What follows belongs to an exercise in optimizing a design on an open flow for small area; a production flow would make more cautious choices.
RTL that was checked went through simulation tests only; none was proved equivalent to the original.
The series may have gaps, and a smaller design here may also do less where the tests do not look.
No functional check of the RTL was part of runs 2 and 13.

==> flow/design.v <==
`timescale 1ns / 1ps
module decoder(
input check,
input rst,       
input en,        
input long_key,  
input short_key,  
input send,  
input back_space, 
input reset, 
output reg[14:0] Y_led,  
output reg error_out_of_length,  
output reg error_character,    
output reg [3:0]cnt_character, 
output reg error_decode,          
output reg [39:0] characters_code, 
output reg [23:0] cnt_character_code 
);
reg [5:0] cnt_code;
reg [2:0] codes_length; 
reg [5:0] index; 
reg decode_complete;
reg [15:0] y_pad;   
reg[3:0] reg_long_key;
reg[3:0] reg_short_key;
reg[3:0] reg_back_space;
reg[3:0] reg_send;
reg[3:0] reg_reset;
always@(posedge check)
if(rst)
begin
    Y_led = 0;
    error_out_of_length = 0;
    error_character = 0;
    cnt_character = 0;
    error_decode = 0;
    characters_code = 0;
    cnt_character_code = 0;
    cnt_code = 0;
    codes_length = 0;
    index = 0;
    decode_complete = 0;
    y_pad = 0;
    reg_long_key = 0;
    reg_short_key = 0;
    reg_back_space = 0;
    reg_send = 0;
    reg_reset = 0;
end
else if(en)
begin  
    if(error_decode)
        error_decode = 0;
    if(long_key) 
    begin
        if(reg_long_key[3] != 1)
        reg_long_key = reg_long_key + 1;   
    end
    if(short_key)
    begin
        if(reg_short_key[3] != 1)
        reg_short_key = reg_short_key + 1;
    end
    if(back_space)
    begin
        if(reg_back_space[3] != 1)
        reg_back_space = reg_back_space + 1;
    end
    if(send)
    begin
        if(reg_send[3] != 1)
        reg_send = reg_send + 1;
    end
    if(reset)
    begin
        if(reg_reset[3] != 1)
        reg_reset = reg_reset + 1;
    end
    if(reg_long_key[3])
    begin
        if(cnt_code <= 13)
        begin
            Y_led[cnt_code] = 1;                       
            Y_led[cnt_code + 1] = 1;
            cnt_code = cnt_code + 3;
            if(cnt_code > 14)
            begin
                cnt_code = 15;
            end            
        end
        else
        cnt_code = 15;
        reg_long_key = 0;
        reg_short_key = 0;
        reg_back_space = 0;
        reg_send = 0;
    end
    else if(reg_short_key[3])
    begin
        if(cnt_code <= 14)
        begin
            Y_led[cnt_code] = 1;    
            cnt_code = cnt_code + 2;
            if(cnt_code > 14)
            cnt_code = 15;
        end
        reg_long_key = 0;
        reg_short_key = 0;
        reg_back_space = 0;
        reg_send = 0;
        reg_reset = 0;
    end
    else if(reg_back_space[3])
    begin             
        if(cnt_code == 15)
        begin
            error_out_of_length = 0;
            if(Y_led[14] && Y_led[13]) 
            begin
                Y_led[14] = 0;
                Y_led[13] = 0;
                cnt_code = 13;
            end
            else if(Y_led[14] && ~Y_led[13])  
            begin
                Y_led[14] = 0;
                cnt_code = 14;
            end
            else if(~Y_led[14] && Y_led[13] && Y_led[12]) 
            begin
                Y_led[13] = 0;
                Y_led[12] = 0;
                cnt_code = 12;
            end
            else if(~Y_led[14] && Y_led[13] && ~Y_led[12]) 
            begin
                Y_led[13] = 0;
                cnt_code = 13;
            end
            else if(~Y_led[14] && ~Y_led[13] && Y_led[12] && ~Y_led[11]) 
            begin
                Y_led[12] = 0;
                cnt_code = 12;
            end
            else if(~Y_led[14] && ~Y_led[13] && Y_led[12] && Y_led[11]) 
            begin
                Y_led[12] = 0;
                Y_led[11] = 0;
                cnt_code = 11;
            end
        end
        else if(cnt_code > 2)
        begin   
            cnt_code = cnt_code - 2; 
            Y_led[cnt_code] = 0;                  
            if(Y_led[cnt_code - 1] == 1)
            begin
                Y_led[cnt_code - 1] = 0;
                cnt_code = cnt_code - 1;
            end
        end
        else
        begin
        Y_led = 0;
        cnt_code = 0;
        end
        reg_long_key = 0;
        reg_short_key = 0;
        reg_back_space = 0;
        reg_send = 0;  
        reg_reset = 0;          
    end
    else if(reg_send[3])
    begin
        codes_length = 0;
        index = 0;
        decode_complete = 1;
        y_pad = {1'b0, Y_led};
        if(cnt_character <= 7)                              
        begin                        
            repeat(6) 
            begin
            if(index <= 14)
            begin
                if(y_pad[index] && y_pad[index + 1])  
                begin
                    if(codes_length < 5)  
                    begin
                        codes_length = codes_length + 1;
                        characters_code[5 * (cnt_character + 1) - codes_length] = 1;  
                    end
                    else
                    decode_complete = 0;
                    index = index + 3; 
                end
                else if(y_pad[index] && ~y_pad[index+1])  
                begin
                    if(codes_length < 5)  
                    begin
                        codes_length = codes_length + 1;
                        characters_code[5 * (cnt_character + 1) - codes_length] = 0;   
                    end
                    else
                    decode_complete = 0;
                    index = index + 2;
                end
                else   
                    index = index + 1;
            end
            end
            case(codes_length)
                4:
                begin
                    case({characters_code[5 * (cnt_character + 1) - 1], characters_code[5 * (cnt_character + 1) - 2], characters_code[5 * (cnt_character + 1) - 3], characters_code[5 * (cnt_character + 1) - 4]})
                        4'b0011: 
                        begin
                        codes_length = 0;
                        decode_complete = 0;
                        end
                        4'b0101: 
                        begin
                        codes_length = 0;
                        decode_complete = 0;
                        end
                        4'b1110: 
                        begin
                        codes_length = 0;
                        decode_complete = 0;
                        end
                        4'b1111:
                        begin
                        codes_length = 0;
                        decode_complete = 0; 
                        end
                        default: codes_length = codes_length;
                    endcase
                end
                5:               
                begin
                    case({characters_code[5 * (cnt_character + 1) - 1], characters_code[5 * (cnt_character + 1) - 2], characters_code[5 * (cnt_character + 1) - 3], characters_code[5 * (cnt_character + 1) - 4], characters_code[5 * (cnt_character + 1) - 5]}) 
                        5'b01111: codes_length = codes_length;
                        5'b00111: codes_length = codes_length;
                        5'b00011: codes_length = codes_length;
                        5'b00001: codes_length = codes_length;
                        5'b00000: codes_length = codes_length;
                        5'b10000: codes_length = codes_length;
                        5'b11000: codes_length = codes_length;
                        5'b11100: codes_length = codes_length;
                        5'b11110: codes_length = codes_length;
                        5'b11111: codes_length = codes_length;
                        default:
                        begin
                            codes_length = 0; 
                            decode_complete = 0;
                        end
                    endcase
                end
                default: 
                begin
                codes_length = codes_length;
                end
            endcase
            if(decode_complete && codes_length != 0)
            begin
                cnt_character = cnt_character + 1;
                error_decode = 0;
            end
            else   
            begin
                codes_length = 0;
                error_decode = 1; 
            end
            case(codes_length)
                1: begin cnt_character_code[3 * cnt_character - 3] = 1'b0; cnt_character_code[3 * cnt_character - 2] = 1'b0; cnt_character_code[3 * cnt_character - 1] = 1'b1; end
                2: begin cnt_character_code[3 * cnt_character - 3] = 1'b0; cnt_character_code[3 * cnt_character - 2] = 1'b1; cnt_character_code[3 * cnt_character - 1] = 1'b0; end
                3: begin cnt_character_code[3 * cnt_character - 3] = 1'b0; cnt_character_code[3 * cnt_character - 2] = 1'b1; cnt_character_code[3 * cnt_character - 1] = 1'b1; end
                4: begin cnt_character_code[3 * cnt_character - 3] = 1'b1; cnt_character_code[3 * cnt_character - 2] = 1'b0; cnt_character_code[3 * cnt_character - 1] = 1'b0; end
                5: begin cnt_character_code[3 * cnt_character - 3] = 1'b1; cnt_character_code[3 * cnt_character - 2] = 1'b0; cnt_character_code[3 * cnt_character - 1] = 1'b1; end 
                default: 
                begin
                characters_code[5 * (cnt_character + 1) - 1] = 1'b0; characters_code[5 * (cnt_character + 1) - 2] = 1'b0;
                characters_code[5 * (cnt_character + 1) - 3] = 1'b0; characters_code[5 * (cnt_character + 1) - 4] = 1'b0; characters_code[5 * (cnt_character + 1) - 5] = 1'b0;
                end
            endcase            
            index = 0;
            codes_length = 0;
            if(cnt_character == 8)
            error_character = 1; 
        end
        else
        error_character = 1;
        Y_led = 0;
        cnt_code = 0;
        error_out_of_length = 0;
        reg_long_key = 0;
        reg_short_key = 0;
        reg_back_space = 0;
        reg_send = 0;
        reg_reset = 0;
    end
    else if(reg_reset[3])
    begin
        cnt_code = 0;
        Y_led = 0;
        error_out_of_length = 0;
        error_character = 0;
        characters_code = 0;
        cnt_character_code = 0;
        cnt_character = 0;
        reg_long_key = 0;
        reg_short_key = 0;
        reg_back_space = 0;
        reg_send = 0;
        reg_reset = 0;
    end
    else
        Y_led = Y_led; 
    if(cnt_code >= 15)
    begin
    cnt_code = 15;
    error_out_of_length = 1;
    end   
end
endmodule
`timescale 1ns / 1ps
module seg_tube(
    input switch,   
    input mode_selection,    
    input clk,  
    input rst,  
    output [7:0] DIG,  
    input [39:0] characters_code,
    input [23:0] cnt_character_code,
    input [3:0] cnt_characters,
    input [63:0] store,
    output [7:0] Y   
  );  
    wire [4:0] character_1;   wire [2:0] length_1;
    wire [4:0] character_2;   wire [2:0] length_2;
    wire [4:0] character_3;   wire [2:0] length_3;
    wire [4:0] character_4;   wire [2:0] length_4;
    wire [4:0] character_5;   wire [2:0] length_5;
    wire [4:0] character_6;   wire [2:0] length_6;
    wire [4:0] character_7;   wire [2:0] length_7;
    wire [4:0] character_8;   wire [2:0] length_8;
    assign character_1 = {characters_code[4],characters_code[3],characters_code[2],characters_code[1],characters_code[0]};
    assign character_2 = {characters_code[9],characters_code[8],characters_code[7],characters_code[6],characters_code[5]};
    assign character_3 = {characters_code[14],characters_code[13],characters_code[12],characters_code[11],characters_code[10]};
    assign character_4 = {characters_code[19],characters_code[18],characters_code[17],characters_code[16],characters_code[15]};
    assign character_5 = {characters_code[24],characters_code[23],characters_code[22],characters_code[21],characters_code[20]};
    assign character_6 = {characters_code[29],characters_code[28],characters_code[27],characters_code[26],characters_code[25]};
    assign character_7 = {characters_code[34],characters_code[33],characters_code[32],characters_code[31],characters_code[30]};
    assign character_8 = {characters_code[39],characters_code[38],characters_code[37],characters_code[36],characters_code[35]};
    assign length_1 = {cnt_character_code[0],cnt_character_code[1],cnt_character_code[2]};
    assign length_2 = {cnt_character_code[3],cnt_character_code[4],cnt_character_code[5]};
    assign length_3 = {cnt_character_code[6],cnt_character_code[7],cnt_character_code[8]};
    assign length_4 = {cnt_character_code[9],cnt_character_code[10],cnt_character_code[11]};
    assign length_5 = {cnt_character_code[12],cnt_character_code[13],cnt_character_code[14]};
    assign length_6 = {cnt_character_code[15],cnt_character_code[16],cnt_character_code[17]};
    assign length_7 = {cnt_character_code[18],cnt_character_code[19],cnt_character_code[20]};
    assign length_8 = {cnt_character_code[21],cnt_character_code[22],cnt_character_code[23]};
    reg [31:0] mode_cnt;
    reg [2:0] scan_cnt;
    parameter period = 200000;  
    reg [6:0] Y_r;
    reg [7:0] DIG_r;
    reg [4:0] mode;
    assign Y = {1'b1,(~Y_r[6:0])};  
    assign DIG = ~DIG_r;
    always@(posedge clk)  
    if(rst)
    begin
            scan_cnt <= 0;
            mode_cnt <= 0;
            mode <= 0;
    end
    else
    begin
            scan_cnt <= scan_cnt + 1;
            if(scan_cnt == 7) scan_cnt <= 0;
            if(!mode_selection)
            begin
                if(mode_cnt == (1200 >> 1) - 1)   
                begin
                    if(mode == 23)
                    begin
                        mode <= 0;
                    end
                    else
                    mode <= mode + 1;
                    mode_cnt <= 0;
                end
                else
                mode_cnt <= mode_cnt + 1;
          end
            else
            begin
                mode_cnt <= 0;
                mode <= 0;
            end
    end 
    always@(*)   
    begin
    case(switch)
    0:
    begin
        case (scan_cnt)
            0: DIG_r = 8'b1000_0000;
            1: DIG_r = 8'b0100_0000;
            2: DIG_r = 8'b0010_0000;
            3: DIG_r = 8'b0001_0000;
            4: DIG_r = 8'b0000_1000;
            5: DIG_r = 8'b0000_0100; 
            6: DIG_r = 8'b0000_0010;
            7: DIG_r = 8'b0000_0001;
            default:DIG_r = 8'b0000_0000;
        endcase
    end
    1:
    begin
       case(scan_cnt) 
            0: DIG_r = 8'b0000_0001;
            1: DIG_r = 8'b0000_0010;
            2: DIG_r = 8'b0000_0100;
            3: DIG_r = 8'b0000_1000;
            4: DIG_r = 8'b0001_0000;
            5: DIG_r = 8'b0010_0000;
            6: DIG_r = 8'b0100_0000;
            7: DIG_r = 8'b1000_0000;
            default:DIG_r = 8'b0000_0000;
        endcase   
    end
    endcase
    end
    always@(*)   
    begin
        case(switch)
        0:   
        begin
          case(mode_selection)
            0:   
            begin
                case(mode)
                        0:    
                        begin
                            case(scan_cnt)
                                0: Y_r = 7'b1101_101;  
                                1: Y_r = 7'b0111_110;  
                                2: Y_r = 7'b1101_101;  
                                3: Y_r = 7'b0000_111;  
                                4: Y_r = 7'b1111_001;  
                                5: Y_r = 7'b0111_001;  
                                6: Y_r = 7'b1110_110;  
                                7: Y_r = 7'b0000_000;
                            endcase
                        end
                        1:    
                        begin
                            case(scan_cnt)
                                0: Y_r = 7'b1101_101;  
                                1: Y_r = 7'b0111_110;  
                                2: Y_r = 7'b1101_101;  
                                3: Y_r = 7'b0000_111;  
                                4: Y_r = 7'b1111_001;  
                                5: Y_r = 7'b0111_001;  
                                6: Y_r = 7'b1110_110;  
                                7: Y_r = 7'b0000_000;
                            endcase
                        end            
                        2:    
                        begin
                            case(scan_cnt)
                                0: Y_r = 7'b0111_001;  
                                1: Y_r = 7'b1101_101;  
                                2: Y_r = 7'b1011_011;  
                                3: Y_r = 7'b0111_111;  
                                4: Y_r = 7'b0100_111;  
                                5: Y_r = 7'b0000_000;
                                6: Y_r = 7'b0000_000;
                                7: Y_r = 7'b0000_000;
                            endcase
                        end 
                        3:    
                        begin
                            case(scan_cnt)
                                0: Y_r = 7'b0111_001;  
                                1: Y_r = 7'b1101_101;  
                                2: Y_r = 7'b1011_011;  
                                3: Y_r = 7'b0111_111;  
                                4: Y_r = 7'b0100_111;  
                                5: Y_r = 7'b0000_000;
                                6: Y_r = 7'b0000_000;
                                7: Y_r = 7'b0000_000;
                            endcase
                        end           
                        4:   
                        begin
                            case(scan_cnt)
                            0: Y_r = 7'b0000_110;  
                            1: Y_r = 7'b1011_011;  
                            2: Y_r = 7'b0111_111;  
                            3: Y_r = 7'b0000_110;  
                            4: Y_r = 7'b1011_011;  
                            5: Y_r = 7'b1101_111;  
                            6: Y_r = 7'b0111_111;  
                            7: Y_r = 7'b1011_011;  
                        endcase            
                        end
                        5:   
                        begin
                            case(scan_cnt)
                            0: Y_r = 7'b0000_110;  
                            1: Y_r = 7'b1011_011;  
                            2: Y_r = 7'b0111_111;  
                            3: Y_r = 7'b0000_110;  
                            4: Y_r = 7'b1011_011;  
                            5: Y_r = 7'b1101_111;  
                            6: Y_r = 7'b0111_111;  
                            7: Y_r = 7'b1011_011;  
                        endcase            
                        end            
                        6:   
                        begin
                            case(scan_cnt)
                            0: Y_r = 7'b0000_110;  
                            1: Y_r = 7'b1011_011;  
                            2: Y_r = 7'b0111_111;  
                            3: Y_r = 7'b0000_110;  
                            4: Y_r = 7'b1011_011;  
                            5: Y_r = 7'b0100_111;  
                            6: Y_r = 7'b0000_110;  
                            7: Y_r = 7'b1101_111;  
                        endcase            
                        end
                        7:   
                        begin
                            case(scan_cnt)
                            0: Y_r = 7'b0000_110;  
                            1: Y_r = 7'b1011_011;  
                            2: Y_r = 7'b0111_111;  
                            3: Y_r = 7'b0000_110;  
                            4: Y_r = 7'b1011_011;  
                            5: Y_r = 7'b0100_111;  
                            6: Y_r = 7'b0000_110;  
                            7: Y_r = 7'b1101_111;  
                        endcase            
                        end            
                        8:   
                        begin
                           case(scan_cnt)
                           0: Y_r = 7'b0000_110;  
                           1: Y_r = 7'b1011_011;  
                           2: Y_r = 7'b0111_111;  
                           3: Y_r = 7'b0000_110;  
                           4: Y_r = 7'b0111_111;  
                           5: Y_r = 7'b1001_111;  
                           6: Y_r = 7'b1001_111;  
                           7: Y_r = 7'b1111_101;  
                        endcase  
                        end
                        9:   
                        begin
                           case(scan_cnt)
                           0: Y_r = 7'b0000_110;  
                           1: Y_r = 7'b1011_011;  
                           2: Y_r = 7'b0111_111;  
                           3: Y_r = 7'b0000_110;  
                           4: Y_r = 7'b0111_111;  
                           5: Y_r = 7'b1001_111;  
                           6: Y_r = 7'b1001_111;  
                           7: Y_r = 7'b1111_101;  
                        endcase  
                        end            
                        10:
                        begin
                            case(scan_cnt)
                                7: Y_r = 7'b1110_110;  
                                default: Y_r = 7'b0000_000;
                            endcase
                        end
                        11:
                        begin
                            case(scan_cnt)
                                6: Y_r = 7'b1110_110;  
                                7: Y_r = 7'b1111_001;  
                                default: Y_r = 7'b0000_000;
                            endcase
                        end
                        12:
                        begin
                            case(scan_cnt)
                                5: Y_r = 7'b1110_110;  
                                6: Y_r = 7'b1111_001;  
                                7: Y_r = 7'b0111_000;  
                                default: Y_r = 7'b0000_000;
                            endcase
                        end
                        13:
                        begin
                            case(scan_cnt)
                                4: Y_r = 7'b1110_110;  
                                5: Y_r = 7'b1111_001;  
                                6: Y_r = 7'b0111_000;  
                                7: Y_r = 7'b0111_000;  
                                default: Y_r = 7'b0000_000;
                            endcase
                        end        
                        14:
                        begin
                            case(scan_cnt)
                                3: Y_r = 7'b1110_110;  
                                4: Y_r = 7'b1111_001;  
                                5: Y_r = 7'b0111_000;  
                                6: Y_r = 7'b0111_000;  
                                7: Y_r = 7'b0111_111;  
                                default: Y_r = 7'b0000_000;
                            endcase
                        end  
                        15:
                        begin
                           case(scan_cnt) 
                            2: Y_r = 7'b1110_110;  
                            3: Y_r = 7'b1111_001;  
                            4: Y_r = 7'b0111_000;  
                            5: Y_r = 7'b0111_000;  
                            6: Y_r = 7'b0111_111;  
                            default: Y_r = 7'b0000_000;
                        endcase                
                        end
                        16:
                        begin
                           case(scan_cnt) 
                            1: Y_r = 7'b1110_110;  
                            2: Y_r = 7'b1111_001;  
                            3: Y_r = 7'b0111_000;  
                            4: Y_r = 7'b0111_000;  
                            5: Y_r = 7'b0111_111;  
                            default: Y_r = 7'b0000_000;
                        endcase
                        end                                                         
                        17:   
                        begin
                           case(scan_cnt)
                           0: Y_r = 7'b1110_110;  
                           1: Y_r = 7'b1111_001;  
                           2: Y_r = 7'b0111_000;  
                           3: Y_r = 7'b0111_000;  
                           4: Y_r = 7'b0111_111;  
                           default: Y_r = 7'b0000_000;
                        endcase  
                        end
                        18:  
                        begin
                           case(scan_cnt)
                           0: Y_r = 7'b1111_001;  
                           1: Y_r = 7'b0111_000;  
                           2: Y_r = 7'b0111_000;  
                           3: Y_r = 7'b0111_111;  
                           default: Y_r = 7'b0000_000;
                        endcase  
                        end 
                        19:
                        begin
                            case(scan_cnt)
                            0: Y_r = 7'b0111_000;  
                            1: Y_r = 7'b0111_000;  
                            2: Y_r = 7'b0111_111;  
                            default: Y_r = 7'b0000_000;
                        endcase
                        end
                        20:
                         begin
                            case(scan_cnt)
                            0: Y_r = 7'b0111_000;  
                            1: Y_r = 7'b0111_111;  
                            default: Y_r = 7'b0000_000;
                        endcase   
                        end
                        21:
                         begin
                            case(scan_cnt)
                            0: Y_r = 7'b0111_111;  
                            default: Y_r = 7'b0000_000;
                        endcase   
                        end
                        default: Y_r = 7'b0000_000;                             
                  endcase
            end
            1:   
            begin
                if(scan_cnt + 1 > cnt_characters)
                begin
                    Y_r = 7'b0000_000;  
                end
                else
                begin
                    case(scan_cnt)
                       0: 
                       begin
                       case(length_1)
                            3'b001: 
                            begin
                                casex(character_1)
                                    5'b0xxxx: Y_r = 7'b1111_001;  
                                    5'b1xxxx: Y_r = 7'b1111_000;  
                                endcase
                            end
                            3'b010: 
                            begin
                                casex(character_1)
                                    5'b00xxx: Y_r = 7'b0001_111;  
                                    5'b01xxx: Y_r = 7'b1110_111;  
                                    5'b10xxx: Y_r = 7'b1010_100;  
                                    5'b11xxx: Y_r = 7'b0110_111;  
                                endcase
                            end
                            3'b011: 
                            begin
                                casex(character_1)
                                    5'b000xx: Y_r = 7'b1001_001;   
                                    5'b001xx: Y_r = 7'b0111_110;   
                                    5'b010xx: Y_r = 7'b0110_001;   
                                    5'b011xx: Y_r = 7'b1111_110;   
                                    5'b100xx: Y_r = 7'b1011_110;   
                                    5'b101xx: Y_r = 7'b1110_101;   
                                    5'b110xx: Y_r = 7'b0111_101;   
                                    5'b111xx: Y_r = 7'b1011_100;   
                                endcase
                            end
                            3'b100: 
                            begin
                                casex(character_1)
                                    5'b0000x: Y_r = 7'b1110_110;  
                                    5'b0001x: Y_r = 7'b0011_100;  
                                    5'b0010x: Y_r = 7'b1110_001;  
                                    5'b0100x: Y_r = 7'b0111_000;  
                                    5'b0110x: Y_r = 7'b1110_011;  
                                    5'b0111x: Y_r = 7'b0001_110;  
                                    5'b1000x: Y_r = 7'b1111_100;  
                                    5'b1001x: Y_r = 7'b1100_100;  
                                    5'b1010x: Y_r = 7'b0111_001;  
                                    5'b1011x: Y_r = 7'b1101_110;  
                                    5'b1100x: Y_r = 7'b1011_010;  
                                    5'b1101x: Y_r = 7'b1100_111;  
                                    default:  Y_r = 7'b0000_000; 
                                endcase
                            end
                            3'b101:
                            begin
                                casex(character_1)      
                                    5'b01111: Y_r = 7'b0000_110;  
                                    5'b00111: Y_r = 7'b1011_011;  
                                    5'b00011: Y_r = 7'b1001_111;  
                                    5'b00001: Y_r = 7'b1100_110;  
                                    5'b00000: Y_r = 7'b1101_101;  
                                    5'b10000: Y_r = 7'b1111_101;  
                                    5'b11000: Y_r = 7'b0100_111;  
                                    5'b11100: Y_r = 7'b1111_111;  
                                    5'b11110: Y_r = 7'b1101_111;  
                                    5'b11111: Y_r = 7'b0111_111;  
                                    default:  Y_r = 7'b0000_000; 
                                endcase
                            end
                            default: Y_r = 7'b0000_000;
                       endcase
                       end
                       1: 
                       begin
                          case(length_2)
                               3'b001: 
                               begin
                                   casex(character_2)
                                       5'b0xxxx: Y_r = 7'b1111_001;  
                                       5'b1xxxx: Y_r = 7'b1111_000;  
                                   endcase
                               end
                               3'b010: 
                               begin
                                   casex(character_2)
                                       5'b00xxx: Y_r = 7'b0001_111;  
                                       5'b01xxx: Y_r = 7'b1110_111;  
                                       5'b10xxx: Y_r = 7'b1010_100;  
                                       5'b11xxx: Y_r = 7'b0110_111;  
                                   endcase
                               end
                               3'b011: 
                               begin
                                   casex(character_2)
                                       5'b000xx: Y_r = 7'b1001_001;   
                                       5'b001xx: Y_r = 7'b0111_110;   
                                       5'b010xx: Y_r = 7'b0110_001;   
                                       5'b011xx: Y_r = 7'b1111_110;   
                                       5'b100xx: Y_r = 7'b1011_110;   
                                       5'b101xx: Y_r = 7'b1110_101;   
                                       5'b110xx: Y_r = 7'b0111_101;   
                                       5'b111xx: Y_r = 7'b1011_100;   
                                   endcase
                               end
                               3'b100: 
                               begin
                                   casex(character_2)
                                       5'b0000x: Y_r = 7'b1110_110;  
                                       5'b0001x: Y_r = 7'b0011_100;  
                                       5'b0010x: Y_r = 7'b1110_001;  
                                       5'b0100x: Y_r = 7'b0111_000;  
                                       5'b0110x: Y_r = 7'b1110_011;  
                                       5'b0111x: Y_r = 7'b0001_110;  
                                       5'b1000x: Y_r = 7'b1111_100;  
                                       5'b1001x: Y_r = 7'b1100_100;  
                                       5'b1010x: Y_r = 7'b0111_001;  
                                       5'b1011x: Y_r = 7'b1101_110;  
                                       5'b1100x: Y_r = 7'b1011_010;  
                                       5'b1101x: Y_r = 7'b1100_111;  
                                       default:  Y_r = 7'b0000_000; 
                                   endcase
                               end
                               3'b101:
                               begin
                                   casex(character_2)      
                                       5'b01111: Y_r = 7'b0000_110;  
                                       5'b00111: Y_r = 7'b1011_011;  
                                       5'b00011: Y_r = 7'b1001_111;  
                                       5'b00001: Y_r = 7'b1100_110;  
                                       5'b00000: Y_r = 7'b1101_101;  
                                       5'b10000: Y_r = 7'b1111_101;  
                                       5'b11000: Y_r = 7'b0100_111;  
                                       5'b11100: Y_r = 7'b1111_111;  
                                       5'b11110: Y_r = 7'b1101_111;  
                                       5'b11111: Y_r = 7'b0111_111;  
                                       default:  Y_r = 7'b0000_000; 
                                   endcase
                               end
                               default: Y_r = 7'b0000_000;
                          endcase
                        end
                       2: 
                       begin
                          case(length_3)
                               3'b001: 
                               begin
                                   casex(character_3)
                                        5'b0xxxx: Y_r = 7'b1111_001;  
                                        5'b1xxxx: Y_r = 7'b1111_000;  
                                   endcase
                               end
                               3'b010: 
                               begin
                                   casex(character_3)
                                       5'b00xxx: Y_r = 7'b0001_111;  
                                       5'b01xxx: Y_r = 7'b1110_111;  
                                       5'b10xxx: Y_r = 7'b1010_100;  
                                       5'b11xxx: Y_r = 7'b0110_111;  
                                   endcase
                               end
                               3'b011: 
                               begin
                                   casex(character_3)
                                       5'b000xx: Y_r = 7'b1001_001;   
                                       5'b001xx: Y_r = 7'b0111_110;   
                                       5'b010xx: Y_r = 7'b0110_001;   
                                       5'b011xx: Y_r = 7'b1111_110;   
                                       5'b100xx: Y_r = 7'b1011_110;   
                                       5'b101xx: Y_r = 7'b1110_101;   
                                       5'b110xx: Y_r = 7'b0111_101;   
                                       5'b111xx: Y_r = 7'b1011_100;   
                                   endcase
                               end
                               3'b100: 
                               begin
                                   casex(character_3)
                                       5'b0000x: Y_r = 7'b1110_110;  
                                       5'b0001x: Y_r = 7'b0011_100;  
                                       5'b0010x: Y_r = 7'b1110_001;  
                                       5'b0100x: Y_r = 7'b0111_000;  
                                       5'b0110x: Y_r = 7'b1110_011;  
                                       5'b0111x: Y_r = 7'b0001_110;  
                                       5'b1000x: Y_r = 7'b1111_100;  
                                       5'b1001x: Y_r = 7'b1100_100;  
                                       5'b1010x: Y_r = 7'b0111_001;  
                                       5'b1011x: Y_r = 7'b1101_110;  
                                       5'b1100x: Y_r = 7'b1011_010;  
                                       5'b1101x: Y_r = 7'b1100_111;  
                                       default:  Y_r = 7'b0000_000; 
                                   endcase
                               end
                               3'b101:
                               begin
                                   casex(character_3)      
                                       5'b01111: Y_r = 7'b0000_110;  
                                       5'b00111: Y_r = 7'b1011_011;  
                                       5'b00011: Y_r = 7'b1001_111;  
                                       5'b00001: Y_r = 7'b1100_110;  
                                       5'b00000: Y_r = 7'b1101_101;  
                                       5'b10000: Y_r = 7'b1111_101;  
                                       5'b11000: Y_r = 7'b0100_111;  
                                       5'b11100: Y_r = 7'b1111_111;  
                                       5'b11110: Y_r = 7'b1101_111;  
                                       5'b11111: Y_r = 7'b0111_111;  
                                       default:  Y_r = 7'b0000_000; 
                                   endcase
                               end
                               default: Y_r = 7'b0000_000;
                          endcase
                       end                
                       3: 
                       begin
                          case(length_4)
                               3'b001: 
                               begin
                                   casex(character_4)
                                        5'b0xxxx: Y_r = 7'b1111_001;  
                                        5'b1xxxx: Y_r = 7'b1111_000;  
                                   endcase
                               end
                               3'b010: 
                               begin
                                   casex(character_4)
                                       5'b00xxx: Y_r = 7'b0001_111;  
                                       5'b01xxx: Y_r = 7'b1110_111;  
                                       5'b10xxx: Y_r = 7'b1010_100;  
                                       5'b11xxx: Y_r = 7'b0110_111;  
                                   endcase
                               end
                               3'b011: 
                               begin
                                   casex(character_4)
                                       5'b000xx: Y_r = 7'b1001_001;   
                                       5'b001xx: Y_r = 7'b0111_110;   
                                       5'b010xx: Y_r = 7'b0110_001;   
                                       5'b011xx: Y_r = 7'b1111_110;   
                                       5'b100xx: Y_r = 7'b1011_110;   
                                       5'b101xx: Y_r = 7'b1110_101;   
                                       5'b110xx: Y_r = 7'b0111_101;   
                                       5'b111xx: Y_r = 7'b1011_100;   
                                   endcase
                               end
                               3'b100: 
                               begin
                                   casex(character_4)
                                       5'b0000x: Y_r = 7'b1110_110;  
                                       5'b0001x: Y_r = 7'b0011_100;  
                                       5'b0010x: Y_r = 7'b1110_001;  
                                       5'b0100x: Y_r = 7'b0111_000;  
                                       5'b0110x: Y_r = 7'b1110_011;  
                                       5'b0111x: Y_r = 7'b0001_110;  
                                       5'b1000x: Y_r = 7'b1111_100;  
                                       5'b1001x: Y_r = 7'b1100_100;  
                                       5'b1010x: Y_r = 7'b0111_001;  
                                       5'b1011x: Y_r = 7'b1101_110;  
                                       5'b1100x: Y_r = 7'b1011_010;  
                                       5'b1101x: Y_r = 7'b1100_111;  
                                       default:  Y_r = 7'b0000_000; 
                                   endcase
                               end
                               3'b101:
                               begin
                                   casex(character_4)      
                                       5'b01111: Y_r = 7'b0000_110;  
                                       5'b00111: Y_r = 7'b1011_011;  
                                       5'b00011: Y_r = 7'b1001_111;  
                                       5'b00001: Y_r = 7'b1100_110;  
                                       5'b00000: Y_r = 7'b1101_101;  
                                       5'b10000: Y_r = 7'b1111_101;  
                                       5'b11000: Y_r = 7'b0100_111;  
                                       5'b11100: Y_r = 7'b1111_111;  
                                       5'b11110: Y_r = 7'b1101_111;  
                                       5'b11111: Y_r = 7'b0111_111;  
                                       default:  Y_r = 7'b0000_000; 
                                   endcase
                               end
                               default: Y_r = 7'b0000_000;
                          endcase
                       end               
                       4: 
                       begin
                          case(length_5)
                               3'b001: 
                               begin
                                   casex(character_5)
                                        5'b0xxxx: Y_r = 7'b1111_001;  
                                        5'b1xxxx: Y_r = 7'b1111_000;  
                                   endcase
                               end
                               3'b010: 
                               begin
                                   casex(character_5)
                                       5'b00xxx: Y_r = 7'b0001_111;  
                                       5'b01xxx: Y_r = 7'b1110_111;  
                                       5'b10xxx: Y_r = 7'b1010_100;  
                                       5'b11xxx: Y_r = 7'b0110_111;  
                                   endcase
                               end
                               3'b011: 
                               begin
                                   casex(character_5)
                                       5'b000xx: Y_r = 7'b1001_001;   
                                       5'b001xx: Y_r = 7'b0111_110;   
                                       5'b010xx: Y_r = 7'b0110_001;   
                                       5'b011xx: Y_r = 7'b1111_110;   
                                       5'b100xx: Y_r = 7'b1011_110;   
                                       5'b101xx: Y_r = 7'b1110_101;   
                                       5'b110xx: Y_r = 7'b0111_101;   
                                       5'b111xx: Y_r = 7'b1011_100;   
                                   endcase
                               end
                               3'b100: 
                               begin
                                   casex(character_5)
                                       5'b0000x: Y_r = 7'b1110_110;  
                                       5'b0001x: Y_r = 7'b0011_100;  
                                       5'b0010x: Y_r = 7'b1110_001;  
                                       5'b0100x: Y_r = 7'b0111_000;  
                                       5'b0110x: Y_r = 7'b1110_011;  
                                       5'b0111x: Y_r = 7'b0001_110;  
                                       5'b1000x: Y_r = 7'b1111_100;  
                                       5'b1001x: Y_r = 7'b1100_100;  
                                       5'b1010x: Y_r = 7'b0111_001;  
                                       5'b1011x: Y_r = 7'b1101_110;  
                                       5'b1100x: Y_r = 7'b1011_010;  
                                       5'b1101x: Y_r = 7'b1100_111;  
                                       default:  Y_r = 7'b0000_000; 
                                   endcase
                               end
                               3'b101:
                               begin
                                   casex(character_5)      
                                       5'b01111: Y_r = 7'b0000_110;  
                                       5'b00111: Y_r = 7'b1011_011;  
                                       5'b00011: Y_r = 7'b1001_111;  
                                       5'b00001: Y_r = 7'b1100_110;  
                                       5'b00000: Y_r = 7'b1101_101;  
                                       5'b10000: Y_r = 7'b1111_101;  
                                       5'b11000: Y_r = 7'b0100_111;  
                                       5'b11100: Y_r = 7'b1111_111;  
                                       5'b11110: Y_r = 7'b1101_111;  
                                       5'b11111: Y_r = 7'b0111_111;  
                                       default:  Y_r = 7'b0000_000; 
                                   endcase
                               end
                               default: Y_r = 7'b0000_000;
                          endcase
                       end               
                       5: 
                       begin
                          case(length_6)
                               3'b001: 
                               begin
                                   casex(character_6)
                                        5'b0xxxx: Y_r = 7'b1111_001;  
                                        5'b1xxxx: Y_r = 7'b1111_000;  
                                   endcase
                               end
                               3'b010: 
                               begin
                                   casex(character_6)
                                       5'b00xxx: Y_r = 7'b0001_111;  
                                       5'b01xxx: Y_r = 7'b1110_111;  
                                       5'b10xxx: Y_r = 7'b1010_100;  
                                       5'b11xxx: Y_r = 7'b0110_111;  
                                   endcase
                               end
                               3'b011: 
                               begin
                                   casex(character_6)
                                       5'b000xx: Y_r = 7'b1001_001;   
                                       5'b001xx: Y_r = 7'b0111_110;   
                                       5'b010xx: Y_r = 7'b0110_001;   
                                       5'b011xx: Y_r = 7'b1111_110;   
                                       5'b100xx: Y_r = 7'b1011_110;   
                                       5'b101xx: Y_r = 7'b1110_101;   
                                       5'b110xx: Y_r = 7'b0111_101;   
                                       5'b111xx: Y_r = 7'b1011_100;   
                                   endcase
                               end
                               3'b100: 
                               begin
                                   casex(character_6)
                                       5'b0000x: Y_r = 7'b1110_110;  
                                       5'b0001x: Y_r = 7'b0011_100;  
                                       5'b0010x: Y_r = 7'b1110_001;  
                                       5'b0100x: Y_r = 7'b0111_000;  
                                       5'b0110x: Y_r = 7'b1110_011;  
                                       5'b0111x: Y_r = 7'b0001_110;  
                                       5'b1000x: Y_r = 7'b1111_100;  
                                       5'b1001x: Y_r = 7'b1100_100;  
                                       5'b1010x: Y_r = 7'b0111_001;  
                                       5'b1011x: Y_r = 7'b1101_110;  
                                       5'b1100x: Y_r = 7'b1011_010;  
                                       5'b1101x: Y_r = 7'b1100_111;  
                                       default:  Y_r = 7'b0000_000; 
                                   endcase
                               end
                               3'b101:
                               begin
                                   casex(character_6)      
                                       5'b01111: Y_r = 7'b0000_110;  
                                       5'b00111: Y_r = 7'b1011_011;  
                                       5'b00011: Y_r = 7'b1001_111;  
                                       5'b00001: Y_r = 7'b1100_110;  
                                       5'b00000: Y_r = 7'b1101_101;  
                                       5'b10000: Y_r = 7'b1111_101;  
                                       5'b11000: Y_r = 7'b0100_111;  
                                       5'b11100: Y_r = 7'b1111_111;  
                                       5'b11110: Y_r = 7'b1101_111;  
                                       5'b11111: Y_r = 7'b0111_111;  
                                       default:  Y_r = 7'b0000_000; 
                                   endcase
                               end
                               default: Y_r = 7'b0000_000;
                          endcase
                       end 
                       6: 
                       begin
                          case(length_7)
                               3'b001: 
                               begin
                                   casex(character_7)
                                        5'b0xxxx: Y_r = 7'b1111_001;  
                                        5'b1xxxx: Y_r = 7'b1111_000;  
                                   endcase
                               end
                               3'b010: 
                               begin
                                   casex(character_7)
                                       5'b00xxx: Y_r = 7'b0001_111;  
                                       5'b01xxx: Y_r = 7'b1110_111;  
                                       5'b10xxx: Y_r = 7'b1010_100;  
                                       5'b11xxx: Y_r = 7'b0110_111;  
                                   endcase
                               end
                               3'b011: 
                               begin
                                   casex(character_7)
                                       5'b000xx: Y_r = 7'b1001_001;   
                                       5'b001xx: Y_r = 7'b0111_110;   
                                       5'b010xx: Y_r = 7'b0110_001;   
                                       5'b011xx: Y_r = 7'b1111_110;   
                                       5'b100xx: Y_r = 7'b1011_110;   
                                       5'b101xx: Y_r = 7'b1110_101;   
                                       5'b110xx: Y_r = 7'b0111_101;   
                                       5'b111xx: Y_r = 7'b1011_100;   
                                   endcase
                               end
                               3'b100: 
                               begin
                                   casex(character_7)
                                       5'b0000x: Y_r = 7'b1110_110;  
                                       5'b0001x: Y_r = 7'b0011_100;  
                                       5'b0010x: Y_r = 7'b1110_001;  
                                       5'b0100x: Y_r = 7'b0111_000;  
                                       5'b0110x: Y_r = 7'b1110_011;  
                                       5'b0111x: Y_r = 7'b0001_110;  
                                       5'b1000x: Y_r = 7'b1111_100;  
                                       5'b1001x: Y_r = 7'b1100_100;  
                                       5'b1010x: Y_r = 7'b0111_001;  
                                       5'b1011x: Y_r = 7'b1101_110;  
                                       5'b1100x: Y_r = 7'b1011_010;  
                                       5'b1101x: Y_r = 7'b1100_111;  
                                       default:  Y_r = 7'b0000_000; 
                                   endcase
                               end
                               3'b101:
                               begin
                                   casex(character_7)      
                                       5'b01111: Y_r = 7'b0000_110;  
                                       5'b00111: Y_r = 7'b1011_011;  
                                       5'b00011: Y_r = 7'b1001_111;  
                                       5'b00001: Y_r = 7'b1100_110;  
                                       5'b00000: Y_r = 7'b1101_101;  
                                       5'b10000: Y_r = 7'b1111_101;  
                                       5'b11000: Y_r = 7'b0100_111;  
                                       5'b11100: Y_r = 7'b1111_111;  
                                       5'b11110: Y_r = 7'b1101_111;  
                                       5'b11111: Y_r = 7'b0111_111;  
                                       default:  Y_r = 7'b0000_000; 
                                   endcase
                               end
                               default: Y_r = 7'b0000_000;
                          endcase
                       end
                       7: 
                       begin
                          case(length_8)
                               3'b001: 
                               begin
                                   casex(character_8)
                                        5'b0xxxx: Y_r = 7'b1111_001;  
                                        5'b1xxxx: Y_r = 7'b1111_000;  
                                   endcase
                               end
                               3'b010: 
                               begin
                                   casex(character_8)
                                       5'b00xxx: Y_r = 7'b0001_111;  
                                       5'b01xxx: Y_r = 7'b1110_111;  
                                       5'b10xxx: Y_r = 7'b1010_100;  
                                       5'b11xxx: Y_r = 7'b0110_111;  
                                   endcase
                               end
                               3'b011: 
                               begin
                                   casex(character_8)
                                       5'b000xx: Y_r = 7'b1001_001;   
                                       5'b001xx: Y_r = 7'b0111_110;   
                                       5'b010xx: Y_r = 7'b0110_001;   
                                       5'b011xx: Y_r = 7'b1111_110;   
                                       5'b100xx: Y_r = 7'b1011_110;   
                                       5'b101xx: Y_r = 7'b1110_101;   
                                       5'b110xx: Y_r = 7'b0111_101;   
                                       5'b111xx: Y_r = 7'b1011_100;   
                                   endcase
                               end
                               3'b100: 
                               begin
                                   casex(character_8)
                                       5'b0000x: Y_r = 7'b1110_110;  
                                       5'b0001x: Y_r = 7'b0011_100;  
                                       5'b0010x: Y_r = 7'b1110_001;  
                                       5'b0100x: Y_r = 7'b0111_000;  
                                       5'b0110x: Y_r = 7'b1110_011;  
                                       5'b0111x: Y_r = 7'b0001_110;  
                                       5'b1000x: Y_r = 7'b1111_100;  
                                       5'b1001x: Y_r = 7'b1100_100;  
                                       5'b1010x: Y_r = 7'b0111_001;  
                                       5'b1011x: Y_r = 7'b1101_110;  
                                       5'b1100x: Y_r = 7'b1011_010;  
                                       5'b1101x: Y_r = 7'b1100_111;  
                                       default:  Y_r = 7'b0000_000; 
                                   endcase
                               end
                               3'b101:
                               begin
                                   casex(character_8)      
                                       5'b01111: Y_r = 7'b0000_110;  
                                       5'b00111: Y_r = 7'b1011_011;  
                                       5'b00011: Y_r = 7'b1001_111;  
                                       5'b00001: Y_r = 7'b1100_110;  
                                       5'b00000: Y_r = 7'b1101_101;  
                                       5'b10000: Y_r = 7'b1111_101;  
                                       5'b11000: Y_r = 7'b0100_111;  
                                       5'b11100: Y_r = 7'b1111_111;  
                                       5'b11110: Y_r = 7'b1101_111;  
                                       5'b11111: Y_r = 7'b0111_111;  
                                       default:  Y_r = 7'b0000_000; 
                                   endcase
                               end
                               default: Y_r = 7'b0000_000;
                          endcase
                       end               
                       default: Y_r = 7'b0000_000;                             
                    endcase
                    end
                end 
            endcase 
          end  
        1:   
        begin
             case(DIG_r)
               8'b10000000:
                   begin
                   Y_r[0] = ~store[0];
                   Y_r[1] = ~store[1];
                   Y_r[2] = ~store[2];
                   Y_r[3] = ~store[3];
                   Y_r[4] = ~store[4];
                   Y_r[5] = ~store[5];
                   Y_r[6] = ~store[6];
                   end
               8'b01000000:
                   begin
                   Y_r[0] = ~store[8];
                   Y_r[1] = ~store[9];
                   Y_r[2] = ~store[10];
                   Y_r[3] = ~store[11];
                   Y_r[4] = ~store[12];
                   Y_r[5] = ~store[13];
                   Y_r[6] = ~store[14];
                   end
               8'b00100000:
                   begin
                   Y_r[0] = ~store[16];
                   Y_r[1] = ~store[17];
                   Y_r[2] = ~store[18];
                   Y_r[3] = ~store[19];
                   Y_r[4] = ~store[20];
                   Y_r[5] = ~store[21];
                   Y_r[6] = ~store[22];
                   end
               8'b00010000:
                   begin
                   Y_r[0] = ~store[24];
                   Y_r[1] = ~store[25];
                   Y_r[2] = ~store[26];
                   Y_r[3] = ~store[27];
                   Y_r[4] = ~store[28];
                   Y_r[5] = ~store[29];
                   Y_r[6] = ~store[30];
                   end
               8'b00001000:
                   begin
                   Y_r[0] = ~store[32];
                   Y_r[1] = ~store[33];
                   Y_r[2] = ~store[34];
                   Y_r[3] = ~store[35];
                   Y_r[4] = ~store[36];
                   Y_r[5] = ~store[37];
                   Y_r[6] = ~store[38];
                   end
               8'b00000100:
                   begin
                   Y_r[0] = ~store[40];
                   Y_r[1] = ~store[41];
                   Y_r[2] = ~store[42];
                   Y_r[3] = ~store[43];
                   Y_r[4] = ~store[44];
                   Y_r[5] = ~store[45];
                   Y_r[6] = ~store[46];
                   end
               8'b00000010:
                   begin
                   Y_r[0] = ~store[48];
                   Y_r[1] = ~store[49];
                   Y_r[2] = ~store[50];
                   Y_r[3] = ~store[51];
                   Y_r[4] = ~store[52];
                   Y_r[5] = ~store[53];
                   Y_r[6] = ~store[54];
                   end
               8'b00000001:
                   begin
                   Y_r[0] = ~store[56];
                   Y_r[1] = ~store[57];
                   Y_r[2] = ~store[58];
                   Y_r[3] = ~store[59];
                   Y_r[4] = ~store[60];
                   Y_r[5] = ~store[61];
                   Y_r[6] = ~store[62];
                   end
               default: Y_r = 7'b0000000;
           endcase
        end
        endcase
    end
endmodule
`timescale 1ns / 1ps
module morse_top(
    input clk,                  
    input rst,                  
    input enable,               
    input EN,                   
    input [63:0] store,         
    input long_key,             
    input short_key,            
    input send_decoder,         
    input back_space_decoder,   
    input reset,                
    output [14:0] Y_led,
    output error_out_of_length,
    output error_character,
    output error_decode,
    output [7:0] seg_bit_selection,
    output [7:0] seg_selection
);
wire [3:0] cnt_character;
wire [39:0] characters_code;
wire [23:0] cnt_character_code;
decoder u_decoder(
    clk,
    rst,
    enable,
    long_key,
    short_key,
    send_decoder,
    back_space_decoder,
    reset,
    Y_led,
    error_out_of_length,
    error_character,
    cnt_character,
    error_decode,
    characters_code,
    cnt_character_code
);
seg_tube u_seg_tube(
    EN,
    enable,
    clk,
    rst,
    seg_bit_selection,
    characters_code,
    cnt_character_code,
    cnt_character,
    store,
    seg_selection
);
endmodule
==> flow/run.sh <==
#!/bin/bash
# synth_recipe.tcl (not shown) runs the flow's synth.tcl, then flattens the netlist and writes it again
# the make line also repeats each setting of config.mk as NAME=value (left out here)
make -C /OpenROAD-flow-scripts/flow DESIGN_CONFIG=/design/flow/config.mk WORK_HOME=/design/flow/orfs CLKGATE_MAP_FILE= SYNTH_SCRIPT=/design/flow/synth_recipe.tcl finish
==> flow/config.mk <==
export PLATFORM = sky130hd
export DESIGN_NAME = morse_top
export DESIGN_NICKNAME = morse_top
export VERILOG_FILES = /design/flow/design.v
export SDC_FILE = /design/flow/constraint.sdc
export NUM_CORES = 4
export LEC_CHECK = 0
export CAP_MARGIN = 20
export CORE_MARGIN = 2
export CORE_UTILIZATION = 40
export SLEW_MARGIN = 20
==> flow/constraint.sdc <==
create_clock -name core_clock -period 20.0 [get_ports {clk}]
set_input_delay 4.0000 -clock core_clock [delete_from_list [all_inputs] [get_ports {clk}]]
set_output_delay 4.0000 -clock core_clock [all_outputs]
set_load 0.01 [all_outputs]
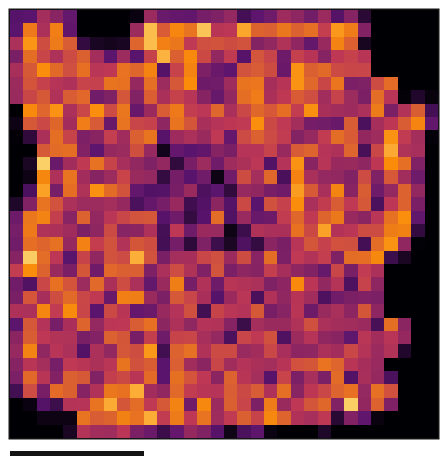
run_1/cell_density.png
Scale bar: 100 um. 32 x 32 tiles, from black (low) to pale yellow (high), 0 to 100% covered.
fullest tile: 90%
emptiest ninth of the die: bottom right
tiles over 75% full: 3.3%
nearly empty tiles: 11%
mean over tiles: 42%
Layout Utilization: 44.7%
Initial Utilization: 40.5%
core area: 0.0987 mm^2

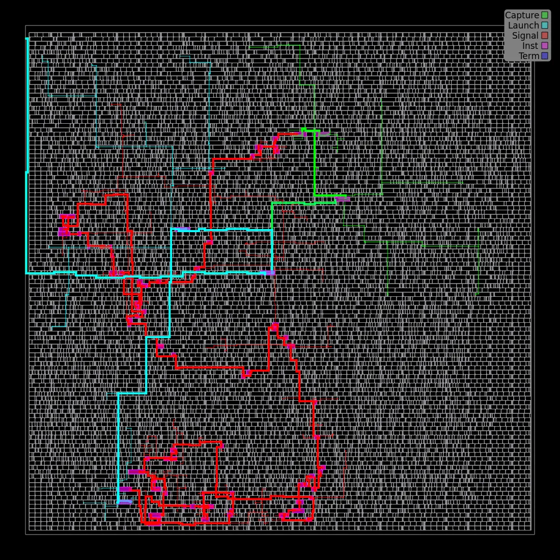
run_1/worst_path.png
Tmin final: 19.04 ns
Final Non-Filler Cells: 7156

==> results.sh, run 1 <==
export IMPL_critPathBufInv=15
export IMPL_finalCritPeriodShare_pct=95.2
export IMPL_sh_seq_area_pct=11.0
export IMPL_hpwl_um=143000
export IMPL_synthMuxAreaShare_pct=6.50
export IMPL_post_route_drc_count=0
export IMPL_synth_compound_area_share_pct=31.2
export IMPL_inverters=232
export IMPL_multi_input_comb_area_mm2=0.0330
export IMPL_setup_worst_path_end_class="register"
export IMPL_fin_ws_ns=0.959
export IMPL_finalMaxSlewViolations=0
export IMPL_die_h_um=320
export IMPL_post_drt_wl_per_cell_um=25.9
export IMPL_grt_use_met1_pct=47.7
export IMPL_synth_fa_ha_area_share_pct=8.61
export IMPL_grt_start_max_net_pins=54
export IMPL_row_count=115
export IMPL_avgSynthCellArea_um2=6.79
export IMPL_via_per_inst=6.69
export IMPL_crit_type="register to register"
export IMPL_ant_nets=0
export IMPL_numCtsBuffers=31
export IMPL_syn2layout_area_growth_pct=10.4
export IMPL_synth_edf_count=0
export IMPL_yosys_most_used_dff="dfxtp_1"
export IMPL_start_kind="register"
export IMPL_multi_input_area_share_pct=74.8
export IMPL_fin_tns_setup_ns=0
export IMPL_tightest_slew_ns=1.14
export IMPL_clock_sink_count=241
export IMPL_overflow=0
export IMPL_slowest_delay_ns=0.62
export IMPL_clock_latency_ns=0.66
export IMPL_finalClockSkew_ns=0.0607
export IMPL_cts_buffer_depth=3
export IMPL_fp_dieW_um=320
export IMPL_syn_nets=6228
export IMPL_clock_area_share_pct=2.66
export IMPL_fin_hold_ws_ns=0.446
export IMPL_max_clock_freq_mhz=52.5
export IMPL_cp_top_family="simple AND/OR/NAND/NOR gates"
export IMPL_setup_violations=0
export IMPL_busiest_layer="met2"
export IMPL_status="complete, no violations"
export IMPL_nWellTaps=1287
export IMPL_nClkBuffers=36
export IMPL_synth_xor_area_share_pct=5.23
export IMPL_synthesis_instances=5885
export IMPL_grtUsageMet3_pct=7.23
export IMPL_grt_pass1_vias=43500
export IMPL_vias=47900
export IMPL_async_flop_share_pct=0
export IMPL_clk_pin_slew_ns=0.07
export IMPL_critPathArrivalTime_ns=19.48
export IMPL_cap_violations=0
export IMPL_post_place_cells=7086
export IMPL_dr_pass1_iters=9
export IMPL_critical_path_required_ns=20.44
export IMPL_design_seq_count=241
export IMPL_netlist_area_mm2=0.0399
export IMPL_slew_headroom_pct=23.7
export IMPL_grt_use_total_pct=34.4
export IMPL_hold_path_class="register to register"
export IMPL_gp_congestion=1.07
export IMPL_ys_seq_area_share_pct=12.1
export IMPL_antenna_found_initial=3
export IMPL_mostFrequentLayoutCells="684 x nor2_1, 631 x nand2_1, 401 x a21oi_1"
export IMPL_cp_slowest_cell="o31ai_2"
export IMPL_drive_above_1_share_pct=9.03
export IMPL_ys_ff_latch=241
export IMPL_synth_warnings=2
export IMPL_multi_input_cells=5025
export IMPL_synth_cell_types=135
export IMPL_largestClassByArea="multi-input gates"
export IMPL_root_buffer="clkbuf_16"
export IMPL_cts_tree="yes"
export IMPL_nFillCells=10300
export IMPL_ff_latch_area_mm2=0.00484
export IMPL_final_nets=6186
export IMPL_layout_commonest_cell="nor2_1"
export IMPL_grt_pass1_wl_um=275000
export IMPL_grtUsageMet2_pct=51.0
export IMPL_diodes=1
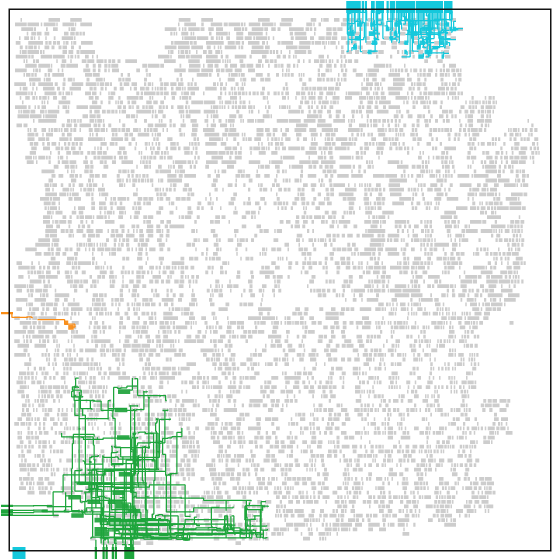
run_1/io_fan.png
[cyan] store | bits: 64 | direction: input | edge: 56 top, 8 bottom | end cells: 31 | buffers: 56 | wire: 1250 um
[orange] reset | bits: 1 | direction: input | edge: left | end cells: 2 | buffers: 1 | wire: 44.6 um
[green] Y_led | bits: 15 | direction: output | edge: 11 bottom, 4 left | end cells: 15 | buffers: 24 | wire: 4320 um
Buffers on Ports: 97
I/O pin count: 107

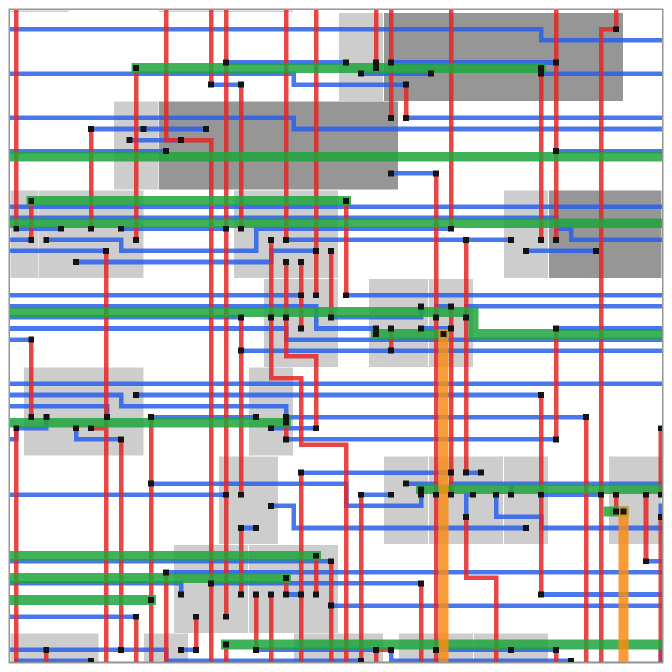
run_1/detail.png
Window x 150 to 170, y 214 to 234 um. Cells in gray, sequential cells in the stronger gray; small squares are vias.
[green] metal 3
[orange] metal 4
[red] metal 2
[blue] metal 1
netlist names of flops here include: u_decoder.characters_code (2)
most frequent: nand2_1 (4), a31oi_1 (3)
cells with their middle in the window: 19
sequential cells in the window: 2

## run 1: per-layer routing
metal  up-vias  routed length, um
met5         -                  0
met4         0               9020
met3       494              20400
met2      2698              76800
met1     22700              79000
li1      22000                  -
## run 1: Yosys cell counts, drive strengths merged, types with 71 or more instances
cell type and instances:
a31oi 114, mux2i 155, nand2 634, ha 262, a21oi 406, nand4 99, nor4 85, inv 227
or3 80, o21ai 337, dfxtp 241, o211ai 95, o31ai 86, a22oi 77, xor2 78, xnor2 155
nor2 693, clkbuf 303, nand3 245, nand2b 75, buf 84, nor3 232, a211oi 71
## run 1: through the flow
stage	area (um^2)	utilization, %
global placement	42600	43.1
finish	44100	44.7
floorplan	39900	-
CTS	43700	44.3
global route	44100	44.7
detailed placement	42600	43.1
## run 1: worst reg2reg max path, delay by kind of cell (launching register included)
| kind | cells | cell delay [ns] |
|---|---|---|
| AOI/OAI and AO/OA | 19 | 4.93 |
| buffers and inverters | 15 | 2.53 |
| xor gates and xnor gates | 5 | 1.14 |
| DFF | 1 | 0.49 |
| adders and majority gates | 8 | 2.52 |
| muxes | 4 | 0.90 |
| and+or+nand+nor | 26 | 6.35 |
## run 1: timing repair
| action | in CTS | in global routing |
|---|---|---|
| setup buffers | 0 | 9 |
| gates resized for setup | 0 | 50 |
| endpoints found under the setup margin | 0 | 104 |
## run 1: worst paths after layout
check | startpoint | end | slack, ns | cells past startpoint
worst min-delay path | u_seg_tube.mode_cnt[0] | u_seg_tube.mode_cnt[0] | 0.45 | 1
worst min register to register | u_seg_tube.mode_cnt[0] | u_seg_tube.mode_cnt[0] | 0.45 | 1
worst max register to register | u_decoder.Y_led[1] | register | 0.96 | 77
worst max-delay path | u_decoder.Y_led[1] | register | 0.96 | 77
## run 1: kinds of logic after synthesis
logic type / count (synthesis)
fa+ha+maj: 270
flops: 241
xor+xnor: 234
compound gates: 1803
mux: 231
buf+inv: 619
other cells: 1
simple gates: 2486
run_1/sizes.png
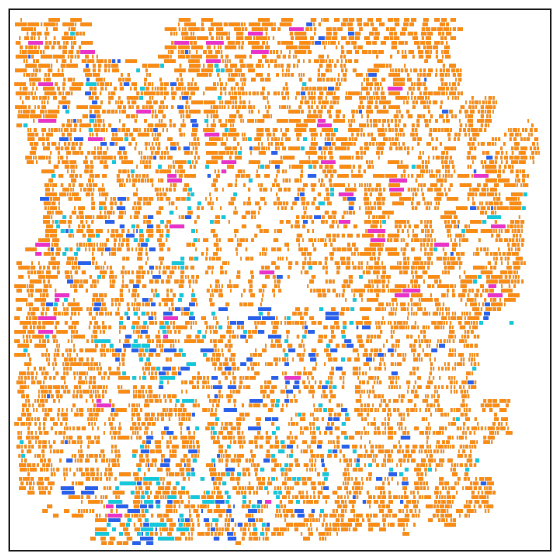

==> run 2: a larger rewrite; changed files in full <==
removed: flow/run.sh
==> flow/design.v <==
`timescale 1ns / 1ps
module decoder(
    input clk,
    input rst,           
    input en,            
    input long_key,
    input short_key,
    input send,
    input back_space,
    input reset,
    input wr,            
    output reg [14:0] Y_led,
    output reg error_out_of_length,
    output error_character,
    output reg error_decode,
    output reg [3:0] cnt_character,
    output reg [5:0] code,
    output reg pend
);
reg [1:0] extra;
reg [2:0] k_long, k_short, k_back, k_send;
reg [3:0] k_reset;
wire full = error_out_of_length;
assign error_character = cnt_character[3];
wire h_long  = long_key & (&k_long);
wire h_short = short_key & (&k_short);
wire h_back  = back_space & (&k_back);
wire h_send  = send & (&k_send);
wire h_reset = k_reset[3] | (reset & (&k_reset[2:0]));
wire a_long  = h_long;
wire a_short = ~h_long & h_short;
wire a_back  = ~h_long & ~h_short & h_back;
wire a_send  = ~h_long & ~h_short & ~h_back & h_send;
wire a_reset = ~h_long & ~h_short & ~h_back & ~h_send & h_reset;
wire a_any   = h_long | h_short | h_back | h_send | h_reset;
wire [15:0] z;
assign z[15] = 1'b1;
genvar g;
generate
    for (g = 0; g < 15; g = g + 1) begin : g_z
        assign z[g] = z[g + 1] & ~Y_led[g];
    end
endgenerate
wire [14:0] at;
assign at[0] = z[0];
assign at[1] = 1'b0;
generate
    for (g = 2; g < 15; g = g + 1) begin : g_at
        assign at[g] = Y_led[g - 2] & z[g - 1];
    end
endgenerate
wire [16:0] last;
assign last[13:0] = {14{~full}} & at[13:0];
assign last[14] = full ? (~Y_led[14] & ~Y_led[13]) : at[14];
assign last[15] = full & ~Y_led[14] & Y_led[13];
assign last[16] = full & Y_led[14];
wire empty = ~full & z[0];
localparam [63:0] CODE_OK = 64'hd101808b3fd7fffc;
wire code_ok = CODE_OK[code];
wire send_ok = ~cnt_character[3] & ~empty & (extra == 2'd0) & code_ok;
wire push_long  = a_long & ~full & ~at[14];
wire push_short = a_short & ~full;
wire push = push_long | push_short;
wire pop  = a_back & ~empty;
reg [14:0] y_n;
integer i;
always @(*)
    for (i = 0; i < 15; i = i + 1)
        y_n[i] = (Y_led[i] & ~(a_send | a_reset) & ~(a_back & (last[i + 2] | last[i + 3])))
               | (push_long & (at[i] | (i > 0 ? at[i - 1] : 1'b0)))
               | (push_short & at[i]);
always @(posedge clk)
if (rst) begin
    Y_led <= 15'd0;
    error_out_of_length <= 1'b0;
    cnt_character <= 4'd0;
    error_decode <= 1'b0;
    code <= 6'd1;
    extra <= 2'd0;
    pend <= 1'b0;
    k_long <= 3'd0;
    k_short <= 3'd0;
    k_back <= 3'd0;
    k_send <= 3'd0;
    k_reset <= 4'd0;
end else begin
    if (wr) begin
        pend <= 1'b0;
        code <= 6'd1;
    end
    if (en) begin
        error_decode <= 1'b0;
        Y_led <= y_n;
        if (a_long)
            error_out_of_length <= full | at[12] | at[13] | at[14];
        else if (a_short)
            error_out_of_length <= full | at[13] | at[14];
        else if (a_any)
            error_out_of_length <= 1'b0;
        k_long  <= a_any ? 3'd0 : k_long + long_key;
        k_short <= a_any ? 3'd0 : k_short + short_key;
        k_back  <= a_any ? 3'd0 : k_back + back_space;
        k_send  <= a_any ? 3'd0 : k_send + send;
        k_reset <= (a_any & ~a_long) ? 4'd0 : k_reset + (reset & ~k_reset[3]);
        if (a_reset || (a_send && !send_ok)) begin
            code <= 6'd1;
            extra <= 2'd0;
        end else if (push) begin
            if (pend)
                code <= {5'b00001, a_long};
            else if (code[5] || extra != 2'd0)
                extra <= extra + 2'd1;
            else
                code <= {code[4:0], a_long};
        end else if (pop) begin
            if (extra != 2'd0)
                extra <= extra - 2'd1;
            else
                code <= {1'b0, code[5:1]};
        end
        if (a_send) begin
            if (send_ok) begin
                cnt_character <= cnt_character + 4'd1;
                pend <= 1'b1;
            end else if (!cnt_character[3])
                error_decode <= 1'b1;
        end
        if (a_reset) begin
            cnt_character <= 4'd0;
            pend <= 1'b0;
        end
    end
end
endmodule
`timescale 1ns / 1ps
module seg_tube(
    input switch,               
    input mode_selection,       
    input clk,
    input rst,                  
    output [7:0] DIG,           
    input [5:0] code,           
    input pend,
    input [3:0] cnt_characters,
    input [63:0] store,
    output wr,                  
    output [7:0] Y              
);
reg [2:0] scan_cnt;
reg [4:0] mode;
reg [9:0] mode_cnt;
reg [47:0] ring;
wire [3:0] last = cnt_characters - 4'd1;
assign wr = pend & (scan_cnt == last[2:0]);
wire [5:0] cur = wr ? code : ring[5:0];
always @(posedge clk)
    ring <= {cur, ring[47:6]};
always @(posedge clk)
if (rst) begin
    scan_cnt <= 3'd0;
    mode_cnt <= 10'd0;
    mode <= 5'd0;
end else begin
    scan_cnt <= scan_cnt + 3'd1;
    if (mode_selection) begin
        mode_cnt <= 10'd0;
        mode <= 5'd0;
    end else if (mode_cnt == 10'd599) begin
        mode_cnt <= 10'd0;
        mode <= (mode == 5'd23) ? 5'd0 : mode + 5'd1;
    end else
        mode_cnt <= mode_cnt + 10'd1;
end
localparam [63:0] CH0 = 64'hd1010089244465b4;
localparam [63:0] CH1 = 64'hd100808a38c11ab0;
localparam [63:0] CH2 = 64'hd101800b2b83faf0;
localparam [63:0] CH3 = 64'hd00100891d92db1c;
localparam [63:0] CH4 = 64'h900100801557feec;
localparam [63:0] CH5 = 64'hd10100032f556eac;
localparam [63:0] CH6 = 64'h5001008b3b45b96c;
wire [6:0] ch = {CH6[cur], CH5[cur], CH4[cur], CH3[cur], CH2[cur], CH1[cur], CH0[cur]};
localparam [255:0] WEL0 = 256'h10204091224489020408000f6f6b6b6f6f61f1f3d3d;
localparam [255:0] WEL1 = 256'h102040811224488102040807f7fffffffff1c1c4a4a;
localparam [255:0] WEL2 = 256'h10204081122448810204080fdfdeded6d6d1a1a4f4f;
localparam [255:0] WEL3 = 256'h103070f1e3c78f0e0c08000f6f69696f6f60f0f3737;
localparam [255:0] WEL4 = 256'h103070f1f3e7cf8f0e0c08096961616d6d60d0d7272;
localparam [255:0] WEL5 = 256'h103070f1f3e7cf8f0e0c0809494a4a464641b1b7777;
localparam [255:0] WEL6 = 256'h103060c183060c080e2e29292b2b206065555;
wire [7:0] ws = {mode, scan_cnt};
wire [6:0] wel = {WEL6[ws], WEL5[ws], WEL4[ws], WEL3[ws], WEL2[ws], WEL1[ws], WEL0[ws]};
wire show = {1'b0, scan_cnt} < cnt_characters;
wire [2:0] byte_sel = ~scan_cnt;
reg [6:0] seg;
always @(*)
    if (switch)
        seg = store[{byte_sel, 3'b000} +: 7];
    else if (mode_selection)
        seg = show ? ~ch : 7'b111_1111;
    else
        seg = ~wel;
assign Y = {1'b1, seg};
assign DIG = switch ? ~(8'b0000_0001 << scan_cnt) : ~(8'b1000_0000 >> scan_cnt);
endmodule
`timescale 1ns / 1ps
module morse_top(
    input clk,                  
    input rst,                  
    input enable,               
    input EN,                   
    input [63:0] store,         
    input long_key,             
    input short_key,            
    input send_decoder,         
    input back_space_decoder,   
    input reset,                
    output [14:0] Y_led,
    output error_out_of_length,
    output error_character,
    output error_decode,
    output [7:0] seg_bit_selection,
    output [7:0] seg_selection
);
wire [3:0] cnt_character;
wire [5:0] code;
wire pend, wr;
decoder u_decoder(
    .clk(clk),
    .rst(rst),
    .en(enable),
    .long_key(long_key),
    .short_key(short_key),
    .send(send_decoder),
    .back_space(back_space_decoder),
    .reset(reset),
    .wr(wr),
    .Y_led(Y_led),
    .error_out_of_length(error_out_of_length),
    .error_character(error_character),
    .error_decode(error_decode),
    .cnt_character(cnt_character),
    .code(code),
    .pend(pend)
);
seg_tube u_seg_tube(
    .switch(EN),
    .mode_selection(enable),
    .clk(clk),
    .rst(rst),
    .DIG(seg_bit_selection),
    .code(code),
    .pend(pend),
    .cnt_characters(cnt_character),
    .store(store),
    .wr(wr),
    .Y(seg_selection)
);
endmodule
==> flow/flow/run.sh <==
#!/bin/bash
# The standard layout, with smaller port buffers and a leaner clock tree:
# every port still gets its own buffer (buf_1 instead of clkdlybuf4s50_1),
# and CTS builds from small clock buffers without dummy loads.
set -euo pipefail
cat >> config.mk <<'EOC'
export BUFFER_PORTS_ARGS = -buffer_cell sky130_fd_sc_hd__buf_1
export CTS_ARGS = -sink_clustering_enable -repair_clock_nets -dont_use_dummy_load -buf_list {sky130_fd_sc_hd__clkbuf_2 sky130_fd_sc_hd__clkbuf_4 sky130_fd_sc_hd__clkbuf_8}
EOC
bash standard.sh finish > make_finish.log 2>&1
==> flow/standard.sh <==
#!/bin/bash
# synth_recipe.tcl (not shown) runs the flow's synth.tcl, then flattens the netlist and writes it again
# the make line also repeats each setting of config.mk as NAME=value (left out here)
make -C /OpenROAD-flow-scripts/flow DESIGN_CONFIG=/design/flow/config.mk WORK_HOME=/design/flow/orfs CLKGATE_MAP_FILE= SYNTH_SCRIPT=/design/flow/synth_recipe.tcl "${@:-finish}"
==> flow/config.mk <==
export PLATFORM = sky130hd
export DESIGN_NAME = morse_top
export DESIGN_NICKNAME = morse_top
export VERILOG_FILES = /design/flow/design.v
export SDC_FILE = /design/flow/constraint.sdc
export NUM_CORES = 4
export LEC_CHECK = 0
export ABC_AREA = 1
export CAP_MARGIN = 20
export CORE_MARGIN = 2
export CORE_UTILIZATION = 40
export SLEW_MARGIN = 20
export BUFFER_PORTS_ARGS = -buffer_cell sky130_fd_sc_hd__buf_1
export CTS_ARGS = -sink_clustering_enable -repair_clock_nets -dont_use_dummy_load -buf_list {sky130_fd_sc_hd__clkbuf_2 sky130_fd_sc_hd__clkbuf_4 sky130_fd_sc_hd__clkbuf_8}
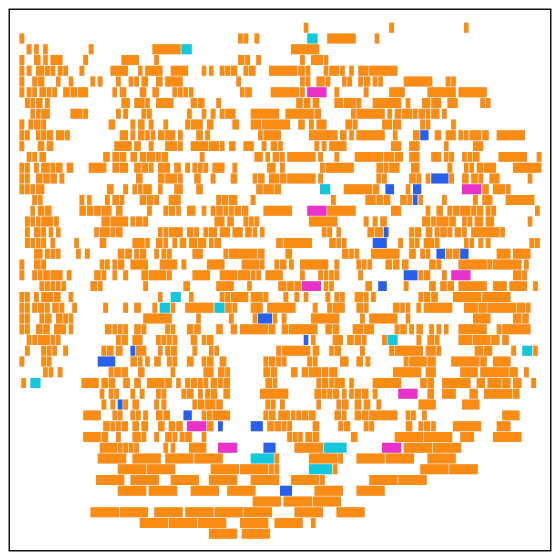
run_2/sizes.png
[cyan] _3 and _4 cells | cells: 12
[orange] _0 and _1 cells | cells: 1070
[blue] _2 cells | cells: 21
[magenta] _6 and larger | cells: 9

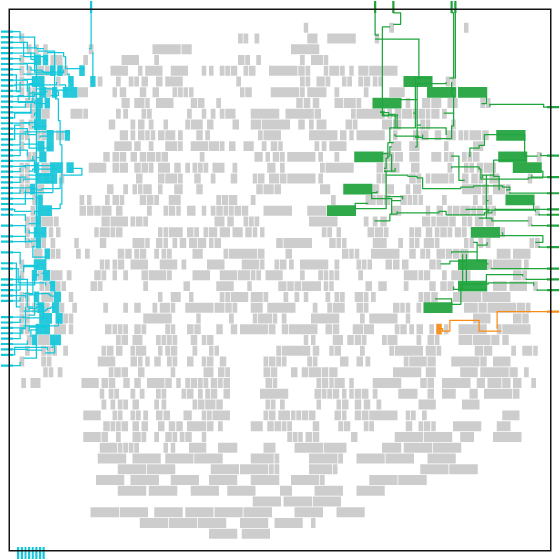
run_2/io_fan.png
[orange] reset | bits: 1 | direction: input | edge: right | end cells: 1 | buffers: 1 | wire: 38.8 um
[cyan] store | bits: 64 | direction: input | edge: 55 left, 8 bottom, 1 top | end cells: 56 | buffers: 56 | wire: 756 um
[green] Y_led | bits: 15 | direction: output | edge: 11 right, 4 top | end cells: 15 | buffers: 15 | wire: 670 um

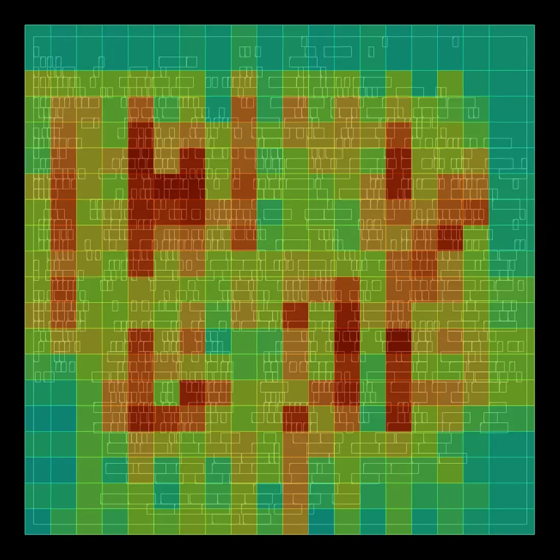
run_2/congestion.png
Layout Utilization: 44.4%
GRT busiest layer: met2
GRT Total Usage: 21.7%
met3 Track Usage GR: 4.29%
grt met1 use: 28.0%

==> run 2 against run 1 <==
Global-route usage is 13 points lower. Cell area decreased by 83%. Worst setup slack better by 8.8 ns. Fmax increased by 87%. Die area fell by 82%. Largest cell class unchanged.
==> results.sh, run 2 <==
export IMPL_diodes=0
export IMPL_gp_congestion=0.943
export IMPL_h_tree_depth=3
export IMPL_hold_violations=0
export IMPL_max_clock_freq_mhz=98.1
export IMPL_synth_area_leaders="dfxtp_1 32%, nand2_1 10%, o21ai_0 8.4%, nor2_1 7.2%, ha_1 7.0%"
export IMPL_critPathMaxFanout=31
export IMPL_regMostFlops="u_seg_tube.ring"
export IMPL_critPathArrivalTime_ns=6.19
export IMPL_clk_pin_slew_ns=0.12
export IMPL_status="complete, no violations"
export IMPL_ff_latch_area_mm2=0.00224
export IMPL_grt_pass1_vias=6704
export IMPL_finalClockSkew_ns=0.0471
export IMPL_clock_sink_count=112
export IMPL_synth_most_common_cell="nand2_1"
export IMPL_die_area_mm2=0.0186
export IMPL_multi_input_comb_area_mm2=0.00416
export IMPL_post_drt_wl_per_cell_um=14.8
export IMPL_synthesis_instances=1039
export IMPL_synth_edf_count=0
export IMPL_critPathBufInv=4
export IMPL_numCtsBuffers=9
export IMPL_cp_slowest_cell="a21oi_1"
export IMPL_crit_type="input pin to primary output"
export IMPL_async_flop_share_pct=0
export IMPL_root_buffer="clkbuf_8"
export IMPL_cts_setup_buffers=0
export IMPL_finalCritPeriodShare_pct=51.0
export IMPL_drive_above_1_share_pct=3.78
export IMPL_layout_commonest_cell="nand2_1"
export IMPL_syn2layout_area_growth_pct=9.28
export IMPL_antenna_found_initial=0
export IMPL_final_nets=1226
export IMPL_avgSynthCellArea_um2=6.75
export IMPL_reg_largest_list="u_seg_tube.ring x48, u_decoder.Y_led x15, u_seg_tube.mode_cnt x10"
export IMPL_die_h_um=136
export IMPL_setup_violations=0
export IMPL_setup_worst_path_end_class="primary output"
export IMPL_post_synth_most_frequent_cells="192 x nand2_1, 134 x nor2_1, 118 x o21ai_0"
export IMPL_hold_depth=0
export IMPL_critical_path_required_ns=16.00
export IMPL_row_count=48
export IMPL_cts_resized=0
export IMPL_start_kind="input pin"
export IMPL_finalMaxSlewViolations=0
export IMPL_port_buffers=97
export IMPL_wl_um=19800
export IMPL_initial_utilization_pct=40.7
export IMPL_cts_tree="yes"
export IMPL_nFillCells=1854
export IMPL_ys_ff_latch=112
export IMPL_syn_nets=1151
export IMPL_tightest_slew_ns=0.834
export IMPL_post_route_drc_count=0
export IMPL_yosysTopAreaCellShare_pct=32.0
export IMPL_rrSetupSlack_ns=17.38
export IMPL_cp_depth=8
export IMPL_clock_latency_ns=0.40
export IMPL_overflow=0
export IMPL_r2r_cells=15
export IMPL_dr_pass1_iters=5
export IMPL_cts_hold_buffers=0
export IMPL_path_cells="buf_1, buf_4, clkinv_1, a21oi_1, nand3_1, nand3_1, nand2_1, buf_1"
export IMPL_core_area_mm2=0.0172
export IMPL_synth_warnings=3
export IMPL_fin_crit_ns=10.19
export IMPL_netlist_area_mm2=0.00701
export IMPL_synth_cell_types=52
export IMPL_ios=107
export IMPL_drtIter0Drc=564
export IMPL_vias=7306
export IMPL_cts_buffer_depth=2
export IMPL_fp_dieW_um=136
export IMPL_rsz0062_at_grt="no"
export IMPL_cp_top_family="buffers and inverters"
export IMPL_cap_violations=0
export IMPL_fin_tns_setup_ns=0
export IMPL_hold_path_class="register to register"
export IMPL_grt_start_max_net_pins=43
export IMPL_largest_reg_flops=48
export IMPL_yosys_area_top_type="dfxtp_1"
export IMPL_slowest_delay_ns=0.66
export IMPL_ys_seq_area_share_pct=32.0
export IMPL_grt_pass1_wl_um=32200
export IMPL_hpwl_um=14400
export IMPL_via_per_inst=5.46
export IMPL_slew_headroom_pct=44.3
export IMPL_mostFrequentLayoutCells="192 x nand2_1, 134 x nor2_1, 118 x o21ai_0"
export IMPL_ant_nets=0
export IMPL_yosys_most_used_dff="dfxtp_1"
[run 2: cell types whose count changed after synthesis, sizes merged, moves of 155 or more]
cell and delta:
ha -223, nand3 -183, a21oi -350, clkbuf -272
o21ai -208, nor2 -554, mux2i -155, nand2 -441
nor3 -213
[run 2: kinds of logic (layout without fill, tap and decap cells)]
kind of cell	Yosys count	count (layout)	synth area share, %
buf+inv	155	228	8.71
flops	112	112	32.0
xor+xnor	6	6	0.750
fa+ha+maj	39	39	6.96
compound gates	280	280	24.4
other cells	1	1	0.0535
simple gates	446	446	27.1
[run 2: final timing paths]
path	from	to
worst max-delay path	enable	seg_selection[1]
worst min-delay path	u_seg_tube.ring[20]	u_seg_tube.ring[14]
worst max register to register	u_decoder.k_long[1]	u_decoder.extra[1]
worst min register to register	u_seg_tube.ring[20]	u_seg_tube.ring[14]
[run 2: layer usage]
layer,part of all wire (%),GRT usage (%),wire (um),vias up
li1,-,-,-,3697
met1,46,28.0,9090,3283
met2,45,35.6,8960,280
met3,6.4,4.29,1260,46
met4,2.6,8.33,514,0
met5,0,0,0,-
[run 2: stage by stage]
step | setup WS [ns] | utilization (%) | area [um^2] | hold slack (ns) | instances
global placement | 9.86 | 43.7 | 7540 | 0.310 | 1328
finish | 9.81 | 44.4 | 7660 | 0.320 | 1337
global route | 9.55 | 44.4 | 7660 | 0.314 | 1337
floorplan | 11.21 | - | 7010 | 0.310 | 1039
CTS | 9.83 | 44.4 | 7660 | 0.317 | 1337
detailed placement | 9.84 | 43.7 | 7540 | 0.312 | 1328
[run 2: layout make-up]
cell class | instances | share of cell area [%]
multi-input cells | 772 | 54.3
flip-flops and latches | 112 | 29.3
repair buffers | 106 | 5.64
inverters | 113 | 5.54
well taps | 225 | 3.68
clock buffers | 9 | 1.62
run_2/cell_density.png
Scale bar: 50 um. 14 x 14 tiles, from black (low) to pale yellow (high), 0 to 100% covered.
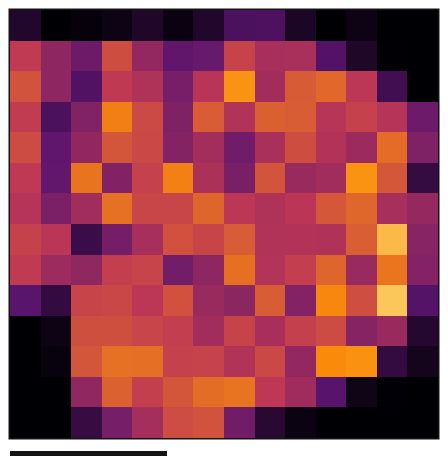

==> run 3: a larger rewrite; changed files in full <==
removed: flow/flow/run.sh
removed: flow/standard.sh
==> flow/design.v <==
`timescale 1ns / 1ps
module decoder(
    input clk,
    input rst,           
    input en,            
    input long_key,
    input short_key,
    input send,
    input back_space,
    input reset,
    input wr,            
    output reg [14:0] Y_led,
    output error_out_of_length,
    output error_character,
    output reg error_decode,
    output reg [3:0] cnt_character,
    output reg [5:0] code,
    output reg pend
);
reg [3:0] cnt_code;
reg [1:0] extra;
reg [2:0] k_long, k_short, k_back, k_send;
reg [3:0] k_reset;
assign error_out_of_length = &cnt_code;
assign error_character = cnt_character[3];
wire h_long  = long_key & (&k_long);
wire h_short = short_key & (&k_short);
wire h_back  = back_space & (&k_back);
wire h_send  = send & (&k_send);
wire h_reset = k_reset[3] | (reset & (&k_reset[2:0]));
wire a_long  = h_long;
wire a_short = ~h_long & h_short;
wire a_back  = ~h_long & ~h_short & h_back;
wire a_send  = ~h_long & ~h_short & ~h_back & h_send;
wire a_reset = ~h_long & ~h_short & ~h_back & ~h_send & h_reset;
wire a_any   = h_long | h_short | h_back | h_send | h_reset;
localparam [63:0] CODE_OK = 64'hd101808b3fd7fffc;
wire code_ok = CODE_OK[code];
wire send_ok = ~cnt_character[3] & (cnt_code != 4'd0) & (extra == 2'd0) & code_ok;
reg [14:0] y_n;
reg [3:0] c_n;
reg push, pop, clr;
integer i;
always @(*) begin
    y_n = Y_led;
    c_n = cnt_code;
    push = 1'b0;
    pop = 1'b0;
    clr = 1'b0;
    if (a_long) begin
        if (cnt_code <= 4'd13) begin
            for (i = 0; i < 15; i = i + 1)
                if (i == cnt_code || i == cnt_code + 1) y_n[i] = 1'b1;
            c_n = (cnt_code >= 4'd12) ? 4'd15 : cnt_code + 4'd3;
            push = 1'b1;
        end else
            c_n = 4'd15;
    end else if (a_short) begin
        if (cnt_code <= 4'd14) begin
            for (i = 0; i < 15; i = i + 1)
                if (i == cnt_code) y_n[i] = 1'b1;
            c_n = (cnt_code >= 4'd13) ? 4'd15 : cnt_code + 4'd2;
            push = 1'b1;
        end
    end else if (a_back) begin
        if (cnt_code == 4'd15) begin
            pop = 1'b1;
            if (Y_led[14] && Y_led[13]) begin
                y_n[14] = 1'b0; y_n[13] = 1'b0; c_n = 4'd13;
            end else if (Y_led[14]) begin
                y_n[14] = 1'b0; c_n = 4'd14;
            end else if (Y_led[13] && Y_led[12]) begin
                y_n[13] = 1'b0; y_n[12] = 1'b0; c_n = 4'd12;
            end else if (Y_led[13]) begin
                y_n[13] = 1'b0; c_n = 4'd13;
            end else if (Y_led[12] && !Y_led[11]) begin
                y_n[12] = 1'b0; c_n = 4'd12;
            end else if (Y_led[12]) begin
                y_n[12] = 1'b0; y_n[11] = 1'b0; c_n = 4'd11;
            end
        end else if (cnt_code > 4'd2) begin
            pop = 1'b1;
            for (i = 0; i < 15; i = i + 1)
                if (i + 2 == cnt_code || i + 3 == cnt_code) y_n[i] = 1'b0;
            c_n = Y_led[cnt_code - 4'd3] ? cnt_code - 4'd3 : cnt_code - 4'd2;
        end else begin
            y_n = 15'd0;
            c_n = 4'd0;
            clr = 1'b1;
        end
    end else if (a_send || a_reset) begin
        y_n = 15'd0;
        c_n = 4'd0;
        clr = ~(a_send & send_ok);
    end
end
always @(posedge clk)
if (rst) begin
    Y_led <= 15'd0;
    cnt_code <= 4'd0;
    cnt_character <= 4'd0;
    error_decode <= 1'b0;
    code <= 6'd1;
    extra <= 2'd0;
    pend <= 1'b0;
    k_long <= 3'd0;
    k_short <= 3'd0;
    k_back <= 3'd0;
    k_send <= 3'd0;
    k_reset <= 4'd0;
end else begin
    if (wr) begin
        pend <= 1'b0;
        code <= 6'd1;
    end
    if (en) begin
        error_decode <= 1'b0;
        Y_led <= y_n;
        cnt_code <= c_n;
        k_long  <= a_any ? 3'd0 : k_long + long_key;
        k_short <= a_any ? 3'd0 : k_short + short_key;
        k_back  <= a_any ? 3'd0 : k_back + back_space;
        k_send  <= a_any ? 3'd0 : k_send + send;
        k_reset <= (a_any & ~a_long) ? 4'd0 : k_reset + (reset & ~k_reset[3]);
        if (clr) begin
            code <= 6'd1;
            extra <= 2'd0;
        end else if (push) begin
            if (pend)
                code <= {5'b00001, a_long};
            else if (code[5] || extra != 2'd0)
                extra <= extra + 2'd1;
            else
                code <= {code[4:0], a_long};
        end else if (pop) begin
            if (extra != 2'd0)
                extra <= extra - 2'd1;
            else
                code <= {1'b0, code[5:1]};
        end
        if (a_send) begin
            if (send_ok) begin
                cnt_character <= cnt_character + 4'd1;
                pend <= 1'b1;
            end else if (!cnt_character[3])
                error_decode <= 1'b1;
        end
        if (a_reset) begin
            cnt_character <= 4'd0;
            pend <= 1'b0;
        end
    end
end
endmodule
`timescale 1ns / 1ps
module seg_tube(
    input switch,               
    input mode_selection,       
    input clk,
    input rst,                  
    output [7:0] DIG,           
    input [5:0] code,           
    input pend,
    input [3:0] cnt_characters,
    input [63:0] store,
    output wr,                  
    output [7:0] Y              
);
reg [2:0] scan_cnt;
reg [4:0] mode;
reg [9:0] mode_cnt;
reg [47:0] ring;
wire [3:0] last = cnt_characters - 4'd1;
assign wr = pend & (scan_cnt == last[2:0]);
wire [5:0] cur = wr ? code : ring[5:0];
always @(posedge clk)
    ring <= {cur, ring[47:6]};
always @(posedge clk)
if (rst) begin
    scan_cnt <= 3'd0;
    mode_cnt <= 10'd0;
    mode <= 5'd0;
end else begin
    scan_cnt <= scan_cnt + 3'd1;
    if (mode_selection) begin
        mode_cnt <= 10'd0;
        mode <= 5'd0;
    end else if (mode_cnt == 10'd599) begin
        mode_cnt <= 10'd0;
        mode <= (mode == 5'd23) ? 5'd0 : mode + 5'd1;
    end else
        mode_cnt <= mode_cnt + 10'd1;
end
localparam [63:0] CH0 = 64'hd1010089244465b4;
localparam [63:0] CH1 = 64'hd100808a38c11ab0;
localparam [63:0] CH2 = 64'hd101800b2b83faf0;
localparam [63:0] CH3 = 64'hd00100891d92db1c;
localparam [63:0] CH4 = 64'h900100801557feec;
localparam [63:0] CH5 = 64'hd10100032f556eac;
localparam [63:0] CH6 = 64'h5001008b3b45b96c;
wire [6:0] ch = {CH6[cur], CH5[cur], CH4[cur], CH3[cur], CH2[cur], CH1[cur], CH0[cur]};
localparam [255:0] WEL0 = 256'h10204091224489020408000f6f6b6b6f6f61f1f3d3d;
localparam [255:0] WEL1 = 256'h102040811224488102040807f7fffffffff1c1c4a4a;
localparam [255:0] WEL2 = 256'h10204081122448810204080fdfdeded6d6d1a1a4f4f;
localparam [255:0] WEL3 = 256'h103070f1e3c78f0e0c08000f6f69696f6f60f0f3737;
localparam [255:0] WEL4 = 256'h103070f1f3e7cf8f0e0c08096961616d6d60d0d7272;
localparam [255:0] WEL5 = 256'h103070f1f3e7cf8f0e0c0809494a4a464641b1b7777;
localparam [255:0] WEL6 = 256'h103060c183060c080e2e29292b2b206065555;
wire [7:0] ws = {mode, scan_cnt};
wire [6:0] wel = {WEL6[ws], WEL5[ws], WEL4[ws], WEL3[ws], WEL2[ws], WEL1[ws], WEL0[ws]};
wire show = {1'b0, scan_cnt} < cnt_characters;
wire [2:0] byte_sel = ~scan_cnt;
reg [6:0] seg;
always @(*)
    if (switch)
        seg = store[{byte_sel, 3'b000} +: 7];
    else if (mode_selection)
        seg = show ? ~ch : 7'b111_1111;
    else
        seg = ~wel;
assign Y = {1'b1, seg};
assign DIG = switch ? ~(8'b0000_0001 << scan_cnt) : ~(8'b1000_0000 >> scan_cnt);
endmodule
`timescale 1ns / 1ps
module morse_top(
    input clk,                  
    input rst,                  
    input enable,               
    input EN,                   
    input [63:0] store,         
    input long_key,             
    input short_key,            
    input send_decoder,         
    input back_space_decoder,   
    input reset,                
    output [14:0] Y_led,
    output error_out_of_length,
    output error_character,
    output error_decode,
    output [7:0] seg_bit_selection,
    output [7:0] seg_selection
);
wire [3:0] cnt_character;
wire [5:0] code;
wire pend, wr;
decoder u_decoder(
    .clk(clk),
    .rst(rst),
    .en(enable),
    .long_key(long_key),
    .short_key(short_key),
    .send(send_decoder),
    .back_space(back_space_decoder),
    .reset(reset),
    .wr(wr),
    .Y_led(Y_led),
    .error_out_of_length(error_out_of_length),
    .error_character(error_character),
    .error_decode(error_decode),
    .cnt_character(cnt_character),
    .code(code),
    .pend(pend)
);
seg_tube u_seg_tube(
    .switch(EN),
    .mode_selection(enable),
    .clk(clk),
    .rst(rst),
    .DIG(seg_bit_selection),
    .code(code),
    .pend(pend),
    .cnt_characters(cnt_character),
    .store(store),
    .wr(wr),
    .Y(seg_selection)
);
endmodule
==> flow/run.sh <==
#!/bin/bash
# synth_recipe.tcl (not shown) runs the flow's synth.tcl, then flattens the netlist and writes it again
# the make line also repeats each setting of config.mk as NAME=value (left out here)
make -C /OpenROAD-flow-scripts/flow DESIGN_CONFIG=/design/flow/config.mk WORK_HOME=/design/flow/orfs CLKGATE_MAP_FILE= SYNTH_SCRIPT=/design/flow/synth_recipe.tcl finish
==> flow/config.mk <==
export PLATFORM = sky130hd
export DESIGN_NAME = morse_top
export DESIGN_NICKNAME = morse_top
export VERILOG_FILES = /design/flow/design.v
export SDC_FILE = /design/flow/constraint.sdc
export NUM_CORES = 4
export LEC_CHECK = 0
export ABC_AREA = 1
export CAP_MARGIN = 20
export CORE_MARGIN = 2
export CORE_UTILIZATION = 40
export SLEW_MARGIN = 20
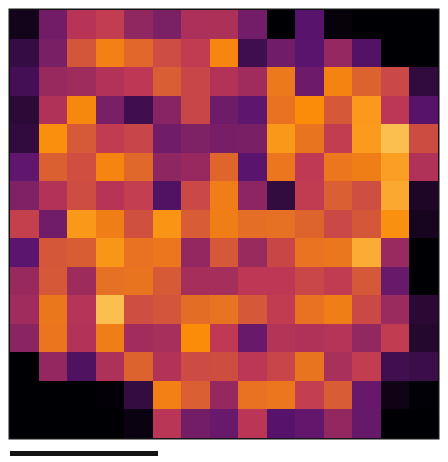
run_3/cell_density.png
Scale bar: 50 um. 15 x 15 tiles, from black (low) to pale yellow (high), 0 to 100% covered.
nearly empty tiles: 9.3%
fullest tile: 86%
emptiest ninth of the die: bottom left
mean over tiles: 44%
tiles over 75% full: 6.2%
Layout Utilization: 49.7%
Initial Utilization: 40.9%
core area: 0.0195 mm^2

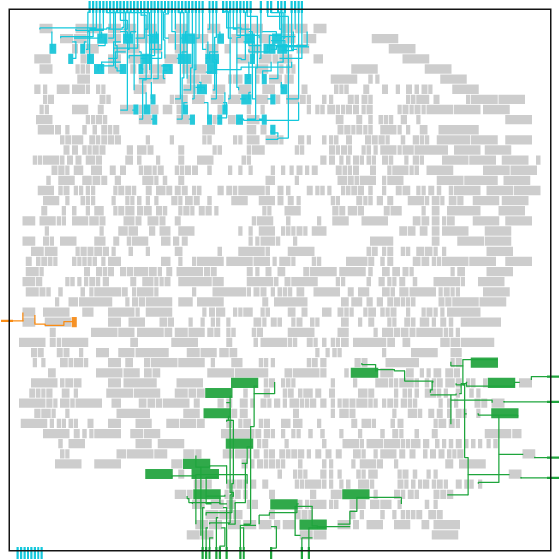
run_3/io_fan.png
[cyan] store | bits: 64 | direction: input | edge: 56 top, 8 bottom | end cells: 41 | buffers: 56 | wire: 1230 um
[green] Y_led | bits: 15 | direction: output | edge: 11 bottom, 4 right | end cells: 15 | buffers: 15 | wire: 642 um
[orange] reset | bits: 1 | direction: input | edge: left | end cells: 1 | buffers: 1 | wire: 19.2 um

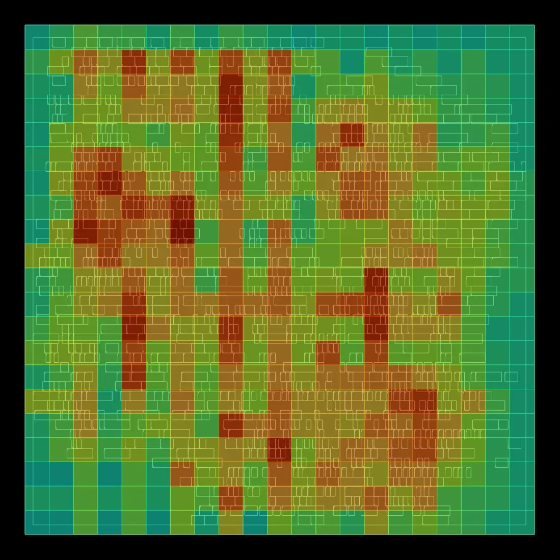
run_3/congestion.png
average wire per standard cell: 15.4 um
GRT Total Usage: 22.2%

==> run 3 against run 2 <==
Sequential share of layout area down 5.5 points. Final cell count up 18%. Wire length up 22%. Critical path depth up 1. Non-clock buffer count down 2. Register-to-register slack worse by 0.24 ns. Critical path type unchanged. Critical endpoint is now seg_selection[4].
==> results.sh, run 3 <==
export IMPL_slowest_delay_ns=0.97
export IMPL_reg_largest_list="u_seg_tube.ring x48, u_decoder.Y_led x15, u_seg_tube.mode_cnt x10"
export IMPL_grt_start_max_net_pins=45
export IMPL_ant_nets=0
export IMPL_numCtsBuffers=17
export IMPL_crit_type="input pin to primary output"
export IMPL_synth_fa_ha_area_share_pct=7.70
export IMPL_fp_dieW_um=145
export IMPL_hold_path_class="register to register"
export IMPL_final_nets=1415
export IMPL_row_count=51
export IMPL_multi_input_comb_area_mm2=0.00495
export IMPL_grt_pass1_vias=7324
export IMPL_synth_cell_types=53
export IMPL_port_buffers=97
export IMPL_overflow=0
export IMPL_synth_xor_area_share_pct=0.660
export IMPL_fin_crit_ns=10.81
export IMPL_nFillCells=1972
export IMPL_finalCritPeriodShare_pct=54.1
export IMPL_clock_latency_ns=0.41
export IMPL_cp_top_family="buffers and inverters"
export IMPL_fin_tns_setup_ns=0
export IMPL_antenna_found_initial=0
export IMPL_clk_pin_slew_ns=0.06
export IMPL_synth_top_family_by_area="simple AND/OR/NAND/NOR gates"
export IMPL_cts_buffer_depth=2
export IMPL_synthesis_instances=1218
export IMPL_cap_violations=0
export IMPL_cp_slowest_cell="clkdlybuf4s50_1"
export IMPL_finalMaxSlewViolations=0
export IMPL_setup_worst_path_end_class="primary output"
export IMPL_mostFrequentLayoutCells="271 x nand2_1, 136 x nor2_1, 115 x dfxtp_1"
export IMPL_status="complete, no violations"
export IMPL_syn2layout_area_growth_pct=21.6
export IMPL_clock_sink_count=115
export IMPL_ys_seq_area_share_pct=28.9
export IMPL_critPathMaxFanout=19
export IMPL_rsz0062_at_grt="no"
export IMPL_die_h_um=145
export IMPL_setup_violations=0
export IMPL_gp_congestion=0.928
export IMPL_synthMuxAreaShare_pct=0.377
export IMPL_hpwl_um=17600
export IMPL_h_tree_depth=4
export IMPL_hold_violations=0
export IMPL_netlist_area_mm2=0.00796
export IMPL_start_kind="input pin"
export IMPL_synth_warnings=2
export IMPL_cts_tree="yes"
export IMPL_regMostFlops="u_seg_tube.ring"
export IMPL_yosys_area_share_simple_pct=32.2
export IMPL_synth_most_common_cell="nand2_1"
export IMPL_critPathBufInv=4
export IMPL_avgSynthCellArea_um2=6.53
export IMPL_wl_um=24200
export IMPL_yosysTopAreaCellShare_pct=28.9
export IMPL_cts_hold_buffers=0
export IMPL_drive_above_1_share_pct=5.67
export IMPL_critical_path_required_ns=16.00
export IMPL_via_per_inst=5.38
export IMPL_syn_nets=1340
export IMPL_largest_reg_flops=48
export IMPL_cts_resized=0
export IMPL_critPathArrivalTime_ns=6.81
export IMPL_root_buffer="clkbuf_16"
export IMPL_ff_latch_area_mm2=0.00230
export IMPL_grt_pass1_wl_um=38600
export IMPL_diodes=0
export IMPL_dr_pass1_iters=6
export IMPL_slew_headroom_pct=29.3
export IMPL_path_cells="clkdlybuf4s50_1, clkinv_1, nor2_1, inv_1, a21oi_1, nand2_1, nand2_1, nand2_1, clkdlybuf4s50_1"
export IMPL_max_clock_freq_mhz=92.5
export IMPL_ys_ff_latch=115
export IMPL_yosys_most_used_dff="dfxtp_1"
export IMPL_async_flop_share_pct=0
export IMPL_die_area_mm2=0.0210
export IMPL_yosys_area_top_type="dfxtp_1"
export IMPL_synth_compound_area_share_pct=21.2
export IMPL_synth_area_leaders="dfxtp_1 29%, nand2_1 13%, ha_1 7.7%, nor2_1 6.5%, o21ai_0 6.0%"
export IMPL_vias=8458
export IMPL_drtIter0Drc=990
export IMPL_post_route_drc_count=0
==> run 3: cell count changes in the layout (fill, tap and decap cells not counted), moves of 9 or more <==
cell             before  now
nand2_2               1   12
clkdlybuf4s50_1       0   97
a21oi_1              56   88
clkbuf_8              9    0
buf_1                97    0
nand4_1              15   27
ha_1                 39   49
nand3_1              60   86
a22oi_1               3   13
nand2_1             192  271
clkbuf_16             0   17
o21ai_0             118   95
==> run 3: cell type report <==
| class | count | area share (%) |
|---|---|---|
| Clock buffer | 17 | 4.40 |
| Clock inverter | 15 | 1.78 |
| Inverter | 126 | 4.89 |
| Multi-Input combinational cell | 929 | 51.2 |
| Sequential cell | 115 | 23.8 |
| Tap cell | 265 | 3.43 |
| Timing Repair Buffer | 104 | 10.6 |
==> run 3: layer usage <==
metal	part of all wire, %	up-vias	wire length [um]	track usage [%]
met2	45	299	10800	34.2
li1	-	4301	-	-
met1	48	3830	11500	32.2
met5	0	-	0	0
met3	6.2	28	1500	3.43
met4	1.3	0	316	5.98
==> run 3: path summary, 6_finish.rpt <==
path,cells after the start,endpoint,from,slack [ns]
setup / recovery,9,seg_selection[4],enable,9.19
hold / removal,0,u_seg_tube.ring[24],u_seg_tube.ring[30],0.32
setup reg to reg,10,u_decoder.Y_led[9],u_decoder.k_long[1],17.14
hold reg to reg,0,u_seg_tube.ring[24],u_seg_tube.ring[30],0.32
==> run 3: per-stage QoR <==
step | instance area (um^2) | hold slack [ns] | cells | setup slack [ns]
after floorplan | 7960 | 0.310 | 1218 | 11.01
after global placement | 9080 | 0.311 | 1539 | 9.25
after detailed placement | 9080 | 0.312 | 1539 | 9.19
after CTS | 9680 | 0.325 | 1571 | 9.20
after global routing | 9680 | 0.328 | 1571 | 8.92
final | 9680 | 0.324 | 1571 | 9.19
==> run 3: logic make-up after synthesis <==
group / Yosys count
AOI/OAI and AO/OA: 282
xor gates and xnor gates: 6
adders and majority gates: 49
buffers and inverters: 174
DFF: 115
muxes: 3
other: 1
and+or+nand+nor: 588
run_3/sizes.png
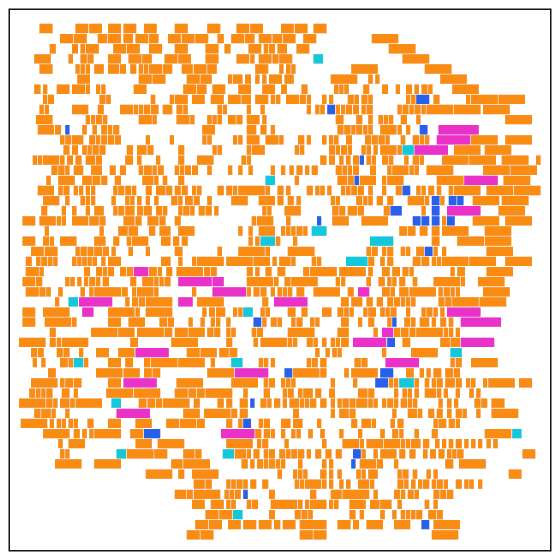

## Run 4: files that changed since run 3, shown whole
removed: flow/run.sh
==> flow/design.v <==
`timescale 1ns / 1ps
module decoder(
    input clk,
    input rst,           
    input en,            
    input long_key,
    input short_key,
    input send,
    input back_space,
    input reset,
    input wr,            
    output reg [14:0] Y_led,
    output reg error_out_of_length,
    output error_character,
    output reg error_decode,
    output reg [3:0] cnt_character,
    output reg [5:0] code,
    output reg pend
);
reg [1:0] extra;
reg [2:0] k_long, k_short, k_back, k_send;
reg [3:0] k_reset;
wire full = error_out_of_length;
assign error_character = cnt_character[3];
wire h_long  = long_key & (&k_long);
wire h_short = short_key & (&k_short);
wire h_back  = back_space & (&k_back);
wire h_send  = send & (&k_send);
wire h_reset = k_reset[3] | (reset & (&k_reset[2:0]));
wire a_long  = h_long;
wire a_short = ~h_long & h_short;
wire a_back  = ~h_long & ~h_short & h_back;
wire a_send  = ~h_long & ~h_short & ~h_back & h_send;
wire a_reset = ~h_long & ~h_short & ~h_back & ~h_send & h_reset;
wire a_any   = h_long | h_short | h_back | h_send | h_reset;
wire [15:0] z;
assign z[15] = 1'b1;
genvar g;
generate
    for (g = 0; g < 15; g = g + 1) begin : g_z
        assign z[g] = z[g + 1] & ~Y_led[g];
    end
endgenerate
wire [14:0] at;
assign at[0] = z[0];
assign at[1] = 1'b0;
generate
    for (g = 2; g < 15; g = g + 1) begin : g_at
        assign at[g] = Y_led[g - 2] & z[g - 1];
    end
endgenerate
wire [16:0] last;
assign last[13:0] = {14{~full}} & at[13:0];
assign last[14] = full ? (~Y_led[14] & ~Y_led[13]) : at[14];
assign last[15] = full & ~Y_led[14] & Y_led[13];
assign last[16] = full & Y_led[14];
wire empty = ~full & z[0];
localparam [63:0] CODE_OK = 64'hd101808b3fd7fffc;
wire code_ok = CODE_OK[code];
wire send_ok = ~cnt_character[3] & ~empty & (extra == 2'd0) & code_ok;
wire push_long  = a_long & ~full & ~at[14];
wire push_short = a_short & ~full;
wire push = push_long | push_short;
wire pop  = a_back & ~empty;
reg [14:0] y_n;
integer i;
always @(*)
    for (i = 0; i < 15; i = i + 1)
        y_n[i] = (Y_led[i] & ~(a_send | a_reset) & ~(a_back & (last[i + 2] | last[i + 3])))
               | (push_long & (at[i] | (i > 0 ? at[i - 1] : 1'b0)))
               | (push_short & at[i]);
always @(posedge clk)
if (rst) begin
    Y_led <= 15'd0;
    error_out_of_length <= 1'b0;
    cnt_character <= 4'd0;
    error_decode <= 1'b0;
    code <= 6'd1;
    extra <= 2'd0;
    pend <= 1'b0;
    k_long <= 3'd0;
    k_short <= 3'd0;
    k_back <= 3'd0;
    k_send <= 3'd0;
    k_reset <= 4'd0;
end else begin
    if (wr) begin
        pend <= 1'b0;
        code <= 6'd1;
    end
    if (en) begin
        error_decode <= 1'b0;
        Y_led <= y_n;
        if (a_long)
            error_out_of_length <= full | at[12] | at[13] | at[14];
        else if (a_short)
            error_out_of_length <= full | at[13] | at[14];
        else if (a_any)
            error_out_of_length <= 1'b0;
        k_long  <= a_any ? 3'd0 : k_long + long_key;
        k_short <= a_any ? 3'd0 : k_short + short_key;
        k_back  <= a_any ? 3'd0 : k_back + back_space;
        k_send  <= a_any ? 3'd0 : k_send + send;
        k_reset <= (a_any & ~a_long) ? 4'd0 : k_reset + (reset & ~k_reset[3]);
        if (a_reset || (a_send && !send_ok)) begin
            code <= 6'd1;
            extra <= 2'd0;
        end else if (push) begin
            if (pend)
                code <= {5'b00001, a_long};
            else if (code[5] || extra != 2'd0)
                extra <= extra + 2'd1;
            else
                code <= {code[4:0], a_long};
        end else if (pop) begin
            if (extra != 2'd0)
                extra <= extra - 2'd1;
            else
                code <= {1'b0, code[5:1]};
        end
        if (a_send) begin
            if (send_ok) begin
                cnt_character <= cnt_character + 4'd1;
                pend <= 1'b1;
            end else if (!cnt_character[3])
                error_decode <= 1'b1;
        end
        if (a_reset) begin
            cnt_character <= 4'd0;
            pend <= 1'b0;
        end
    end
end
endmodule
`timescale 1ns / 1ps
module seg_tube(
    input switch,               
    input mode_selection,       
    input clk,
    input rst,                  
    output [7:0] DIG,           
    input [5:0] code,           
    input pend,
    input [3:0] cnt_characters,
    input [63:0] store,
    output wr,                  
    output [7:0] Y              
);
reg [2:0] scan_cnt;
reg [4:0] frame;
reg [9:0] mode_cnt;
reg [47:0] ring;
wire [3:0] last = cnt_characters - 4'd1;
assign wr = pend & (scan_cnt == last[2:0]);
wire [5:0] cur = wr ? code : ring[5:0];
always @(posedge clk)
    ring <= {cur, ring[47:6]};
wire frame_end = ~mode_cnt[0] & mode_cnt[1] & mode_cnt[3] & ~mode_cnt[4] &
                 mode_cnt[5] & mode_cnt[6] & ~mode_cnt[7] & ~mode_cnt[9];
always @(posedge clk)
if (rst) begin
    scan_cnt <= 3'd0;
    mode_cnt <= 10'd0;
    frame <= 5'd16;
end else begin
    scan_cnt <= scan_cnt + 3'd1;
    if (mode_selection) begin
        mode_cnt <= 10'd0;
        frame <= 5'd16;
    end else if (frame_end) begin
        mode_cnt <= 10'd0;
        frame <= (frame == 5'd7) ? 5'd16 : frame + 5'd1;
    end else
        mode_cnt <= {mode_cnt[8:0], ~(mode_cnt[9] ^ mode_cnt[6])};
end
wire [6:0] ch;
assign ch[0] = (cur[0] & cur[2] & ~cur[3] & ~cur[4]) | (~cur[0] & ~cur[2] & ~cur[4]) | (cur[0] & ~cur[1] & cur[2]) | (~cur[0] & cur[1] & cur[3]) | (~cur[0] & cur[1] & cur[4]) | (cur[4] & cur[5]) | (cur[1] & ~cur[2] & cur[5]) | (~cur[0] & ~cur[1] & ~cur[3] & ~cur[4]);
assign ch[1] = (cur[0] & cur[2] & ~cur[3]) | (~cur[0] & ~cur[1] & ~cur[2] & ~cur[3] & ~cur[5]) | (cur[1] & cur[2] & cur[4]) | (cur[3] & cur[5]) | (cur[0] & cur[5]) | (cur[2] & cur[3] & cur[4]) | (cur[0] & cur[1] & ~cur[2] & cur[3]) | (~cur[0] & ~cur[1] & cur[2] & ~cur[4]) | (cur[0] & ~cur[1] & ~cur[2] & ~cur[4]);
assign ch[2] = (cur[0] & cur[3]) | (~cur[2] & cur[5]) | (~cur[1] & ~cur[2] & cur[4]) | (cur[2] & ~cur[4] & ~cur[5]) | (cur[4] & cur[5]) | (cur[0] & cur[4]);
assign ch[3] = (~cur[0] & ~cur[1] & cur[2]) | (cur[1] & cur[3] & cur[4]) | (cur[0] & cur[1] & ~cur[2]) | (cur[0] & ~cur[3] & cur[4]) | (~cur[0] & ~cur[3] & cur[5]) | (~cur[0] & ~cur[1] & cur[3] & ~cur[5]) | (cur[1] & cur[2] & cur[3] & ~cur[5]) | (cur[2] & ~cur[3] & cur[5]) | (cur[1] & ~cur[2] & ~cur[3] & ~cur[4]) | (cur[0] & ~cur[2] & cur[3] & ~cur[4]);
assign ch[4] = (~cur[0] & cur[4] & ~cur[5]) | (cur[1] & ~cur[4] & ~cur[5]) | (cur[0] & ~cur[4] & ~cur[5]) | (~cur[2] & ~cur[3] & cur[4]) | (~cur[0] & ~cur[1] & cur[2] & cur[3]) | (cur[2] & ~cur[3] & cur[5]) | (cur[0] & cur[4] & cur[5]);
assign ch[5] = (cur[0] & ~cur[3] & ~cur[4] & ~cur[5]) | (~cur[0] & cur[1] & cur[3]) | (~cur[1] & cur[5]) | (cur[0] & cur[3] & cur[4]) | (~cur[0] & ~cur[3] & cur[4]) | (cur[1] & ~cur[2] & ~cur[5]) | (cur[0] & ~cur[1] & cur[3]) | (~cur[0] & ~cur[2] & cur[4]);
assign ch[6] = ~((cur[0] & cur[1] & cur[2] & ~cur[3] & ~cur[5]) | (~cur[2] & cur[3] & cur[5]) | (~cur[0] & cur[1] & cur[3] & ~cur[5]) | (cur[0] & cur[3] & cur[5]) | (~cur[0] & ~cur[1] & cur[2] & ~cur[3]) | (cur[0] & ~cur[3] & cur[4]) | (cur[0] & ~cur[1] & ~cur[2] & ~cur[4] & ~cur[5]));
wire [3:0] g_static, g_scroll;
assign g_static[0] = ~((~scan_cnt[0] & frame[1] & ~frame[2]) | (scan_cnt[1] & scan_cnt[2] & frame[3]) | (scan_cnt[0] & scan_cnt[1] & scan_cnt[2] & ~frame[1]) | (scan_cnt[0] & scan_cnt[2] & ~frame[2]) | (~scan_cnt[0] & ~scan_cnt[1] & scan_cnt[2] & ~frame[3]) | (scan_cnt[0] & ~scan_cnt[1] & ~scan_cnt[2] & ~frame[1]) | (scan_cnt[0] & ~scan_cnt[1] & frame[1] & frame[2]));
assign g_static[1] = (scan_cnt[2] & frame[3]) | (scan_cnt[0] & frame[1] & ~frame[2]) | (scan_cnt[1] & scan_cnt[2] & frame[1] & ~frame[2]) | (~scan_cnt[0] & scan_cnt[1] & ~frame[1] & frame[2]) | (~scan_cnt[0] & scan_cnt[1] & ~scan_cnt[2] & frame[2]) | (~scan_cnt[0] & scan_cnt[1] & ~scan_cnt[2] & ~frame[1]) | (scan_cnt[0] & scan_cnt[1] & ~frame[2] & ~frame[3]) | (~scan_cnt[0] & ~scan_cnt[1] & ~frame[1] & ~frame[2] & ~frame[3]);
assign g_static[2] = ~((scan_cnt[0] & scan_cnt[1] & ~scan_cnt[2] & ~frame[1] & ~frame[2] & ~frame[3]) | (scan_cnt[0] & ~scan_cnt[1] & scan_cnt[2] & ~frame[1]) | (scan_cnt[1] & scan_cnt[2] & frame[3]) | (~scan_cnt[0] & ~scan_cnt[1] & frame[1] & ~frame[2]) | (scan_cnt[0] & scan_cnt[2] & frame[1] & frame[2]));
assign g_static[3] = ~((~scan_cnt[1] & scan_cnt[2] & ~frame[1] & ~frame[2] & ~frame[3]) | (~scan_cnt[0] & ~scan_cnt[2] & frame[1]) | (~scan_cnt[2] & frame[3]) | (scan_cnt[0] & scan_cnt[1] & frame[3]) | (scan_cnt[1] & ~scan_cnt[2] & frame[1]) | (~scan_cnt[2] & frame[2]) | (scan_cnt[1] & ~frame[1] & frame[2]) | (~scan_cnt[0] & frame[2]) | (~scan_cnt[0] & ~scan_cnt[1] & frame[3]));
wire [4:0] k = frame + {2'b00, scan_cnt};
assign g_scroll[0] = ~((~k[0] & ~k[2]) | (k[1] & k[2]) | (k[3]) | (k[4]));
assign g_scroll[1] = (~k[0]) | (k[1]) | (k[2]) | (k[3]) | (k[4]);
assign g_scroll[2] = (k[3]) | (k[4]) | (k[0] & ~k[1]) | (~k[0] & ~k[2]) | (k[1] & k[2]);
assign g_scroll[3] = (~k[1] & ~k[2]) | (k[1] & k[2]) | (k[3]) | (k[4]);
wire still = frame[4] & (frame[3:1] < 3'd5);
wire [3:0] glyph = still ? g_static : g_scroll;
wire [6:0] wel;
assign wel[0] = (~glyph[0] & ~glyph[3]) | (~glyph[2] & glyph[3]) | (glyph[0] & glyph[1] & glyph[2]);
assign wel[1] = (~glyph[1] & glyph[2]) | (glyph[0] & glyph[2] & ~glyph[3]) | (~glyph[2] & glyph[3]);
assign wel[2] = (~glyph[0] & glyph[1] & ~glyph[2]) | (glyph[0] & glyph[2]) | (~glyph[1] & glyph[3]) | (~glyph[2] & glyph[3]);
assign wel[3] = ~((~glyph[0] & ~glyph[1] & ~glyph[2] & glyph[3]) | (glyph[0] & ~glyph[1] & glyph[2]) | (glyph[0] & glyph[1] & ~glyph[2] & glyph[3]) | (~glyph[0] & glyph[1] & glyph[2] & glyph[3]));
assign wel[4] = (glyph[1] & ~glyph[3]) | (~glyph[1] & glyph[2] & glyph[3]) | (~glyph[0] & ~glyph[3]);
assign wel[5] = (glyph[1] & ~glyph[3]) | (~glyph[1] & glyph[3]) | (~glyph[2] & ~glyph[3]) | (glyph[0] & glyph[2] & glyph[3]);
assign wel[6] = ~((glyph[0] & ~glyph[3]) | (glyph[0] & glyph[1] & ~glyph[2]) | (~glyph[0] & glyph[2] & glyph[3]) | (~glyph[0] & ~glyph[1] & ~glyph[2]));
wire [7:0] sel = 8'b1000_0000 >> scan_cnt;
wire [6:0] st_seg;
genvar i, j;
generate
    for (i = 0; i < 7; i = i + 1) begin : g_store
        wire [7:0] t;
        for (j = 0; j < 8; j = j + 1) begin : g_byte
            assign t[j] = sel[j] & store[8 * j + i];
        end
        assign st_seg[i] = |t;
    end
endgenerate
wire show = {1'b0, scan_cnt} < cnt_characters;
reg [6:0] seg;
always @(*)
    if (switch)
        seg = st_seg;
    else if (mode_selection)
        seg = show ? ~ch : 7'b111_1111;
    else
        seg = ~wel;
assign Y = {1'b1, seg};
genvar d;
generate
    for (d = 0; d < 8; d = d + 1) begin : g_dig
        assign DIG[d] = ~(switch ? sel[7 - d] : sel[d]);
    end
endgenerate
endmodule
`timescale 1ns / 1ps
module morse_top(
    input clk,                  
    input rst,                  
    input enable,               
    input EN,                   
    input [63:0] store,         
    input long_key,             
    input short_key,            
    input send_decoder,         
    input back_space_decoder,   
    input reset,                
    output [14:0] Y_led,
    output error_out_of_length,
    output error_character,
    output error_decode,
    output [7:0] seg_bit_selection,
    output [7:0] seg_selection
);
wire [3:0] cnt_character;
wire [5:0] code;
wire pend, wr;
decoder u_decoder(
    .clk(clk),
    .rst(rst),
    .en(enable),
    .long_key(long_key),
    .short_key(short_key),
    .send(send_decoder),
    .back_space(back_space_decoder),
    .reset(reset),
    .wr(wr),
    .Y_led(Y_led),
    .error_out_of_length(error_out_of_length),
    .error_character(error_character),
    .error_decode(error_decode),
    .cnt_character(cnt_character),
    .code(code),
    .pend(pend)
);
seg_tube u_seg_tube(
    .switch(EN),
    .mode_selection(enable),
    .clk(clk),
    .rst(rst),
    .DIG(seg_bit_selection),
    .code(code),
    .pend(pend),
    .cnt_characters(cnt_character),
    .store(store),
    .wr(wr),
    .Y(seg_selection)
);
endmodule
==> flow/flow/run.sh <==
#!/bin/bash
# The standard layout (standard.sh, unchanged synthesis), with smaller port
# buffers and a leaner clock tree: every port still gets its own buffer
# (buf_1 instead of clkdlybuf4s50_1), and CTS builds the tree from small
# clock buffers in small clusters, without dummy loads.
# make's full output goes to make_finish.log; each ORFS step also keeps its
# own log under orfs/logs/.
set -euo pipefail
cat >> config.mk <<'EOC'
export BUFFER_PORTS_ARGS = -buffer_cell sky130_fd_sc_hd__buf_1
export CTS_ARGS = -sink_clustering_enable -repair_clock_nets -dont_use_dummy_load -sink_clustering_size 12 -sink_clustering_max_diameter 60 -buf_list {sky130_fd_sc_hd__clkbuf_4 sky130_fd_sc_hd__clkbuf_8 sky130_fd_sc_hd__clkbuf_16}
EOC
bash standard.sh finish > make_finish.log 2>&1
==> flow/standard.sh <==
#!/bin/bash
# synth_recipe.tcl (not shown) runs the flow's synth.tcl, then flattens the netlist and writes it again
# the make line also repeats each setting of config.mk as NAME=value (left out here)
make -C /OpenROAD-flow-scripts/flow DESIGN_CONFIG=/design/flow/config.mk WORK_HOME=/design/flow/orfs CLKGATE_MAP_FILE= SYNTH_SCRIPT=/design/flow/synth_recipe.tcl "${@:-finish}"
==> flow/config.mk <==
export PLATFORM = sky130hd
export DESIGN_NAME = morse_top
export DESIGN_NICKNAME = morse_top
export VERILOG_FILES = /design/flow/design.v
export SDC_FILE = /design/flow/constraint.sdc
export NUM_CORES = 4
export LEC_CHECK = 0
export ABC_AREA = 1
export CAP_MARGIN = 20
export CORE_MARGIN = 2
export CORE_UTILIZATION = 55
export SLEW_MARGIN = 20
export BUFFER_PORTS_ARGS = -buffer_cell sky130_fd_sc_hd__buf_1
export CTS_ARGS = -sink_clustering_enable -repair_clock_nets -dont_use_dummy_load -sink_clustering_size 12 -sink_clustering_max_diameter 60 -buf_list {sky130_fd_sc_hd__clkbuf_4 sky130_fd_sc_hd__clkbuf_8 sky130_fd_sc_hd__clkbuf_16}
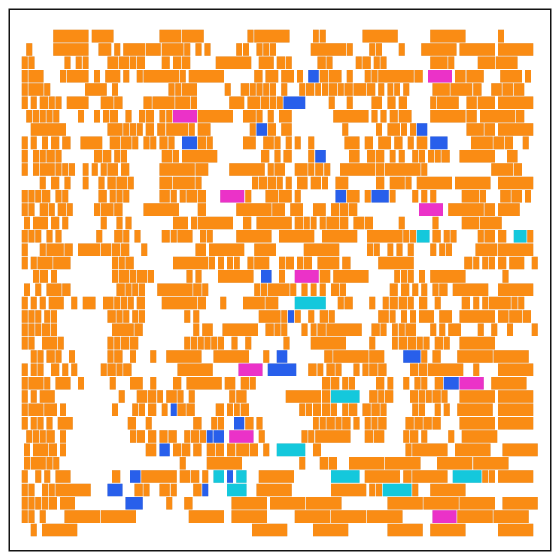
run_4/sizes.png
[cyan] _3 and _4 cells | cells: 11
[orange] _0 and _1 cells | cells: 894
[blue] _2 cells | cells: 25
[magenta] _6 and larger | cells: 9

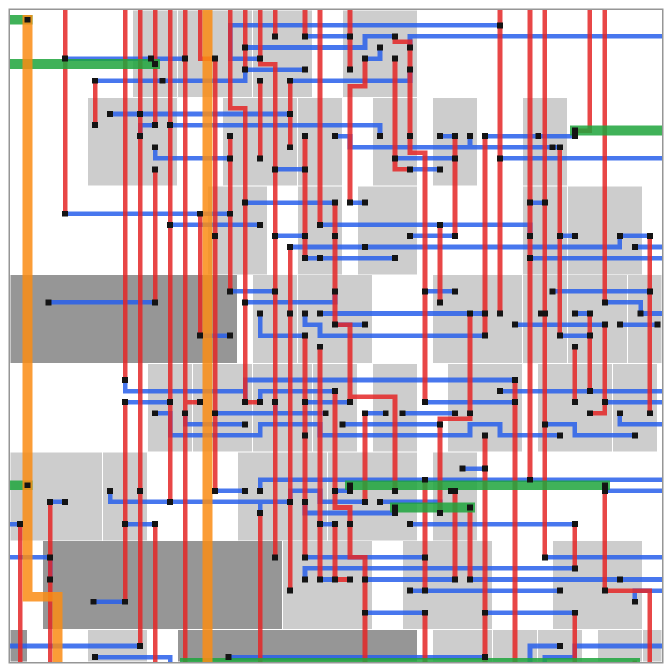
run_4/detail.png
Window x 45 to 65, y 67 to 87 um. Cells in gray, sequential cells in the stronger gray; small squares are vias.
[blue] metal 1
[green] metal 3
[orange] metal 4
[red] metal 2
cells with their middle in the window: 39
most frequent: inv_1 (7), nor2_1 (5), o211ai_1 (5)
sequential cells in the window: 2
netlist names of flops here include: u_decoder.Y_led (2)

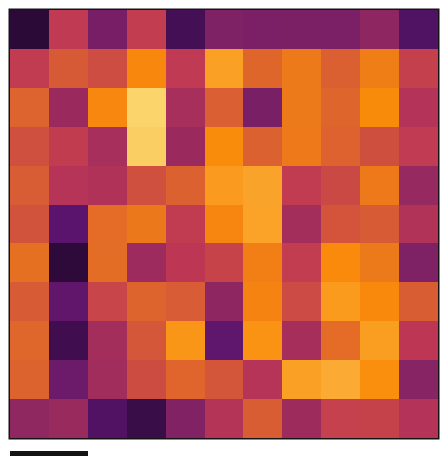
run_4/cell_density.png
Scale bar: 20 um. 11 x 11 tiles, from black (low) to pale yellow (high), 0 to 100% covered.
fullest tile: 91%
mean over tiles: 54%
tiles over 75% full: 12%
emptiest ninth of the die: bottom left

==> run 4 against run 3 <==
Still clean on timing, DRC and antenna. Die area fell by 42%. Worst setup slack gained 1.1 ns. Synthesized cell count decreased by 30%. Critical path type unchanged.
==> results.sh, run 4 <==
export IMPL_status="complete, no violations"
export IMPL_synth_warnings=3
export IMPL_critPathArrivalTime_ns=5.68
export IMPL_mostFrequentLayoutCells="157 x nand2_1, 112 x dfxtp_1, 103 x inv_1"
export IMPL_rsz0062_at_grt="no"
export IMPL_timing_rr_end="u_decoder.Y_led[6]"
export IMPL_row_count=38
export IMPL_crit_type="input pin to primary output"
export IMPL_cp_slowest_cell="nor2_1"
export IMPL_initial_utilization_pct=56.8
export IMPL_yosys_area_top_type="dfxtp_1"
export IMPL_hold_end="u_seg_tube.ring[24]"
export IMPL_h_tree_depth=3
export IMPL_synth_most_common_cell="nand2_1"
export IMPL_antenna_found_initial=0
export IMPL_max_clock_freq_mhz=103
export IMPL_grt_start_max_net_pins=34
export IMPL_synth_fa_ha_area_share_pct=6.19
export IMPL_place_area_mm2=0.00664
export IMPL_cts_hold_buffers=0
export IMPL_r2r_cells=10
export IMPL_finalCritPeriodShare_pct=48.4
export IMPL_ys_ff_latch=112
export IMPL_post_place_cells=1070
export IMPL_crit_top_cell="buf_1"
export IMPL_gp_congestion=0.926
export IMPL_wl_met2_um=7860
export IMPL_yosys_area_share_simple_pct=26.2
export IMPL_grt_pass1_wl_um=25600
export IMPL_synth_compound_area_share_pct=21.6
export IMPL_min_from="u_seg_tube.ring[30]"
export IMPL_die_area_mm2=0.0121
export IMPL_cts_tree="yes"
export IMPL_layout_cells_non_filler=1079
export IMPL_critPathMaxFanout=33
export IMPL_cts_buffer_depth=2
export IMPL_met3_length_um=1050
export IMPL_drive_above_1_share_pct=4.79
export IMPL_regMostFlops="u_seg_tube.ring"
export IMPL_setup_violations=0
export IMPL_reg_largest_list="u_seg_tube.ring x48, u_decoder.Y_led x15, u_seg_tube.mode_cnt x10"
export IMPL_synthesis_instances=853
export IMPL_fin_crit_ns=9.68
export IMPL_highest_layer="met4"
export IMPL_async_flop_share_pct=0
export IMPL_hold_violations=0
export IMPL_rrSetupSlack_ns=17.44
export IMPL_dr_pass1_iters=6
export IMPL_cp_top_family="buffers and inverters"
export IMPL_avgSynthCellArea_um2=7.25
export IMPL_ys_seq_area_share_pct=36.3
export IMPL_fin_tns_setup_ns=0
export IMPL_post_route_drc_count=0
export IMPL_wl_um=16200
export IMPL_fp_dieW_um=110
export IMPL_design_area_mm2=0.00677
export IMPL_start_kind="input pin"
export IMPL_via_per_inst=5.71
export IMPL_grt_use_total_pct=26.8
export IMPL_ios=107
export IMPL_syn2layout_area_growth_pct=9.39
export IMPL_setup_worst_path_end_class="primary output"
export IMPL_synth_cell_types=56
export IMPL_nFillCells=1032
export IMPL_yosys_most_used_dff="dfxtp_1"
export IMPL_hpwl_um=12000
export IMPL_critPathBufInv=4
export IMPL_largest_reg_flops=48
export IMPL_synthMuxAreaShare_pct=0
export IMPL_final_nets=1044
export IMPL_path_cells="buf_1, buf_4, inv_1, nor2_1, nand4_1, nand2_1, o21ai_1, buf_1"
export IMPL_hold_depth=0
export IMPL_diodes=0
export IMPL_multi_input_comb_area_mm2=0.00341
export IMPL_core_area_mm2=0.0109
export IMPL_ant_nets=0
export IMPL_slowest_delay_ns=0.38
export IMPL_overflow=0
export IMPL_hold_path_class="register to register"
export IMPL_clock_sink_count=112
export IMPL_clk_pin_slew_ns=0.10
export IMPL_clock_latency_ns=0.39
export IMPL_critical_path_required_ns=16.00
export IMPL_synth_area_leaders="dfxtp_1 36%, nand2_1 9.5%, inv_1 6.3%, ha_1 5.9%, o21ai_0 5.3%"
export IMPL_finalClockSkew_ns=0.0325
export IMPL_die_h_um=110
export IMPL_wl_met1_um=6900
export IMPL_synth_xor_area_share_pct=1.11
export IMPL_grt_pass1_vias=5541
export IMPL_port_buffers=97
export IMPL_finalMaxSlewViolations=0
export IMPL_vias=6166
export IMPL_slew_headroom_pct=31.7
export IMPL_synth_edf_count=0
export IMPL_cap_violations=0
export IMPL_ff_latch_area_mm2=0.00224
export IMPL_synth_top_family_by_area="simple AND/OR/NAND/NOR gates"
export IMPL_drtIter0Drc=555
export IMPL_cts_resized=0
export IMPL_root_buffer="clkbuf_8"
export IMPL_layout_commonest_cell="nand2_1"
export IMPL_post_synth_most_frequent_cells="157 x nand2_1, 112 x dfxtp_1, 103 x inv_1"
export IMPL_r2r_start="u_decoder.k_long[1]"
export IMPL_cts_setup_buffers=0
export IMPL_post_drt_wl_per_cell_um=15.0
export IMPL_tightest_slew_ns=1.02
export IMPL_numCtsBuffers=9
export IMPL_syn_nets=956
export IMPL_netlist_area_mm2=0.00618
export IMPL_yosysTopAreaCellShare_pct=36.3
## run 4: cell count changes in the layout (fill, tap and decap cells not counted), moves of 9 or more
cell             change
a21oi_1             -43
a22o_1               +9
a22oi_1             -12
buf_1               +97
clkbuf_16           -17
clkbuf_8             +9
clkdlybuf4s50_1     -97
ha_1                -20
inv_1                -9
nand2_1            -114
nand3_1             -45
nor2_1              -52
o21ai_0             -29
## run 4: layout make-up
class	count	share of cell area [%]
clock buffers	9	1.83
inverters	115	6.45
multi-input cells	604	50.4
flip-flops and latches	112	33.1
well taps	140	2.59
repair buffers	99	5.60
## run 4: worst max-delay path by stage
stage | cells after the start | from | to | slack [ns]
after floorplan | 5 | enable | seg_selection[5] | 11.01
after global placement | 7 | enable | seg_selection[4] | 10.37
after detailed placement | 7 | enable | seg_selection[4] | 10.35
after CTS | 7 | enable | seg_selection[4] | 10.33
after global routing | 7 | enable | seg_selection[4] | 10.18
final | 8 | enable | seg_selection[6] | 10.32
## run 4: layer usage
metal  GRT usage [%]  vias to the layer above
met5               0                        -
met4            10.5                        0
met3            4.17                       25
met2            46.5                      249
met1            33.2                     2803
li1                -                     3089
## run 4: cells by family (layout without fill, tap and decap cells)
| group | count (synthesis) | count (layout) |
|---|---|---|
| other | 1 | 1 |
| adder cells (fa/ha/maj) | 30 | 30 |
| AO/OA/AOI/OAI | 205 | 205 |
| buffers and inverters | 137 | 223 |
| XOR/XNOR | 7 | 7 |
| AND/OR/NAND/NOR | 361 | 361 |
| flip-flops | 112 | 112 |
## run 4: metrics by stage
step                worst slack (ns)  hold WS [ns]  utilization [%]
global placement               10.37         0.310             61.0
global route                   10.18         0.342             62.1
finish                         10.32         0.333             62.1
detailed placement             10.35         0.312             61.0
floorplan                      11.01         0.310                -
CTS                            10.33         0.336             62.1
run_4/worst_path.png
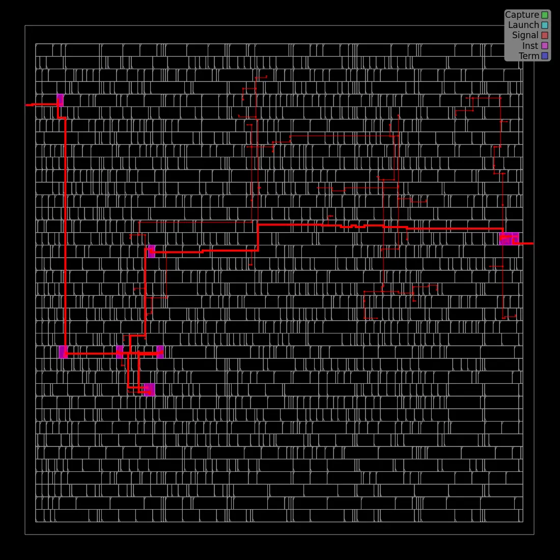

## Run 5: what changed since run 4
--- a/flow/design.v
+++ b/flow/design.v
@@ -22,17 +22,18 @@
 reg [3:0] k_reset;
 wire full = error_out_of_length;
 assign error_character = cnt_character[3];
+wire run = en & ~rst;
 wire h_long  = long_key & (&k_long);
 wire h_short = short_key & (&k_short);
 wire h_back  = back_space & (&k_back);
 wire h_send  = send & (&k_send);
 wire h_reset = k_reset[3] | (reset & (&k_reset[2:0]));
-wire a_long  = h_long;
-wire a_short = ~h_long & h_short;
-wire a_back  = ~h_long & ~h_short & h_back;
-wire a_send  = ~h_long & ~h_short & ~h_back & h_send;
-wire a_reset = ~h_long & ~h_short & ~h_back & ~h_send & h_reset;
-wire a_any   = h_long | h_short | h_back | h_send | h_reset;
+wire a_long  = run & h_long;
+wire a_short = run & ~h_long & h_short;
+wire a_back  = run & ~h_long & ~h_short & h_back;
+wire a_send  = run & ~h_long & ~h_short & ~h_back & h_send;
+wire a_reset = run & ~h_long & ~h_short & ~h_back & ~h_send & h_reset;
+wire a_any   = run & (h_long | h_short | h_back | h_send | h_reset);
 wire [15:0] z;
 assign z[15] = 1'b1;
 genvar g;
@@ -58,78 +59,63 @@
 localparam [63:0] CODE_OK = 64'hd101808b3fd7fffc;
 wire code_ok = CODE_OK[code];
 wire send_ok = ~cnt_character[3] & ~empty & (extra == 2'd0) & code_ok;
+wire sent = a_send & send_ok;            
+wire wipe = rst | a_reset | (a_send & ~send_ok);   
 wire push_long  = a_long & ~full & ~at[14];
 wire push_short = a_short & ~full;
 wire push = push_long | push_short;
 wire pop  = a_back & ~empty;
+wire clear = rst | a_send | a_reset;     
 reg [14:0] y_n;
 integer i;
 always @(*)
     for (i = 0; i < 15; i = i + 1)
-        y_n[i] = (Y_led[i] & ~(a_send | a_reset) & ~(a_back & (last[i + 2] | last[i + 3])))
+        y_n[i] = (Y_led[i] & ~clear & ~(a_back & (last[i + 2] | last[i + 3])))
                | (push_long & (at[i] | (i > 0 ? at[i - 1] : 1'b0)))
                | (push_short & at[i]);
-always @(posedge clk)
-if (rst) begin
-    Y_led <= 15'd0;
-    error_out_of_length <= 1'b0;
-    cnt_character <= 4'd0;
-    error_decode <= 1'b0;
-    code <= 6'd1;
-    extra <= 2'd0;
-    pend <= 1'b0;
-    k_long <= 3'd0;
-    k_short <= 3'd0;
-    k_back <= 3'd0;
-    k_send <= 3'd0;
-    k_reset <= 4'd0;
-end else begin
-    if (wr) begin
-        pend <= 1'b0;
-        code <= 6'd1;
-    end
-    if (en) begin
-        error_decode <= 1'b0;
-        Y_led <= y_n;
-        if (a_long)
-            error_out_of_length <= full | at[12] | at[13] | at[14];
-        else if (a_short)
-            error_out_of_length <= full | at[13] | at[14];
-        else if (a_any)
-            error_out_of_length <= 1'b0;
-        k_long  <= a_any ? 3'd0 : k_long + long_key;
-        k_short <= a_any ? 3'd0 : k_short + short_key;
-        k_back  <= a_any ? 3'd0 : k_back + back_space;
-        k_send  <= a_any ? 3'd0 : k_send + send;
-        k_reset <= (a_any & ~a_long) ? 4'd0 : k_reset + (reset & ~k_reset[3]);
-        if (a_reset || (a_send && !send_ok)) begin
-            code <= 6'd1;
-            extra <= 2'd0;
-        end else if (push) begin
-            if (pend)
-                code <= {5'b00001, a_long};
-            else if (code[5] || extra != 2'd0)
-                extra <= extra + 2'd1;
-            else
-                code <= {code[4:0], a_long};
-        end else if (pop) begin
-            if (extra != 2'd0)
-                extra <= extra - 2'd1;
-            else
-                code <= {1'b0, code[5:1]};
-        end
-        if (a_send) begin
-            if (send_ok) begin
-                cnt_character <= cnt_character + 4'd1;
-                pend <= 1'b1;
-            end else if (!cnt_character[3])
-                error_decode <= 1'b1;
-        end
-        if (a_reset) begin
-            cnt_character <= 4'd0;
-            pend <= 1'b0;
-        end
-    end
+wire full_n = (a_long & (full | at[12] | at[13] | at[14]))
+            | (a_short & (full | at[13] | at[14]))
+            | (full & ~rst & ~a_any);
+wire more = code[5] | (extra != 2'd0);   
+reg [5:0] code_n;
+reg [1:0] extra_n;
+always @(*) begin
+    code_n = code;
+    extra_n = extra;
+    if (wipe) begin
+        code_n = 6'd1;
+        extra_n = 2'd0;
+    end else if (push) begin
+        if (pend)
+            code_n = {5'b00001, a_long};
+        else if (more)
+            extra_n = extra + 2'd1;
+        else
+            code_n = {code[4:0], a_long};
+    end else if (pop) begin
+        if (extra != 2'd0)
+            extra_n = extra - 2'd1;
+        else
+            code_n = {1'b0, code[5:1]};
+    end else if (wr)
+        code_n = 6'd1;
+end
+wire k_clr  = rst | a_any;
+wire kr_clr = rst | (a_any & ~a_long);
+wire ke = en;
+always @(posedge clk) begin
+    Y_led <= y_n;
+    error_out_of_length <= full_n;
+    code <= code_n;
+    extra <= extra_n;
+    pend <= ~rst & ~a_reset & (sent | (pend & ~wr));
+    cnt_character <= {4{~rst & ~a_reset}} & (cnt_character + {3'd0, sent});
+    error_decode <= ~rst & (en ? (a_send & ~send_ok & ~cnt_character[3]) : error_decode);
+    k_long  <= {3{~k_clr}} & (k_long + {2'd0, long_key & ke});
+    k_short <= {3{~k_clr}} & (k_short + {2'd0, short_key & ke});
+    k_back  <= {3{~k_clr}} & (k_back + {2'd0, back_space & ke});
+    k_send  <= {3{~k_clr}} & (k_send + {2'd0, send & ke});
+    k_reset <= {4{~kr_clr}} & (k_reset + {3'd0, reset & ke & ~k_reset[3]});
 end
 endmodule
 `timescale 1ns / 1ps
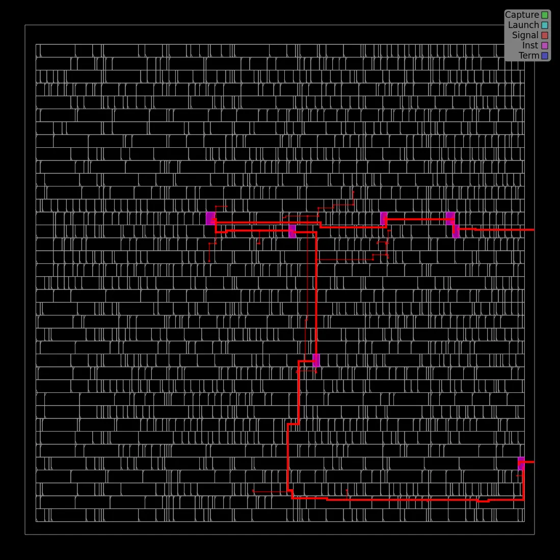
run_5/worst_path.png
final worst slack: 10.51 ns
Final TNS setup: 0 ns
Tmin final: 9.49 ns
Layout Utilization: 62.4%

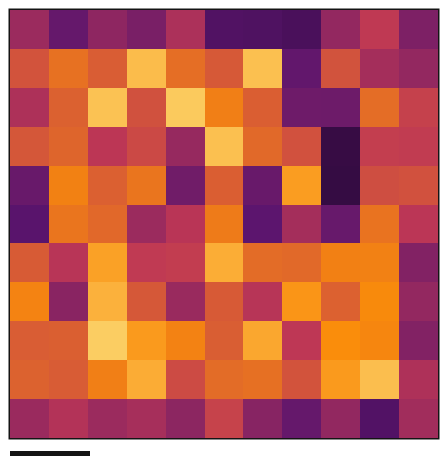
run_5/cell_density.png
Scale bar: 20 um. 11 x 11 tiles, from black (low) to pale yellow (high), 0 to 100% covered.
tiles over 75% full: 14%
mean over tiles: 55%
emptiest ninth of the die: top right
fullest tile: 89%

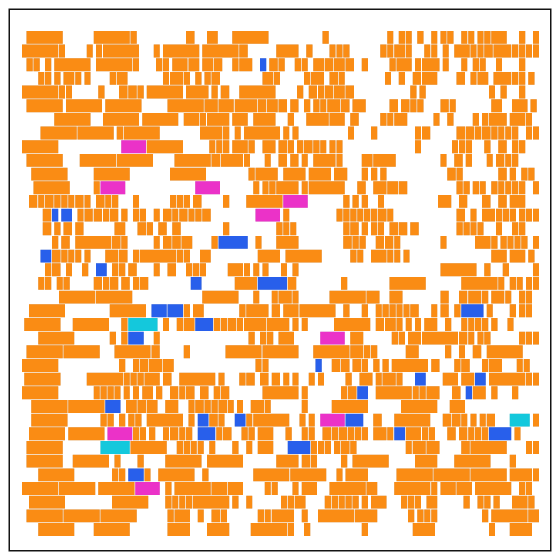
run_5/sizes.png
[blue] _2 cells | cells: 27
[cyan] _3 and _4 cells | cells: 3
[magenta] _6 and larger | cells: 9
[orange] _0 and _1 cells | cells: 866
bufs w/o clock: 97
Synth-to-Final Area Change: 9.95%
fin area: 0.00647 mm^2

==> run 5 against run 4 <==
Still clean on timing, DRC and antenna. Worst hold slack got worse by 0.011 ns. Via count decreased by 6.7%. Non-clock buffer count decreased by 2. Largest cell class unchanged.
==> results.sh, run 5 <==
export IMPL_finalCritPeriodShare_pct=47.5
export IMPL_design_seq_count=112
export IMPL_synth_xor_area_share_pct=2.64
export IMPL_nClkBuffers=9
export IMPL_critical_path_required_ns=16.00
export IMPL_buf_share_pct=5.63
export IMPL_netlist_area_mm2=0.00589
export IMPL_nFillCells=982
export IMPL_setup_violations=0
export IMPL_ant_nets=0
export IMPL_crit_type="input pin to primary output"
export IMPL_diodes=0
export IMPL_largest_reg_flops=48
export IMPL_hpwl_um=11200
export IMPL_synth_edf_count=0
export IMPL_ios=107
export IMPL_multi_input_cells=564
export IMPL_clock_sink_count=112
export IMPL_yosys_area_top_type="dfxtp_1"
export IMPL_r2r_cells=16
export IMPL_dr_pass1_iters=5
export IMPL_synthMuxAreaShare_pct=0
export IMPL_place_ws_ns=10.47
export IMPL_synthesis_instances=816
export IMPL_initial_utilization_pct=56.8
export IMPL_grt_use_met1_pct=33.8
export IMPL_layout_commonest_cell="nand2_1"
export IMPL_multi_input_comb_area_mm2=0.00311
export IMPL_setup_worst_path_end_class="primary output"
export IMPL_finalClockSkew_ns=0.0323
export IMPL_multi_input_area_share_pct=48.0
export IMPL_numCtsBuffers=9
export IMPL_largestClassByArea="multi-input gates"
export IMPL_reg_largest_list="u_seg_tube.ring x48, u_decoder.Y_led x15, u_seg_tube.mode_cnt x10"
export IMPL_fin_hold_ws_ns=0.323
export IMPL_antenna_found_initial=0
export IMPL_slew_headroom_pct=31.7
export IMPL_die_area_mm2=0.0115
export IMPL_rsz0062_at_grt="no"
export IMPL_hold_path_class="register to register"
export IMPL_mostFrequentLayoutCells="173 x nand2_1, 117 x inv_1, 112 x dfxtp_1"
export IMPL_synth_cell_types=49
export IMPL_drtIter0Drc=424
export IMPL_final_nets=1011
export IMPL_cts_setup_buffers=0
export IMPL_hold_depth=0
export IMPL_async_flop_share_pct=0
export IMPL_cap_violations=0
export IMPL_place_area_mm2=0.00634
export IMPL_nWellTaps=136
export IMPL_synth_top_family_by_area="simple AND/OR/NAND/NOR gates"
export IMPL_syn_nets=920
export IMPL_grt_pass1_wl_um=23700
export IMPL_finalMaxSlewViolations=0
export IMPL_max_clock_freq_mhz=105
export IMPL_via_per_inst=5.53
export IMPL_root_buffer="clkbuf_8"
export IMPL_gp_congestion=0.915
export IMPL_ff_latch_area_mm2=0.00224
export IMPL_drive_above_1_share_pct=4.31
export IMPL_critPathMaxFanout=9
export IMPL_critPathArrivalTime_ns=5.49
export IMPL_tightest_slew_ns=1.02
export IMPL_ys_seq_area_share_pct=38.1
export IMPL_synth_warnings=3
export IMPL_busiest_layer="met2"
export IMPL_grtUsageMet2_pct=43.0
export IMPL_port_buffers=97
export IMPL_hold_violations=0
export IMPL_sh_seq_area_pct=34.6
export IMPL_grt_use_total_pct=25.5
export IMPL_synth_area_leaders="dfxtp_1 38%, nand2_1 11%, inv_1 7.5%, nor2_1 6.5%, ha_1 6.4%"
export IMPL_grt_pass1_vias=5227
export IMPL_clk_pin_slew_ns=0.09
export IMPL_fp_dieW_um=107
export IMPL_post_drt_wl_per_cell_um=14.1
export IMPL_start_kind="input pin"
export IMPL_avgSynthCellArea_um2=7.21
export IMPL_inverters=123
export IMPL_cts_buffer_depth=2
export IMPL_regMostFlops="u_seg_tube.ring"
export IMPL_status="complete, no violations"
export IMPL_cts_tree="yes"
export IMPL_synth_most_common_cell="nand2_1"
export IMPL_synth_fa_ha_area_share_pct=6.72
export IMPL_core_area_mm2=0.0104
export IMPL_vias=5754
export IMPL_clock_area_share_pct=1.91
export IMPL_yosys_most_used_dff="dfxtp_1"
export IMPL_post_route_drc_count=0
export IMPL_clock_latency_ns=0.37
export IMPL_die_h_um=107
export IMPL_yosys_area_share_simple_pct=27.8
export IMPL_cts_resized=0
export IMPL_row_count=37
export IMPL_overflow=0
export IMPL_ys_ff_latch=112
export IMPL_h_tree_depth=3
export IMPL_grt_start_max_net_pins=22
export IMPL_synth_compound_area_share_pct=15.5
export IMPL_post_synth_most_frequent_cells="173 x nand2_1, 117 x inv_1, 112 x dfxtp_1"
export IMPL_cts_hold_buffers=0
export IMPL_yosysTopAreaCellShare_pct=38.1
export IMPL_grtUsageMet3_pct=4.48
export IMPL_wl_um=14700
[run 5: cell types whose count changed in the layout (fill, tap and decap cells not counted), moves of 5 or more]
cell | before | now
o21ai_0 | 66 | 43
a32o_1 | 9 | 4
inv_1 | 103 | 117
nand3_1 | 41 | 54
nand2_1 | 157 | 173
a31oi_1 | 9 | 2
xnor2_1 | 3 | 9
a21oi_1 | 45 | 18
nor2_1 | 84 | 102
nor3_1 | 22 | 10
a22o_1 | 9 | 3
nor4_1 | 11 | 3
a211oi_1 | 6 | 0
o211ai_1 | 16 | 24
[run 5: worst paths after layout]
kind	from	to	slack, ns
worst max-delay path	enable	seg_selection[4]	10.51
worst min-delay path	u_seg_tube.ring[15]	u_seg_tube.ring[9]	0.32
worst max register to register	u_decoder.Y_led[14]	u_decoder.cnt_character[2]	17.32
worst min register to register	u_seg_tube.ring[15]	u_seg_tube.ring[9]	0.32
[run 5: worst max-delay path, cell delays in order]
cell and delay [ns]:
buf_1 0.41, inv_2 0.17, nor2_1 0.33, o21ai_0 0.24
nand2_1 0.11, o21ai_0 0.08, buf_1 0.15
[run 5: cells by family after synthesis]
kind of cell             count (synthesis)
AO/OA/AOI/OAI                          137
other                                    1
AND/OR/NAND/NOR                        379
XOR/XNOR                                16
flip-flops                             112
buffers and inverters                  140
adder cells (fa/ha/maj)                 31
[run 5: per-layer routing]
metal	up-vias	routed length, um	share of wire, %
met5	-	0	0
met4	0	234	1.6
met3	17	1150	7.9
met2	244	6580	45
met1	2631	6720	46
li1	2862	-	-
[run 5: through the flow]
stage | instances | util, %
after floorplan | 816 | -
after global placement | 1032 | 61.1
after detailed placement | 1032 | 61.1
after CTS | 1041 | 62.3
after global routing | 1041 | 62.4
final | 1041 | 62.4
run_5/congestion.png
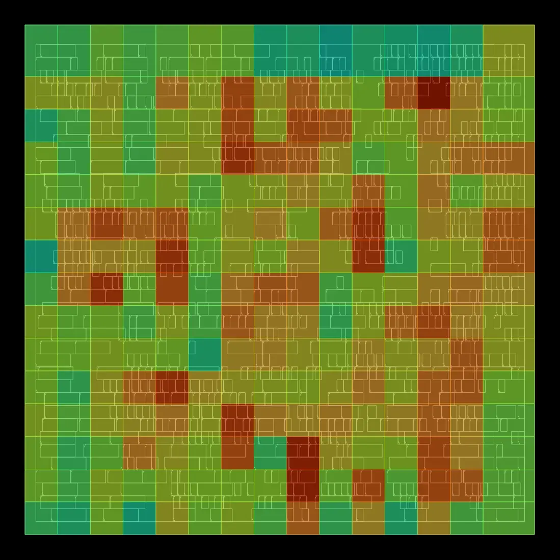

## Run 6: what changed since run 5
==> flow/flow/run.sh (replaced) <==
#!/bin/bash
# Layout flow: the standard flow (standard.sh), with three changes.
#  1. After the standard synthesis, its logic (everything but the flip-flops,
#     which keep their cells and names) is optimised again by ABC with a
#     stronger script (flow/abc.script) and mapped onto the same library;
#     the netlist then goes through the rest of the standard flow.
#  2. Every port still gets its own buffer, a buf_1 instead of clkdlybuf4s50_1.
#  3. CTS builds the tree from small clock buffers in small clusters,
#     without dummy loads.
# Each tool's full output goes to a log here: make_synth.log, resynth.log,
# make_finish.log (ORFS also keeps each step's log under orfs/logs/).
set -euo pipefail
cat >> config.mk <<'EOC'
export BUFFER_PORTS_ARGS = -buffer_cell sky130_fd_sc_hd__buf_1
export CTS_ARGS = -sink_clustering_enable -repair_clock_nets -dont_use_dummy_load -sink_clustering_size 12 -sink_clustering_max_diameter 60 -buf_list {sky130_fd_sc_hd__clkbuf_4 sky130_fd_sc_hd__clkbuf_8 sky130_fd_sc_hd__clkbuf_16}
EOC
bash standard.sh synth > make_synth.log 2>&1

RES=orfs/results/${FLOW_PLATFORM}/morse_top/base
LIB=${FLOW_HOME}/platforms/${FLOW_PLATFORM}/lib/sky130_fd_sc_hd__tt_025C_1v80.lib
YOSYS=yosys
if [[ -x ${FLOW_HOME}/../tools/install/yosys/bin/yosys ]]; then
  YOSYS=${FLOW_HOME}/../tools/install/yosys/bin/yosys
fi
DONT_USE=""
for c in $(sed -n 's/^export DONT_USE_CELLS += *//p; /^ *sky130_fd_sc_hd__/p' ${FLOW_HOME}/platforms/${FLOW_PLATFORM}/config.mk | tr -d '\\'); do
  DONT_USE="$DONT_USE -dont_use $c"
done
cp ${RES}/1_2_yosys.v standard_1_2_yosys.v
${YOSYS} -l resynth.log -p "
read_liberty -ignore_miss_func ${LIB}
blackbox sky130_fd_sc_hd__dfxtp_1
read_verilog standard_1_2_yosys.v
hierarchy -top ${FLOW_TOP}
flatten
opt -purge
techmap
opt -fast -purge
abc -script flow/abc.script -liberty ${LIB} ${DONT_USE}
setundef -zero
splitnets
opt_clean -purge
hilomap -singleton -hicell sky130_fd_sc_hd__conb_1 HI -locell sky130_fd_sc_hd__conb_1 LO
insbuf -buf sky130_fd_sc_hd__buf_4 A X
write_verilog -noattr -nohex -nodec resynth_1_2_yosys.v
tee -o resynth_stat.txt stat -liberty ${LIB}
" > /dev/null
cp resynth_1_2_yosys.v ${RES}/1_2_yosys.v
rm -f ${RES}/1_synth.odb ${RES}/1_synth.sdc
bash standard.sh finish > make_finish.log 2>&1
==> flow/flow/abc.script (new file) <==
strash
&get -n
&deepsyn -T 120
&put
&get -n
&dch -f
&nf -R 1000
&put
topo
dnsize -c
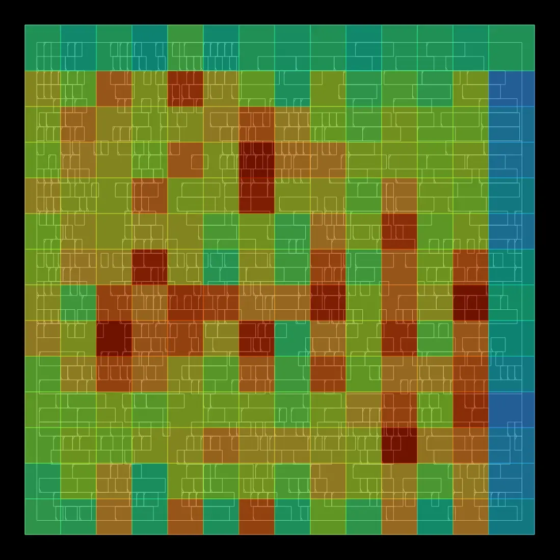
run_6/congestion.png
Layout Utilization: 62.9%
met3 Track Usage GR: 3.83%
grt met2 use: 39.4%
average wire per standard cell: 14.7 um
GRT Total Usage: 23.5%

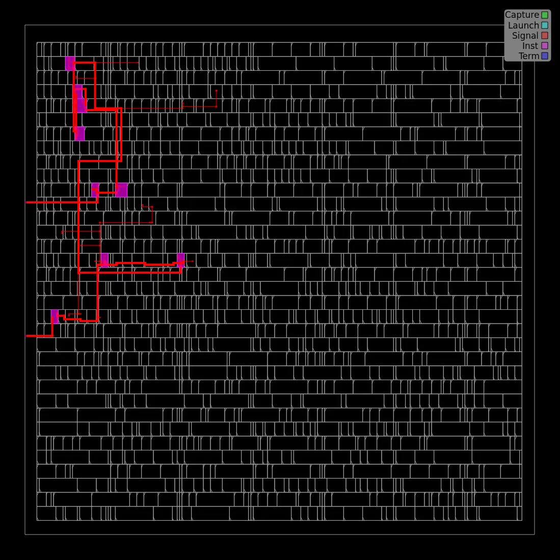
run_6/worst_path.png
Final Non-Filler Cells: 787
Tmin final: 9.86 ns
final worst slack: 10.14 ns

==> run 6 against run 5 <==
Worst hold slack got worse by 0.025 ns. Wire length decreased by 21%. Count of clock-buffer cells in the layout unchanged. Non-clock buffer count up 4. Final cell count down 24%. Critical endpoint is now seg_selection[0]. Sequential cell count unchanged. Still clean on timing, DRC and antenna. Fmax fell by 3.7%.
==> results.sh, run 6 <==
export IMPL_status="complete, no violations"
export IMPL_max_clock_freq_mhz=101
export IMPL_cts_setup_buffers=0
export IMPL_multi_input_comb_area_mm2=0.00249
export IMPL_clock_latency_ns=0.37
export IMPL_post_place_cells=778
export IMPL_cts_tree="yes"
export IMPL_hpwl_um=8380
export IMPL_antenna_found_initial=0
export IMPL_overflow=0
export IMPL_busiest_layer="met2"
export IMPL_regMostFlops="u_seg_tube.ring"
export IMPL_drtIter0Drc=326
export IMPL_grt_use_met1_pct=31.1
export IMPL_cp_slowest_cell="nor2_1"
export IMPL_dr_pass1_iters=5
export IMPL_critPathMaxFanout=9
export IMPL_finalCritPeriodShare_pct=49.3
export IMPL_syn_nets=658
export IMPL_synthesis_instances=585
export IMPL_path_cells="buf_1, clkinv_1, nor2_1, nand3_1, a21oi_1, a21oi_1, a31oi_1, nor4_1, buf_1"
export IMPL_numCtsBuffers=9
export IMPL_mostFrequentLayoutCells="112 x dfxtp_1, 97 x buf_1, 71 x nor2_1"
export IMPL_critPathArrivalTime_ns=5.86
export IMPL_final_nets=754
export IMPL_synth_warnings=3
export IMPL_rsz0062_at_grt="no"
export IMPL_hold_violations=0
export IMPL_avgSynthCellArea_um2=8.41
export IMPL_cp_top_family="simple AND/OR/NAND/NOR gates"
export IMPL_port_buffers=97
export IMPL_tightest_slew_ns=0.946
export IMPL_cts_hold_buffers=0
export IMPL_fp_dieW_um=98.6
export IMPL_diodes=0
export IMPL_root_buffer="clkbuf_8"
export IMPL_ant_nets=0
export IMPL_core_area_mm2=0.00868
export IMPL_critical_path_required_ns=16.00
export IMPL_clk_pin_slew_ns=0.09
export IMPL_cap_violations=0
export IMPL_h_tree_depth=3
export IMPL_drive_above_1_share_pct=2.21
export IMPL_hold_path_class="register to register"
export IMPL_via_per_inst=5.99
export IMPL_grt_start_max_net_pins=26
export IMPL_clock_sink_count=112
export IMPL_layout_commonest_cell="dfxtp_1"
export IMPL_crit_type="input pin to primary output"
export IMPL_start_kind="input pin"
export IMPL_grt_pass1_vias=4408
export IMPL_die_h_um=98.6
export IMPL_cts_buffer_depth=2
export IMPL_slowest_delay_ns=0.57
export IMPL_initial_utilization_pct=56.7
export IMPL_fin_tns_setup_ns=0
export IMPL_netlist_area_mm2=0.00492
export IMPL_syn2layout_area_growth_pct=10.9
export IMPL_ios=107
export IMPL_gp_congestion=0.897
export IMPL_wl_um=11500
export IMPL_cts_resized=0
export IMPL_setup_violations=0
export IMPL_critPathBufInv=3
export IMPL_die_area_mm2=0.00972
export IMPL_row_count=34
export IMPL_largest_reg_flops=48
export IMPL_vias=4713
export IMPL_setup_worst_path_end_class="primary output"
export IMPL_grt_pass1_wl_um=19400
export IMPL_fin_hold_ws_ns=0.297
export IMPL_finalMaxSlewViolations=0
export IMPL_reg_largest_list="u_seg_tube.ring x48, u_decoder.Y_led x15, u_seg_tube.mode_cnt x10"
export IMPL_nFillCells=774
export IMPL_ff_latch_area_mm2=0.00224
export IMPL_slew_headroom_pct=36.4
export IMPL_finalClockSkew_ns=0.0510
export IMPL_post_route_drc_count=0
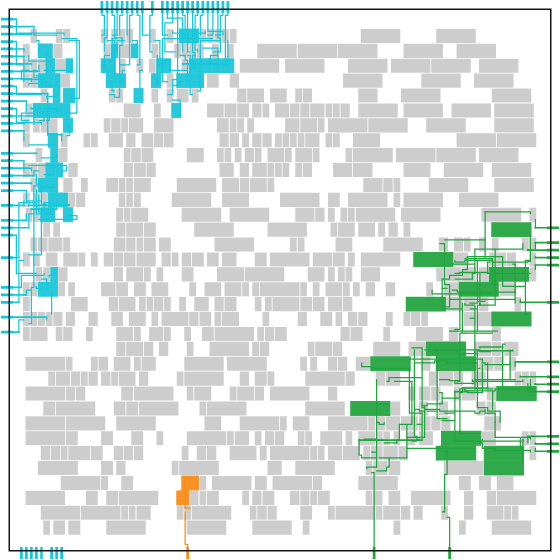
run_6/io_fan.png
[orange] reset | bits: 1 | direction: input | edge: bottom | end cells: 2 | buffers: 1 | wire: 16.6 um
[green] Y_led | bits: 15 | direction: output | edge: 13 right, 2 bottom | end cells: 15 | buffers: 15 | wire: 812 um
[cyan] store | bits: 64 | direction: input | edge: 32 left, 24 top, 8 bottom | end cells: 35 | buffers: 56 | wire: 754 um

run 6: path summary, 6_finish.rpt:
check / startpoint / end / slack (ns) / depth (start not counted)
setup reg to reg: u_decoder.error_out_of_length / u_decoder.code[1] / 16.53 / 10
hold / removal: u_seg_tube.ring[41] / u_seg_tube.ring[35] / 0.30 / 0
setup / recovery: EN / seg_selection[0] / 10.14 / 9
hold reg to reg: u_seg_tube.ring[41] / u_seg_tube.ring[35] / 0.30 / 0
run 6: cell type report:
| type | instances | area share, % |
|---|---|---|
| clock buffer | 9 | 2.27 |
| sequential | 112 | 41.1 |
| inverter | 20 | 1.38 |
| multi-input combinational | 437 | 45.6 |
| timing repair buffer | 101 | 7.22 |
| tap | 108 | 2.48 |
run 6: stage by stage:
stage	util (%)	worst slack, ns	instance area, um^2
finish	62.9	10.14	5460
detailed placement	61.4	10.10	5330
global placement	61.4	10.17	5330
floorplan	-	10.99	4920
global route	62.9	9.88	5460
CTS	62.8	10.10	5450
run 6: routing by layer:
metal	share of wire (%)	vias to the layer above
li1	-	2353
met1	46	2150
met2	47	191
met3	5.7	19
met4	1.3	0
met5	0	-
## Run 7: what changed since run 6
--- a/flow/flow/run.sh
+++ b/flow/flow/run.sh
@@ -12,7 +12,7 @@
 set -euo pipefail
 cat >> config.mk <<'EOC'
 export BUFFER_PORTS_ARGS = -buffer_cell sky130_fd_sc_hd__buf_1
-export CTS_ARGS = -sink_clustering_enable -repair_clock_nets -dont_use_dummy_load -sink_clustering_size 12 -sink_clustering_max_diameter 60 -buf_list {sky130_fd_sc_hd__clkbuf_4 sky130_fd_sc_hd__clkbuf_8 sky130_fd_sc_hd__clkbuf_16}
+export CTS_ARGS = -sink_clustering_enable -repair_clock_nets -dont_use_dummy_load -sink_clustering_size 8 -sink_clustering_max_diameter 30 -buf_list {sky130_fd_sc_hd__clkbuf_4 sky130_fd_sc_hd__clkbuf_8}
 EOC
 bash standard.sh synth > make_synth.log 2>&1
 
==> flow/config.mk (replaced) <==
export PLATFORM = sky130hd
export DESIGN_NAME = morse_top
export DESIGN_NICKNAME = morse_top
export VERILOG_FILES = /design/flow/design.v
export SDC_FILE = /design/flow/constraint.sdc
export NUM_CORES = 4
export LEC_CHECK = 0
export ABC_AREA = 1
export CAP_MARGIN = 20
export CORE_MARGIN = 2
export CORE_UTILIZATION = 55
export SLEW_MARGIN = 20
export BUFFER_PORTS_ARGS = -buffer_cell sky130_fd_sc_hd__buf_1
export CTS_ARGS = -sink_clustering_enable -repair_clock_nets -dont_use_dummy_load -sink_clustering_size 8 -sink_clustering_max_diameter 30 -buf_list {sky130_fd_sc_hd__clkbuf_4 sky130_fd_sc_hd__clkbuf_8}
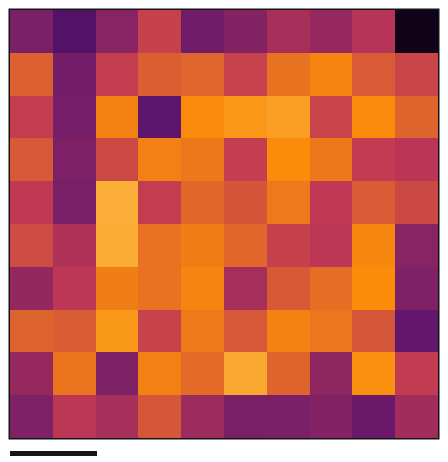
run_7/cell_density.png
Scale bar: 20 um. 10 x 10 tiles, from black (low) to pale yellow (high), 0 to 100% covered.
tiles over 75% full: 9.0%
fullest tile: 83%
mean over tiles: 55%
Initial Utilization: 56.7%
core area: 0.00868 mm^2

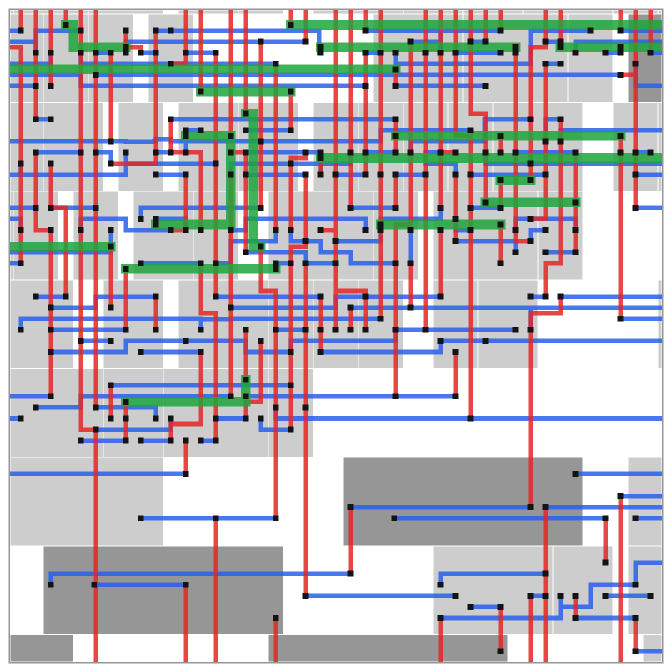
run_7/detail.png
Window x 39 to 59, y 59 to 79 um. Cells in gray, sequential cells in the stronger gray; small squares are vias.
[green] metal 3
[blue] metal 1
[red] metal 2
sequential cells in the window: 2
cells with their middle in the window: 43
most frequent: nor2_1 (11), nand2_1 (7)
netlist names of flops here include: u_decoder.code (1), u_seg_tube.ring (1)

==> run 7 against run 6 <==
Non-clock buffer count did not move. Core utilization did not move. Synthesized area did not move. Via count did not move. Wire length did not move. Sequential share of layout area did not move. Count of clock-buffer cells in the layout did not move. Largest cell class unchanged. First-iteration DRC count did not move.
==> results.sh, run 7 <==
export IMPL_cts_tree="yes"
export IMPL_cap_violations=0
export IMPL_via_per_inst=5.99
export IMPL_setup_violations=0
export IMPL_numCtsBuffers=9
export IMPL_syn_nets=658
export IMPL_reg_largest_list="u_seg_tube.ring x48, u_decoder.Y_led x15, u_seg_tube.mode_cnt x10"
export IMPL_place_area_mm2=0.00533
export IMPL_layout_commonest_cell="dfxtp_1"
export IMPL_status="complete, no violations"
export IMPL_grt_pass1_vias=4408
export IMPL_slew_headroom_pct=36.4
export IMPL_cts_resized=0
export IMPL_critPathMaxFanout=9
export IMPL_setup_worst_path_end_class="primary output"
export IMPL_cts_setup_buffers=0
export IMPL_hpwl_um=8380
export IMPL_grt_pass1_wl_um=19400
export IMPL_crit_type="input pin to primary output"
export IMPL_critPathBufInv=3
export IMPL_finalClockSkew_ns=0.0510
export IMPL_post_route_drc_count=0
export IMPL_drtIter0Drc=326
export IMPL_regMostFlops="u_seg_tube.ring"
export IMPL_avgSynthCellArea_um2=8.41
export IMPL_cp_top_family="simple AND/OR/NAND/NOR gates"
export IMPL_start_kind="input pin"
export IMPL_ant_nets=0
export IMPL_cp_slowest_cell="nor2_1"
export IMPL_fp_dieW_um=98.6
export IMPL_hold_violations=0
export IMPL_largest_reg_flops=48
export IMPL_finalMaxSlewViolations=0
export IMPL_post_drt_wl_per_cell_um=14.7
export IMPL_mostFrequentLayoutCells="112 x dfxtp_1, 97 x buf_1, 71 x nor2_1"
export IMPL_cts_hold_buffers=0
export IMPL_fin_crit_ns=9.86
export IMPL_tightest_slew_ns=0.946
export IMPL_drive_above_1_share_pct=2.21
export IMPL_grt_use_total_pct=23.5
export IMPL_die_h_um=98.6
export IMPL_diodes=0
export IMPL_row_count=34
export IMPL_final_nets=754
export IMPL_max_clock_freq_mhz=101
export IMPL_clock_latency_ns=0.37
export IMPL_ios=107
export IMPL_synth_warnings=3
export IMPL_vias=4713
export IMPL_h_tree_depth=3
export IMPL_fin_tns_setup_ns=0
export IMPL_root_buffer="clkbuf_8"
export IMPL_critPathArrivalTime_ns=5.86
export IMPL_critical_path_required_ns=16.00
export IMPL_clk_pin_slew_ns=0.09
export IMPL_dr_pass1_iters=5
export IMPL_clock_sink_count=112
export IMPL_port_buffers=97
export IMPL_hold_path_class="register to register"
export IMPL_synthesis_instances=585
export IMPL_overflow=0
export IMPL_path_cells="buf_1, clkinv_1, nor2_1, nand3_1, a21oi_1, a21oi_1, a31oi_1, nor4_1, buf_1"
export IMPL_wl_um=11500
export IMPL_rrSetupSlack_ns=16.53
export IMPL_finalCritPeriodShare_pct=49.3
export IMPL_cts_buffer_depth=2
export IMPL_die_area_mm2=0.00972
export IMPL_grt_start_max_net_pins=26
export IMPL_slowest_delay_ns=0.57
export IMPL_antenna_found_initial=0
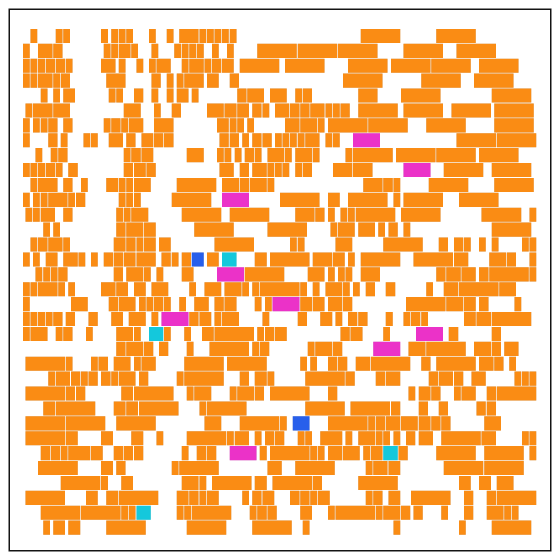
run_7/sizes.png
[blue] _2 cells | cells: 2
[cyan] _3 and _4 cells | cells: 4
[orange] _0 and _1 cells | cells: 664
[magenta] _6 and larger | cells: 9
Synth-to-Final Area Change: 10.9%
fin area: 0.00546 mm^2

run 7: path summary, 6_finish.rpt:
path,from,endpoint,depth (start not counted)
min reg2reg,u_seg_tube.ring[41],u_seg_tube.ring[35],0
min,u_seg_tube.ring[41],u_seg_tube.ring[35],0
max,EN,seg_selection[0],9
max reg2reg,u_decoder.error_out_of_length,u_decoder.code[1],10
run 7: per-stage QoR:
stage | utilization, % | cells | setup slack [ns]
2_1_floorplan | - | 585 | 10.99
3_3_place_gp | 61.4 | 778 | 10.17
3_5_place_dp | 61.4 | 778 | 10.10
4_1_cts | 62.8 | 787 | 10.10
5_1_grt | 62.9 | 787 | 9.88
6_report | 62.9 | 787 | 10.14
run 7: cell type report:
cell class / instances / area (um^2)
clock buffer: 9 / 124
fill: 774 / 3220
inverter: 20 / 75.1
multi-input combinational: 437 / 2490
sequential: 112 / 2240
tap: 108 / 135
timing repair buffer: 101 / 394
run 7: layer usage:
layer  vias to the layer above  part of all wire (%)  GRT usage (%)
met5                         -                     0              0
met4                         0                   1.3           8.11
met3                        19                   5.7           3.83
met2                       191                    47           39.4
met1                      2150                    46           31.1
li1                       2353                     -              -
run 7: worst register-to-register path, stage by stage (launching register included):
cell and delay [ns]:
dfxtp_1 0.36, or3b_1 0.39, nor3_1 0.42, nor2_1 0.22
nor2_1 0.31, a21oi_1 0.07, nor3_1 0.37, a31oi_1 0.08
nor3_1 0.75, nor3_1 0.12, a221o_1 0.28
## Run 8: what changed since run 7
--- a/flow/flow/run.sh
+++ b/flow/flow/run.sh
@@ -12,7 +12,7 @@
 set -euo pipefail
 cat >> config.mk <<'EOC'
 export BUFFER_PORTS_ARGS = -buffer_cell sky130_fd_sc_hd__buf_1
-export CTS_ARGS = -sink_clustering_enable -repair_clock_nets -dont_use_dummy_load -sink_clustering_size 8 -sink_clustering_max_diameter 30 -buf_list {sky130_fd_sc_hd__clkbuf_4 sky130_fd_sc_hd__clkbuf_8}
+export CTS_ARGS = -sink_clustering_enable -repair_clock_nets -dont_use_dummy_load -sink_buffer_max_cap_derate 0.6 -buf_list {sky130_fd_sc_hd__clkbuf_8}
 EOC
 bash standard.sh synth > make_synth.log 2>&1
 
--- a/flow/config.mk
+++ b/flow/config.mk
@@ -11,4 +11,4 @@
 export CORE_UTILIZATION = 55
 export SLEW_MARGIN = 20
 export BUFFER_PORTS_ARGS = -buffer_cell sky130_fd_sc_hd__buf_1
-export CTS_ARGS = -sink_clustering_enable -repair_clock_nets -dont_use_dummy_load -sink_clustering_size 8 -sink_clustering_max_diameter 30 -buf_list {sky130_fd_sc_hd__clkbuf_4 sky130_fd_sc_hd__clkbuf_8}
+export CTS_ARGS = -sink_clustering_enable -repair_clock_nets -dont_use_dummy_load -sink_buffer_max_cap_derate 0.6 -buf_list {sky130_fd_sc_hd__clkbuf_8}
==> run 8 against run 7 <==
Global-route usage did not move. Worst setup slack did not move. Synthesized cell count did not move. Clock skew did not move. Largest cell class unchanged.
==> results.sh, run 8 <==
export IMPL_slew_headroom_pct=36.4
export IMPL_cts_buffer_depth=2
export IMPL_overflow=0
export IMPL_drtIter0Drc=326
export IMPL_initial_utilization_pct=56.7
export IMPL_busiest_layer="met2"
export IMPL_hold_violations=0
export IMPL_rsz0062_at_grt="no"
export IMPL_setup_violations=0
export IMPL_cts_setup_buffers=0
export IMPL_tightest_slew_ns=0.946
export IMPL_numCtsBuffers=9
export IMPL_status="complete, no violations"
export IMPL_syn_nets=658
export IMPL_critical_path_required_ns=16.00
export IMPL_fin_crit_ns=9.86
export IMPL_row_count=34
export IMPL_port_buffers=97
export IMPL_wl_um=11500
export IMPL_grt_pass1_vias=4408
export IMPL_start_kind="input pin"
export IMPL_ios=107
export IMPL_cts_hold_buffers=0
export IMPL_critPathArrivalTime_ns=5.86
export IMPL_fin_hold_ws_ns=0.297
export IMPL_die_area_mm2=0.00972
export IMPL_cts_resized=0
export IMPL_die_h_um=98.6
export IMPL_grtUsageMet2_pct=39.4
export IMPL_clock_sink_count=112
export IMPL_path_cells="buf_1, clkinv_1, nor2_1, nand3_1, a21oi_1, a21oi_1, a31oi_1, nor4_1, buf_1"
export IMPL_grt_use_total_pct=23.5
export IMPL_grt_start_max_net_pins=26
export IMPL_clock_latency_ns=0.37
export IMPL_synth_warnings=3
export IMPL_finalClockSkew_ns=0.0510
export IMPL_post_drt_wl_per_cell_um=14.7
export IMPL_slowest_delay_ns=0.57
export IMPL_layout_commonest_cell="dfxtp_1"
export IMPL_drive_above_1_share_pct=2.21
export IMPL_final_nets=754
export IMPL_fin_ws_ns=10.14
export IMPL_design_area_mm2=0.00546
export IMPL_fp_dieW_um=98.6
export IMPL_core_area_mm2=0.00868
export IMPL_syn2layout_area_growth_pct=10.9
export IMPL_setup_worst_path_end_class="primary output"
export IMPL_cap_violations=0
export IMPL_grt_pass1_wl_um=19400
export IMPL_hold_path_class="register to register"
export IMPL_cts_tree="yes"
export IMPL_place_ws_ns=10.10
export IMPL_netlist_area_mm2=0.00492
export IMPL_dr_pass1_iters=5
export IMPL_diodes=0
export IMPL_antenna_found_initial=0
export IMPL_ant_nets=0
export IMPL_post_route_drc_count=0
export IMPL_fin_tns_setup_ns=0
export IMPL_finalCritPeriodShare_pct=49.3
export IMPL_critPathMaxFanout=9
export IMPL_reg_largest_list="u_seg_tube.ring x48, u_decoder.Y_led x15, u_seg_tube.mode_cnt x10"
export IMPL_grtUsageMet3_pct=3.83
export IMPL_place_area_mm2=0.00533
export IMPL_crit_type="input pin to primary output"
export IMPL_largest_reg_flops=48
export IMPL_via_per_inst=5.99
export IMPL_gp_congestion=0.897
export IMPL_h_tree_depth=3
export IMPL_mostFrequentLayoutCells="112 x dfxtp_1, 97 x buf_1, 71 x nor2_1"
export IMPL_max_clock_freq_mhz=101
export IMPL_grt_use_met1_pct=31.1
export IMPL_avgSynthCellArea_um2=8.41
export IMPL_finalMaxSlewViolations=0
export IMPL_vias=4713
export IMPL_hpwl_um=8380
export IMPL_regMostFlops="u_seg_tube.ring"
export IMPL_clk_pin_slew_ns=0.09
export IMPL_root_buffer="clkbuf_8"
export IMPL_synthesis_instances=585
export IMPL_cp_slowest_cell="nor2_1"
[run 8: cell type report]
| type | instances | area (um^2) |
|---|---|---|
| clock buffer | 9 | 124 |
| timing repair buffer | 101 | 394 |
| sequential | 112 | 2240 |
| tap | 108 | 135 |
| fill | 774 | 3220 |
| multi-input combinational | 437 | 2490 |
| inverter | 20 | 75.1 |
[run 8: stage by stage]
step | util (%) | instances
3_5_place_dp | 61.4 | 778
6_report | 62.9 | 787
4_1_cts | 62.8 | 787
2_1_floorplan | - | 585
5_1_grt | 62.9 | 787
3_3_place_gp | 61.4 | 778
[run 8: worst max-delay path, delay by kind of cell]
family | cells | cell delay [ns]
AOI/OAI and AO/OA | 3 | 0.42
and+or+nand+nor | 3 | 0.84
buffers and inverters | 3 | 0.58
[run 8: final timing paths]
path                                                    start                   to  slack (ns)  depth (start not counted)
worst min register to register            u_seg_tube.ring[41]  u_seg_tube.ring[35]        0.30                          0
worst max-delay path                                       EN     seg_selection[0]       10.14                          9
worst max register to register  u_decoder.error_out_of_length    u_decoder.code[1]       16.53                         10
worst min-delay path                      u_seg_tube.ring[41]  u_seg_tube.ring[35]        0.30                          0
[run 8: metal layers]
metal  vias up  part of all wire [%]
met1      2150                    46
met5         -                     0
li1       2353                     -
met4         0                   1.3
met2       191                    47
met3        19                   5.7
## Run 9: what changed since run 8
==> flow/flow/run.sh (replaced) <==
#!/bin/bash
# Layout flow: the standard flow (standard.sh), with three changes.
#  1. After the standard synthesis, its logic (everything but the flip-flops,
#     which keep their cells and names) is optimised again by ABC and mapped
#     onto the same library.  Four ABC runs (flow/abc_N.script: the same
#     script with different random seeds for &deepsyn) go in parallel, and the
#     netlist with the smallest cell area goes on through the rest of the
#     standard flow.
#  2. Every port still gets its own buffer, a buf_1 instead of clkdlybuf4s50_1.
#  3. CTS builds the tree from small clock buffers, without dummy loads.
# Each tool's full output goes to a log here: make_synth.log, resynth_N.log,
# make_finish.log (ORFS also keeps each step's log under orfs/logs/).
set -euo pipefail
cat >> config.mk <<'EOC'
export BUFFER_PORTS_ARGS = -buffer_cell sky130_fd_sc_hd__buf_1
export CTS_ARGS = -sink_clustering_enable -repair_clock_nets -dont_use_dummy_load -sink_clustering_size 12 -sink_clustering_max_diameter 60 -buf_list {sky130_fd_sc_hd__clkbuf_4 sky130_fd_sc_hd__clkbuf_8 sky130_fd_sc_hd__clkbuf_16}
EOC
bash standard.sh synth > make_synth.log 2>&1

RES=orfs/results/${FLOW_PLATFORM}/morse_top/base
LIB=${FLOW_HOME}/platforms/${FLOW_PLATFORM}/lib/sky130_fd_sc_hd__tt_025C_1v80.lib
YOSYS=yosys
if [[ -x ${FLOW_HOME}/../tools/install/yosys/bin/yosys ]]; then
  YOSYS=${FLOW_HOME}/../tools/install/yosys/bin/yosys
fi
DONT_USE=""
for c in $(sed -n 's/^export DONT_USE_CELLS += *//p; /^ *sky130_fd_sc_hd__/p' ${FLOW_HOME}/platforms/${FLOW_PLATFORM}/config.mk | tr -d '\\'); do
  DONT_USE="$DONT_USE -dont_use $c"
done
cp ${RES}/1_2_yosys.v standard_1_2_yosys.v

resynth() {
  ${YOSYS} -l resynth_$1.log -p "
read_liberty -ignore_miss_func ${LIB}
blackbox sky130_fd_sc_hd__dfxtp_1
read_verilog standard_1_2_yosys.v
hierarchy -top ${FLOW_TOP}
flatten
opt -purge
techmap
opt -fast -purge
abc -script flow/abc_$1.script -liberty ${LIB} ${DONT_USE}
setundef -zero
splitnets
opt_clean -purge
hilomap -singleton -hicell sky130_fd_sc_hd__conb_1 HI -locell sky130_fd_sc_hd__conb_1 LO
insbuf -buf sky130_fd_sc_hd__buf_4 A X
write_verilog -noattr -nohex -nodec resynth_$1.v
tee -o resynth_stat_$1.txt stat -liberty ${LIB}
" > /dev/null
}
for n in 0 1 2 3; do resynth $n & done
wait
best=""
best_area=""
for n in 0 1 2 3; do
  a=$(sed -n 's/.*Chip area for module.*: *//p' resynth_stat_$n.txt | head -1)
  echo "resynth $n: $a" >> resynth_choice.txt
  if [[ -n "$a" ]] && { [[ -z "$best" ]] || awk -v a="$a" -v b="$best_area" 'BEGIN{exit !(a < b)}'; }; then
    best=$n
    best_area=$a
  fi
done
echo "chosen: $best ($best_area)" >> resynth_choice.txt
cp resynth_${best}.v ${RES}/1_2_yosys.v
rm -f ${RES}/1_synth.odb ${RES}/1_synth.sdc
bash standard.sh finish > make_finish.log 2>&1
==> flow/flow/abc_0.script (new file) <==
strash
&get -n
&deepsyn -T 150 -S 0
&put
&get -n
&dch -f
&nf -R 1000
&put
topo
dnsize -c
==> flow/flow/abc_1.script (new file) <==
strash
&get -n
&deepsyn -T 150 -S 1
&put
&get -n
&dch -f
&nf -R 1000
&put
topo
dnsize -c
==> flow/flow/abc_2.script (new file) <==
strash
&get -n
&deepsyn -T 150 -S 2
&put
&get -n
&dch -f
&nf -R 1000
&put
topo
dnsize -c
==> flow/flow/abc_3.script (new file) <==
strash
&get -n
&deepsyn -T 150 -S 3
&put
&get -n
&dch -f
&nf -R 1000
&put
topo
dnsize -c
--- a/flow/config.mk
+++ b/flow/config.mk
@@ -11,4 +11,4 @@
 export CORE_UTILIZATION = 55
 export SLEW_MARGIN = 20
 export BUFFER_PORTS_ARGS = -buffer_cell sky130_fd_sc_hd__buf_1
-export CTS_ARGS = -sink_clustering_enable -repair_clock_nets -dont_use_dummy_load -sink_buffer_max_cap_derate 0.6 -buf_list {sky130_fd_sc_hd__clkbuf_8}
+export CTS_ARGS = -sink_clustering_enable -repair_clock_nets -dont_use_dummy_load -sink_clustering_size 12 -sink_clustering_max_diameter 60 -buf_list {sky130_fd_sc_hd__clkbuf_4 sky130_fd_sc_hd__clkbuf_8 sky130_fd_sc_hd__clkbuf_16}
removed: flow/flow/abc.script
==> run 9 against run 8 <==
Count of clock-buffer cells in the layout unchanged. Largest cell class unchanged. Clock skew unchanged. Synthesized cell count unchanged. Final cell count unchanged. Still clean. Critical endpoint unchanged. Cell area unchanged. Core utilization unchanged.
==> results.sh, run 9 <==
export IMPL_hold_path_class="register to register"
export IMPL_grt_pass1_vias=4408
export IMPL_layout_cells_non_filler=787
export IMPL_layout_commonest_cell="dfxtp_1"
export IMPL_clk_pin_slew_ns=0.09
export IMPL_initial_utilization_pct=56.7
export IMPL_nFillCells=774
export IMPL_max_clock_freq_mhz=101
export IMPL_reg_largest_list="u_seg_tube.ring x48, u_decoder.Y_led x15, u_seg_tube.mode_cnt x10"
export IMPL_place_ws_ns=10.10
export IMPL_cts_buffer_depth=2
export IMPL_cts_hold_buffers=0
export IMPL_startpoint="EN"
export IMPL_post_route_drc_count=0
export IMPL_die_area_mm2=0.00972
export IMPL_setup_violations=0
export IMPL_port_buffers=97
export IMPL_grt_pass1_wl_um=19400
export IMPL_drive_above_1_share_pct=2.21
export IMPL_avgSynthCellArea_um2=8.41
export IMPL_drtIter0Drc=326
export IMPL_grtUsageMet3_pct=3.83
export IMPL_finalMaxSlewViolations=0
export IMPL_post_drt_wl_per_cell_um=14.7
export IMPL_row_count=34
export IMPL_busiest_layer="met2"
export IMPL_largest_reg_flops=48
export IMPL_syn2layout_area_growth_pct=10.9
export IMPL_critPathArrivalTime_ns=5.86
export IMPL_critPathBufInv=3
export IMPL_antenna_found_initial=0
export IMPL_cp_slowest_cell="nor2_1"
export IMPL_status="complete, no violations"
export IMPL_hpwl_um=8380
export IMPL_slew_headroom_pct=36.4
export IMPL_tightest_slew_ns=0.946
export IMPL_finalCritPeriodShare_pct=49.3
export IMPL_netlist_area_mm2=0.00492
export IMPL_mostFrequentLayoutCells="112 x dfxtp_1, 97 x buf_1, 71 x nor2_1"
export IMPL_fp_dieW_um=98.6
export IMPL_gp_congestion=0.897
export IMPL_clock_latency_ns=0.37
export IMPL_hold_depth=0
export IMPL_vias=4713
export IMPL_cp_depth=9
export IMPL_r2r_start="u_decoder.error_out_of_length"
export IMPL_start_kind="input pin"
export IMPL_min_from="u_seg_tube.ring[41]"
export IMPL_fin_crit_ns=9.86
export IMPL_path_cells="buf_1, clkinv_1, nor2_1, nand3_1, a21oi_1, a21oi_1, a31oi_1, nor4_1, buf_1"
export IMPL_r2r_cells=10
export IMPL_numCtsBuffers=9
export IMPL_cp_top_family="simple AND/OR/NAND/NOR gates"
export IMPL_critical_path_required_ns=16.00
export IMPL_synth_warnings=3
export IMPL_crit_type="input pin to primary output"
export IMPL_overflow=0
export IMPL_grtUsageMet2_pct=39.4
export IMPL_grt_start_max_net_pins=26
export IMPL_die_h_um=98.6
==> run 9: cell counts in the layout (fill, tap and decap cells not counted) <==
Identical to the previous run, type by type.
==> run 9: area by class of cell <==
cell class,count,area [um^2],area share [%]
tap,108,135,2.48
inverter,20,75.1,1.38
multi-input combinational,437,2490,45.6
clock buffer,9,124,2.27
sequential,112,2240,41.1
timing repair buffer,101,394,7.22
==> run 9: path summary, 6_finish.rpt <==
check,end
worst min register to register,u_seg_tube.ring[35]
worst min-delay path,u_seg_tube.ring[35]
worst max-delay path,seg_selection[0]
worst max register to register,u_decoder.code[1]
==> run 9: worst register-to-register path: cells and delay by family, from the launching register on <==
family	cells	cell delay (ns)
simple gates	7	2.58
compound gates	3	0.43
flops	1	0.36
==> run 9: layer usage <==
layer  vias to the layer above  wire length, um
li1                       2353                -
met3                        19              654
met1                      2150             5320
met5                         -                0
met2                       191             5410
met4                         0              150
==> run 9: stage by stage <==
| stage | hold WS, ns | util [%] | area [um^2] |
|---|---|---|---|
| after global placement | 0.311 | 61.4 | 5330 |
| after detailed placement | 0.312 | 61.4 | 5330 |
| final | 0.297 | 62.9 | 5460 |
| after floorplan | 0.310 | - | 4920 |
| after global routing | 0.303 | 62.9 | 5460 |
| after CTS | 0.303 | 62.8 | 5450 |
## Run 10: what changed since run 9
==> flow/flow/run.sh (replaced) <==
#!/bin/bash
# Layout flow: the standard flow (standard.sh), with three changes.
#  1. Synthesis: the standard synthesis runs first.  Then its logic is made
#     again four ways, each keeping the standard synthesis's flip-flops (same
#     names, same cells):
#       std_deep0  the standard netlist's logic re-optimised by ABC
#                  (flow/abc_deep0.script),
#       rtl_deep0, rtl_deep2, rtl_nf
#                  design.v synthesised by Yosys as the standard synthesis
#                  does (synth -flatten -nofsm -noshare, registers renamed
#                  after their wires), its logic mapped by ABC with
#                  flow/abc_deep0.script, abc_deep2.script or abc_nf.script.
#     A candidate whose flip-flop names differ from the standard netlist's is
#     dropped; of the rest, the netlist with the smallest cell area goes on
#     through the rest of the standard flow (resynth_choice.txt says which).
#  2. Every port still gets its own buffer, a buf_1 instead of clkdlybuf4s50_1.
#  3. CTS builds the tree from small clock buffers, without dummy loads.
# Each tool's full output goes to a log here: make_synth.log, <candidate>.log,
# make_finish.log (ORFS also keeps each step's log under orfs/logs/).
set -euo pipefail
cat >> config.mk <<'EOC'
export BUFFER_PORTS_ARGS = -buffer_cell sky130_fd_sc_hd__buf_1
export CTS_ARGS = -sink_clustering_enable -repair_clock_nets -dont_use_dummy_load -sink_clustering_size 12 -sink_clustering_max_diameter 60 -buf_list {sky130_fd_sc_hd__clkbuf_4 sky130_fd_sc_hd__clkbuf_8 sky130_fd_sc_hd__clkbuf_16}
EOC
bash standard.sh synth > make_synth.log 2>&1

RES=orfs/results/${FLOW_PLATFORM}/morse_top/base
LIB=${FLOW_HOME}/platforms/${FLOW_PLATFORM}/lib/sky130_fd_sc_hd__tt_025C_1v80.lib
YOSYS=yosys
if [[ -x ${FLOW_HOME}/../tools/install/yosys/bin/yosys ]]; then
  YOSYS=${FLOW_HOME}/../tools/install/yosys/bin/yosys
fi
DONT_USE=""
for c in $(sed -n 's/^export DONT_USE_CELLS += *//p; /^ *sky130_fd_sc_hd__/p' ${FLOW_HOME}/platforms/${FLOW_PLATFORM}/config.mk | tr -d '\\'); do
  DONT_USE="$DONT_USE -dont_use $c"
done
cp ${RES}/1_2_yosys.v standard_1_2_yosys.v
FINISH="setundef -zero
splitnets
opt_clean -purge
hilomap -singleton -hicell sky130_fd_sc_hd__conb_1 HI -locell sky130_fd_sc_hd__conb_1 LO
insbuf -buf sky130_fd_sc_hd__buf_4 A X
rename -hide w:*\$func\$*
write_verilog -noattr -nohex -nodec"

# $1 candidate name, $2 ABC script
from_standard() {
  ${YOSYS} -l $1.log -p "
read_liberty -ignore_miss_func ${LIB}
blackbox sky130_fd_sc_hd__dfxtp_1
read_verilog standard_1_2_yosys.v
hierarchy -top ${FLOW_TOP}
flatten
opt -purge
techmap
opt -fast -purge
abc -script $2 -liberty ${LIB} ${DONT_USE}
${FINISH} $1.v
tee -o $1_stat.txt stat -liberty ${LIB}
" > /dev/null || true
}
from_rtl() {
  ${YOSYS} -l $1.log -p "
read_verilog -sv ${FLOW_DESIGN}
hierarchy -top ${FLOW_TOP}
synth -top ${FLOW_TOP} -flatten -nofsm -noshare
rename -wire
opt_clean -purge
dfflibmap -liberty ${LIB} ${DONT_USE}
abc -script $2 -liberty ${LIB} ${DONT_USE}
${FINISH} $1.v
tee -o $1_stat.txt stat -liberty ${LIB}
" > /dev/null || true
}
from_standard std_deep0 flow/abc_deep0.script &
from_rtl rtl_deep0 flow/abc_deep0.script &
from_rtl rtl_deep2 flow/abc_deep2.script &
from_rtl rtl_nf flow/abc_nf.script &
wait

flops() { grep -E '^ *sky130_fd_sc_hd__df' "$1" | awk '{print $1, $2}' | sort; }
flops standard_1_2_yosys.v > flops_standard.txt
best=""
best_area=""
for c in std_deep0 rtl_deep0 rtl_deep2 rtl_nf; do
  a=""
  if [[ -f $c.v && -f ${c}_stat.txt ]]; then
    a=$(sed -n 's/.*Chip area for module.*: *//p' ${c}_stat.txt | head -1)
    flops $c.v > flops_$c.txt
    if ! cmp -s flops_standard.txt flops_$c.txt; then
      echo "$c: flip-flops differ from the standard synthesis, dropped" >> resynth_choice.txt
      continue
    fi
  fi
  echo "$c: ${a:-failed}" >> resynth_choice.txt
  if [[ -n "$a" ]] && { [[ -z "$best" ]] || awk -v a="$a" -v b="$best_area" 'BEGIN{exit !(a < b)}'; }; then
    best=$c
    best_area=$a
  fi
done
if [[ -n "$best" ]]; then
  echo "chosen: $best ($best_area)" >> resynth_choice.txt
  cp $best.v ${RES}/1_2_yosys.v
  rm -f ${RES}/1_synth.odb ${RES}/1_synth.sdc
else
  echo "chosen: standard synthesis" >> resynth_choice.txt
fi
bash standard.sh finish > make_finish.log 2>&1
==> flow/flow/abc_deep0.script (new file) <==
strash
&get -n
&deepsyn -T 150
&put
&get -n
&dch -f
&nf -R 1000
&put
topo
dnsize -c
==> flow/flow/abc_deep2.script (new file) <==
strash
&get -n
&deepsyn -T 150 -S 2
&put
&get -n
&dch -f
&nf -R 1000
&put
topo
dnsize -c
==> flow/flow/abc_nf.script (new file) <==
strash
dc2
balance
 rewrite
 refactor
 balance
 rewrite
 rewrite -z
 balance
 refactor -z
 rewrite -z
 balance
&get -n
&dch -f
&nf -R 1000
&put
topo
dnsize -c
removed: flow/flow/abc_0.script
removed: flow/flow/abc_1.script
removed: flow/flow/abc_2.script
removed: flow/flow/abc_3.script
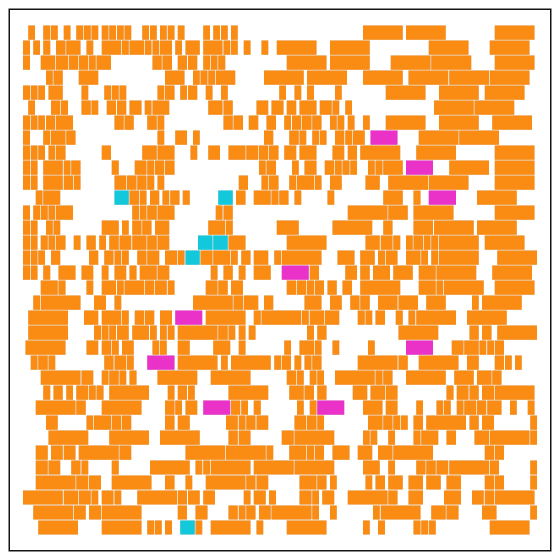
run_10/sizes.png
[orange] _0 and _1 cells | cells: 687
[magenta] _6 and larger | cells: 9
[cyan] _3 and _4 cells | cells: 6
Synth-to-Final Area Change: 13.6%
bufs w/o clock: 103
final worst slack: 10.33 ns
fin area: 0.00552 mm^2

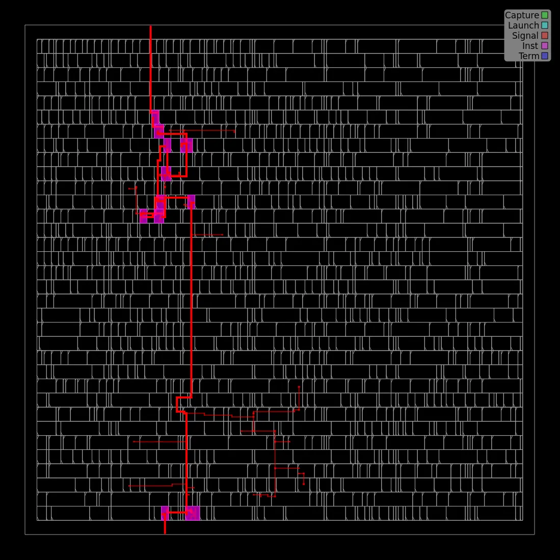
run_10/worst_path.png
Final Non-Filler Cells: 810
Layout Utilization: 63.9%

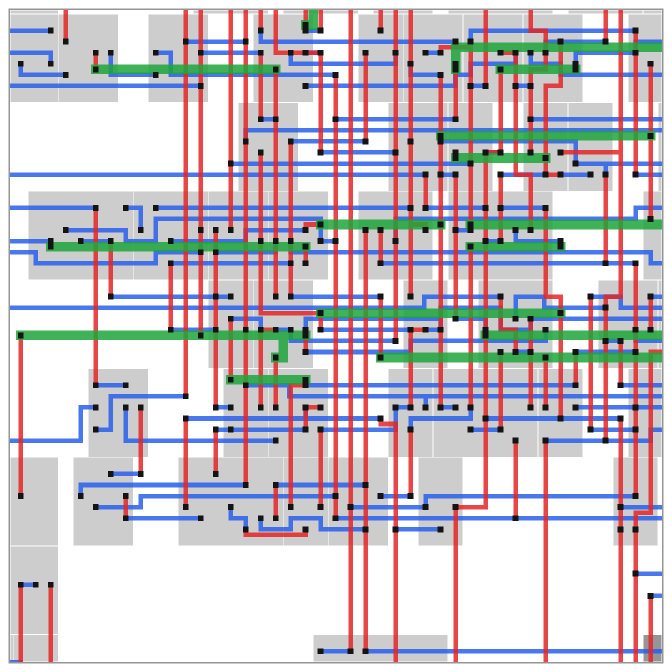
run_10/detail.png
Window x 39 to 59, y 59 to 79 um. Cells in gray, sequential cells in the stronger gray; small squares are vias.
[red] metal 2
[green] metal 3
[blue] metal 1
sequential cells in the window: 0
cells with their middle in the window: 39
most frequent: a21oi_1 (7), o21ai_0 (7), nand2_1 (6)

==> run 10 against run 9 <==
Synthesized area is 1.3% lower. Register-to-register slack worse by 0.60 ns. Global-route usage is 0.77 points higher. Sequential cell count stayed put. Worst hold slack better by 0.0091 ns. Cell area is 1.1% higher. Critical endpoint is now seg_selection[3].
==> results.sh, run 10 <==
export IMPL_status="complete, no violations"
export IMPL_crit_type="input pin to primary output"
export IMPL_dr_pass1_iters=7
export IMPL_ios=107
export IMPL_finalMaxSlewViolations=0
export IMPL_syn_nets=664
export IMPL_post_place_cells=801
export IMPL_reg_largest_list="u_seg_tube.ring x48, u_decoder.Y_led x15, u_seg_tube.mode_cnt x10"
export IMPL_hpwl_um=8380
export IMPL_setup_violations=0
export IMPL_initial_utilization_pct=56.2
export IMPL_layout_commonest_cell="dfxtp_1"
export IMPL_hold_path_class="register to register"
export IMPL_finalCritPeriodShare_pct=48.3
export IMPL_critical_path_required_ns=16.00
export IMPL_drtIter0Drc=377
export IMPL_root_buffer="clkbuf_8"
export IMPL_fin_crit_ns=9.67
export IMPL_numCtsBuffers=9
export IMPL_ff_latch_area_mm2=0.00224
export IMPL_clock_sink_count=112
export IMPL_multi_input_comb_area_mm2=0.00253
export IMPL_place_area_mm2=0.00539
export IMPL_vias=4818
export IMPL_cap_violations=0
export IMPL_fp_dieW_um=98.0
export IMPL_overflow=0
export IMPL_antenna_found_initial=0
export IMPL_avgSynthCellArea_um2=8.21
export IMPL_grt_pass1_wl_um=19800
export IMPL_critPathMaxFanout=18
export IMPL_cts_setup_buffers=0
export IMPL_critPathArrivalTime_ns=5.67
export IMPL_slew_headroom_pct=36.7
export IMPL_hold_depth=0
export IMPL_clk_pin_slew_ns=0.12
export IMPL_die_h_um=98.0
export IMPL_max_clock_freq_mhz=103
export IMPL_grt_start_max_net_pins=25
export IMPL_cts_hold_buffers=0
export IMPL_fin_tns_setup_ns=0
export IMPL_hold_violations=0
export IMPL_post_drt_wl_per_cell_um=14.2
export IMPL_clock_latency_ns=0.37
export IMPL_drive_above_1_share_pct=2.14
export IMPL_cts_tree="yes"
export IMPL_via_per_inst=5.95
export IMPL_setup_worst_path_end_class="primary output"
export IMPL_row_count=34
export IMPL_r2r_cells=10
export IMPL_tightest_slew_ns=0.946
export IMPL_finalClockSkew_ns=0.0507
export IMPL_r2r_start="u_decoder.k_long[0]"
export IMPL_netlist_area_mm2=0.00485
export IMPL_ant_nets=0
export IMPL_synthesis_instances=591
export IMPL_grt_pass1_vias=4412
export IMPL_die_area_mm2=0.00959
export IMPL_diodes=0
export IMPL_h_tree_depth=3
export IMPL_nFillCells=792
export IMPL_critPathCapture="seg_selection[3]"
export IMPL_core_area_mm2=0.00864
export IMPL_post_route_drc_count=0
export IMPL_rsz0062_at_grt="no"
export IMPL_largest_reg_flops=48
export IMPL_cts_resized=0
export IMPL_port_buffers=97
export IMPL_rrSetupSlack_ns=15.93
export IMPL_timing_rr_end="u_decoder.code[2]"
export IMPL_gp_congestion=0.885
export IMPL_cts_buffer_depth=2
export IMPL_mostFrequentLayoutCells="112 x dfxtp_1, 97 x buf_1, 80 x nor2_1"
export IMPL_synth_warnings=3
export IMPL_wl_um=11500
export IMPL_final_nets=777
export IMPL_regMostFlops="u_seg_tube.ring"
export IMPL_startpoint="enable"
export IMPL_start_kind="input pin"
export IMPL_grt_use_total_pct=24.3
[run 10: cell types whose count changed in the layout (fill, tap and decap cells not counted), moves of 5 or more]
cell,delta
a21oi_1,+5
nand2_1,+11
nor2_1,+9
or3_1,+5
[run 10: worst min path at each step]
stage | startpoint | slack [ns] | end
final | u_seg_tube.ring[11] | 0.31 | u_seg_tube.ring[5]
after global routing | u_seg_tube.ring[37] | 0.31 | u_seg_tube.ring[31]
after CTS | u_seg_tube.ring[37] | 0.31 | u_seg_tube.ring[31]
after detailed placement | u_seg_tube.ring[40] | 0.31 | u_seg_tube.ring[34]
after global placement | u_seg_tube.ring[31] | 0.31 | u_seg_tube.ring[25]
after floorplan | u_seg_tube.ring[6] | 0.31 | u_seg_tube.ring[0]
[run 10: area by class of cell]
type	count	area share [%]
Multi-Input combinational cell	458	45.9
Sequential cell	112	40.7
Timing Repair Buffer	103	7.42
Tap cell	108	2.45
Clock buffer	9	2.25
Inverter	20	1.36
[run 10: metal layers]
layer  global-route usage (%)  part of all wire [%]  vias to the layer above
li1                         -                     -                     2396
met1                     32.9                    47                     2249
met2                     40.8                    47                      163
met3                     4.44                   5.6                       10
met4                     5.34                  0.74                        0
met5                        0                     0                        -
[run 10: metrics by stage]
step	setup slack (ns)	hold slack, ns	util, %
4_1_cts	10.31	0.307	63.9
3_5_place_dp	10.34	0.312	62.4
5_1_grt	10.05	0.309	63.9
3_3_place_gp	10.36	0.311	62.4
6_report	10.33	0.307	63.9
2_1_floorplan	10.83	0.310	-
[run 10: critical path, stage by stage]
cell and delay, ns:
buf_1 0.07, buf_4 0.18, nor2_1 0.22, o21ai_0 0.19, nor2_1 0.16, o21ai_0 0.13, nand2_1 0.08, o21ai_0 0.13
nand2b_1 0.18, o21ai_0 0.14, buf_1 0.18
run_10/cell_density.png
Scale bar: 20 um. 10 x 10 tiles, from black (low) to pale yellow (high), 0 to 100% covered.
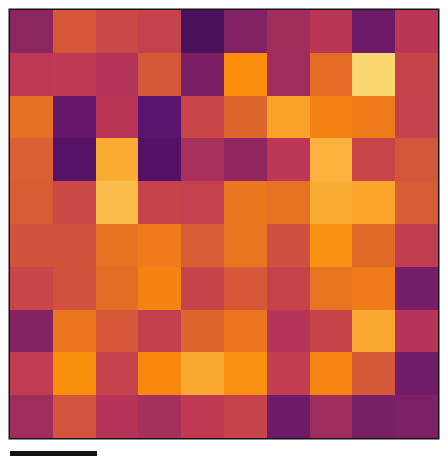

## Run 11: what changed since run 10
--- a/flow/design.v
+++ b/flow/design.v
@@ -50,11 +50,6 @@
         assign at[g] = Y_led[g - 2] & z[g - 1];
     end
 endgenerate
-wire [16:0] last;
-assign last[13:0] = {14{~full}} & at[13:0];
-assign last[14] = full ? (~Y_led[14] & ~Y_led[13]) : at[14];
-assign last[15] = full & ~Y_led[14] & Y_led[13];
-assign last[16] = full & Y_led[14];
 wire empty = ~full & z[0];
 localparam [63:0] CODE_OK = 64'hd101808b3fd7fffc;
 wire code_ok = CODE_OK[code];
@@ -70,11 +65,11 @@
 integer i;
 always @(*)
     for (i = 0; i < 15; i = i + 1)
-        y_n[i] = (Y_led[i] & ~clear & ~(a_back & (last[i + 2] | last[i + 3])))
+        y_n[i] = (Y_led[i] & ~clear & ~(a_back & z[i < 14 ? i + 2 : 15]))
                | (push_long & (at[i] | (i > 0 ? at[i - 1] : 1'b0)))
                | (push_short & at[i]);
-wire full_n = (a_long & (full | at[12] | at[13] | at[14]))
-            | (a_short & (full | at[13] | at[14]))
+wire full_n = (a_long & (full | ~z[10]))
+            | (a_short & (full | ~z[11]))
             | (full & ~rst & ~a_any);
 wire more = code[5] | (extra != 2'd0);   
 reg [5:0] code_n;
@@ -168,25 +163,25 @@
 assign ch[5] = (cur[0] & ~cur[3] & ~cur[4] & ~cur[5]) | (~cur[0] & cur[1] & cur[3]) | (~cur[1] & cur[5]) | (cur[0] & cur[3] & cur[4]) | (~cur[0] & ~cur[3] & cur[4]) | (cur[1] & ~cur[2] & ~cur[5]) | (cur[0] & ~cur[1] & cur[3]) | (~cur[0] & ~cur[2] & cur[4]);
 assign ch[6] = ~((cur[0] & cur[1] & cur[2] & ~cur[3] & ~cur[5]) | (~cur[2] & cur[3] & cur[5]) | (~cur[0] & cur[1] & cur[3] & ~cur[5]) | (cur[0] & cur[3] & cur[5]) | (~cur[0] & ~cur[1] & cur[2] & ~cur[3]) | (cur[0] & ~cur[3] & cur[4]) | (cur[0] & ~cur[1] & ~cur[2] & ~cur[4] & ~cur[5]));
 wire [3:0] g_static, g_scroll;
-assign g_static[0] = ~((~scan_cnt[0] & frame[1] & ~frame[2]) | (scan_cnt[1] & scan_cnt[2] & frame[3]) | (scan_cnt[0] & scan_cnt[1] & scan_cnt[2] & ~frame[1]) | (scan_cnt[0] & scan_cnt[2] & ~frame[2]) | (~scan_cnt[0] & ~scan_cnt[1] & scan_cnt[2] & ~frame[3]) | (scan_cnt[0] & ~scan_cnt[1] & ~scan_cnt[2] & ~frame[1]) | (scan_cnt[0] & ~scan_cnt[1] & frame[1] & frame[2]));
-assign g_static[1] = (scan_cnt[2] & frame[3]) | (scan_cnt[0] & frame[1] & ~frame[2]) | (scan_cnt[1] & scan_cnt[2] & frame[1] & ~frame[2]) | (~scan_cnt[0] & scan_cnt[1] & ~frame[1] & frame[2]) | (~scan_cnt[0] & scan_cnt[1] & ~scan_cnt[2] & frame[2]) | (~scan_cnt[0] & scan_cnt[1] & ~scan_cnt[2] & ~frame[1]) | (scan_cnt[0] & scan_cnt[1] & ~frame[2] & ~frame[3]) | (~scan_cnt[0] & ~scan_cnt[1] & ~frame[1] & ~frame[2] & ~frame[3]);
-assign g_static[2] = ~((scan_cnt[0] & scan_cnt[1] & ~scan_cnt[2] & ~frame[1] & ~frame[2] & ~frame[3]) | (scan_cnt[0] & ~scan_cnt[1] & scan_cnt[2] & ~frame[1]) | (scan_cnt[1] & scan_cnt[2] & frame[3]) | (~scan_cnt[0] & ~scan_cnt[1] & frame[1] & ~frame[2]) | (scan_cnt[0] & scan_cnt[2] & frame[1] & frame[2]));
-assign g_static[3] = ~((~scan_cnt[1] & scan_cnt[2] & ~frame[1] & ~frame[2] & ~frame[3]) | (~scan_cnt[0] & ~scan_cnt[2] & frame[1]) | (~scan_cnt[2] & frame[3]) | (scan_cnt[0] & scan_cnt[1] & frame[3]) | (scan_cnt[1] & ~scan_cnt[2] & frame[1]) | (~scan_cnt[2] & frame[2]) | (scan_cnt[1] & ~frame[1] & frame[2]) | (~scan_cnt[0] & frame[2]) | (~scan_cnt[0] & ~scan_cnt[1] & frame[3]));
+assign g_static[0] = (~scan_cnt[0] & ~scan_cnt[2] & ~frame[1] & ~frame[2] & ~frame[3]) | (~scan_cnt[0] & scan_cnt[1] & ~frame[1]) | (scan_cnt[0] & ~scan_cnt[1] & frame[3]) | (~scan_cnt[0] & ~scan_cnt[1] & scan_cnt[2] & frame[1]) | (scan_cnt[0] & ~scan_cnt[1] & frame[2]) | (~scan_cnt[0] & scan_cnt[1] & ~scan_cnt[2]) | (scan_cnt[0] & scan_cnt[2] & frame[2]) | (scan_cnt[0] & ~scan_cnt[2] & frame[1] & ~frame[2]) | (~scan_cnt[0] & scan_cnt[2] & frame[3]) | (scan_cnt[2] & ~frame[1] & frame[2]);
+assign g_static[1] = (~scan_cnt[0] & scan_cnt[2] & ~frame[1]) | (scan_cnt[0] & scan_cnt[2] & frame[1] & ~frame[2]) | (~scan_cnt[2] & frame[2]) | (~scan_cnt[2] & frame[3]) | (~scan_cnt[1] & frame[3]) | (~scan_cnt[0] & frame[2]) | (scan_cnt[1] & frame[1] & ~frame[2]) | (scan_cnt[1] & scan_cnt[2] & ~frame[1] & ~frame[3]);
+assign g_static[2] = ~((~scan_cnt[2] & ~frame[1] & ~frame[2] & ~frame[3]) | (scan_cnt[0] & ~scan_cnt[1] & ~scan_cnt[2]) | (~scan_cnt[0] & ~frame[1] & ~frame[2] & ~frame[3]) | (~scan_cnt[0] & ~scan_cnt[1] & scan_cnt[2] & frame[2]) | (scan_cnt[0] & scan_cnt[1] & scan_cnt[2] & ~frame[1] & frame[2]) | (~scan_cnt[0] & scan_cnt[1] & ~scan_cnt[2] & frame[1] & ~frame[2]));
+assign g_static[3] = (~scan_cnt[0] & ~scan_cnt[2] & ~frame[2] & ~frame[3]) | (~scan_cnt[1] & ~frame[1] & ~frame[3]) | (~scan_cnt[1] & ~scan_cnt[2]) | (scan_cnt[0] & ~scan_cnt[2] & frame[3]) | (~scan_cnt[0] & scan_cnt[1] & scan_cnt[2] & frame[3]) | (scan_cnt[0] & scan_cnt[1] & frame[2]) | (~scan_cnt[0] & scan_cnt[2] & frame[1] & frame[2]) | (scan_cnt[0] & ~scan_cnt[1] & frame[3]);
 wire [4:0] k = frame + {2'b00, scan_cnt};
-assign g_scroll[0] = ~((~k[0] & ~k[2]) | (k[1] & k[2]) | (k[3]) | (k[4]));
-assign g_scroll[1] = (~k[0]) | (k[1]) | (k[2]) | (k[3]) | (k[4]);
-assign g_scroll[2] = (k[3]) | (k[4]) | (k[0] & ~k[1]) | (~k[0] & ~k[2]) | (k[1] & k[2]);
-assign g_scroll[3] = (~k[1] & ~k[2]) | (k[1] & k[2]) | (k[3]) | (k[4]);
+assign g_scroll[0] = (k[0] & ~k[1] & ~k[3] & ~k[4]);
+assign g_scroll[1] = 1'b1;
+assign g_scroll[2] = (~k[0] & ~k[1] & ~k[2]) | (k[0] & k[2]) | (k[1] & k[2]) | (k[3]) | (k[4]);
+assign g_scroll[3] = (~k[0] & k[1] & ~k[2] & ~k[3] & ~k[4]);
 wire still = frame[4] & (frame[3:1] < 3'd5);
 wire [3:0] glyph = still ? g_static : g_scroll;
 wire [6:0] wel;
-assign wel[0] = (~glyph[0] & ~glyph[3]) | (~glyph[2] & glyph[3]) | (glyph[0] & glyph[1] & glyph[2]);
-assign wel[1] = (~glyph[1] & glyph[2]) | (glyph[0] & glyph[2] & ~glyph[3]) | (~glyph[2] & glyph[3]);
-assign wel[2] = (~glyph[0] & glyph[1] & ~glyph[2]) | (glyph[0] & glyph[2]) | (~glyph[1] & glyph[3]) | (~glyph[2] & glyph[3]);
-assign wel[3] = ~((~glyph[0] & ~glyph[1] & ~glyph[2] & glyph[3]) | (glyph[0] & ~glyph[1] & glyph[2]) | (glyph[0] & glyph[1] & ~glyph[2] & glyph[3]) | (~glyph[0] & glyph[1] & glyph[2] & glyph[3]));
-assign wel[4] = (glyph[1] & ~glyph[3]) | (~glyph[1] & glyph[2] & glyph[3]) | (~glyph[0] & ~glyph[3]);
-assign wel[5] = (glyph[1] & ~glyph[3]) | (~glyph[1] & glyph[3]) | (~glyph[2] & ~glyph[3]) | (glyph[0] & glyph[2] & glyph[3]);
-assign wel[6] = ~((glyph[0] & ~glyph[3]) | (glyph[0] & glyph[1] & ~glyph[2]) | (~glyph[0] & glyph[2] & glyph[3]) | (~glyph[0] & ~glyph[1] & ~glyph[2]));
+assign wel[0] = ~((~glyph[0] & ~glyph[1] & ~glyph[2] & glyph[3]) | (~glyph[0] & glyph[1] & glyph[2]) | (glyph[1] & ~glyph[2] & ~glyph[3]));
+assign wel[1] = (~glyph[0] & ~glyph[1] & ~glyph[2]) | (glyph[0] & glyph[1]) | (glyph[0] & glyph[2]) | (glyph[1] & glyph[2] & glyph[3]);
+assign wel[2] = ~((~glyph[0] & glyph[1] & ~glyph[3]) | (glyph[1] & ~glyph[2] & glyph[3]) | (~glyph[0] & ~glyph[1] & glyph[2] & glyph[3]));
+assign wel[3] = ~((~glyph[1] & ~glyph[2] & ~glyph[3]) | (glyph[0] & ~glyph[2] & ~glyph[3]) | (glyph[0] & ~glyph[1] & ~glyph[3]) | (~glyph[0] & glyph[1] & glyph[2]));
+assign wel[4] = (glyph[1] & ~glyph[2]) | (~glyph[0] & ~glyph[1] & glyph[2]) | (glyph[0] & glyph[1] & ~glyph[3]) | (~glyph[0] & ~glyph[1] & glyph[3]);
+assign wel[5] = (~glyph[1] & glyph[2]) | (glyph[0] & ~glyph[3]) | (~glyph[1] & glyph[3]) | (~glyph[0] & glyph[1] & ~glyph[2]);
+assign wel[6] = (glyph[0] & ~glyph[2]) | (glyph[1] & ~glyph[2] & glyph[3]) | (~glyph[0] & ~glyph[1] & glyph[2] & ~glyph[3]) | (glyph[0] & glyph[3]);
 wire [7:0] sel = 8'b1000_0000 >> scan_cnt;
 wire [6:0] st_seg;
 genvar i, j;
--- a/flow/flow/run.sh
+++ b/flow/flow/run.sh
@@ -11,7 +11,8 @@
 #                  after their wires), its logic mapped by ABC with
 #                  flow/abc_deep0.script, abc_deep2.script or abc_nf.script.
 #     A candidate whose flip-flop names differ from the standard netlist's is
-#     dropped; of the rest, the netlist with the smallest cell area goes on
+#     dropped; of the rest, the netlist with the smallest cell area (not
+#     counting plain buffers, which the layout flow removes) goes on
 #     through the rest of the standard flow (resynth_choice.txt says which).
 #  2. Every port still gets its own buffer, a buf_1 instead of clkdlybuf4s50_1.
 #  3. CTS builds the tree from small clock buffers, without dummy loads.
@@ -85,7 +86,8 @@
 for c in std_deep0 rtl_deep0 rtl_deep2 rtl_nf; do
   a=""
   if [[ -f $c.v && -f ${c}_stat.txt ]]; then
-    a=$(sed -n 's/.*Chip area for module.*: *//p' ${c}_stat.txt | head -1)
+    # cell area less plain buffers, which the layout flow removes again
+    a=$(awk '/Chip area for module/ {t = $NF} /sky130_fd_sc_hd__buf_[0-9]+$/ {b += $2} END {if (t != "") printf "%.4f", t - b}' ${c}_stat.txt)
     flops $c.v > flops_$c.txt
     if ! cmp -s flops_standard.txt flops_$c.txt; then
       echo "$c: flip-flops differ from the standard synthesis, dropped" >> resynth_choice.txt
--- a/flow/config.mk
+++ b/flow/config.mk
@@ -8,7 +8,7 @@
 export ABC_AREA = 1
 export CAP_MARGIN = 20
 export CORE_MARGIN = 2
-export CORE_UTILIZATION = 55
+export CORE_UTILIZATION = 70
 export SLEW_MARGIN = 20
 export BUFFER_PORTS_ARGS = -buffer_cell sky130_fd_sc_hd__buf_1
 export CTS_ARGS = -sink_clustering_enable -repair_clock_nets -dont_use_dummy_load -sink_clustering_size 12 -sink_clustering_max_diameter 60 -buf_list {sky130_fd_sc_hd__clkbuf_4 sky130_fd_sc_hd__clkbuf_8 sky130_fd_sc_hd__clkbuf_16}
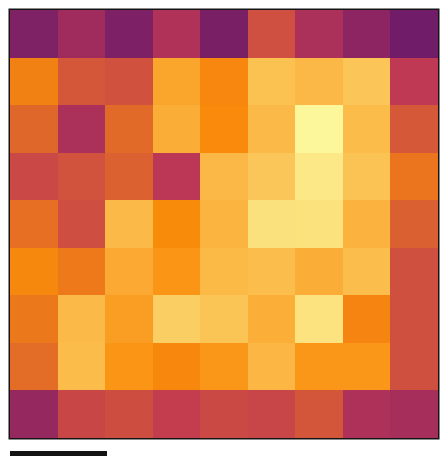
run_11/cell_density.png
Scale bar: 20 um. 9 x 9 tiles, from black (low) to pale yellow (high), 0 to 100% covered.
mean over tiles: 69%
fullest tile: 98%
emptiest ninth of the die: top left
tiles over 75% full: 43%
Layout Utilization: 79.8%
Initial Utilization: 72.4%
core area: 0.00679 mm^2

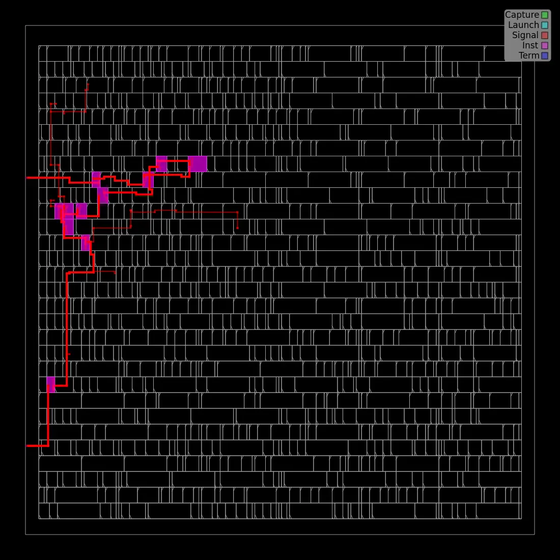
run_11/worst_path.png
Final Non-Filler Cells: 780
Tmin final: 9.61 ns
final worst slack: 10.39 ns

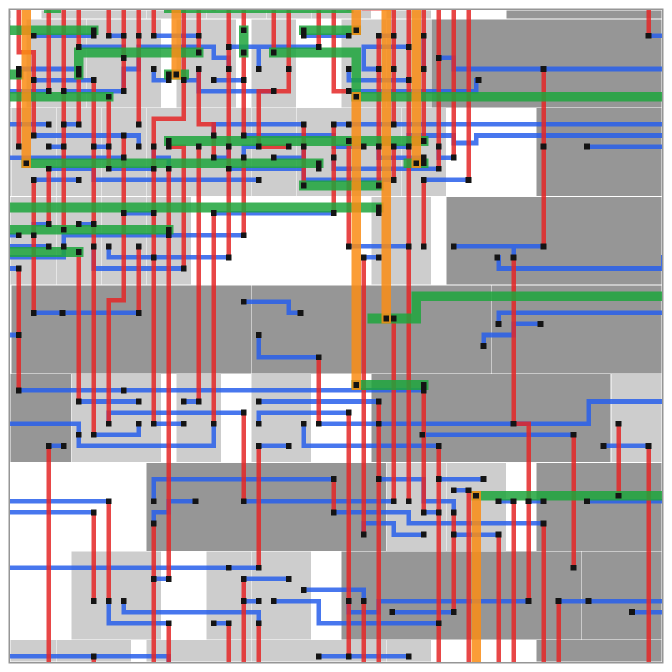
run_11/detail.png
Window x 34 to 54, y 51 to 71 um. Cells in gray, sequential cells in the stronger gray; small squares are vias.
[orange] metal 4
[red] metal 2
[green] metal 3
[blue] metal 1
most frequent: dfxtp_1 (10), nand2_1 (6)
sequential cells in the window: 10
cells with their middle in the window: 36
netlist names of flops here include: u_seg_tube.ring (10)

==> run 11 against run 10 <==
Worst hold slack worse by 0.00057 ns. Synthesized area up 1.3%. Sequential cell count unchanged. Register-to-register slack better by 0.34 ns. Sequential share of layout area up 0.72 points. Via count up 2.0%. Critical path depth unchanged. Count of clock-buffer cells in the layout unchanged. Synthesized cell count up 0.17%. Wire length up 5.0%.
==> results.sh, run 11 <==
export IMPL_tightest_slew_ns=1.05
export IMPL_design_area_mm2=0.00542
export IMPL_clock_sink_count=112
export IMPL_die_area_mm2=0.00771
export IMPL_regMostFlops="u_seg_tube.ring"
export IMPL_via_per_inst=6.30
export IMPL_r2r_start="u_seg_tube.scan_cnt[1]"
export IMPL_synthesis_instances=592
export IMPL_status="complete, no violations"
export IMPL_grt_pass1_vias=4462
export IMPL_layout_commonest_cell="dfxtp_1"
export IMPL_syn2layout_area_growth_pct=10.2
export IMPL_critPathArrivalTime_ns=5.61
export IMPL_clock_latency_ns=0.38
export IMPL_ant_nets=0
export IMPL_root_buffer="clkbuf_8"
export IMPL_die_h_um=87.8
export IMPL_ios=107
export IMPL_cts_buffer_depth=2
export IMPL_drtIter0Drc=348
export IMPL_cts_tree="yes"
export IMPL_max_clock_freq_mhz=104
export IMPL_post_drt_wl_per_cell_um=15.5
export IMPL_crit_type="input pin to primary output"
export IMPL_setup_violations=0
export IMPL_cts_hold_buffers=0
export IMPL_final_nets=759
export IMPL_finalMaxSlewViolations=0
export IMPL_finalClockSkew_ns=0.0474
export IMPL_rsz0062_at_grt="no"
export IMPL_cts_setup_buffers=0
export IMPL_mostFrequentLayoutCells="112 x dfxtp_1, 97 x buf_1, 70 x nand2_1"
export IMPL_largest_reg_flops=48
export IMPL_hold_path_class="register to register"
export IMPL_start_kind="input pin"
export IMPL_post_route_drc_count=0
export IMPL_diodes=0
export IMPL_wl_um=12100
export IMPL_hold_violations=0
export IMPL_drive_above_1_share_pct=1.61
export IMPL_reg_largest_list="u_seg_tube.ring x48, u_decoder.Y_led x15, u_seg_tube.mode_cnt x10"
export IMPL_gp_congestion=0.896
export IMPL_syn_nets=665
export IMPL_critPathMaxFanout=9
export IMPL_h_tree_depth=3
export IMPL_hpwl_um=8840
export IMPL_netlist_area_mm2=0.00492
export IMPL_numCtsBuffers=9
export IMPL_grt_pass1_wl_um=19500
export IMPL_cts_resized=0
export IMPL_place_area_mm2=0.00530
export IMPL_fp_dieW_um=87.8
export IMPL_antenna_found_initial=0
export IMPL_synth_warnings=2
export IMPL_cap_violations=0
export IMPL_grt_use_total_pct=31.4
export IMPL_clk_pin_slew_ns=0.12
export IMPL_row_count=30
export IMPL_port_buffers=97
export IMPL_min_from="u_seg_tube.ring[37]"
export IMPL_grt_start_max_net_pins=24
export IMPL_startpoint="EN"
export IMPL_vias=4913
export IMPL_slew_headroom_pct=29.6
export IMPL_finalCritPeriodShare_pct=48.1
export IMPL_avgSynthCellArea_um2=8.30
export IMPL_fin_hold_ws_ns=0.306
export IMPL_dr_pass1_iters=6
export IMPL_overflow=0
export IMPL_setup_worst_path_end_class="primary output"
export IMPL_fin_tns_setup_ns=0
export IMPL_critical_path_required_ns=16.00
-- run 11: final timing paths --
| check | to | slack [ns] | depth (start not counted) |
|---|---|---|---|
| setup / recovery | seg_selection[4] | 10.39 | 11 |
| hold / removal | u_seg_tube.ring[31] | 0.31 | 0 |
| setup reg to reg | u_seg_tube.ring[45] | 16.27 | 7 |
| hold reg to reg | u_seg_tube.ring[31] | 0.31 | 0 |
-- run 11: worst max-delay path, cell delays in order --
cell and delay, ns:
buf_1 0.33, nand2_1 0.25, a21oi_1 0.19, nand2_1 0.08
a21oi_1 0.12, a21oi_1 0.06, o21ai_0 0.21, a21oi_1 0.07
o41ai_1 0.08, a21oi_1 0.08, buf_1 0.15
-- run 11: per-layer routing --
layer / global-route usage [%] / wire length [um] / up-vias
met1: 37.6 / 4890 / 2237
met3: 6.31 / 887 / 45
met2: 56.1 / 6050 / 277
li1: - / - / 2354
met4: 10.6 / 274 / 0
met5: 0 / 0 / -
-- run 11: area by class of cell --
class                           count  area (um^2)
Tap cell                           96          120
Clock buffer                        9          124
Fill cell                         478         1380
Timing Repair Buffer               99          379
Multi-Input combinational cell    447         2490
Sequential cell                   112         2240
Inverter                           17         63.8
-- run 11: stage by stage --
step / cells / worst slack, ns
2_1_floorplan: 592 / 10.97
3_3_place_gp: 771 / 10.44
3_5_place_dp: 771 / 10.42
4_1_cts: 780 / 10.42
5_1_grt: 780 / 10.07
6_report: 780 / 10.39
run_11/congestion.png
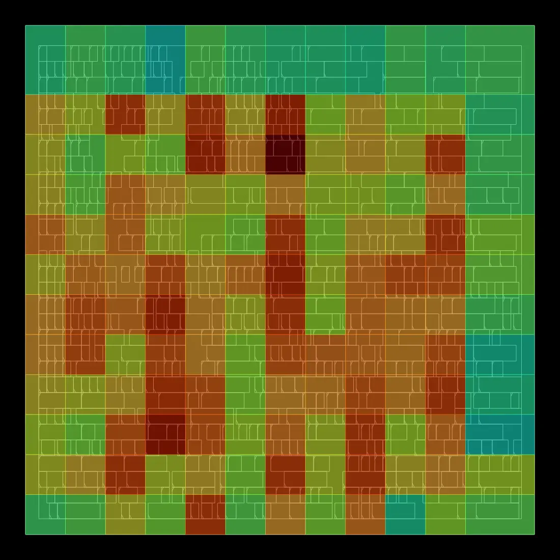

## Run 12: what changed since run 11
--- a/flow/config.mk
+++ b/flow/config.mk
@@ -8,7 +8,7 @@
 export ABC_AREA = 1
 export CAP_MARGIN = 20
 export CORE_MARGIN = 2
-export CORE_UTILIZATION = 70
+export CORE_UTILIZATION = 55
 export SLEW_MARGIN = 20
 export BUFFER_PORTS_ARGS = -buffer_cell sky130_fd_sc_hd__buf_1
 export CTS_ARGS = -sink_clustering_enable -repair_clock_nets -dont_use_dummy_load -sink_clustering_size 12 -sink_clustering_max_diameter 60 -buf_list {sky130_fd_sc_hd__clkbuf_4 sky130_fd_sc_hd__clkbuf_8 sky130_fd_sc_hd__clkbuf_16}
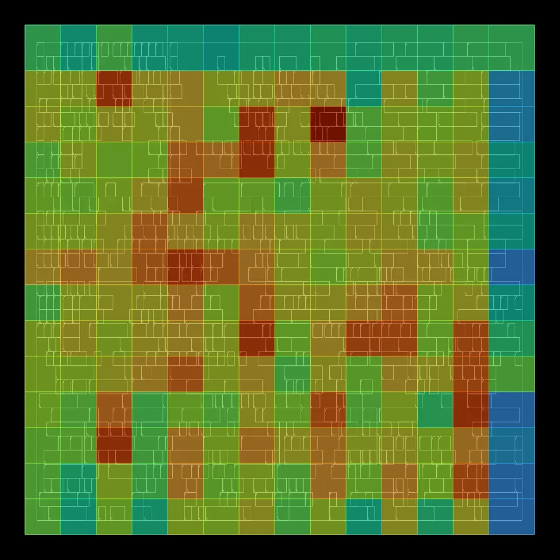
run_12/congestion.png
grt met1 use: 30.9%
Layout Utilization: 62.6%
grt met2 use: 38.8%
GRT Total Usage: 22.9%

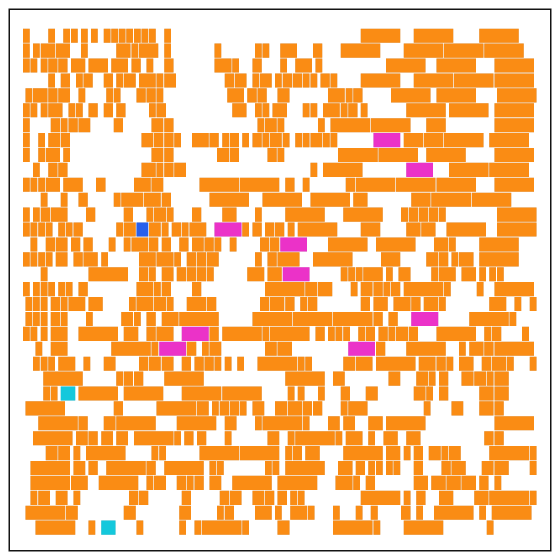
run_12/sizes.png
[orange] _0 and _1 cells | cells: 672
[magenta] _6 and larger | cells: 9
[cyan] _3 and _4 cells | cells: 2
[blue] _2 cells | cells: 1
bufs w/o clock: 99
fin area: 0.00544 mm^2
Synth-to-Final Area Change: 10.6%
final worst slack: 10.38 ns

==> run 12 against run 11 <==
Worst setup slack got worse by 0.0066 ns. Sequential cell count did not move. Synthesized area unchanged. Register-to-register slack gained 0.09 ns. Wire length down 7.1%. Still clean on timing, DRC and antenna. Largest cell class unchanged. Clock skew about the same. Fmax is essentially flat. First-iteration DRC count fell by 12%. Global-route usage decreased by 8.5 points.
==> results.sh, run 12 <==
export IMPL_netlist_area_mm2=0.00492
export IMPL_nFillCells=809
export IMPL_post_place_cells=783
export IMPL_multi_input_comb_area_mm2=0.00249
export IMPL_clk_pin_slew_ns=0.12
export IMPL_antenna_found_initial=0
export IMPL_fin_crit_ns=9.62
export IMPL_syn_nets=665
export IMPL_hold_path_class="register to register"
export IMPL_dr_pass1_iters=5
export IMPL_cts_buffer_depth=2
export IMPL_overflow=0
export IMPL_critPathBufInv=2
export IMPL_finalClockSkew_ns=0.0470
export IMPL_slew_headroom_pct=35.0
export IMPL_critical_path_required_ns=16.00
export IMPL_h_tree_depth=3
export IMPL_cts_tree="yes"
export IMPL_setup_violations=0
export IMPL_layout_cells_non_filler=792
export IMPL_root_buffer="clkbuf_8"
export IMPL_regMostFlops="u_seg_tube.ring"
export IMPL_hold_violations=0
export IMPL_rsz0062_at_grt="no"
export IMPL_clock_sink_count=112
export IMPL_initial_utilization_pct=56.6
export IMPL_clock_latency_ns=0.37
export IMPL_gp_congestion=0.885
export IMPL_crit_top_cell="buf_1"
export IMPL_die_h_um=98.5
export IMPL_core_area_mm2=0.00868
export IMPL_cp_slowest_cell="buf_1"
export IMPL_largest_reg_flops=48
export IMPL_drive_above_1_share_pct=1.75
export IMPL_reg_largest_list="u_seg_tube.ring x48, u_decoder.Y_led x15, u_seg_tube.mode_cnt x10"
export IMPL_synthesis_instances=592
export IMPL_setup_worst_path_end_class="primary output"
export IMPL_layout_commonest_cell="dfxtp_1"
export IMPL_ff_latch_area_mm2=0.00224
export IMPL_critPathArrivalTime_ns=5.62
export IMPL_hpwl_um=8270
export IMPL_finalMaxSlewViolations=0
export IMPL_vias=4700
export IMPL_cp_top_family="compound AO/OA/AOI/OAI gates"
export IMPL_ios=107
export IMPL_final_nets=759
export IMPL_port_buffers=97
export IMPL_fin_hold_ws_ns=0.273
export IMPL_cts_hold_buffers=0
export IMPL_path_cells="buf_1, nand2_1, a221o_1, a221oi_1, a21oi_1, a31oi_1, nor4_1, buf_1"
export IMPL_slowest_delay_ns=0.36
export IMPL_ant_nets=0
export IMPL_die_area_mm2=0.00971
export IMPL_via_per_inst=5.93
export IMPL_grt_pass1_wl_um=18900
export IMPL_fin_tns_setup_ns=0
export IMPL_crit_type="input pin to primary output"
export IMPL_wl_um=11200
export IMPL_post_drt_wl_per_cell_um=14.2
export IMPL_status="complete, no violations"
export IMPL_grt_start_max_net_pins=25
export IMPL_drtIter0Drc=305
export IMPL_synth_warnings=2
export IMPL_cts_resized=0
export IMPL_tightest_slew_ns=0.972
export IMPL_start_kind="input pin"
export IMPL_place_ws_ns=10.41
export IMPL_mostFrequentLayoutCells="112 x dfxtp_1, 97 x buf_1, 70 x nand2_1"
export IMPL_cts_setup_buffers=0
export IMPL_diodes=0
export IMPL_finalCritPeriodShare_pct=48.1
export IMPL_row_count=34
export IMPL_cap_violations=0
export IMPL_grt_pass1_vias=4236
export IMPL_critPathMaxFanout=9
export IMPL_post_route_drc_count=0
export IMPL_max_clock_freq_mhz=104
export IMPL_avgSynthCellArea_um2=8.30
export IMPL_fp_dieW_um=98.5
export IMPL_numCtsBuffers=9
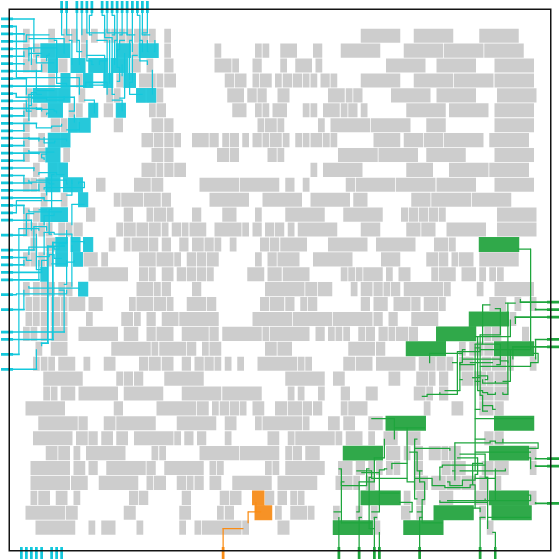
run_12/io_fan.png
[green] Y_led | bits: 15 | direction: output | edge: 8 right, 7 bottom | end cells: 15 | buffers: 15 | wire: 633 um
[cyan] store | bits: 64 | direction: input | edge: 40 left, 16 top, 8 bottom | end cells: 39 | buffers: 56 | wire: 793 um
[orange] reset | bits: 1 | direction: input | edge: bottom | end cells: 2 | buffers: 1 | wire: 13.3 um

==> run 12: layout make-up <==
class / count / share of cell area (%)
clock buffer: 9 / 2.28
inverter: 17 / 1.17
multi-input combinational: 447 / 45.8
sequential: 112 / 41.2
tap: 108 / 2.49
timing repair buffer: 99 / 6.97
==> run 12: worst paths after layout <==
check	startpoint	endpoint	slack (ns)	depth (start not counted)
min	u_seg_tube.ring[24]	u_seg_tube.ring[18]	0.27	0
max	EN	seg_selection[3]	10.38	8
max reg2reg	u_decoder.k_long[0]	u_decoder.code[0]	16.36	13
min reg2reg	u_seg_tube.ring[24]	u_seg_tube.ring[18]	0.27	0
==> run 12: routing by layer <==
metal	GRT usage [%]	wire, um	vias up
met5	0	0	-
met4	4.00	100	0
met3	4.61	676	13
met2	38.8	5300	166
met1	30.9	5180	2180
li1	-	-	2341
==> run 12: metrics by stage <==
stage / instance area, um^2 / utilization [%]
global route: 5440 / 62.6
CTS: 5430 / 62.6
floorplan: 4920 / -
detailed placement: 5310 / 61.2
global placement: 5310 / 61.2
finish: 5440 / 62.6
run_12/worst_path.png
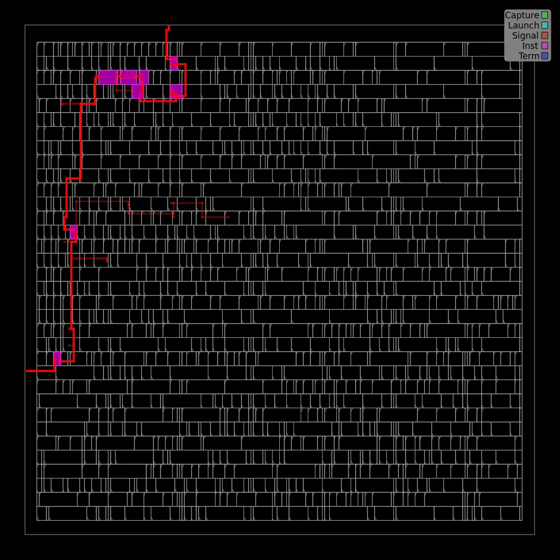

## Run 13: what changed since run 12
--- a/flow/design.v
+++ b/flow/design.v
@@ -17,7 +17,6 @@
     output reg [5:0] code,
     output reg pend
 );
-reg [1:0] extra;
 reg [2:0] k_long, k_short, k_back, k_send;
 reg [3:0] k_reset;
 wire full = error_out_of_length;
@@ -53,7 +52,10 @@
 wire empty = ~full & z[0];
 localparam [63:0] CODE_OK = 64'hd101808b3fd7fffc;
 wire code_ok = CODE_OK[code];
-wire send_ok = ~cnt_character[3] & ~empty & (extra == 2'd0) & code_ok;
+wire [2:0] longs = {2'd0, code[0]} + {2'd0, code[1]} + {2'd0, code[2]} + {2'd0, code[3]} + {2'd0, code[4]};
+wire [15:0] y_pad = {1'b0, Y_led};
+wire six = code[5] & y_pad[4'd10 + {1'b0, longs}];
+wire send_ok = ~cnt_character[3] & ~empty & ~six & code_ok;
 wire sent = a_send & send_ok;            
 wire wipe = rst | a_reset | (a_send & ~send_ok);   
 wire push_long  = a_long & ~full & ~at[14];
@@ -71,26 +73,18 @@
 wire full_n = (a_long & (full | ~z[10]))
             | (a_short & (full | ~z[11]))
             | (full & ~rst & ~a_any);
-wire more = code[5] | (extra != 2'd0);   
 reg [5:0] code_n;
-reg [1:0] extra_n;
 always @(*) begin
     code_n = code;
-    extra_n = extra;
-    if (wipe) begin
+    if (wipe)
         code_n = 6'd1;
-        extra_n = 2'd0;
-    end else if (push) begin
+    else if (push) begin
         if (pend)
             code_n = {5'b00001, a_long};
-        else if (more)
-            extra_n = extra + 2'd1;
-        else
+        else if (!code[5])
             code_n = {code[4:0], a_long};
     end else if (pop) begin
-        if (extra != 2'd0)
-            extra_n = extra - 2'd1;
-        else
+        if (!six)
             code_n = {1'b0, code[5:1]};
     end else if (wr)
         code_n = 6'd1;
@@ -102,7 +96,6 @@
     Y_led <= y_n;
     error_out_of_length <= full_n;
     code <= code_n;
-    extra <= extra_n;
     pend <= ~rst & ~a_reset & (sent | (pend & ~wr));
     cnt_character <= {4{~rst & ~a_reset}} & (cnt_character + {3'd0, sent});
     error_decode <= ~rst & (en ? (a_send & ~send_ok & ~cnt_character[3]) : error_decode);
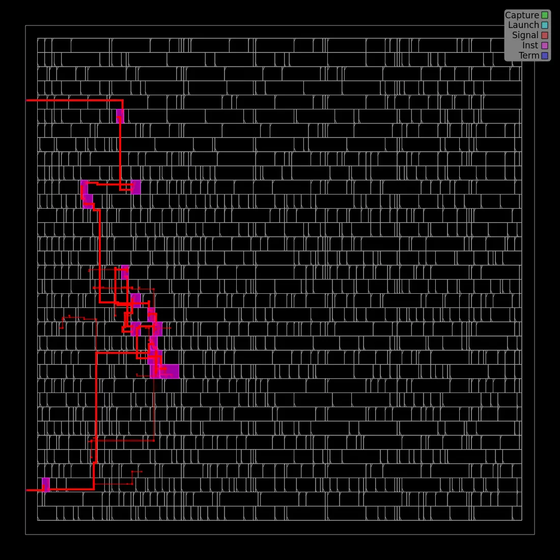
run_13/worst_path.png
final worst slack: 9.87 ns
Final Non-Filler Cells: 806
Layout Utilization: 63.8%
Tmin final: 10.13 ns

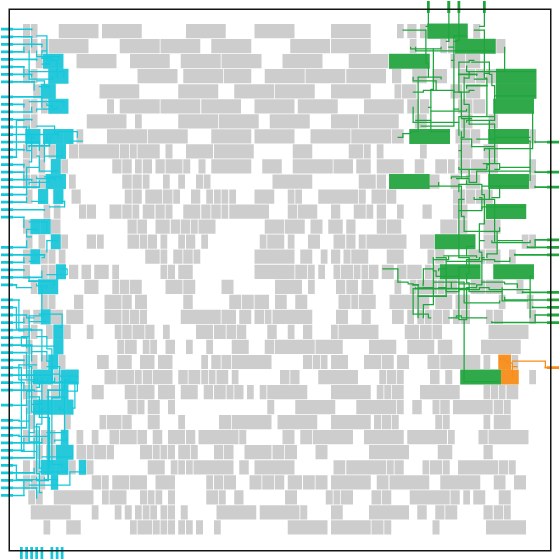
run_13/io_fan.png
[green] Y_led | bits: 15 | direction: output | edge: 11 right, 4 top | end cells: 15 | buffers: 15 | wire: 784 um
[cyan] store | bits: 64 | direction: input | edge: 56 left, 8 bottom | end cells: 34 | buffers: 56 | wire: 727 um
[orange] reset | bits: 1 | direction: input | edge: right | end cells: 2 | buffers: 1 | wire: 14.4 um

==> run 13 against run 12 <==
Wire length grew 5.1%. Fmax fell by 5.1%. Sequential cell count down 2. Worst hold slack improved by 0.045 ns. Critical path type unchanged. Highest routed layer unchanged.
==> results.sh, run 13 <==
export IMPL_post_route_drc_count=0
export IMPL_cts_buffer_depth=2
export IMPL_largest_reg_flops=48
export IMPL_diodes=0
export IMPL_grt_start_max_net_pins=25
export IMPL_mostFrequentLayoutCells="110 x dfxtp_1, 97 x buf_1, 74 x nor2_1"
export IMPL_h_tree_depth=3
export IMPL_core_area_mm2=0.00859
export IMPL_status="complete, no violations"
export IMPL_regMostFlops="u_seg_tube.ring"
export IMPL_grt_pass1_vias=4359
export IMPL_cts_hold_buffers=0
export IMPL_critPathMaxFanout=9
export IMPL_synth_warnings=2
export IMPL_netlist_area_mm2=0.00482
export IMPL_cp_slowest_cell="a2111oi_1"
export IMPL_wl_met1_um=5300
export IMPL_hold_path_class="register to register"
export IMPL_synthesis_instances=587
export IMPL_drtIter0Drc=226
export IMPL_final_nets=773
export IMPL_hpwl_um=8720
export IMPL_tightest_slew_ns=0.890
export IMPL_cts_tree="yes"
export IMPL_drive_above_1_share_pct=2.15
export IMPL_syn_nets=660
export IMPL_rrSetupSlack_ns=16.21
export IMPL_finalClockSkew_ns=0.0394
export IMPL_fp_dieW_um=97.7
export IMPL_via_per_inst=5.95
export IMPL_die_h_um=97.7
export IMPL_grt_use_total_pct=24.6
export IMPL_wl_met2_um=5660
export IMPL_max_clock_freq_mhz=98.7
export IMPL_setup_worst_path_end_class="primary output"
export IMPL_highest_layer="met4"
export IMPL_finalCritPeriodShare_pct=50.7
export IMPL_path_cells="buf_1, nor2_1, nand3_1, a2111oi_1, buf_4, nor3_1, nand2_1, nand2_1, a21oi_1, a21oi_1, a21oi_1, nand2_1, a21oi_1, buf_1"
export IMPL_layout_commonest_cell="dfxtp_1"
export IMPL_cap_violations=0
export IMPL_row_count=34
export IMPL_critPathArrivalTime_ns=6.13
export IMPL_cts_resized=0
export IMPL_initial_utilization_pct=56.1
export IMPL_root_buffer="clkbuf_8"
export IMPL_avgSynthCellArea_um2=8.22
export IMPL_place_ws_ns=9.90
export IMPL_cts_setup_buffers=0
export IMPL_port_buffers=97
export IMPL_dr_pass1_iters=6
export IMPL_grt_pass1_wl_um=19800
export IMPL_antenna_found_initial=0
export IMPL_reg_largest_list="u_seg_tube.ring x48, u_decoder.Y_led x15, u_seg_tube.mode_cnt x10"
export IMPL_crit_top_cell="a21oi_1"
export IMPL_clock_sink_count=110
export IMPL_nFillCells=756
export IMPL_post_drt_wl_per_cell_um=14.7
export IMPL_setup_violations=0
export IMPL_fin_tns_setup_ns=0
export IMPL_gp_congestion=0.877
export IMPL_start_kind="input pin"
export IMPL_clock_latency_ns=0.37
export IMPL_vias=4792
export IMPL_numCtsBuffers=9
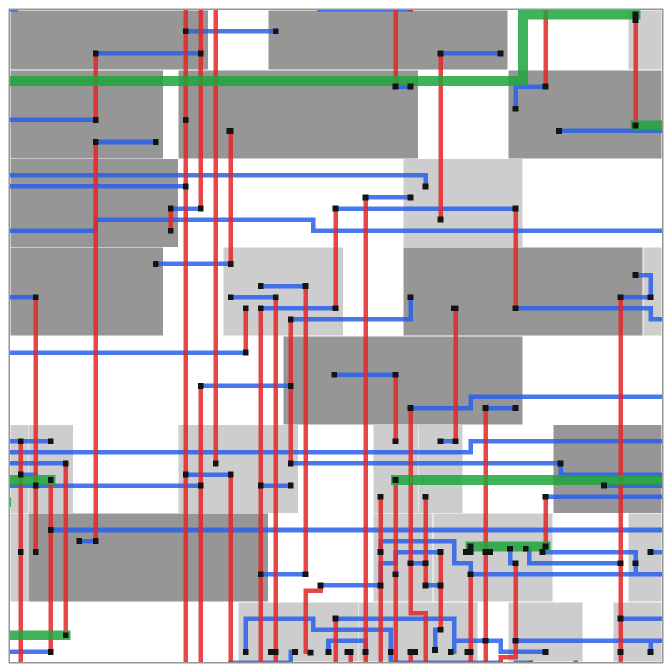
run_13/detail.png
Window x 39 to 59, y 58 to 78 um. Cells in gray, sequential cells in the stronger gray; small squares are vias.
[red] metal 2
[blue] metal 1
[green] metal 3
sequential cells in the window: 10
cells with their middle in the window: 23
netlist names of flops here include: u_seg_tube.ring (8), u_decoder.code (2)
most frequent: dfxtp_1 (10)

[run 13: area by class of cell]
type	count	area [um^2]	area share [%]
Clock buffer	9	124	2.26
Timing Repair Buffer	103	409	7.46
Inverter	17	63.8	1.16
Sequential cell	110	2200	40.1
Tap cell	108	135	2.46
Multi-Input combinational cell	459	2550	46.5
[run 13: worst max-delay path, delay by kind of cell]
kind,cells,cell delay (ns)
buffers and inverters,3,0.63
AND/OR/NAND/NOR,6,0.71
AO/OA/AOI/OAI,5,0.77
[run 13: worst paths after layout]
| check | start | cells after the start | to |
|---|---|---|---|
| worst min-delay path | u_seg_tube.ring[28] | 0 | u_seg_tube.ring[22] |
| worst max register to register | u_decoder.Y_led[14] | 13 | u_decoder.code[3] |
| worst min register to register | u_seg_tube.ring[28] | 0 | u_seg_tube.ring[22] |
| worst max-delay path | EN | 14 | seg_selection[6] |
[run 13: routing by layer]
layer | vias up | track usage (%)
met4 | 0 | 7.59
met1 | 2201 | 31.3
met5 | - | 0
met3 | 16 | 4.10
li1 | 2384 | -
met2 | 191 | 42.7
[run 13: per-stage QoR]
| stage | cell area, um^2 | hold WS (ns) | instances |
|---|---|---|---|
| after floorplan | 4820 | 0.310 | 587 |
| after global placement | 5360 | 0.310 | 797 |
| after detailed placement | 5360 | 0.312 | 797 |
| after CTS | 5490 | 0.321 | 806 |
| after global routing | 5490 | 0.319 | 806 |
| final | 5490 | 0.318 | 806 |
run_13/cell_density.png
Scale bar: 20 um. 10 x 10 tiles, from black (low) to pale yellow (high), 0 to 100% covered.
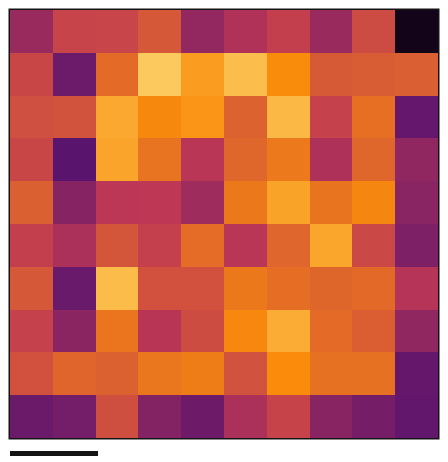

## Run 14: what changed since run 13
--- a/flow/design.v
+++ b/flow/design.v
@@ -17,6 +17,7 @@
     output reg [5:0] code,
     output reg pend
 );
+reg [1:0] extra;
 reg [2:0] k_long, k_short, k_back, k_send;
 reg [3:0] k_reset;
 wire full = error_out_of_length;
@@ -52,10 +53,7 @@
 wire empty = ~full & z[0];
 localparam [63:0] CODE_OK = 64'hd101808b3fd7fffc;
 wire code_ok = CODE_OK[code];
-wire [2:0] longs = {2'd0, code[0]} + {2'd0, code[1]} + {2'd0, code[2]} + {2'd0, code[3]} + {2'd0, code[4]};
-wire [15:0] y_pad = {1'b0, Y_led};
-wire six = code[5] & y_pad[4'd10 + {1'b0, longs}];
-wire send_ok = ~cnt_character[3] & ~empty & ~six & code_ok;
+wire send_ok = ~cnt_character[3] & ~empty & (extra == 2'd0) & code_ok;
 wire sent = a_send & send_ok;            
 wire wipe = rst | a_reset | (a_send & ~send_ok);   
 wire push_long  = a_long & ~full & ~at[14];
@@ -73,18 +71,26 @@
 wire full_n = (a_long & (full | ~z[10]))
             | (a_short & (full | ~z[11]))
             | (full & ~rst & ~a_any);
+wire more = code[5] | (extra != 2'd0);   
 reg [5:0] code_n;
+reg [1:0] extra_n;
 always @(*) begin
     code_n = code;
-    if (wipe)
+    extra_n = extra;
+    if (wipe) begin
         code_n = 6'd1;
-    else if (push) begin
+        extra_n = 2'd0;
+    end else if (push) begin
         if (pend)
             code_n = {5'b00001, a_long};
-        else if (!code[5])
+        else if (more)
+            extra_n = extra + 2'd1;
+        else
             code_n = {code[4:0], a_long};
     end else if (pop) begin
-        if (!six)
+        if (extra != 2'd0)
+            extra_n = extra - 2'd1;
+        else
             code_n = {1'b0, code[5:1]};
     end else if (wr)
         code_n = 6'd1;
@@ -96,6 +102,7 @@
     Y_led <= y_n;
     error_out_of_length <= full_n;
     code <= code_n;
+    extra <= extra_n;
     pend <= ~rst & ~a_reset & (sent | (pend & ~wr));
     cnt_character <= {4{~rst & ~a_reset}} & (cnt_character + {3'd0, sent});
     error_decode <= ~rst & (en ? (a_send & ~send_ok & ~cnt_character[3]) : error_decode);
--- a/flow/flow/run.sh
+++ b/flow/flow/run.sh
@@ -21,7 +21,7 @@
 set -euo pipefail
 cat >> config.mk <<'EOC'
 export BUFFER_PORTS_ARGS = -buffer_cell sky130_fd_sc_hd__buf_1
-export CTS_ARGS = -sink_clustering_enable -repair_clock_nets -dont_use_dummy_load -sink_clustering_size 12 -sink_clustering_max_diameter 60 -buf_list {sky130_fd_sc_hd__clkbuf_4 sky130_fd_sc_hd__clkbuf_8 sky130_fd_sc_hd__clkbuf_16}
+export CTS_ARGS = -repair_clock_nets -dont_use_dummy_load -buf_list {sky130_fd_sc_hd__clkbuf_4 sky130_fd_sc_hd__clkbuf_8 sky130_fd_sc_hd__clkbuf_16}
 EOC
 bash standard.sh synth > make_synth.log 2>&1
 
==> flow/config.mk (replaced) <==
export PLATFORM = sky130hd
export DESIGN_NAME = morse_top
export DESIGN_NICKNAME = morse_top
export VERILOG_FILES = /design/flow/design.v
export SDC_FILE = /design/flow/constraint.sdc
export NUM_CORES = 4
export LEC_CHECK = 0
export ABC_AREA = 1
export CAP_MARGIN = 20
export CORE_MARGIN = 2
export CORE_UTILIZATION = 55
export SLEW_MARGIN = 20
export BUFFER_PORTS_ARGS = -buffer_cell sky130_fd_sc_hd__buf_1
export CTS_ARGS = -repair_clock_nets -dont_use_dummy_load -buf_list {sky130_fd_sc_hd__clkbuf_4 sky130_fd_sc_hd__clkbuf_8 sky130_fd_sc_hd__clkbuf_16}
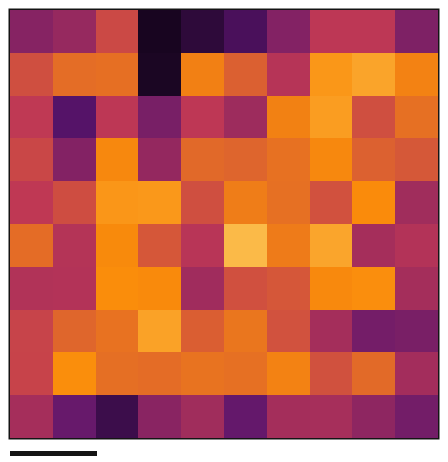
run_14/cell_density.png
Scale bar: 20 um. 10 x 10 tiles, from black (low) to pale yellow (high), 0 to 100% covered.
mean over tiles: 55%
tiles over 75% full: 11%
fullest tile: 85%
emptiest ninth of the die: top middle
Layout Utilization: 62.6%
core area: 0.00868 mm^2
Initial Utilization: 56.6%

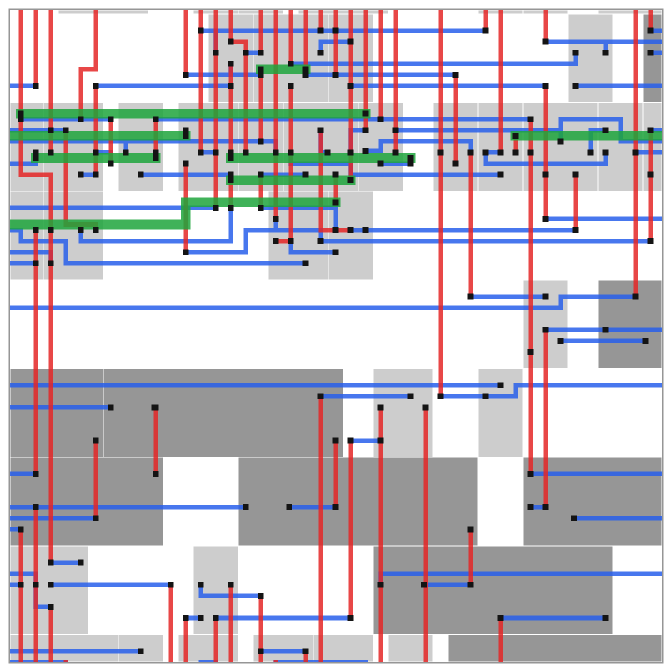
run_14/detail.png
Window x 39 to 59, y 59 to 79 um. Cells in gray, sequential cells in the stronger gray; small squares are vias.
[green] metal 3
[blue] metal 1
[red] metal 2
sequential cells in the window: 5
netlist names of flops here include: u_seg_tube.ring (5)
most frequent: nand2_1 (6), nor2_1 (5), dfxtp_1 (5)
cells with their middle in the window: 28

==> run 14 against run 13 <==
Sequential cell count is 2 higher. Critical path depth shrank 6. Via count decreased by 1.9%. Global-route usage is 1.7 points lower. Final cell count is 1.7% lower. Synthesized area is 1.9% higher. Non-clock buffer count down 4. Synthesized cell count grew 0.85%. Still clean. Worst setup slack improved by 0.51 ns. Fmax is 5.3% higher.
==> results.sh, run 14 <==
export IMPL_status="complete, no violations"
export IMPL_hold_path_class="register to register"
export IMPL_post_route_drc_count=0
export IMPL_gp_congestion=0.885
export IMPL_rrSetupSlack_ns=16.36
export IMPL_cts_setup_buffers=0
export IMPL_dr_pass1_iters=5
export IMPL_r2r_cells=13
export IMPL_crit_type="input pin to primary output"
export IMPL_timing_rr_end="u_decoder.code[0]"
export IMPL_wl_um=11200
export IMPL_via_per_inst=5.93
export IMPL_avgSynthCellArea_um2=8.30
export IMPL_row_count=34
export IMPL_mostFrequentLayoutCells="112 x dfxtp_1, 97 x buf_1, 70 x nand2_1"
export IMPL_fin_crit_ns=9.62
export IMPL_critical_path_required_ns=16.00
export IMPL_hold_violations=0
export IMPL_hpwl_um=8270
export IMPL_ios=107
export IMPL_cp_slowest_cell="buf_1"
export IMPL_crit_top_cell="buf_1"
export IMPL_clock_latency_ns=0.37
export IMPL_place_ws_ns=10.41
export IMPL_synth_warnings=2
export IMPL_grt_start_max_net_pins=25
export IMPL_cp_depth=8
export IMPL_layout_commonest_cell="dfxtp_1"
export IMPL_fin_tns_setup_ns=0
export IMPL_largest_reg_flops=48
export IMPL_clock_sink_count=112
export IMPL_grt_pass1_wl_um=18900
export IMPL_finalCritPeriodShare_pct=48.1
export IMPL_cap_violations=0
export IMPL_antenna_found_initial=0
export IMPL_reg_largest_list="u_seg_tube.ring x48, u_decoder.Y_led x15, u_seg_tube.mode_cnt x10"
export IMPL_grt_pass1_vias=4236
export IMPL_ant_nets=0
export IMPL_drive_above_1_share_pct=1.75
export IMPL_critPathMaxFanout=9
export IMPL_layout_cells_non_filler=792
export IMPL_max_clock_freq_mhz=104
export IMPL_die_area_mm2=0.00971
export IMPL_post_place_cells=783
export IMPL_finalClockSkew_ns=0.0470
export IMPL_port_buffers=97
export IMPL_syn2layout_area_growth_pct=10.6
export IMPL_cp_top_family="compound AO/OA/AOI/OAI gates"
export IMPL_start_kind="input pin"
export IMPL_rsz0062_at_grt="no"
export IMPL_diodes=0
export IMPL_netlist_area_mm2=0.00492
export IMPL_numCtsBuffers=9
export IMPL_critPathBufInv=2
export IMPL_fp_dieW_um=98.5
export IMPL_critPathArrivalTime_ns=5.62
export IMPL_regMostFlops="u_seg_tube.ring"
export IMPL_finalMaxSlewViolations=0
export IMPL_post_drt_wl_per_cell_um=14.2
export IMPL_critPathCapture="seg_selection[3]"
export IMPL_grt_use_total_pct=22.9
==> run 14: area by class of cell <==
type / count / area [um^2]
inverters: 17 / 63.8
well taps: 108 / 135
flip-flops and latches: 112 / 2240
repair buffers: 99 / 379
multi-input cells: 447 / 2490
fillers: 809 / 3240
clock buffers: 9 / 124
==> run 14: worst min-delay path by stage <==
stage,startpoint,to,slack (ns),cells past startpoint
global route,u_seg_tube.ring[24],u_seg_tube.ring[18],0.27,0
floorplan,u_seg_tube.ring[6],u_seg_tube.ring[0],0.31,0
finish,u_seg_tube.ring[24],u_seg_tube.ring[18],0.27,0
detailed placement,u_seg_tube.ring[37],u_seg_tube.ring[31],0.31,0
global placement,u_seg_tube.ring[46],u_seg_tube.ring[40],0.31,0
CTS,u_seg_tube.ring[24],u_seg_tube.ring[18],0.27,0
==> run 14: metrics by stage <==
step | hold WS, ns | utilization, % | instance area [um^2]
2_1_floorplan | 0.310 | - | 4920
3_3_place_gp | 0.310 | 61.2 | 5310
3_5_place_dp | 0.312 | 61.2 | 5310
4_1_cts | 0.267 | 62.6 | 5430
5_1_grt | 0.267 | 62.6 | 5440
6_report | 0.273 | 62.6 | 5440
==> run 14: per-layer routing <==
layer  track usage (%)  wire, um  vias to the layer above
met4              4.00       100                        0
met2              38.8      5300                      166
li1                  -         -                     2341
met1              30.9      5180                     2180
met3              4.61       676                       13
met5                 0         0                        -

==> screenshots <==
Routing congestion map.
picture 1
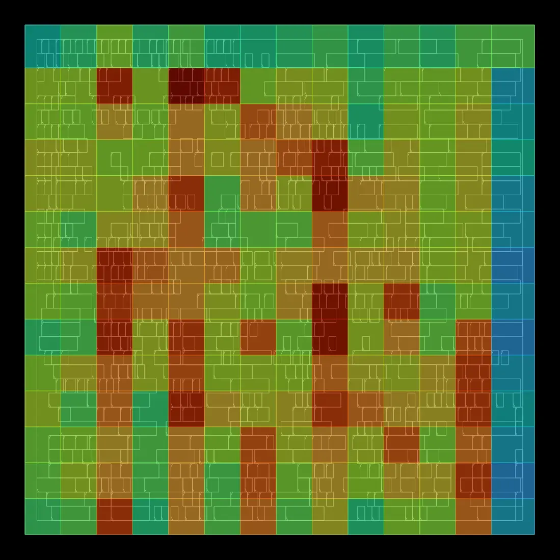
picture 2
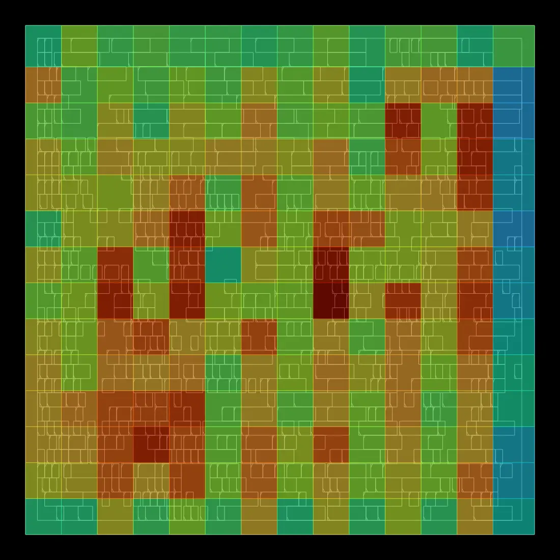
picture 3
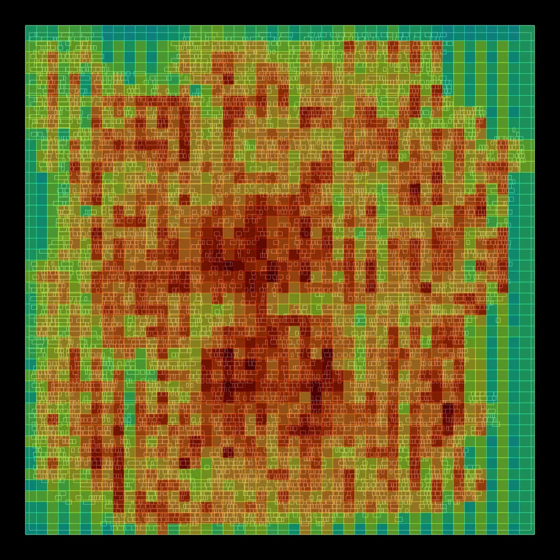
The one with the most wire per cell is picture 3.
picture 3: run 1
picture 1: run 10
picture 2: run 13


==> screenshots <==
Close-up of the layout.
image #1
Window x 44 to 64, y 65 to 85 um. Cells in gray, sequential cells in the stronger gray; small squares are vias.
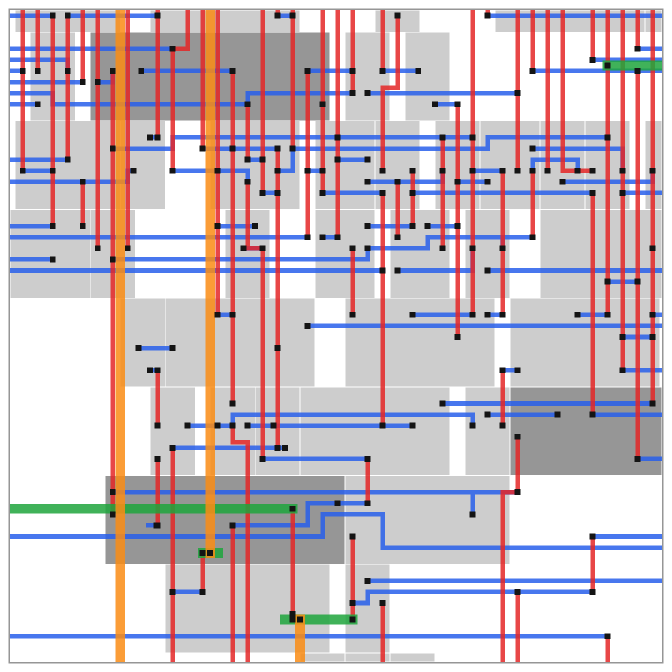
image #2
Window x 58 to 78, y 85 to 105 um. Cells in gray, sequential cells in the stronger gray; small squares are vias.
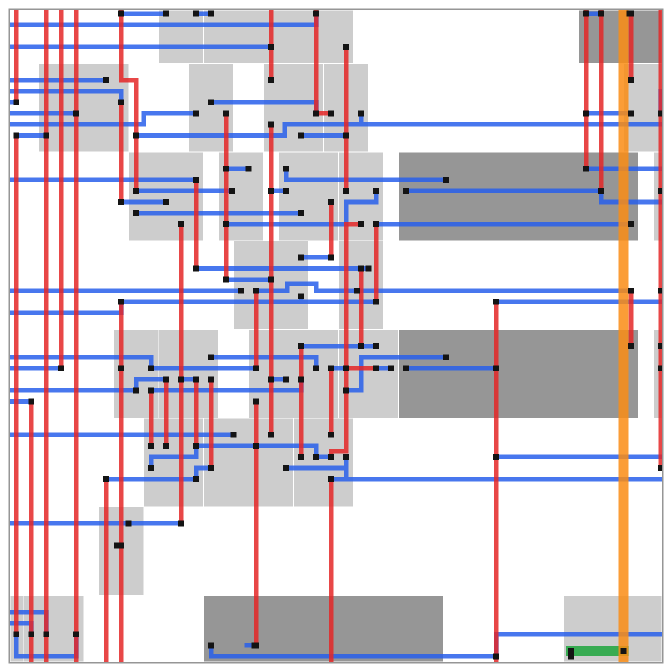
image #3
Window x 63 to 83, y 92 to 112 um. Cells in gray, sequential cells in the stronger gray; small squares are vias.
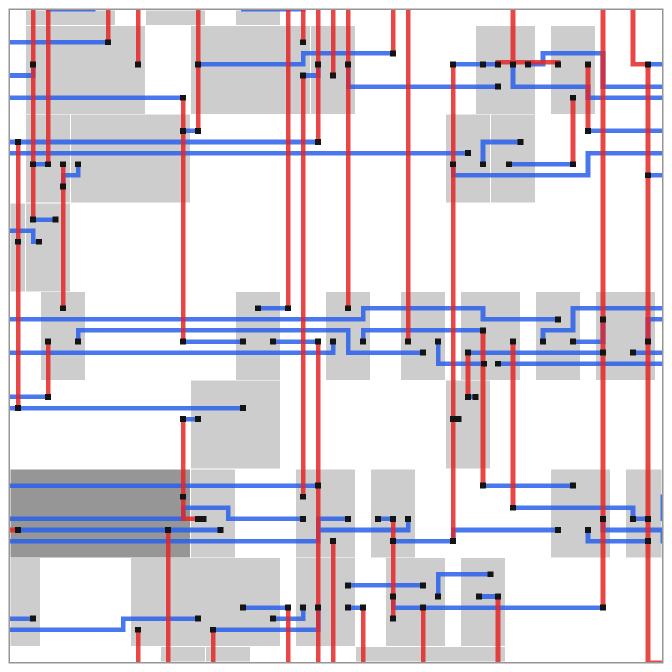
run 2 -> image #2
run 3 -> image #3
run 5 -> image #1

Key to image #1:
[blue] metal 1
[red] metal 2
[orange] metal 4
[green] metal 3
most frequent: nor2_1 (6), nand2_1 (6), ha_1 (6)
netlist names of flops here include: u_seg_tube.scan_cnt (3)
sequential cells in the window: 3
cells with their middle in the window: 34

-- what the ideal ports hide --
No port has a modelled driver above. Below, the same layouts with a new extraction and two added sets of constraints. Step 1 (the two cells are an assumption about what drives the block):
set clk [get_ports {clk}]
set_driving_cell -lib_cell sky130_fd_sc_hd__clkbuf_16 $clk
set_driving_cell -lib_cell sky130_fd_sc_hd__buf_2 [delete_from_list [all_inputs] $clk]
Step 2 also shifts input and output timing later by t, the mid clock arrival at the registers, as if the neighbouring blocks saw the same clock. a / b / c = ideal ports / drivers / drivers and shift; a / b = the first two.
| run | t (ns) | slack for setup (ns) | worst setup path at the end | slew at the worst register clock pin (ns) | worst slew at a driven data input, ns |
|---|---|---|---|---|---|
| run 1 | 0.702 | 0.959 / 0.959 / 0.959 | register to register | 0.07 / 0.07 | 0.05 |
| run 2 | 0.414 | 9.808 / 9.786 / 9.786 | input to output | 0.12 / 0.12 | 0.04 |
| run 3 | 0.456 | 9.186 / 9.164 / 9.164 | input to output | 0.06 / 0.06 | 0.05 |
| run 4 | 0.409 | 10.317 / 10.294 / 10.294 | input to output | 0.10 / 0.10 | 0.04 |
| run 5 | 0.385 | 10.508 / 10.486 / 10.486 | input to output | 0.11 / 0.11 | 0.06 |
| run 6 | 0.376 | 10.145 / 10.119 / 10.119 | input to output | 0.12 / 0.12 | 0.04 |
| run 7 | 0.376 | 10.145 / 10.119 / 10.119 | input to output | 0.12 / 0.12 | 0.04 |
| run 8 | 0.376 | 10.145 / 10.119 / 10.119 | input to output | 0.12 / 0.12 | 0.04 |
| run 9 | 0.376 | 10.145 / 10.119 / 10.119 | input to output | 0.12 / 0.12 | 0.04 |
| run 10 | 0.373 | 10.332 / 10.313 / 10.313 | input to output | 0.12 / 0.12 | 0.04 |
| run 11 | 0.384 | 10.387 / 10.355 / 10.355 | input to output | 0.12 / 0.12 | 0.04 |
| run 12 | 0.382 | 10.381 / 10.354 / 10.354 | input to output | 0.12 / 0.12 | 0.05 |
| run 13 | 0.382 | 9.869 / 9.849 / 9.849 | input to output | 0.11 / 0.11 | 0.04 |
| run 14 | 0.382 | 10.381 / 10.354 / 10.354 | input to output | 0.12 / 0.12 | 0.05 |
After both steps every run listed still meets setup and hold. The setup slack of run 11, which loses most, moves by -0.032 ns with the drivers and by -0.032 ns with both steps.
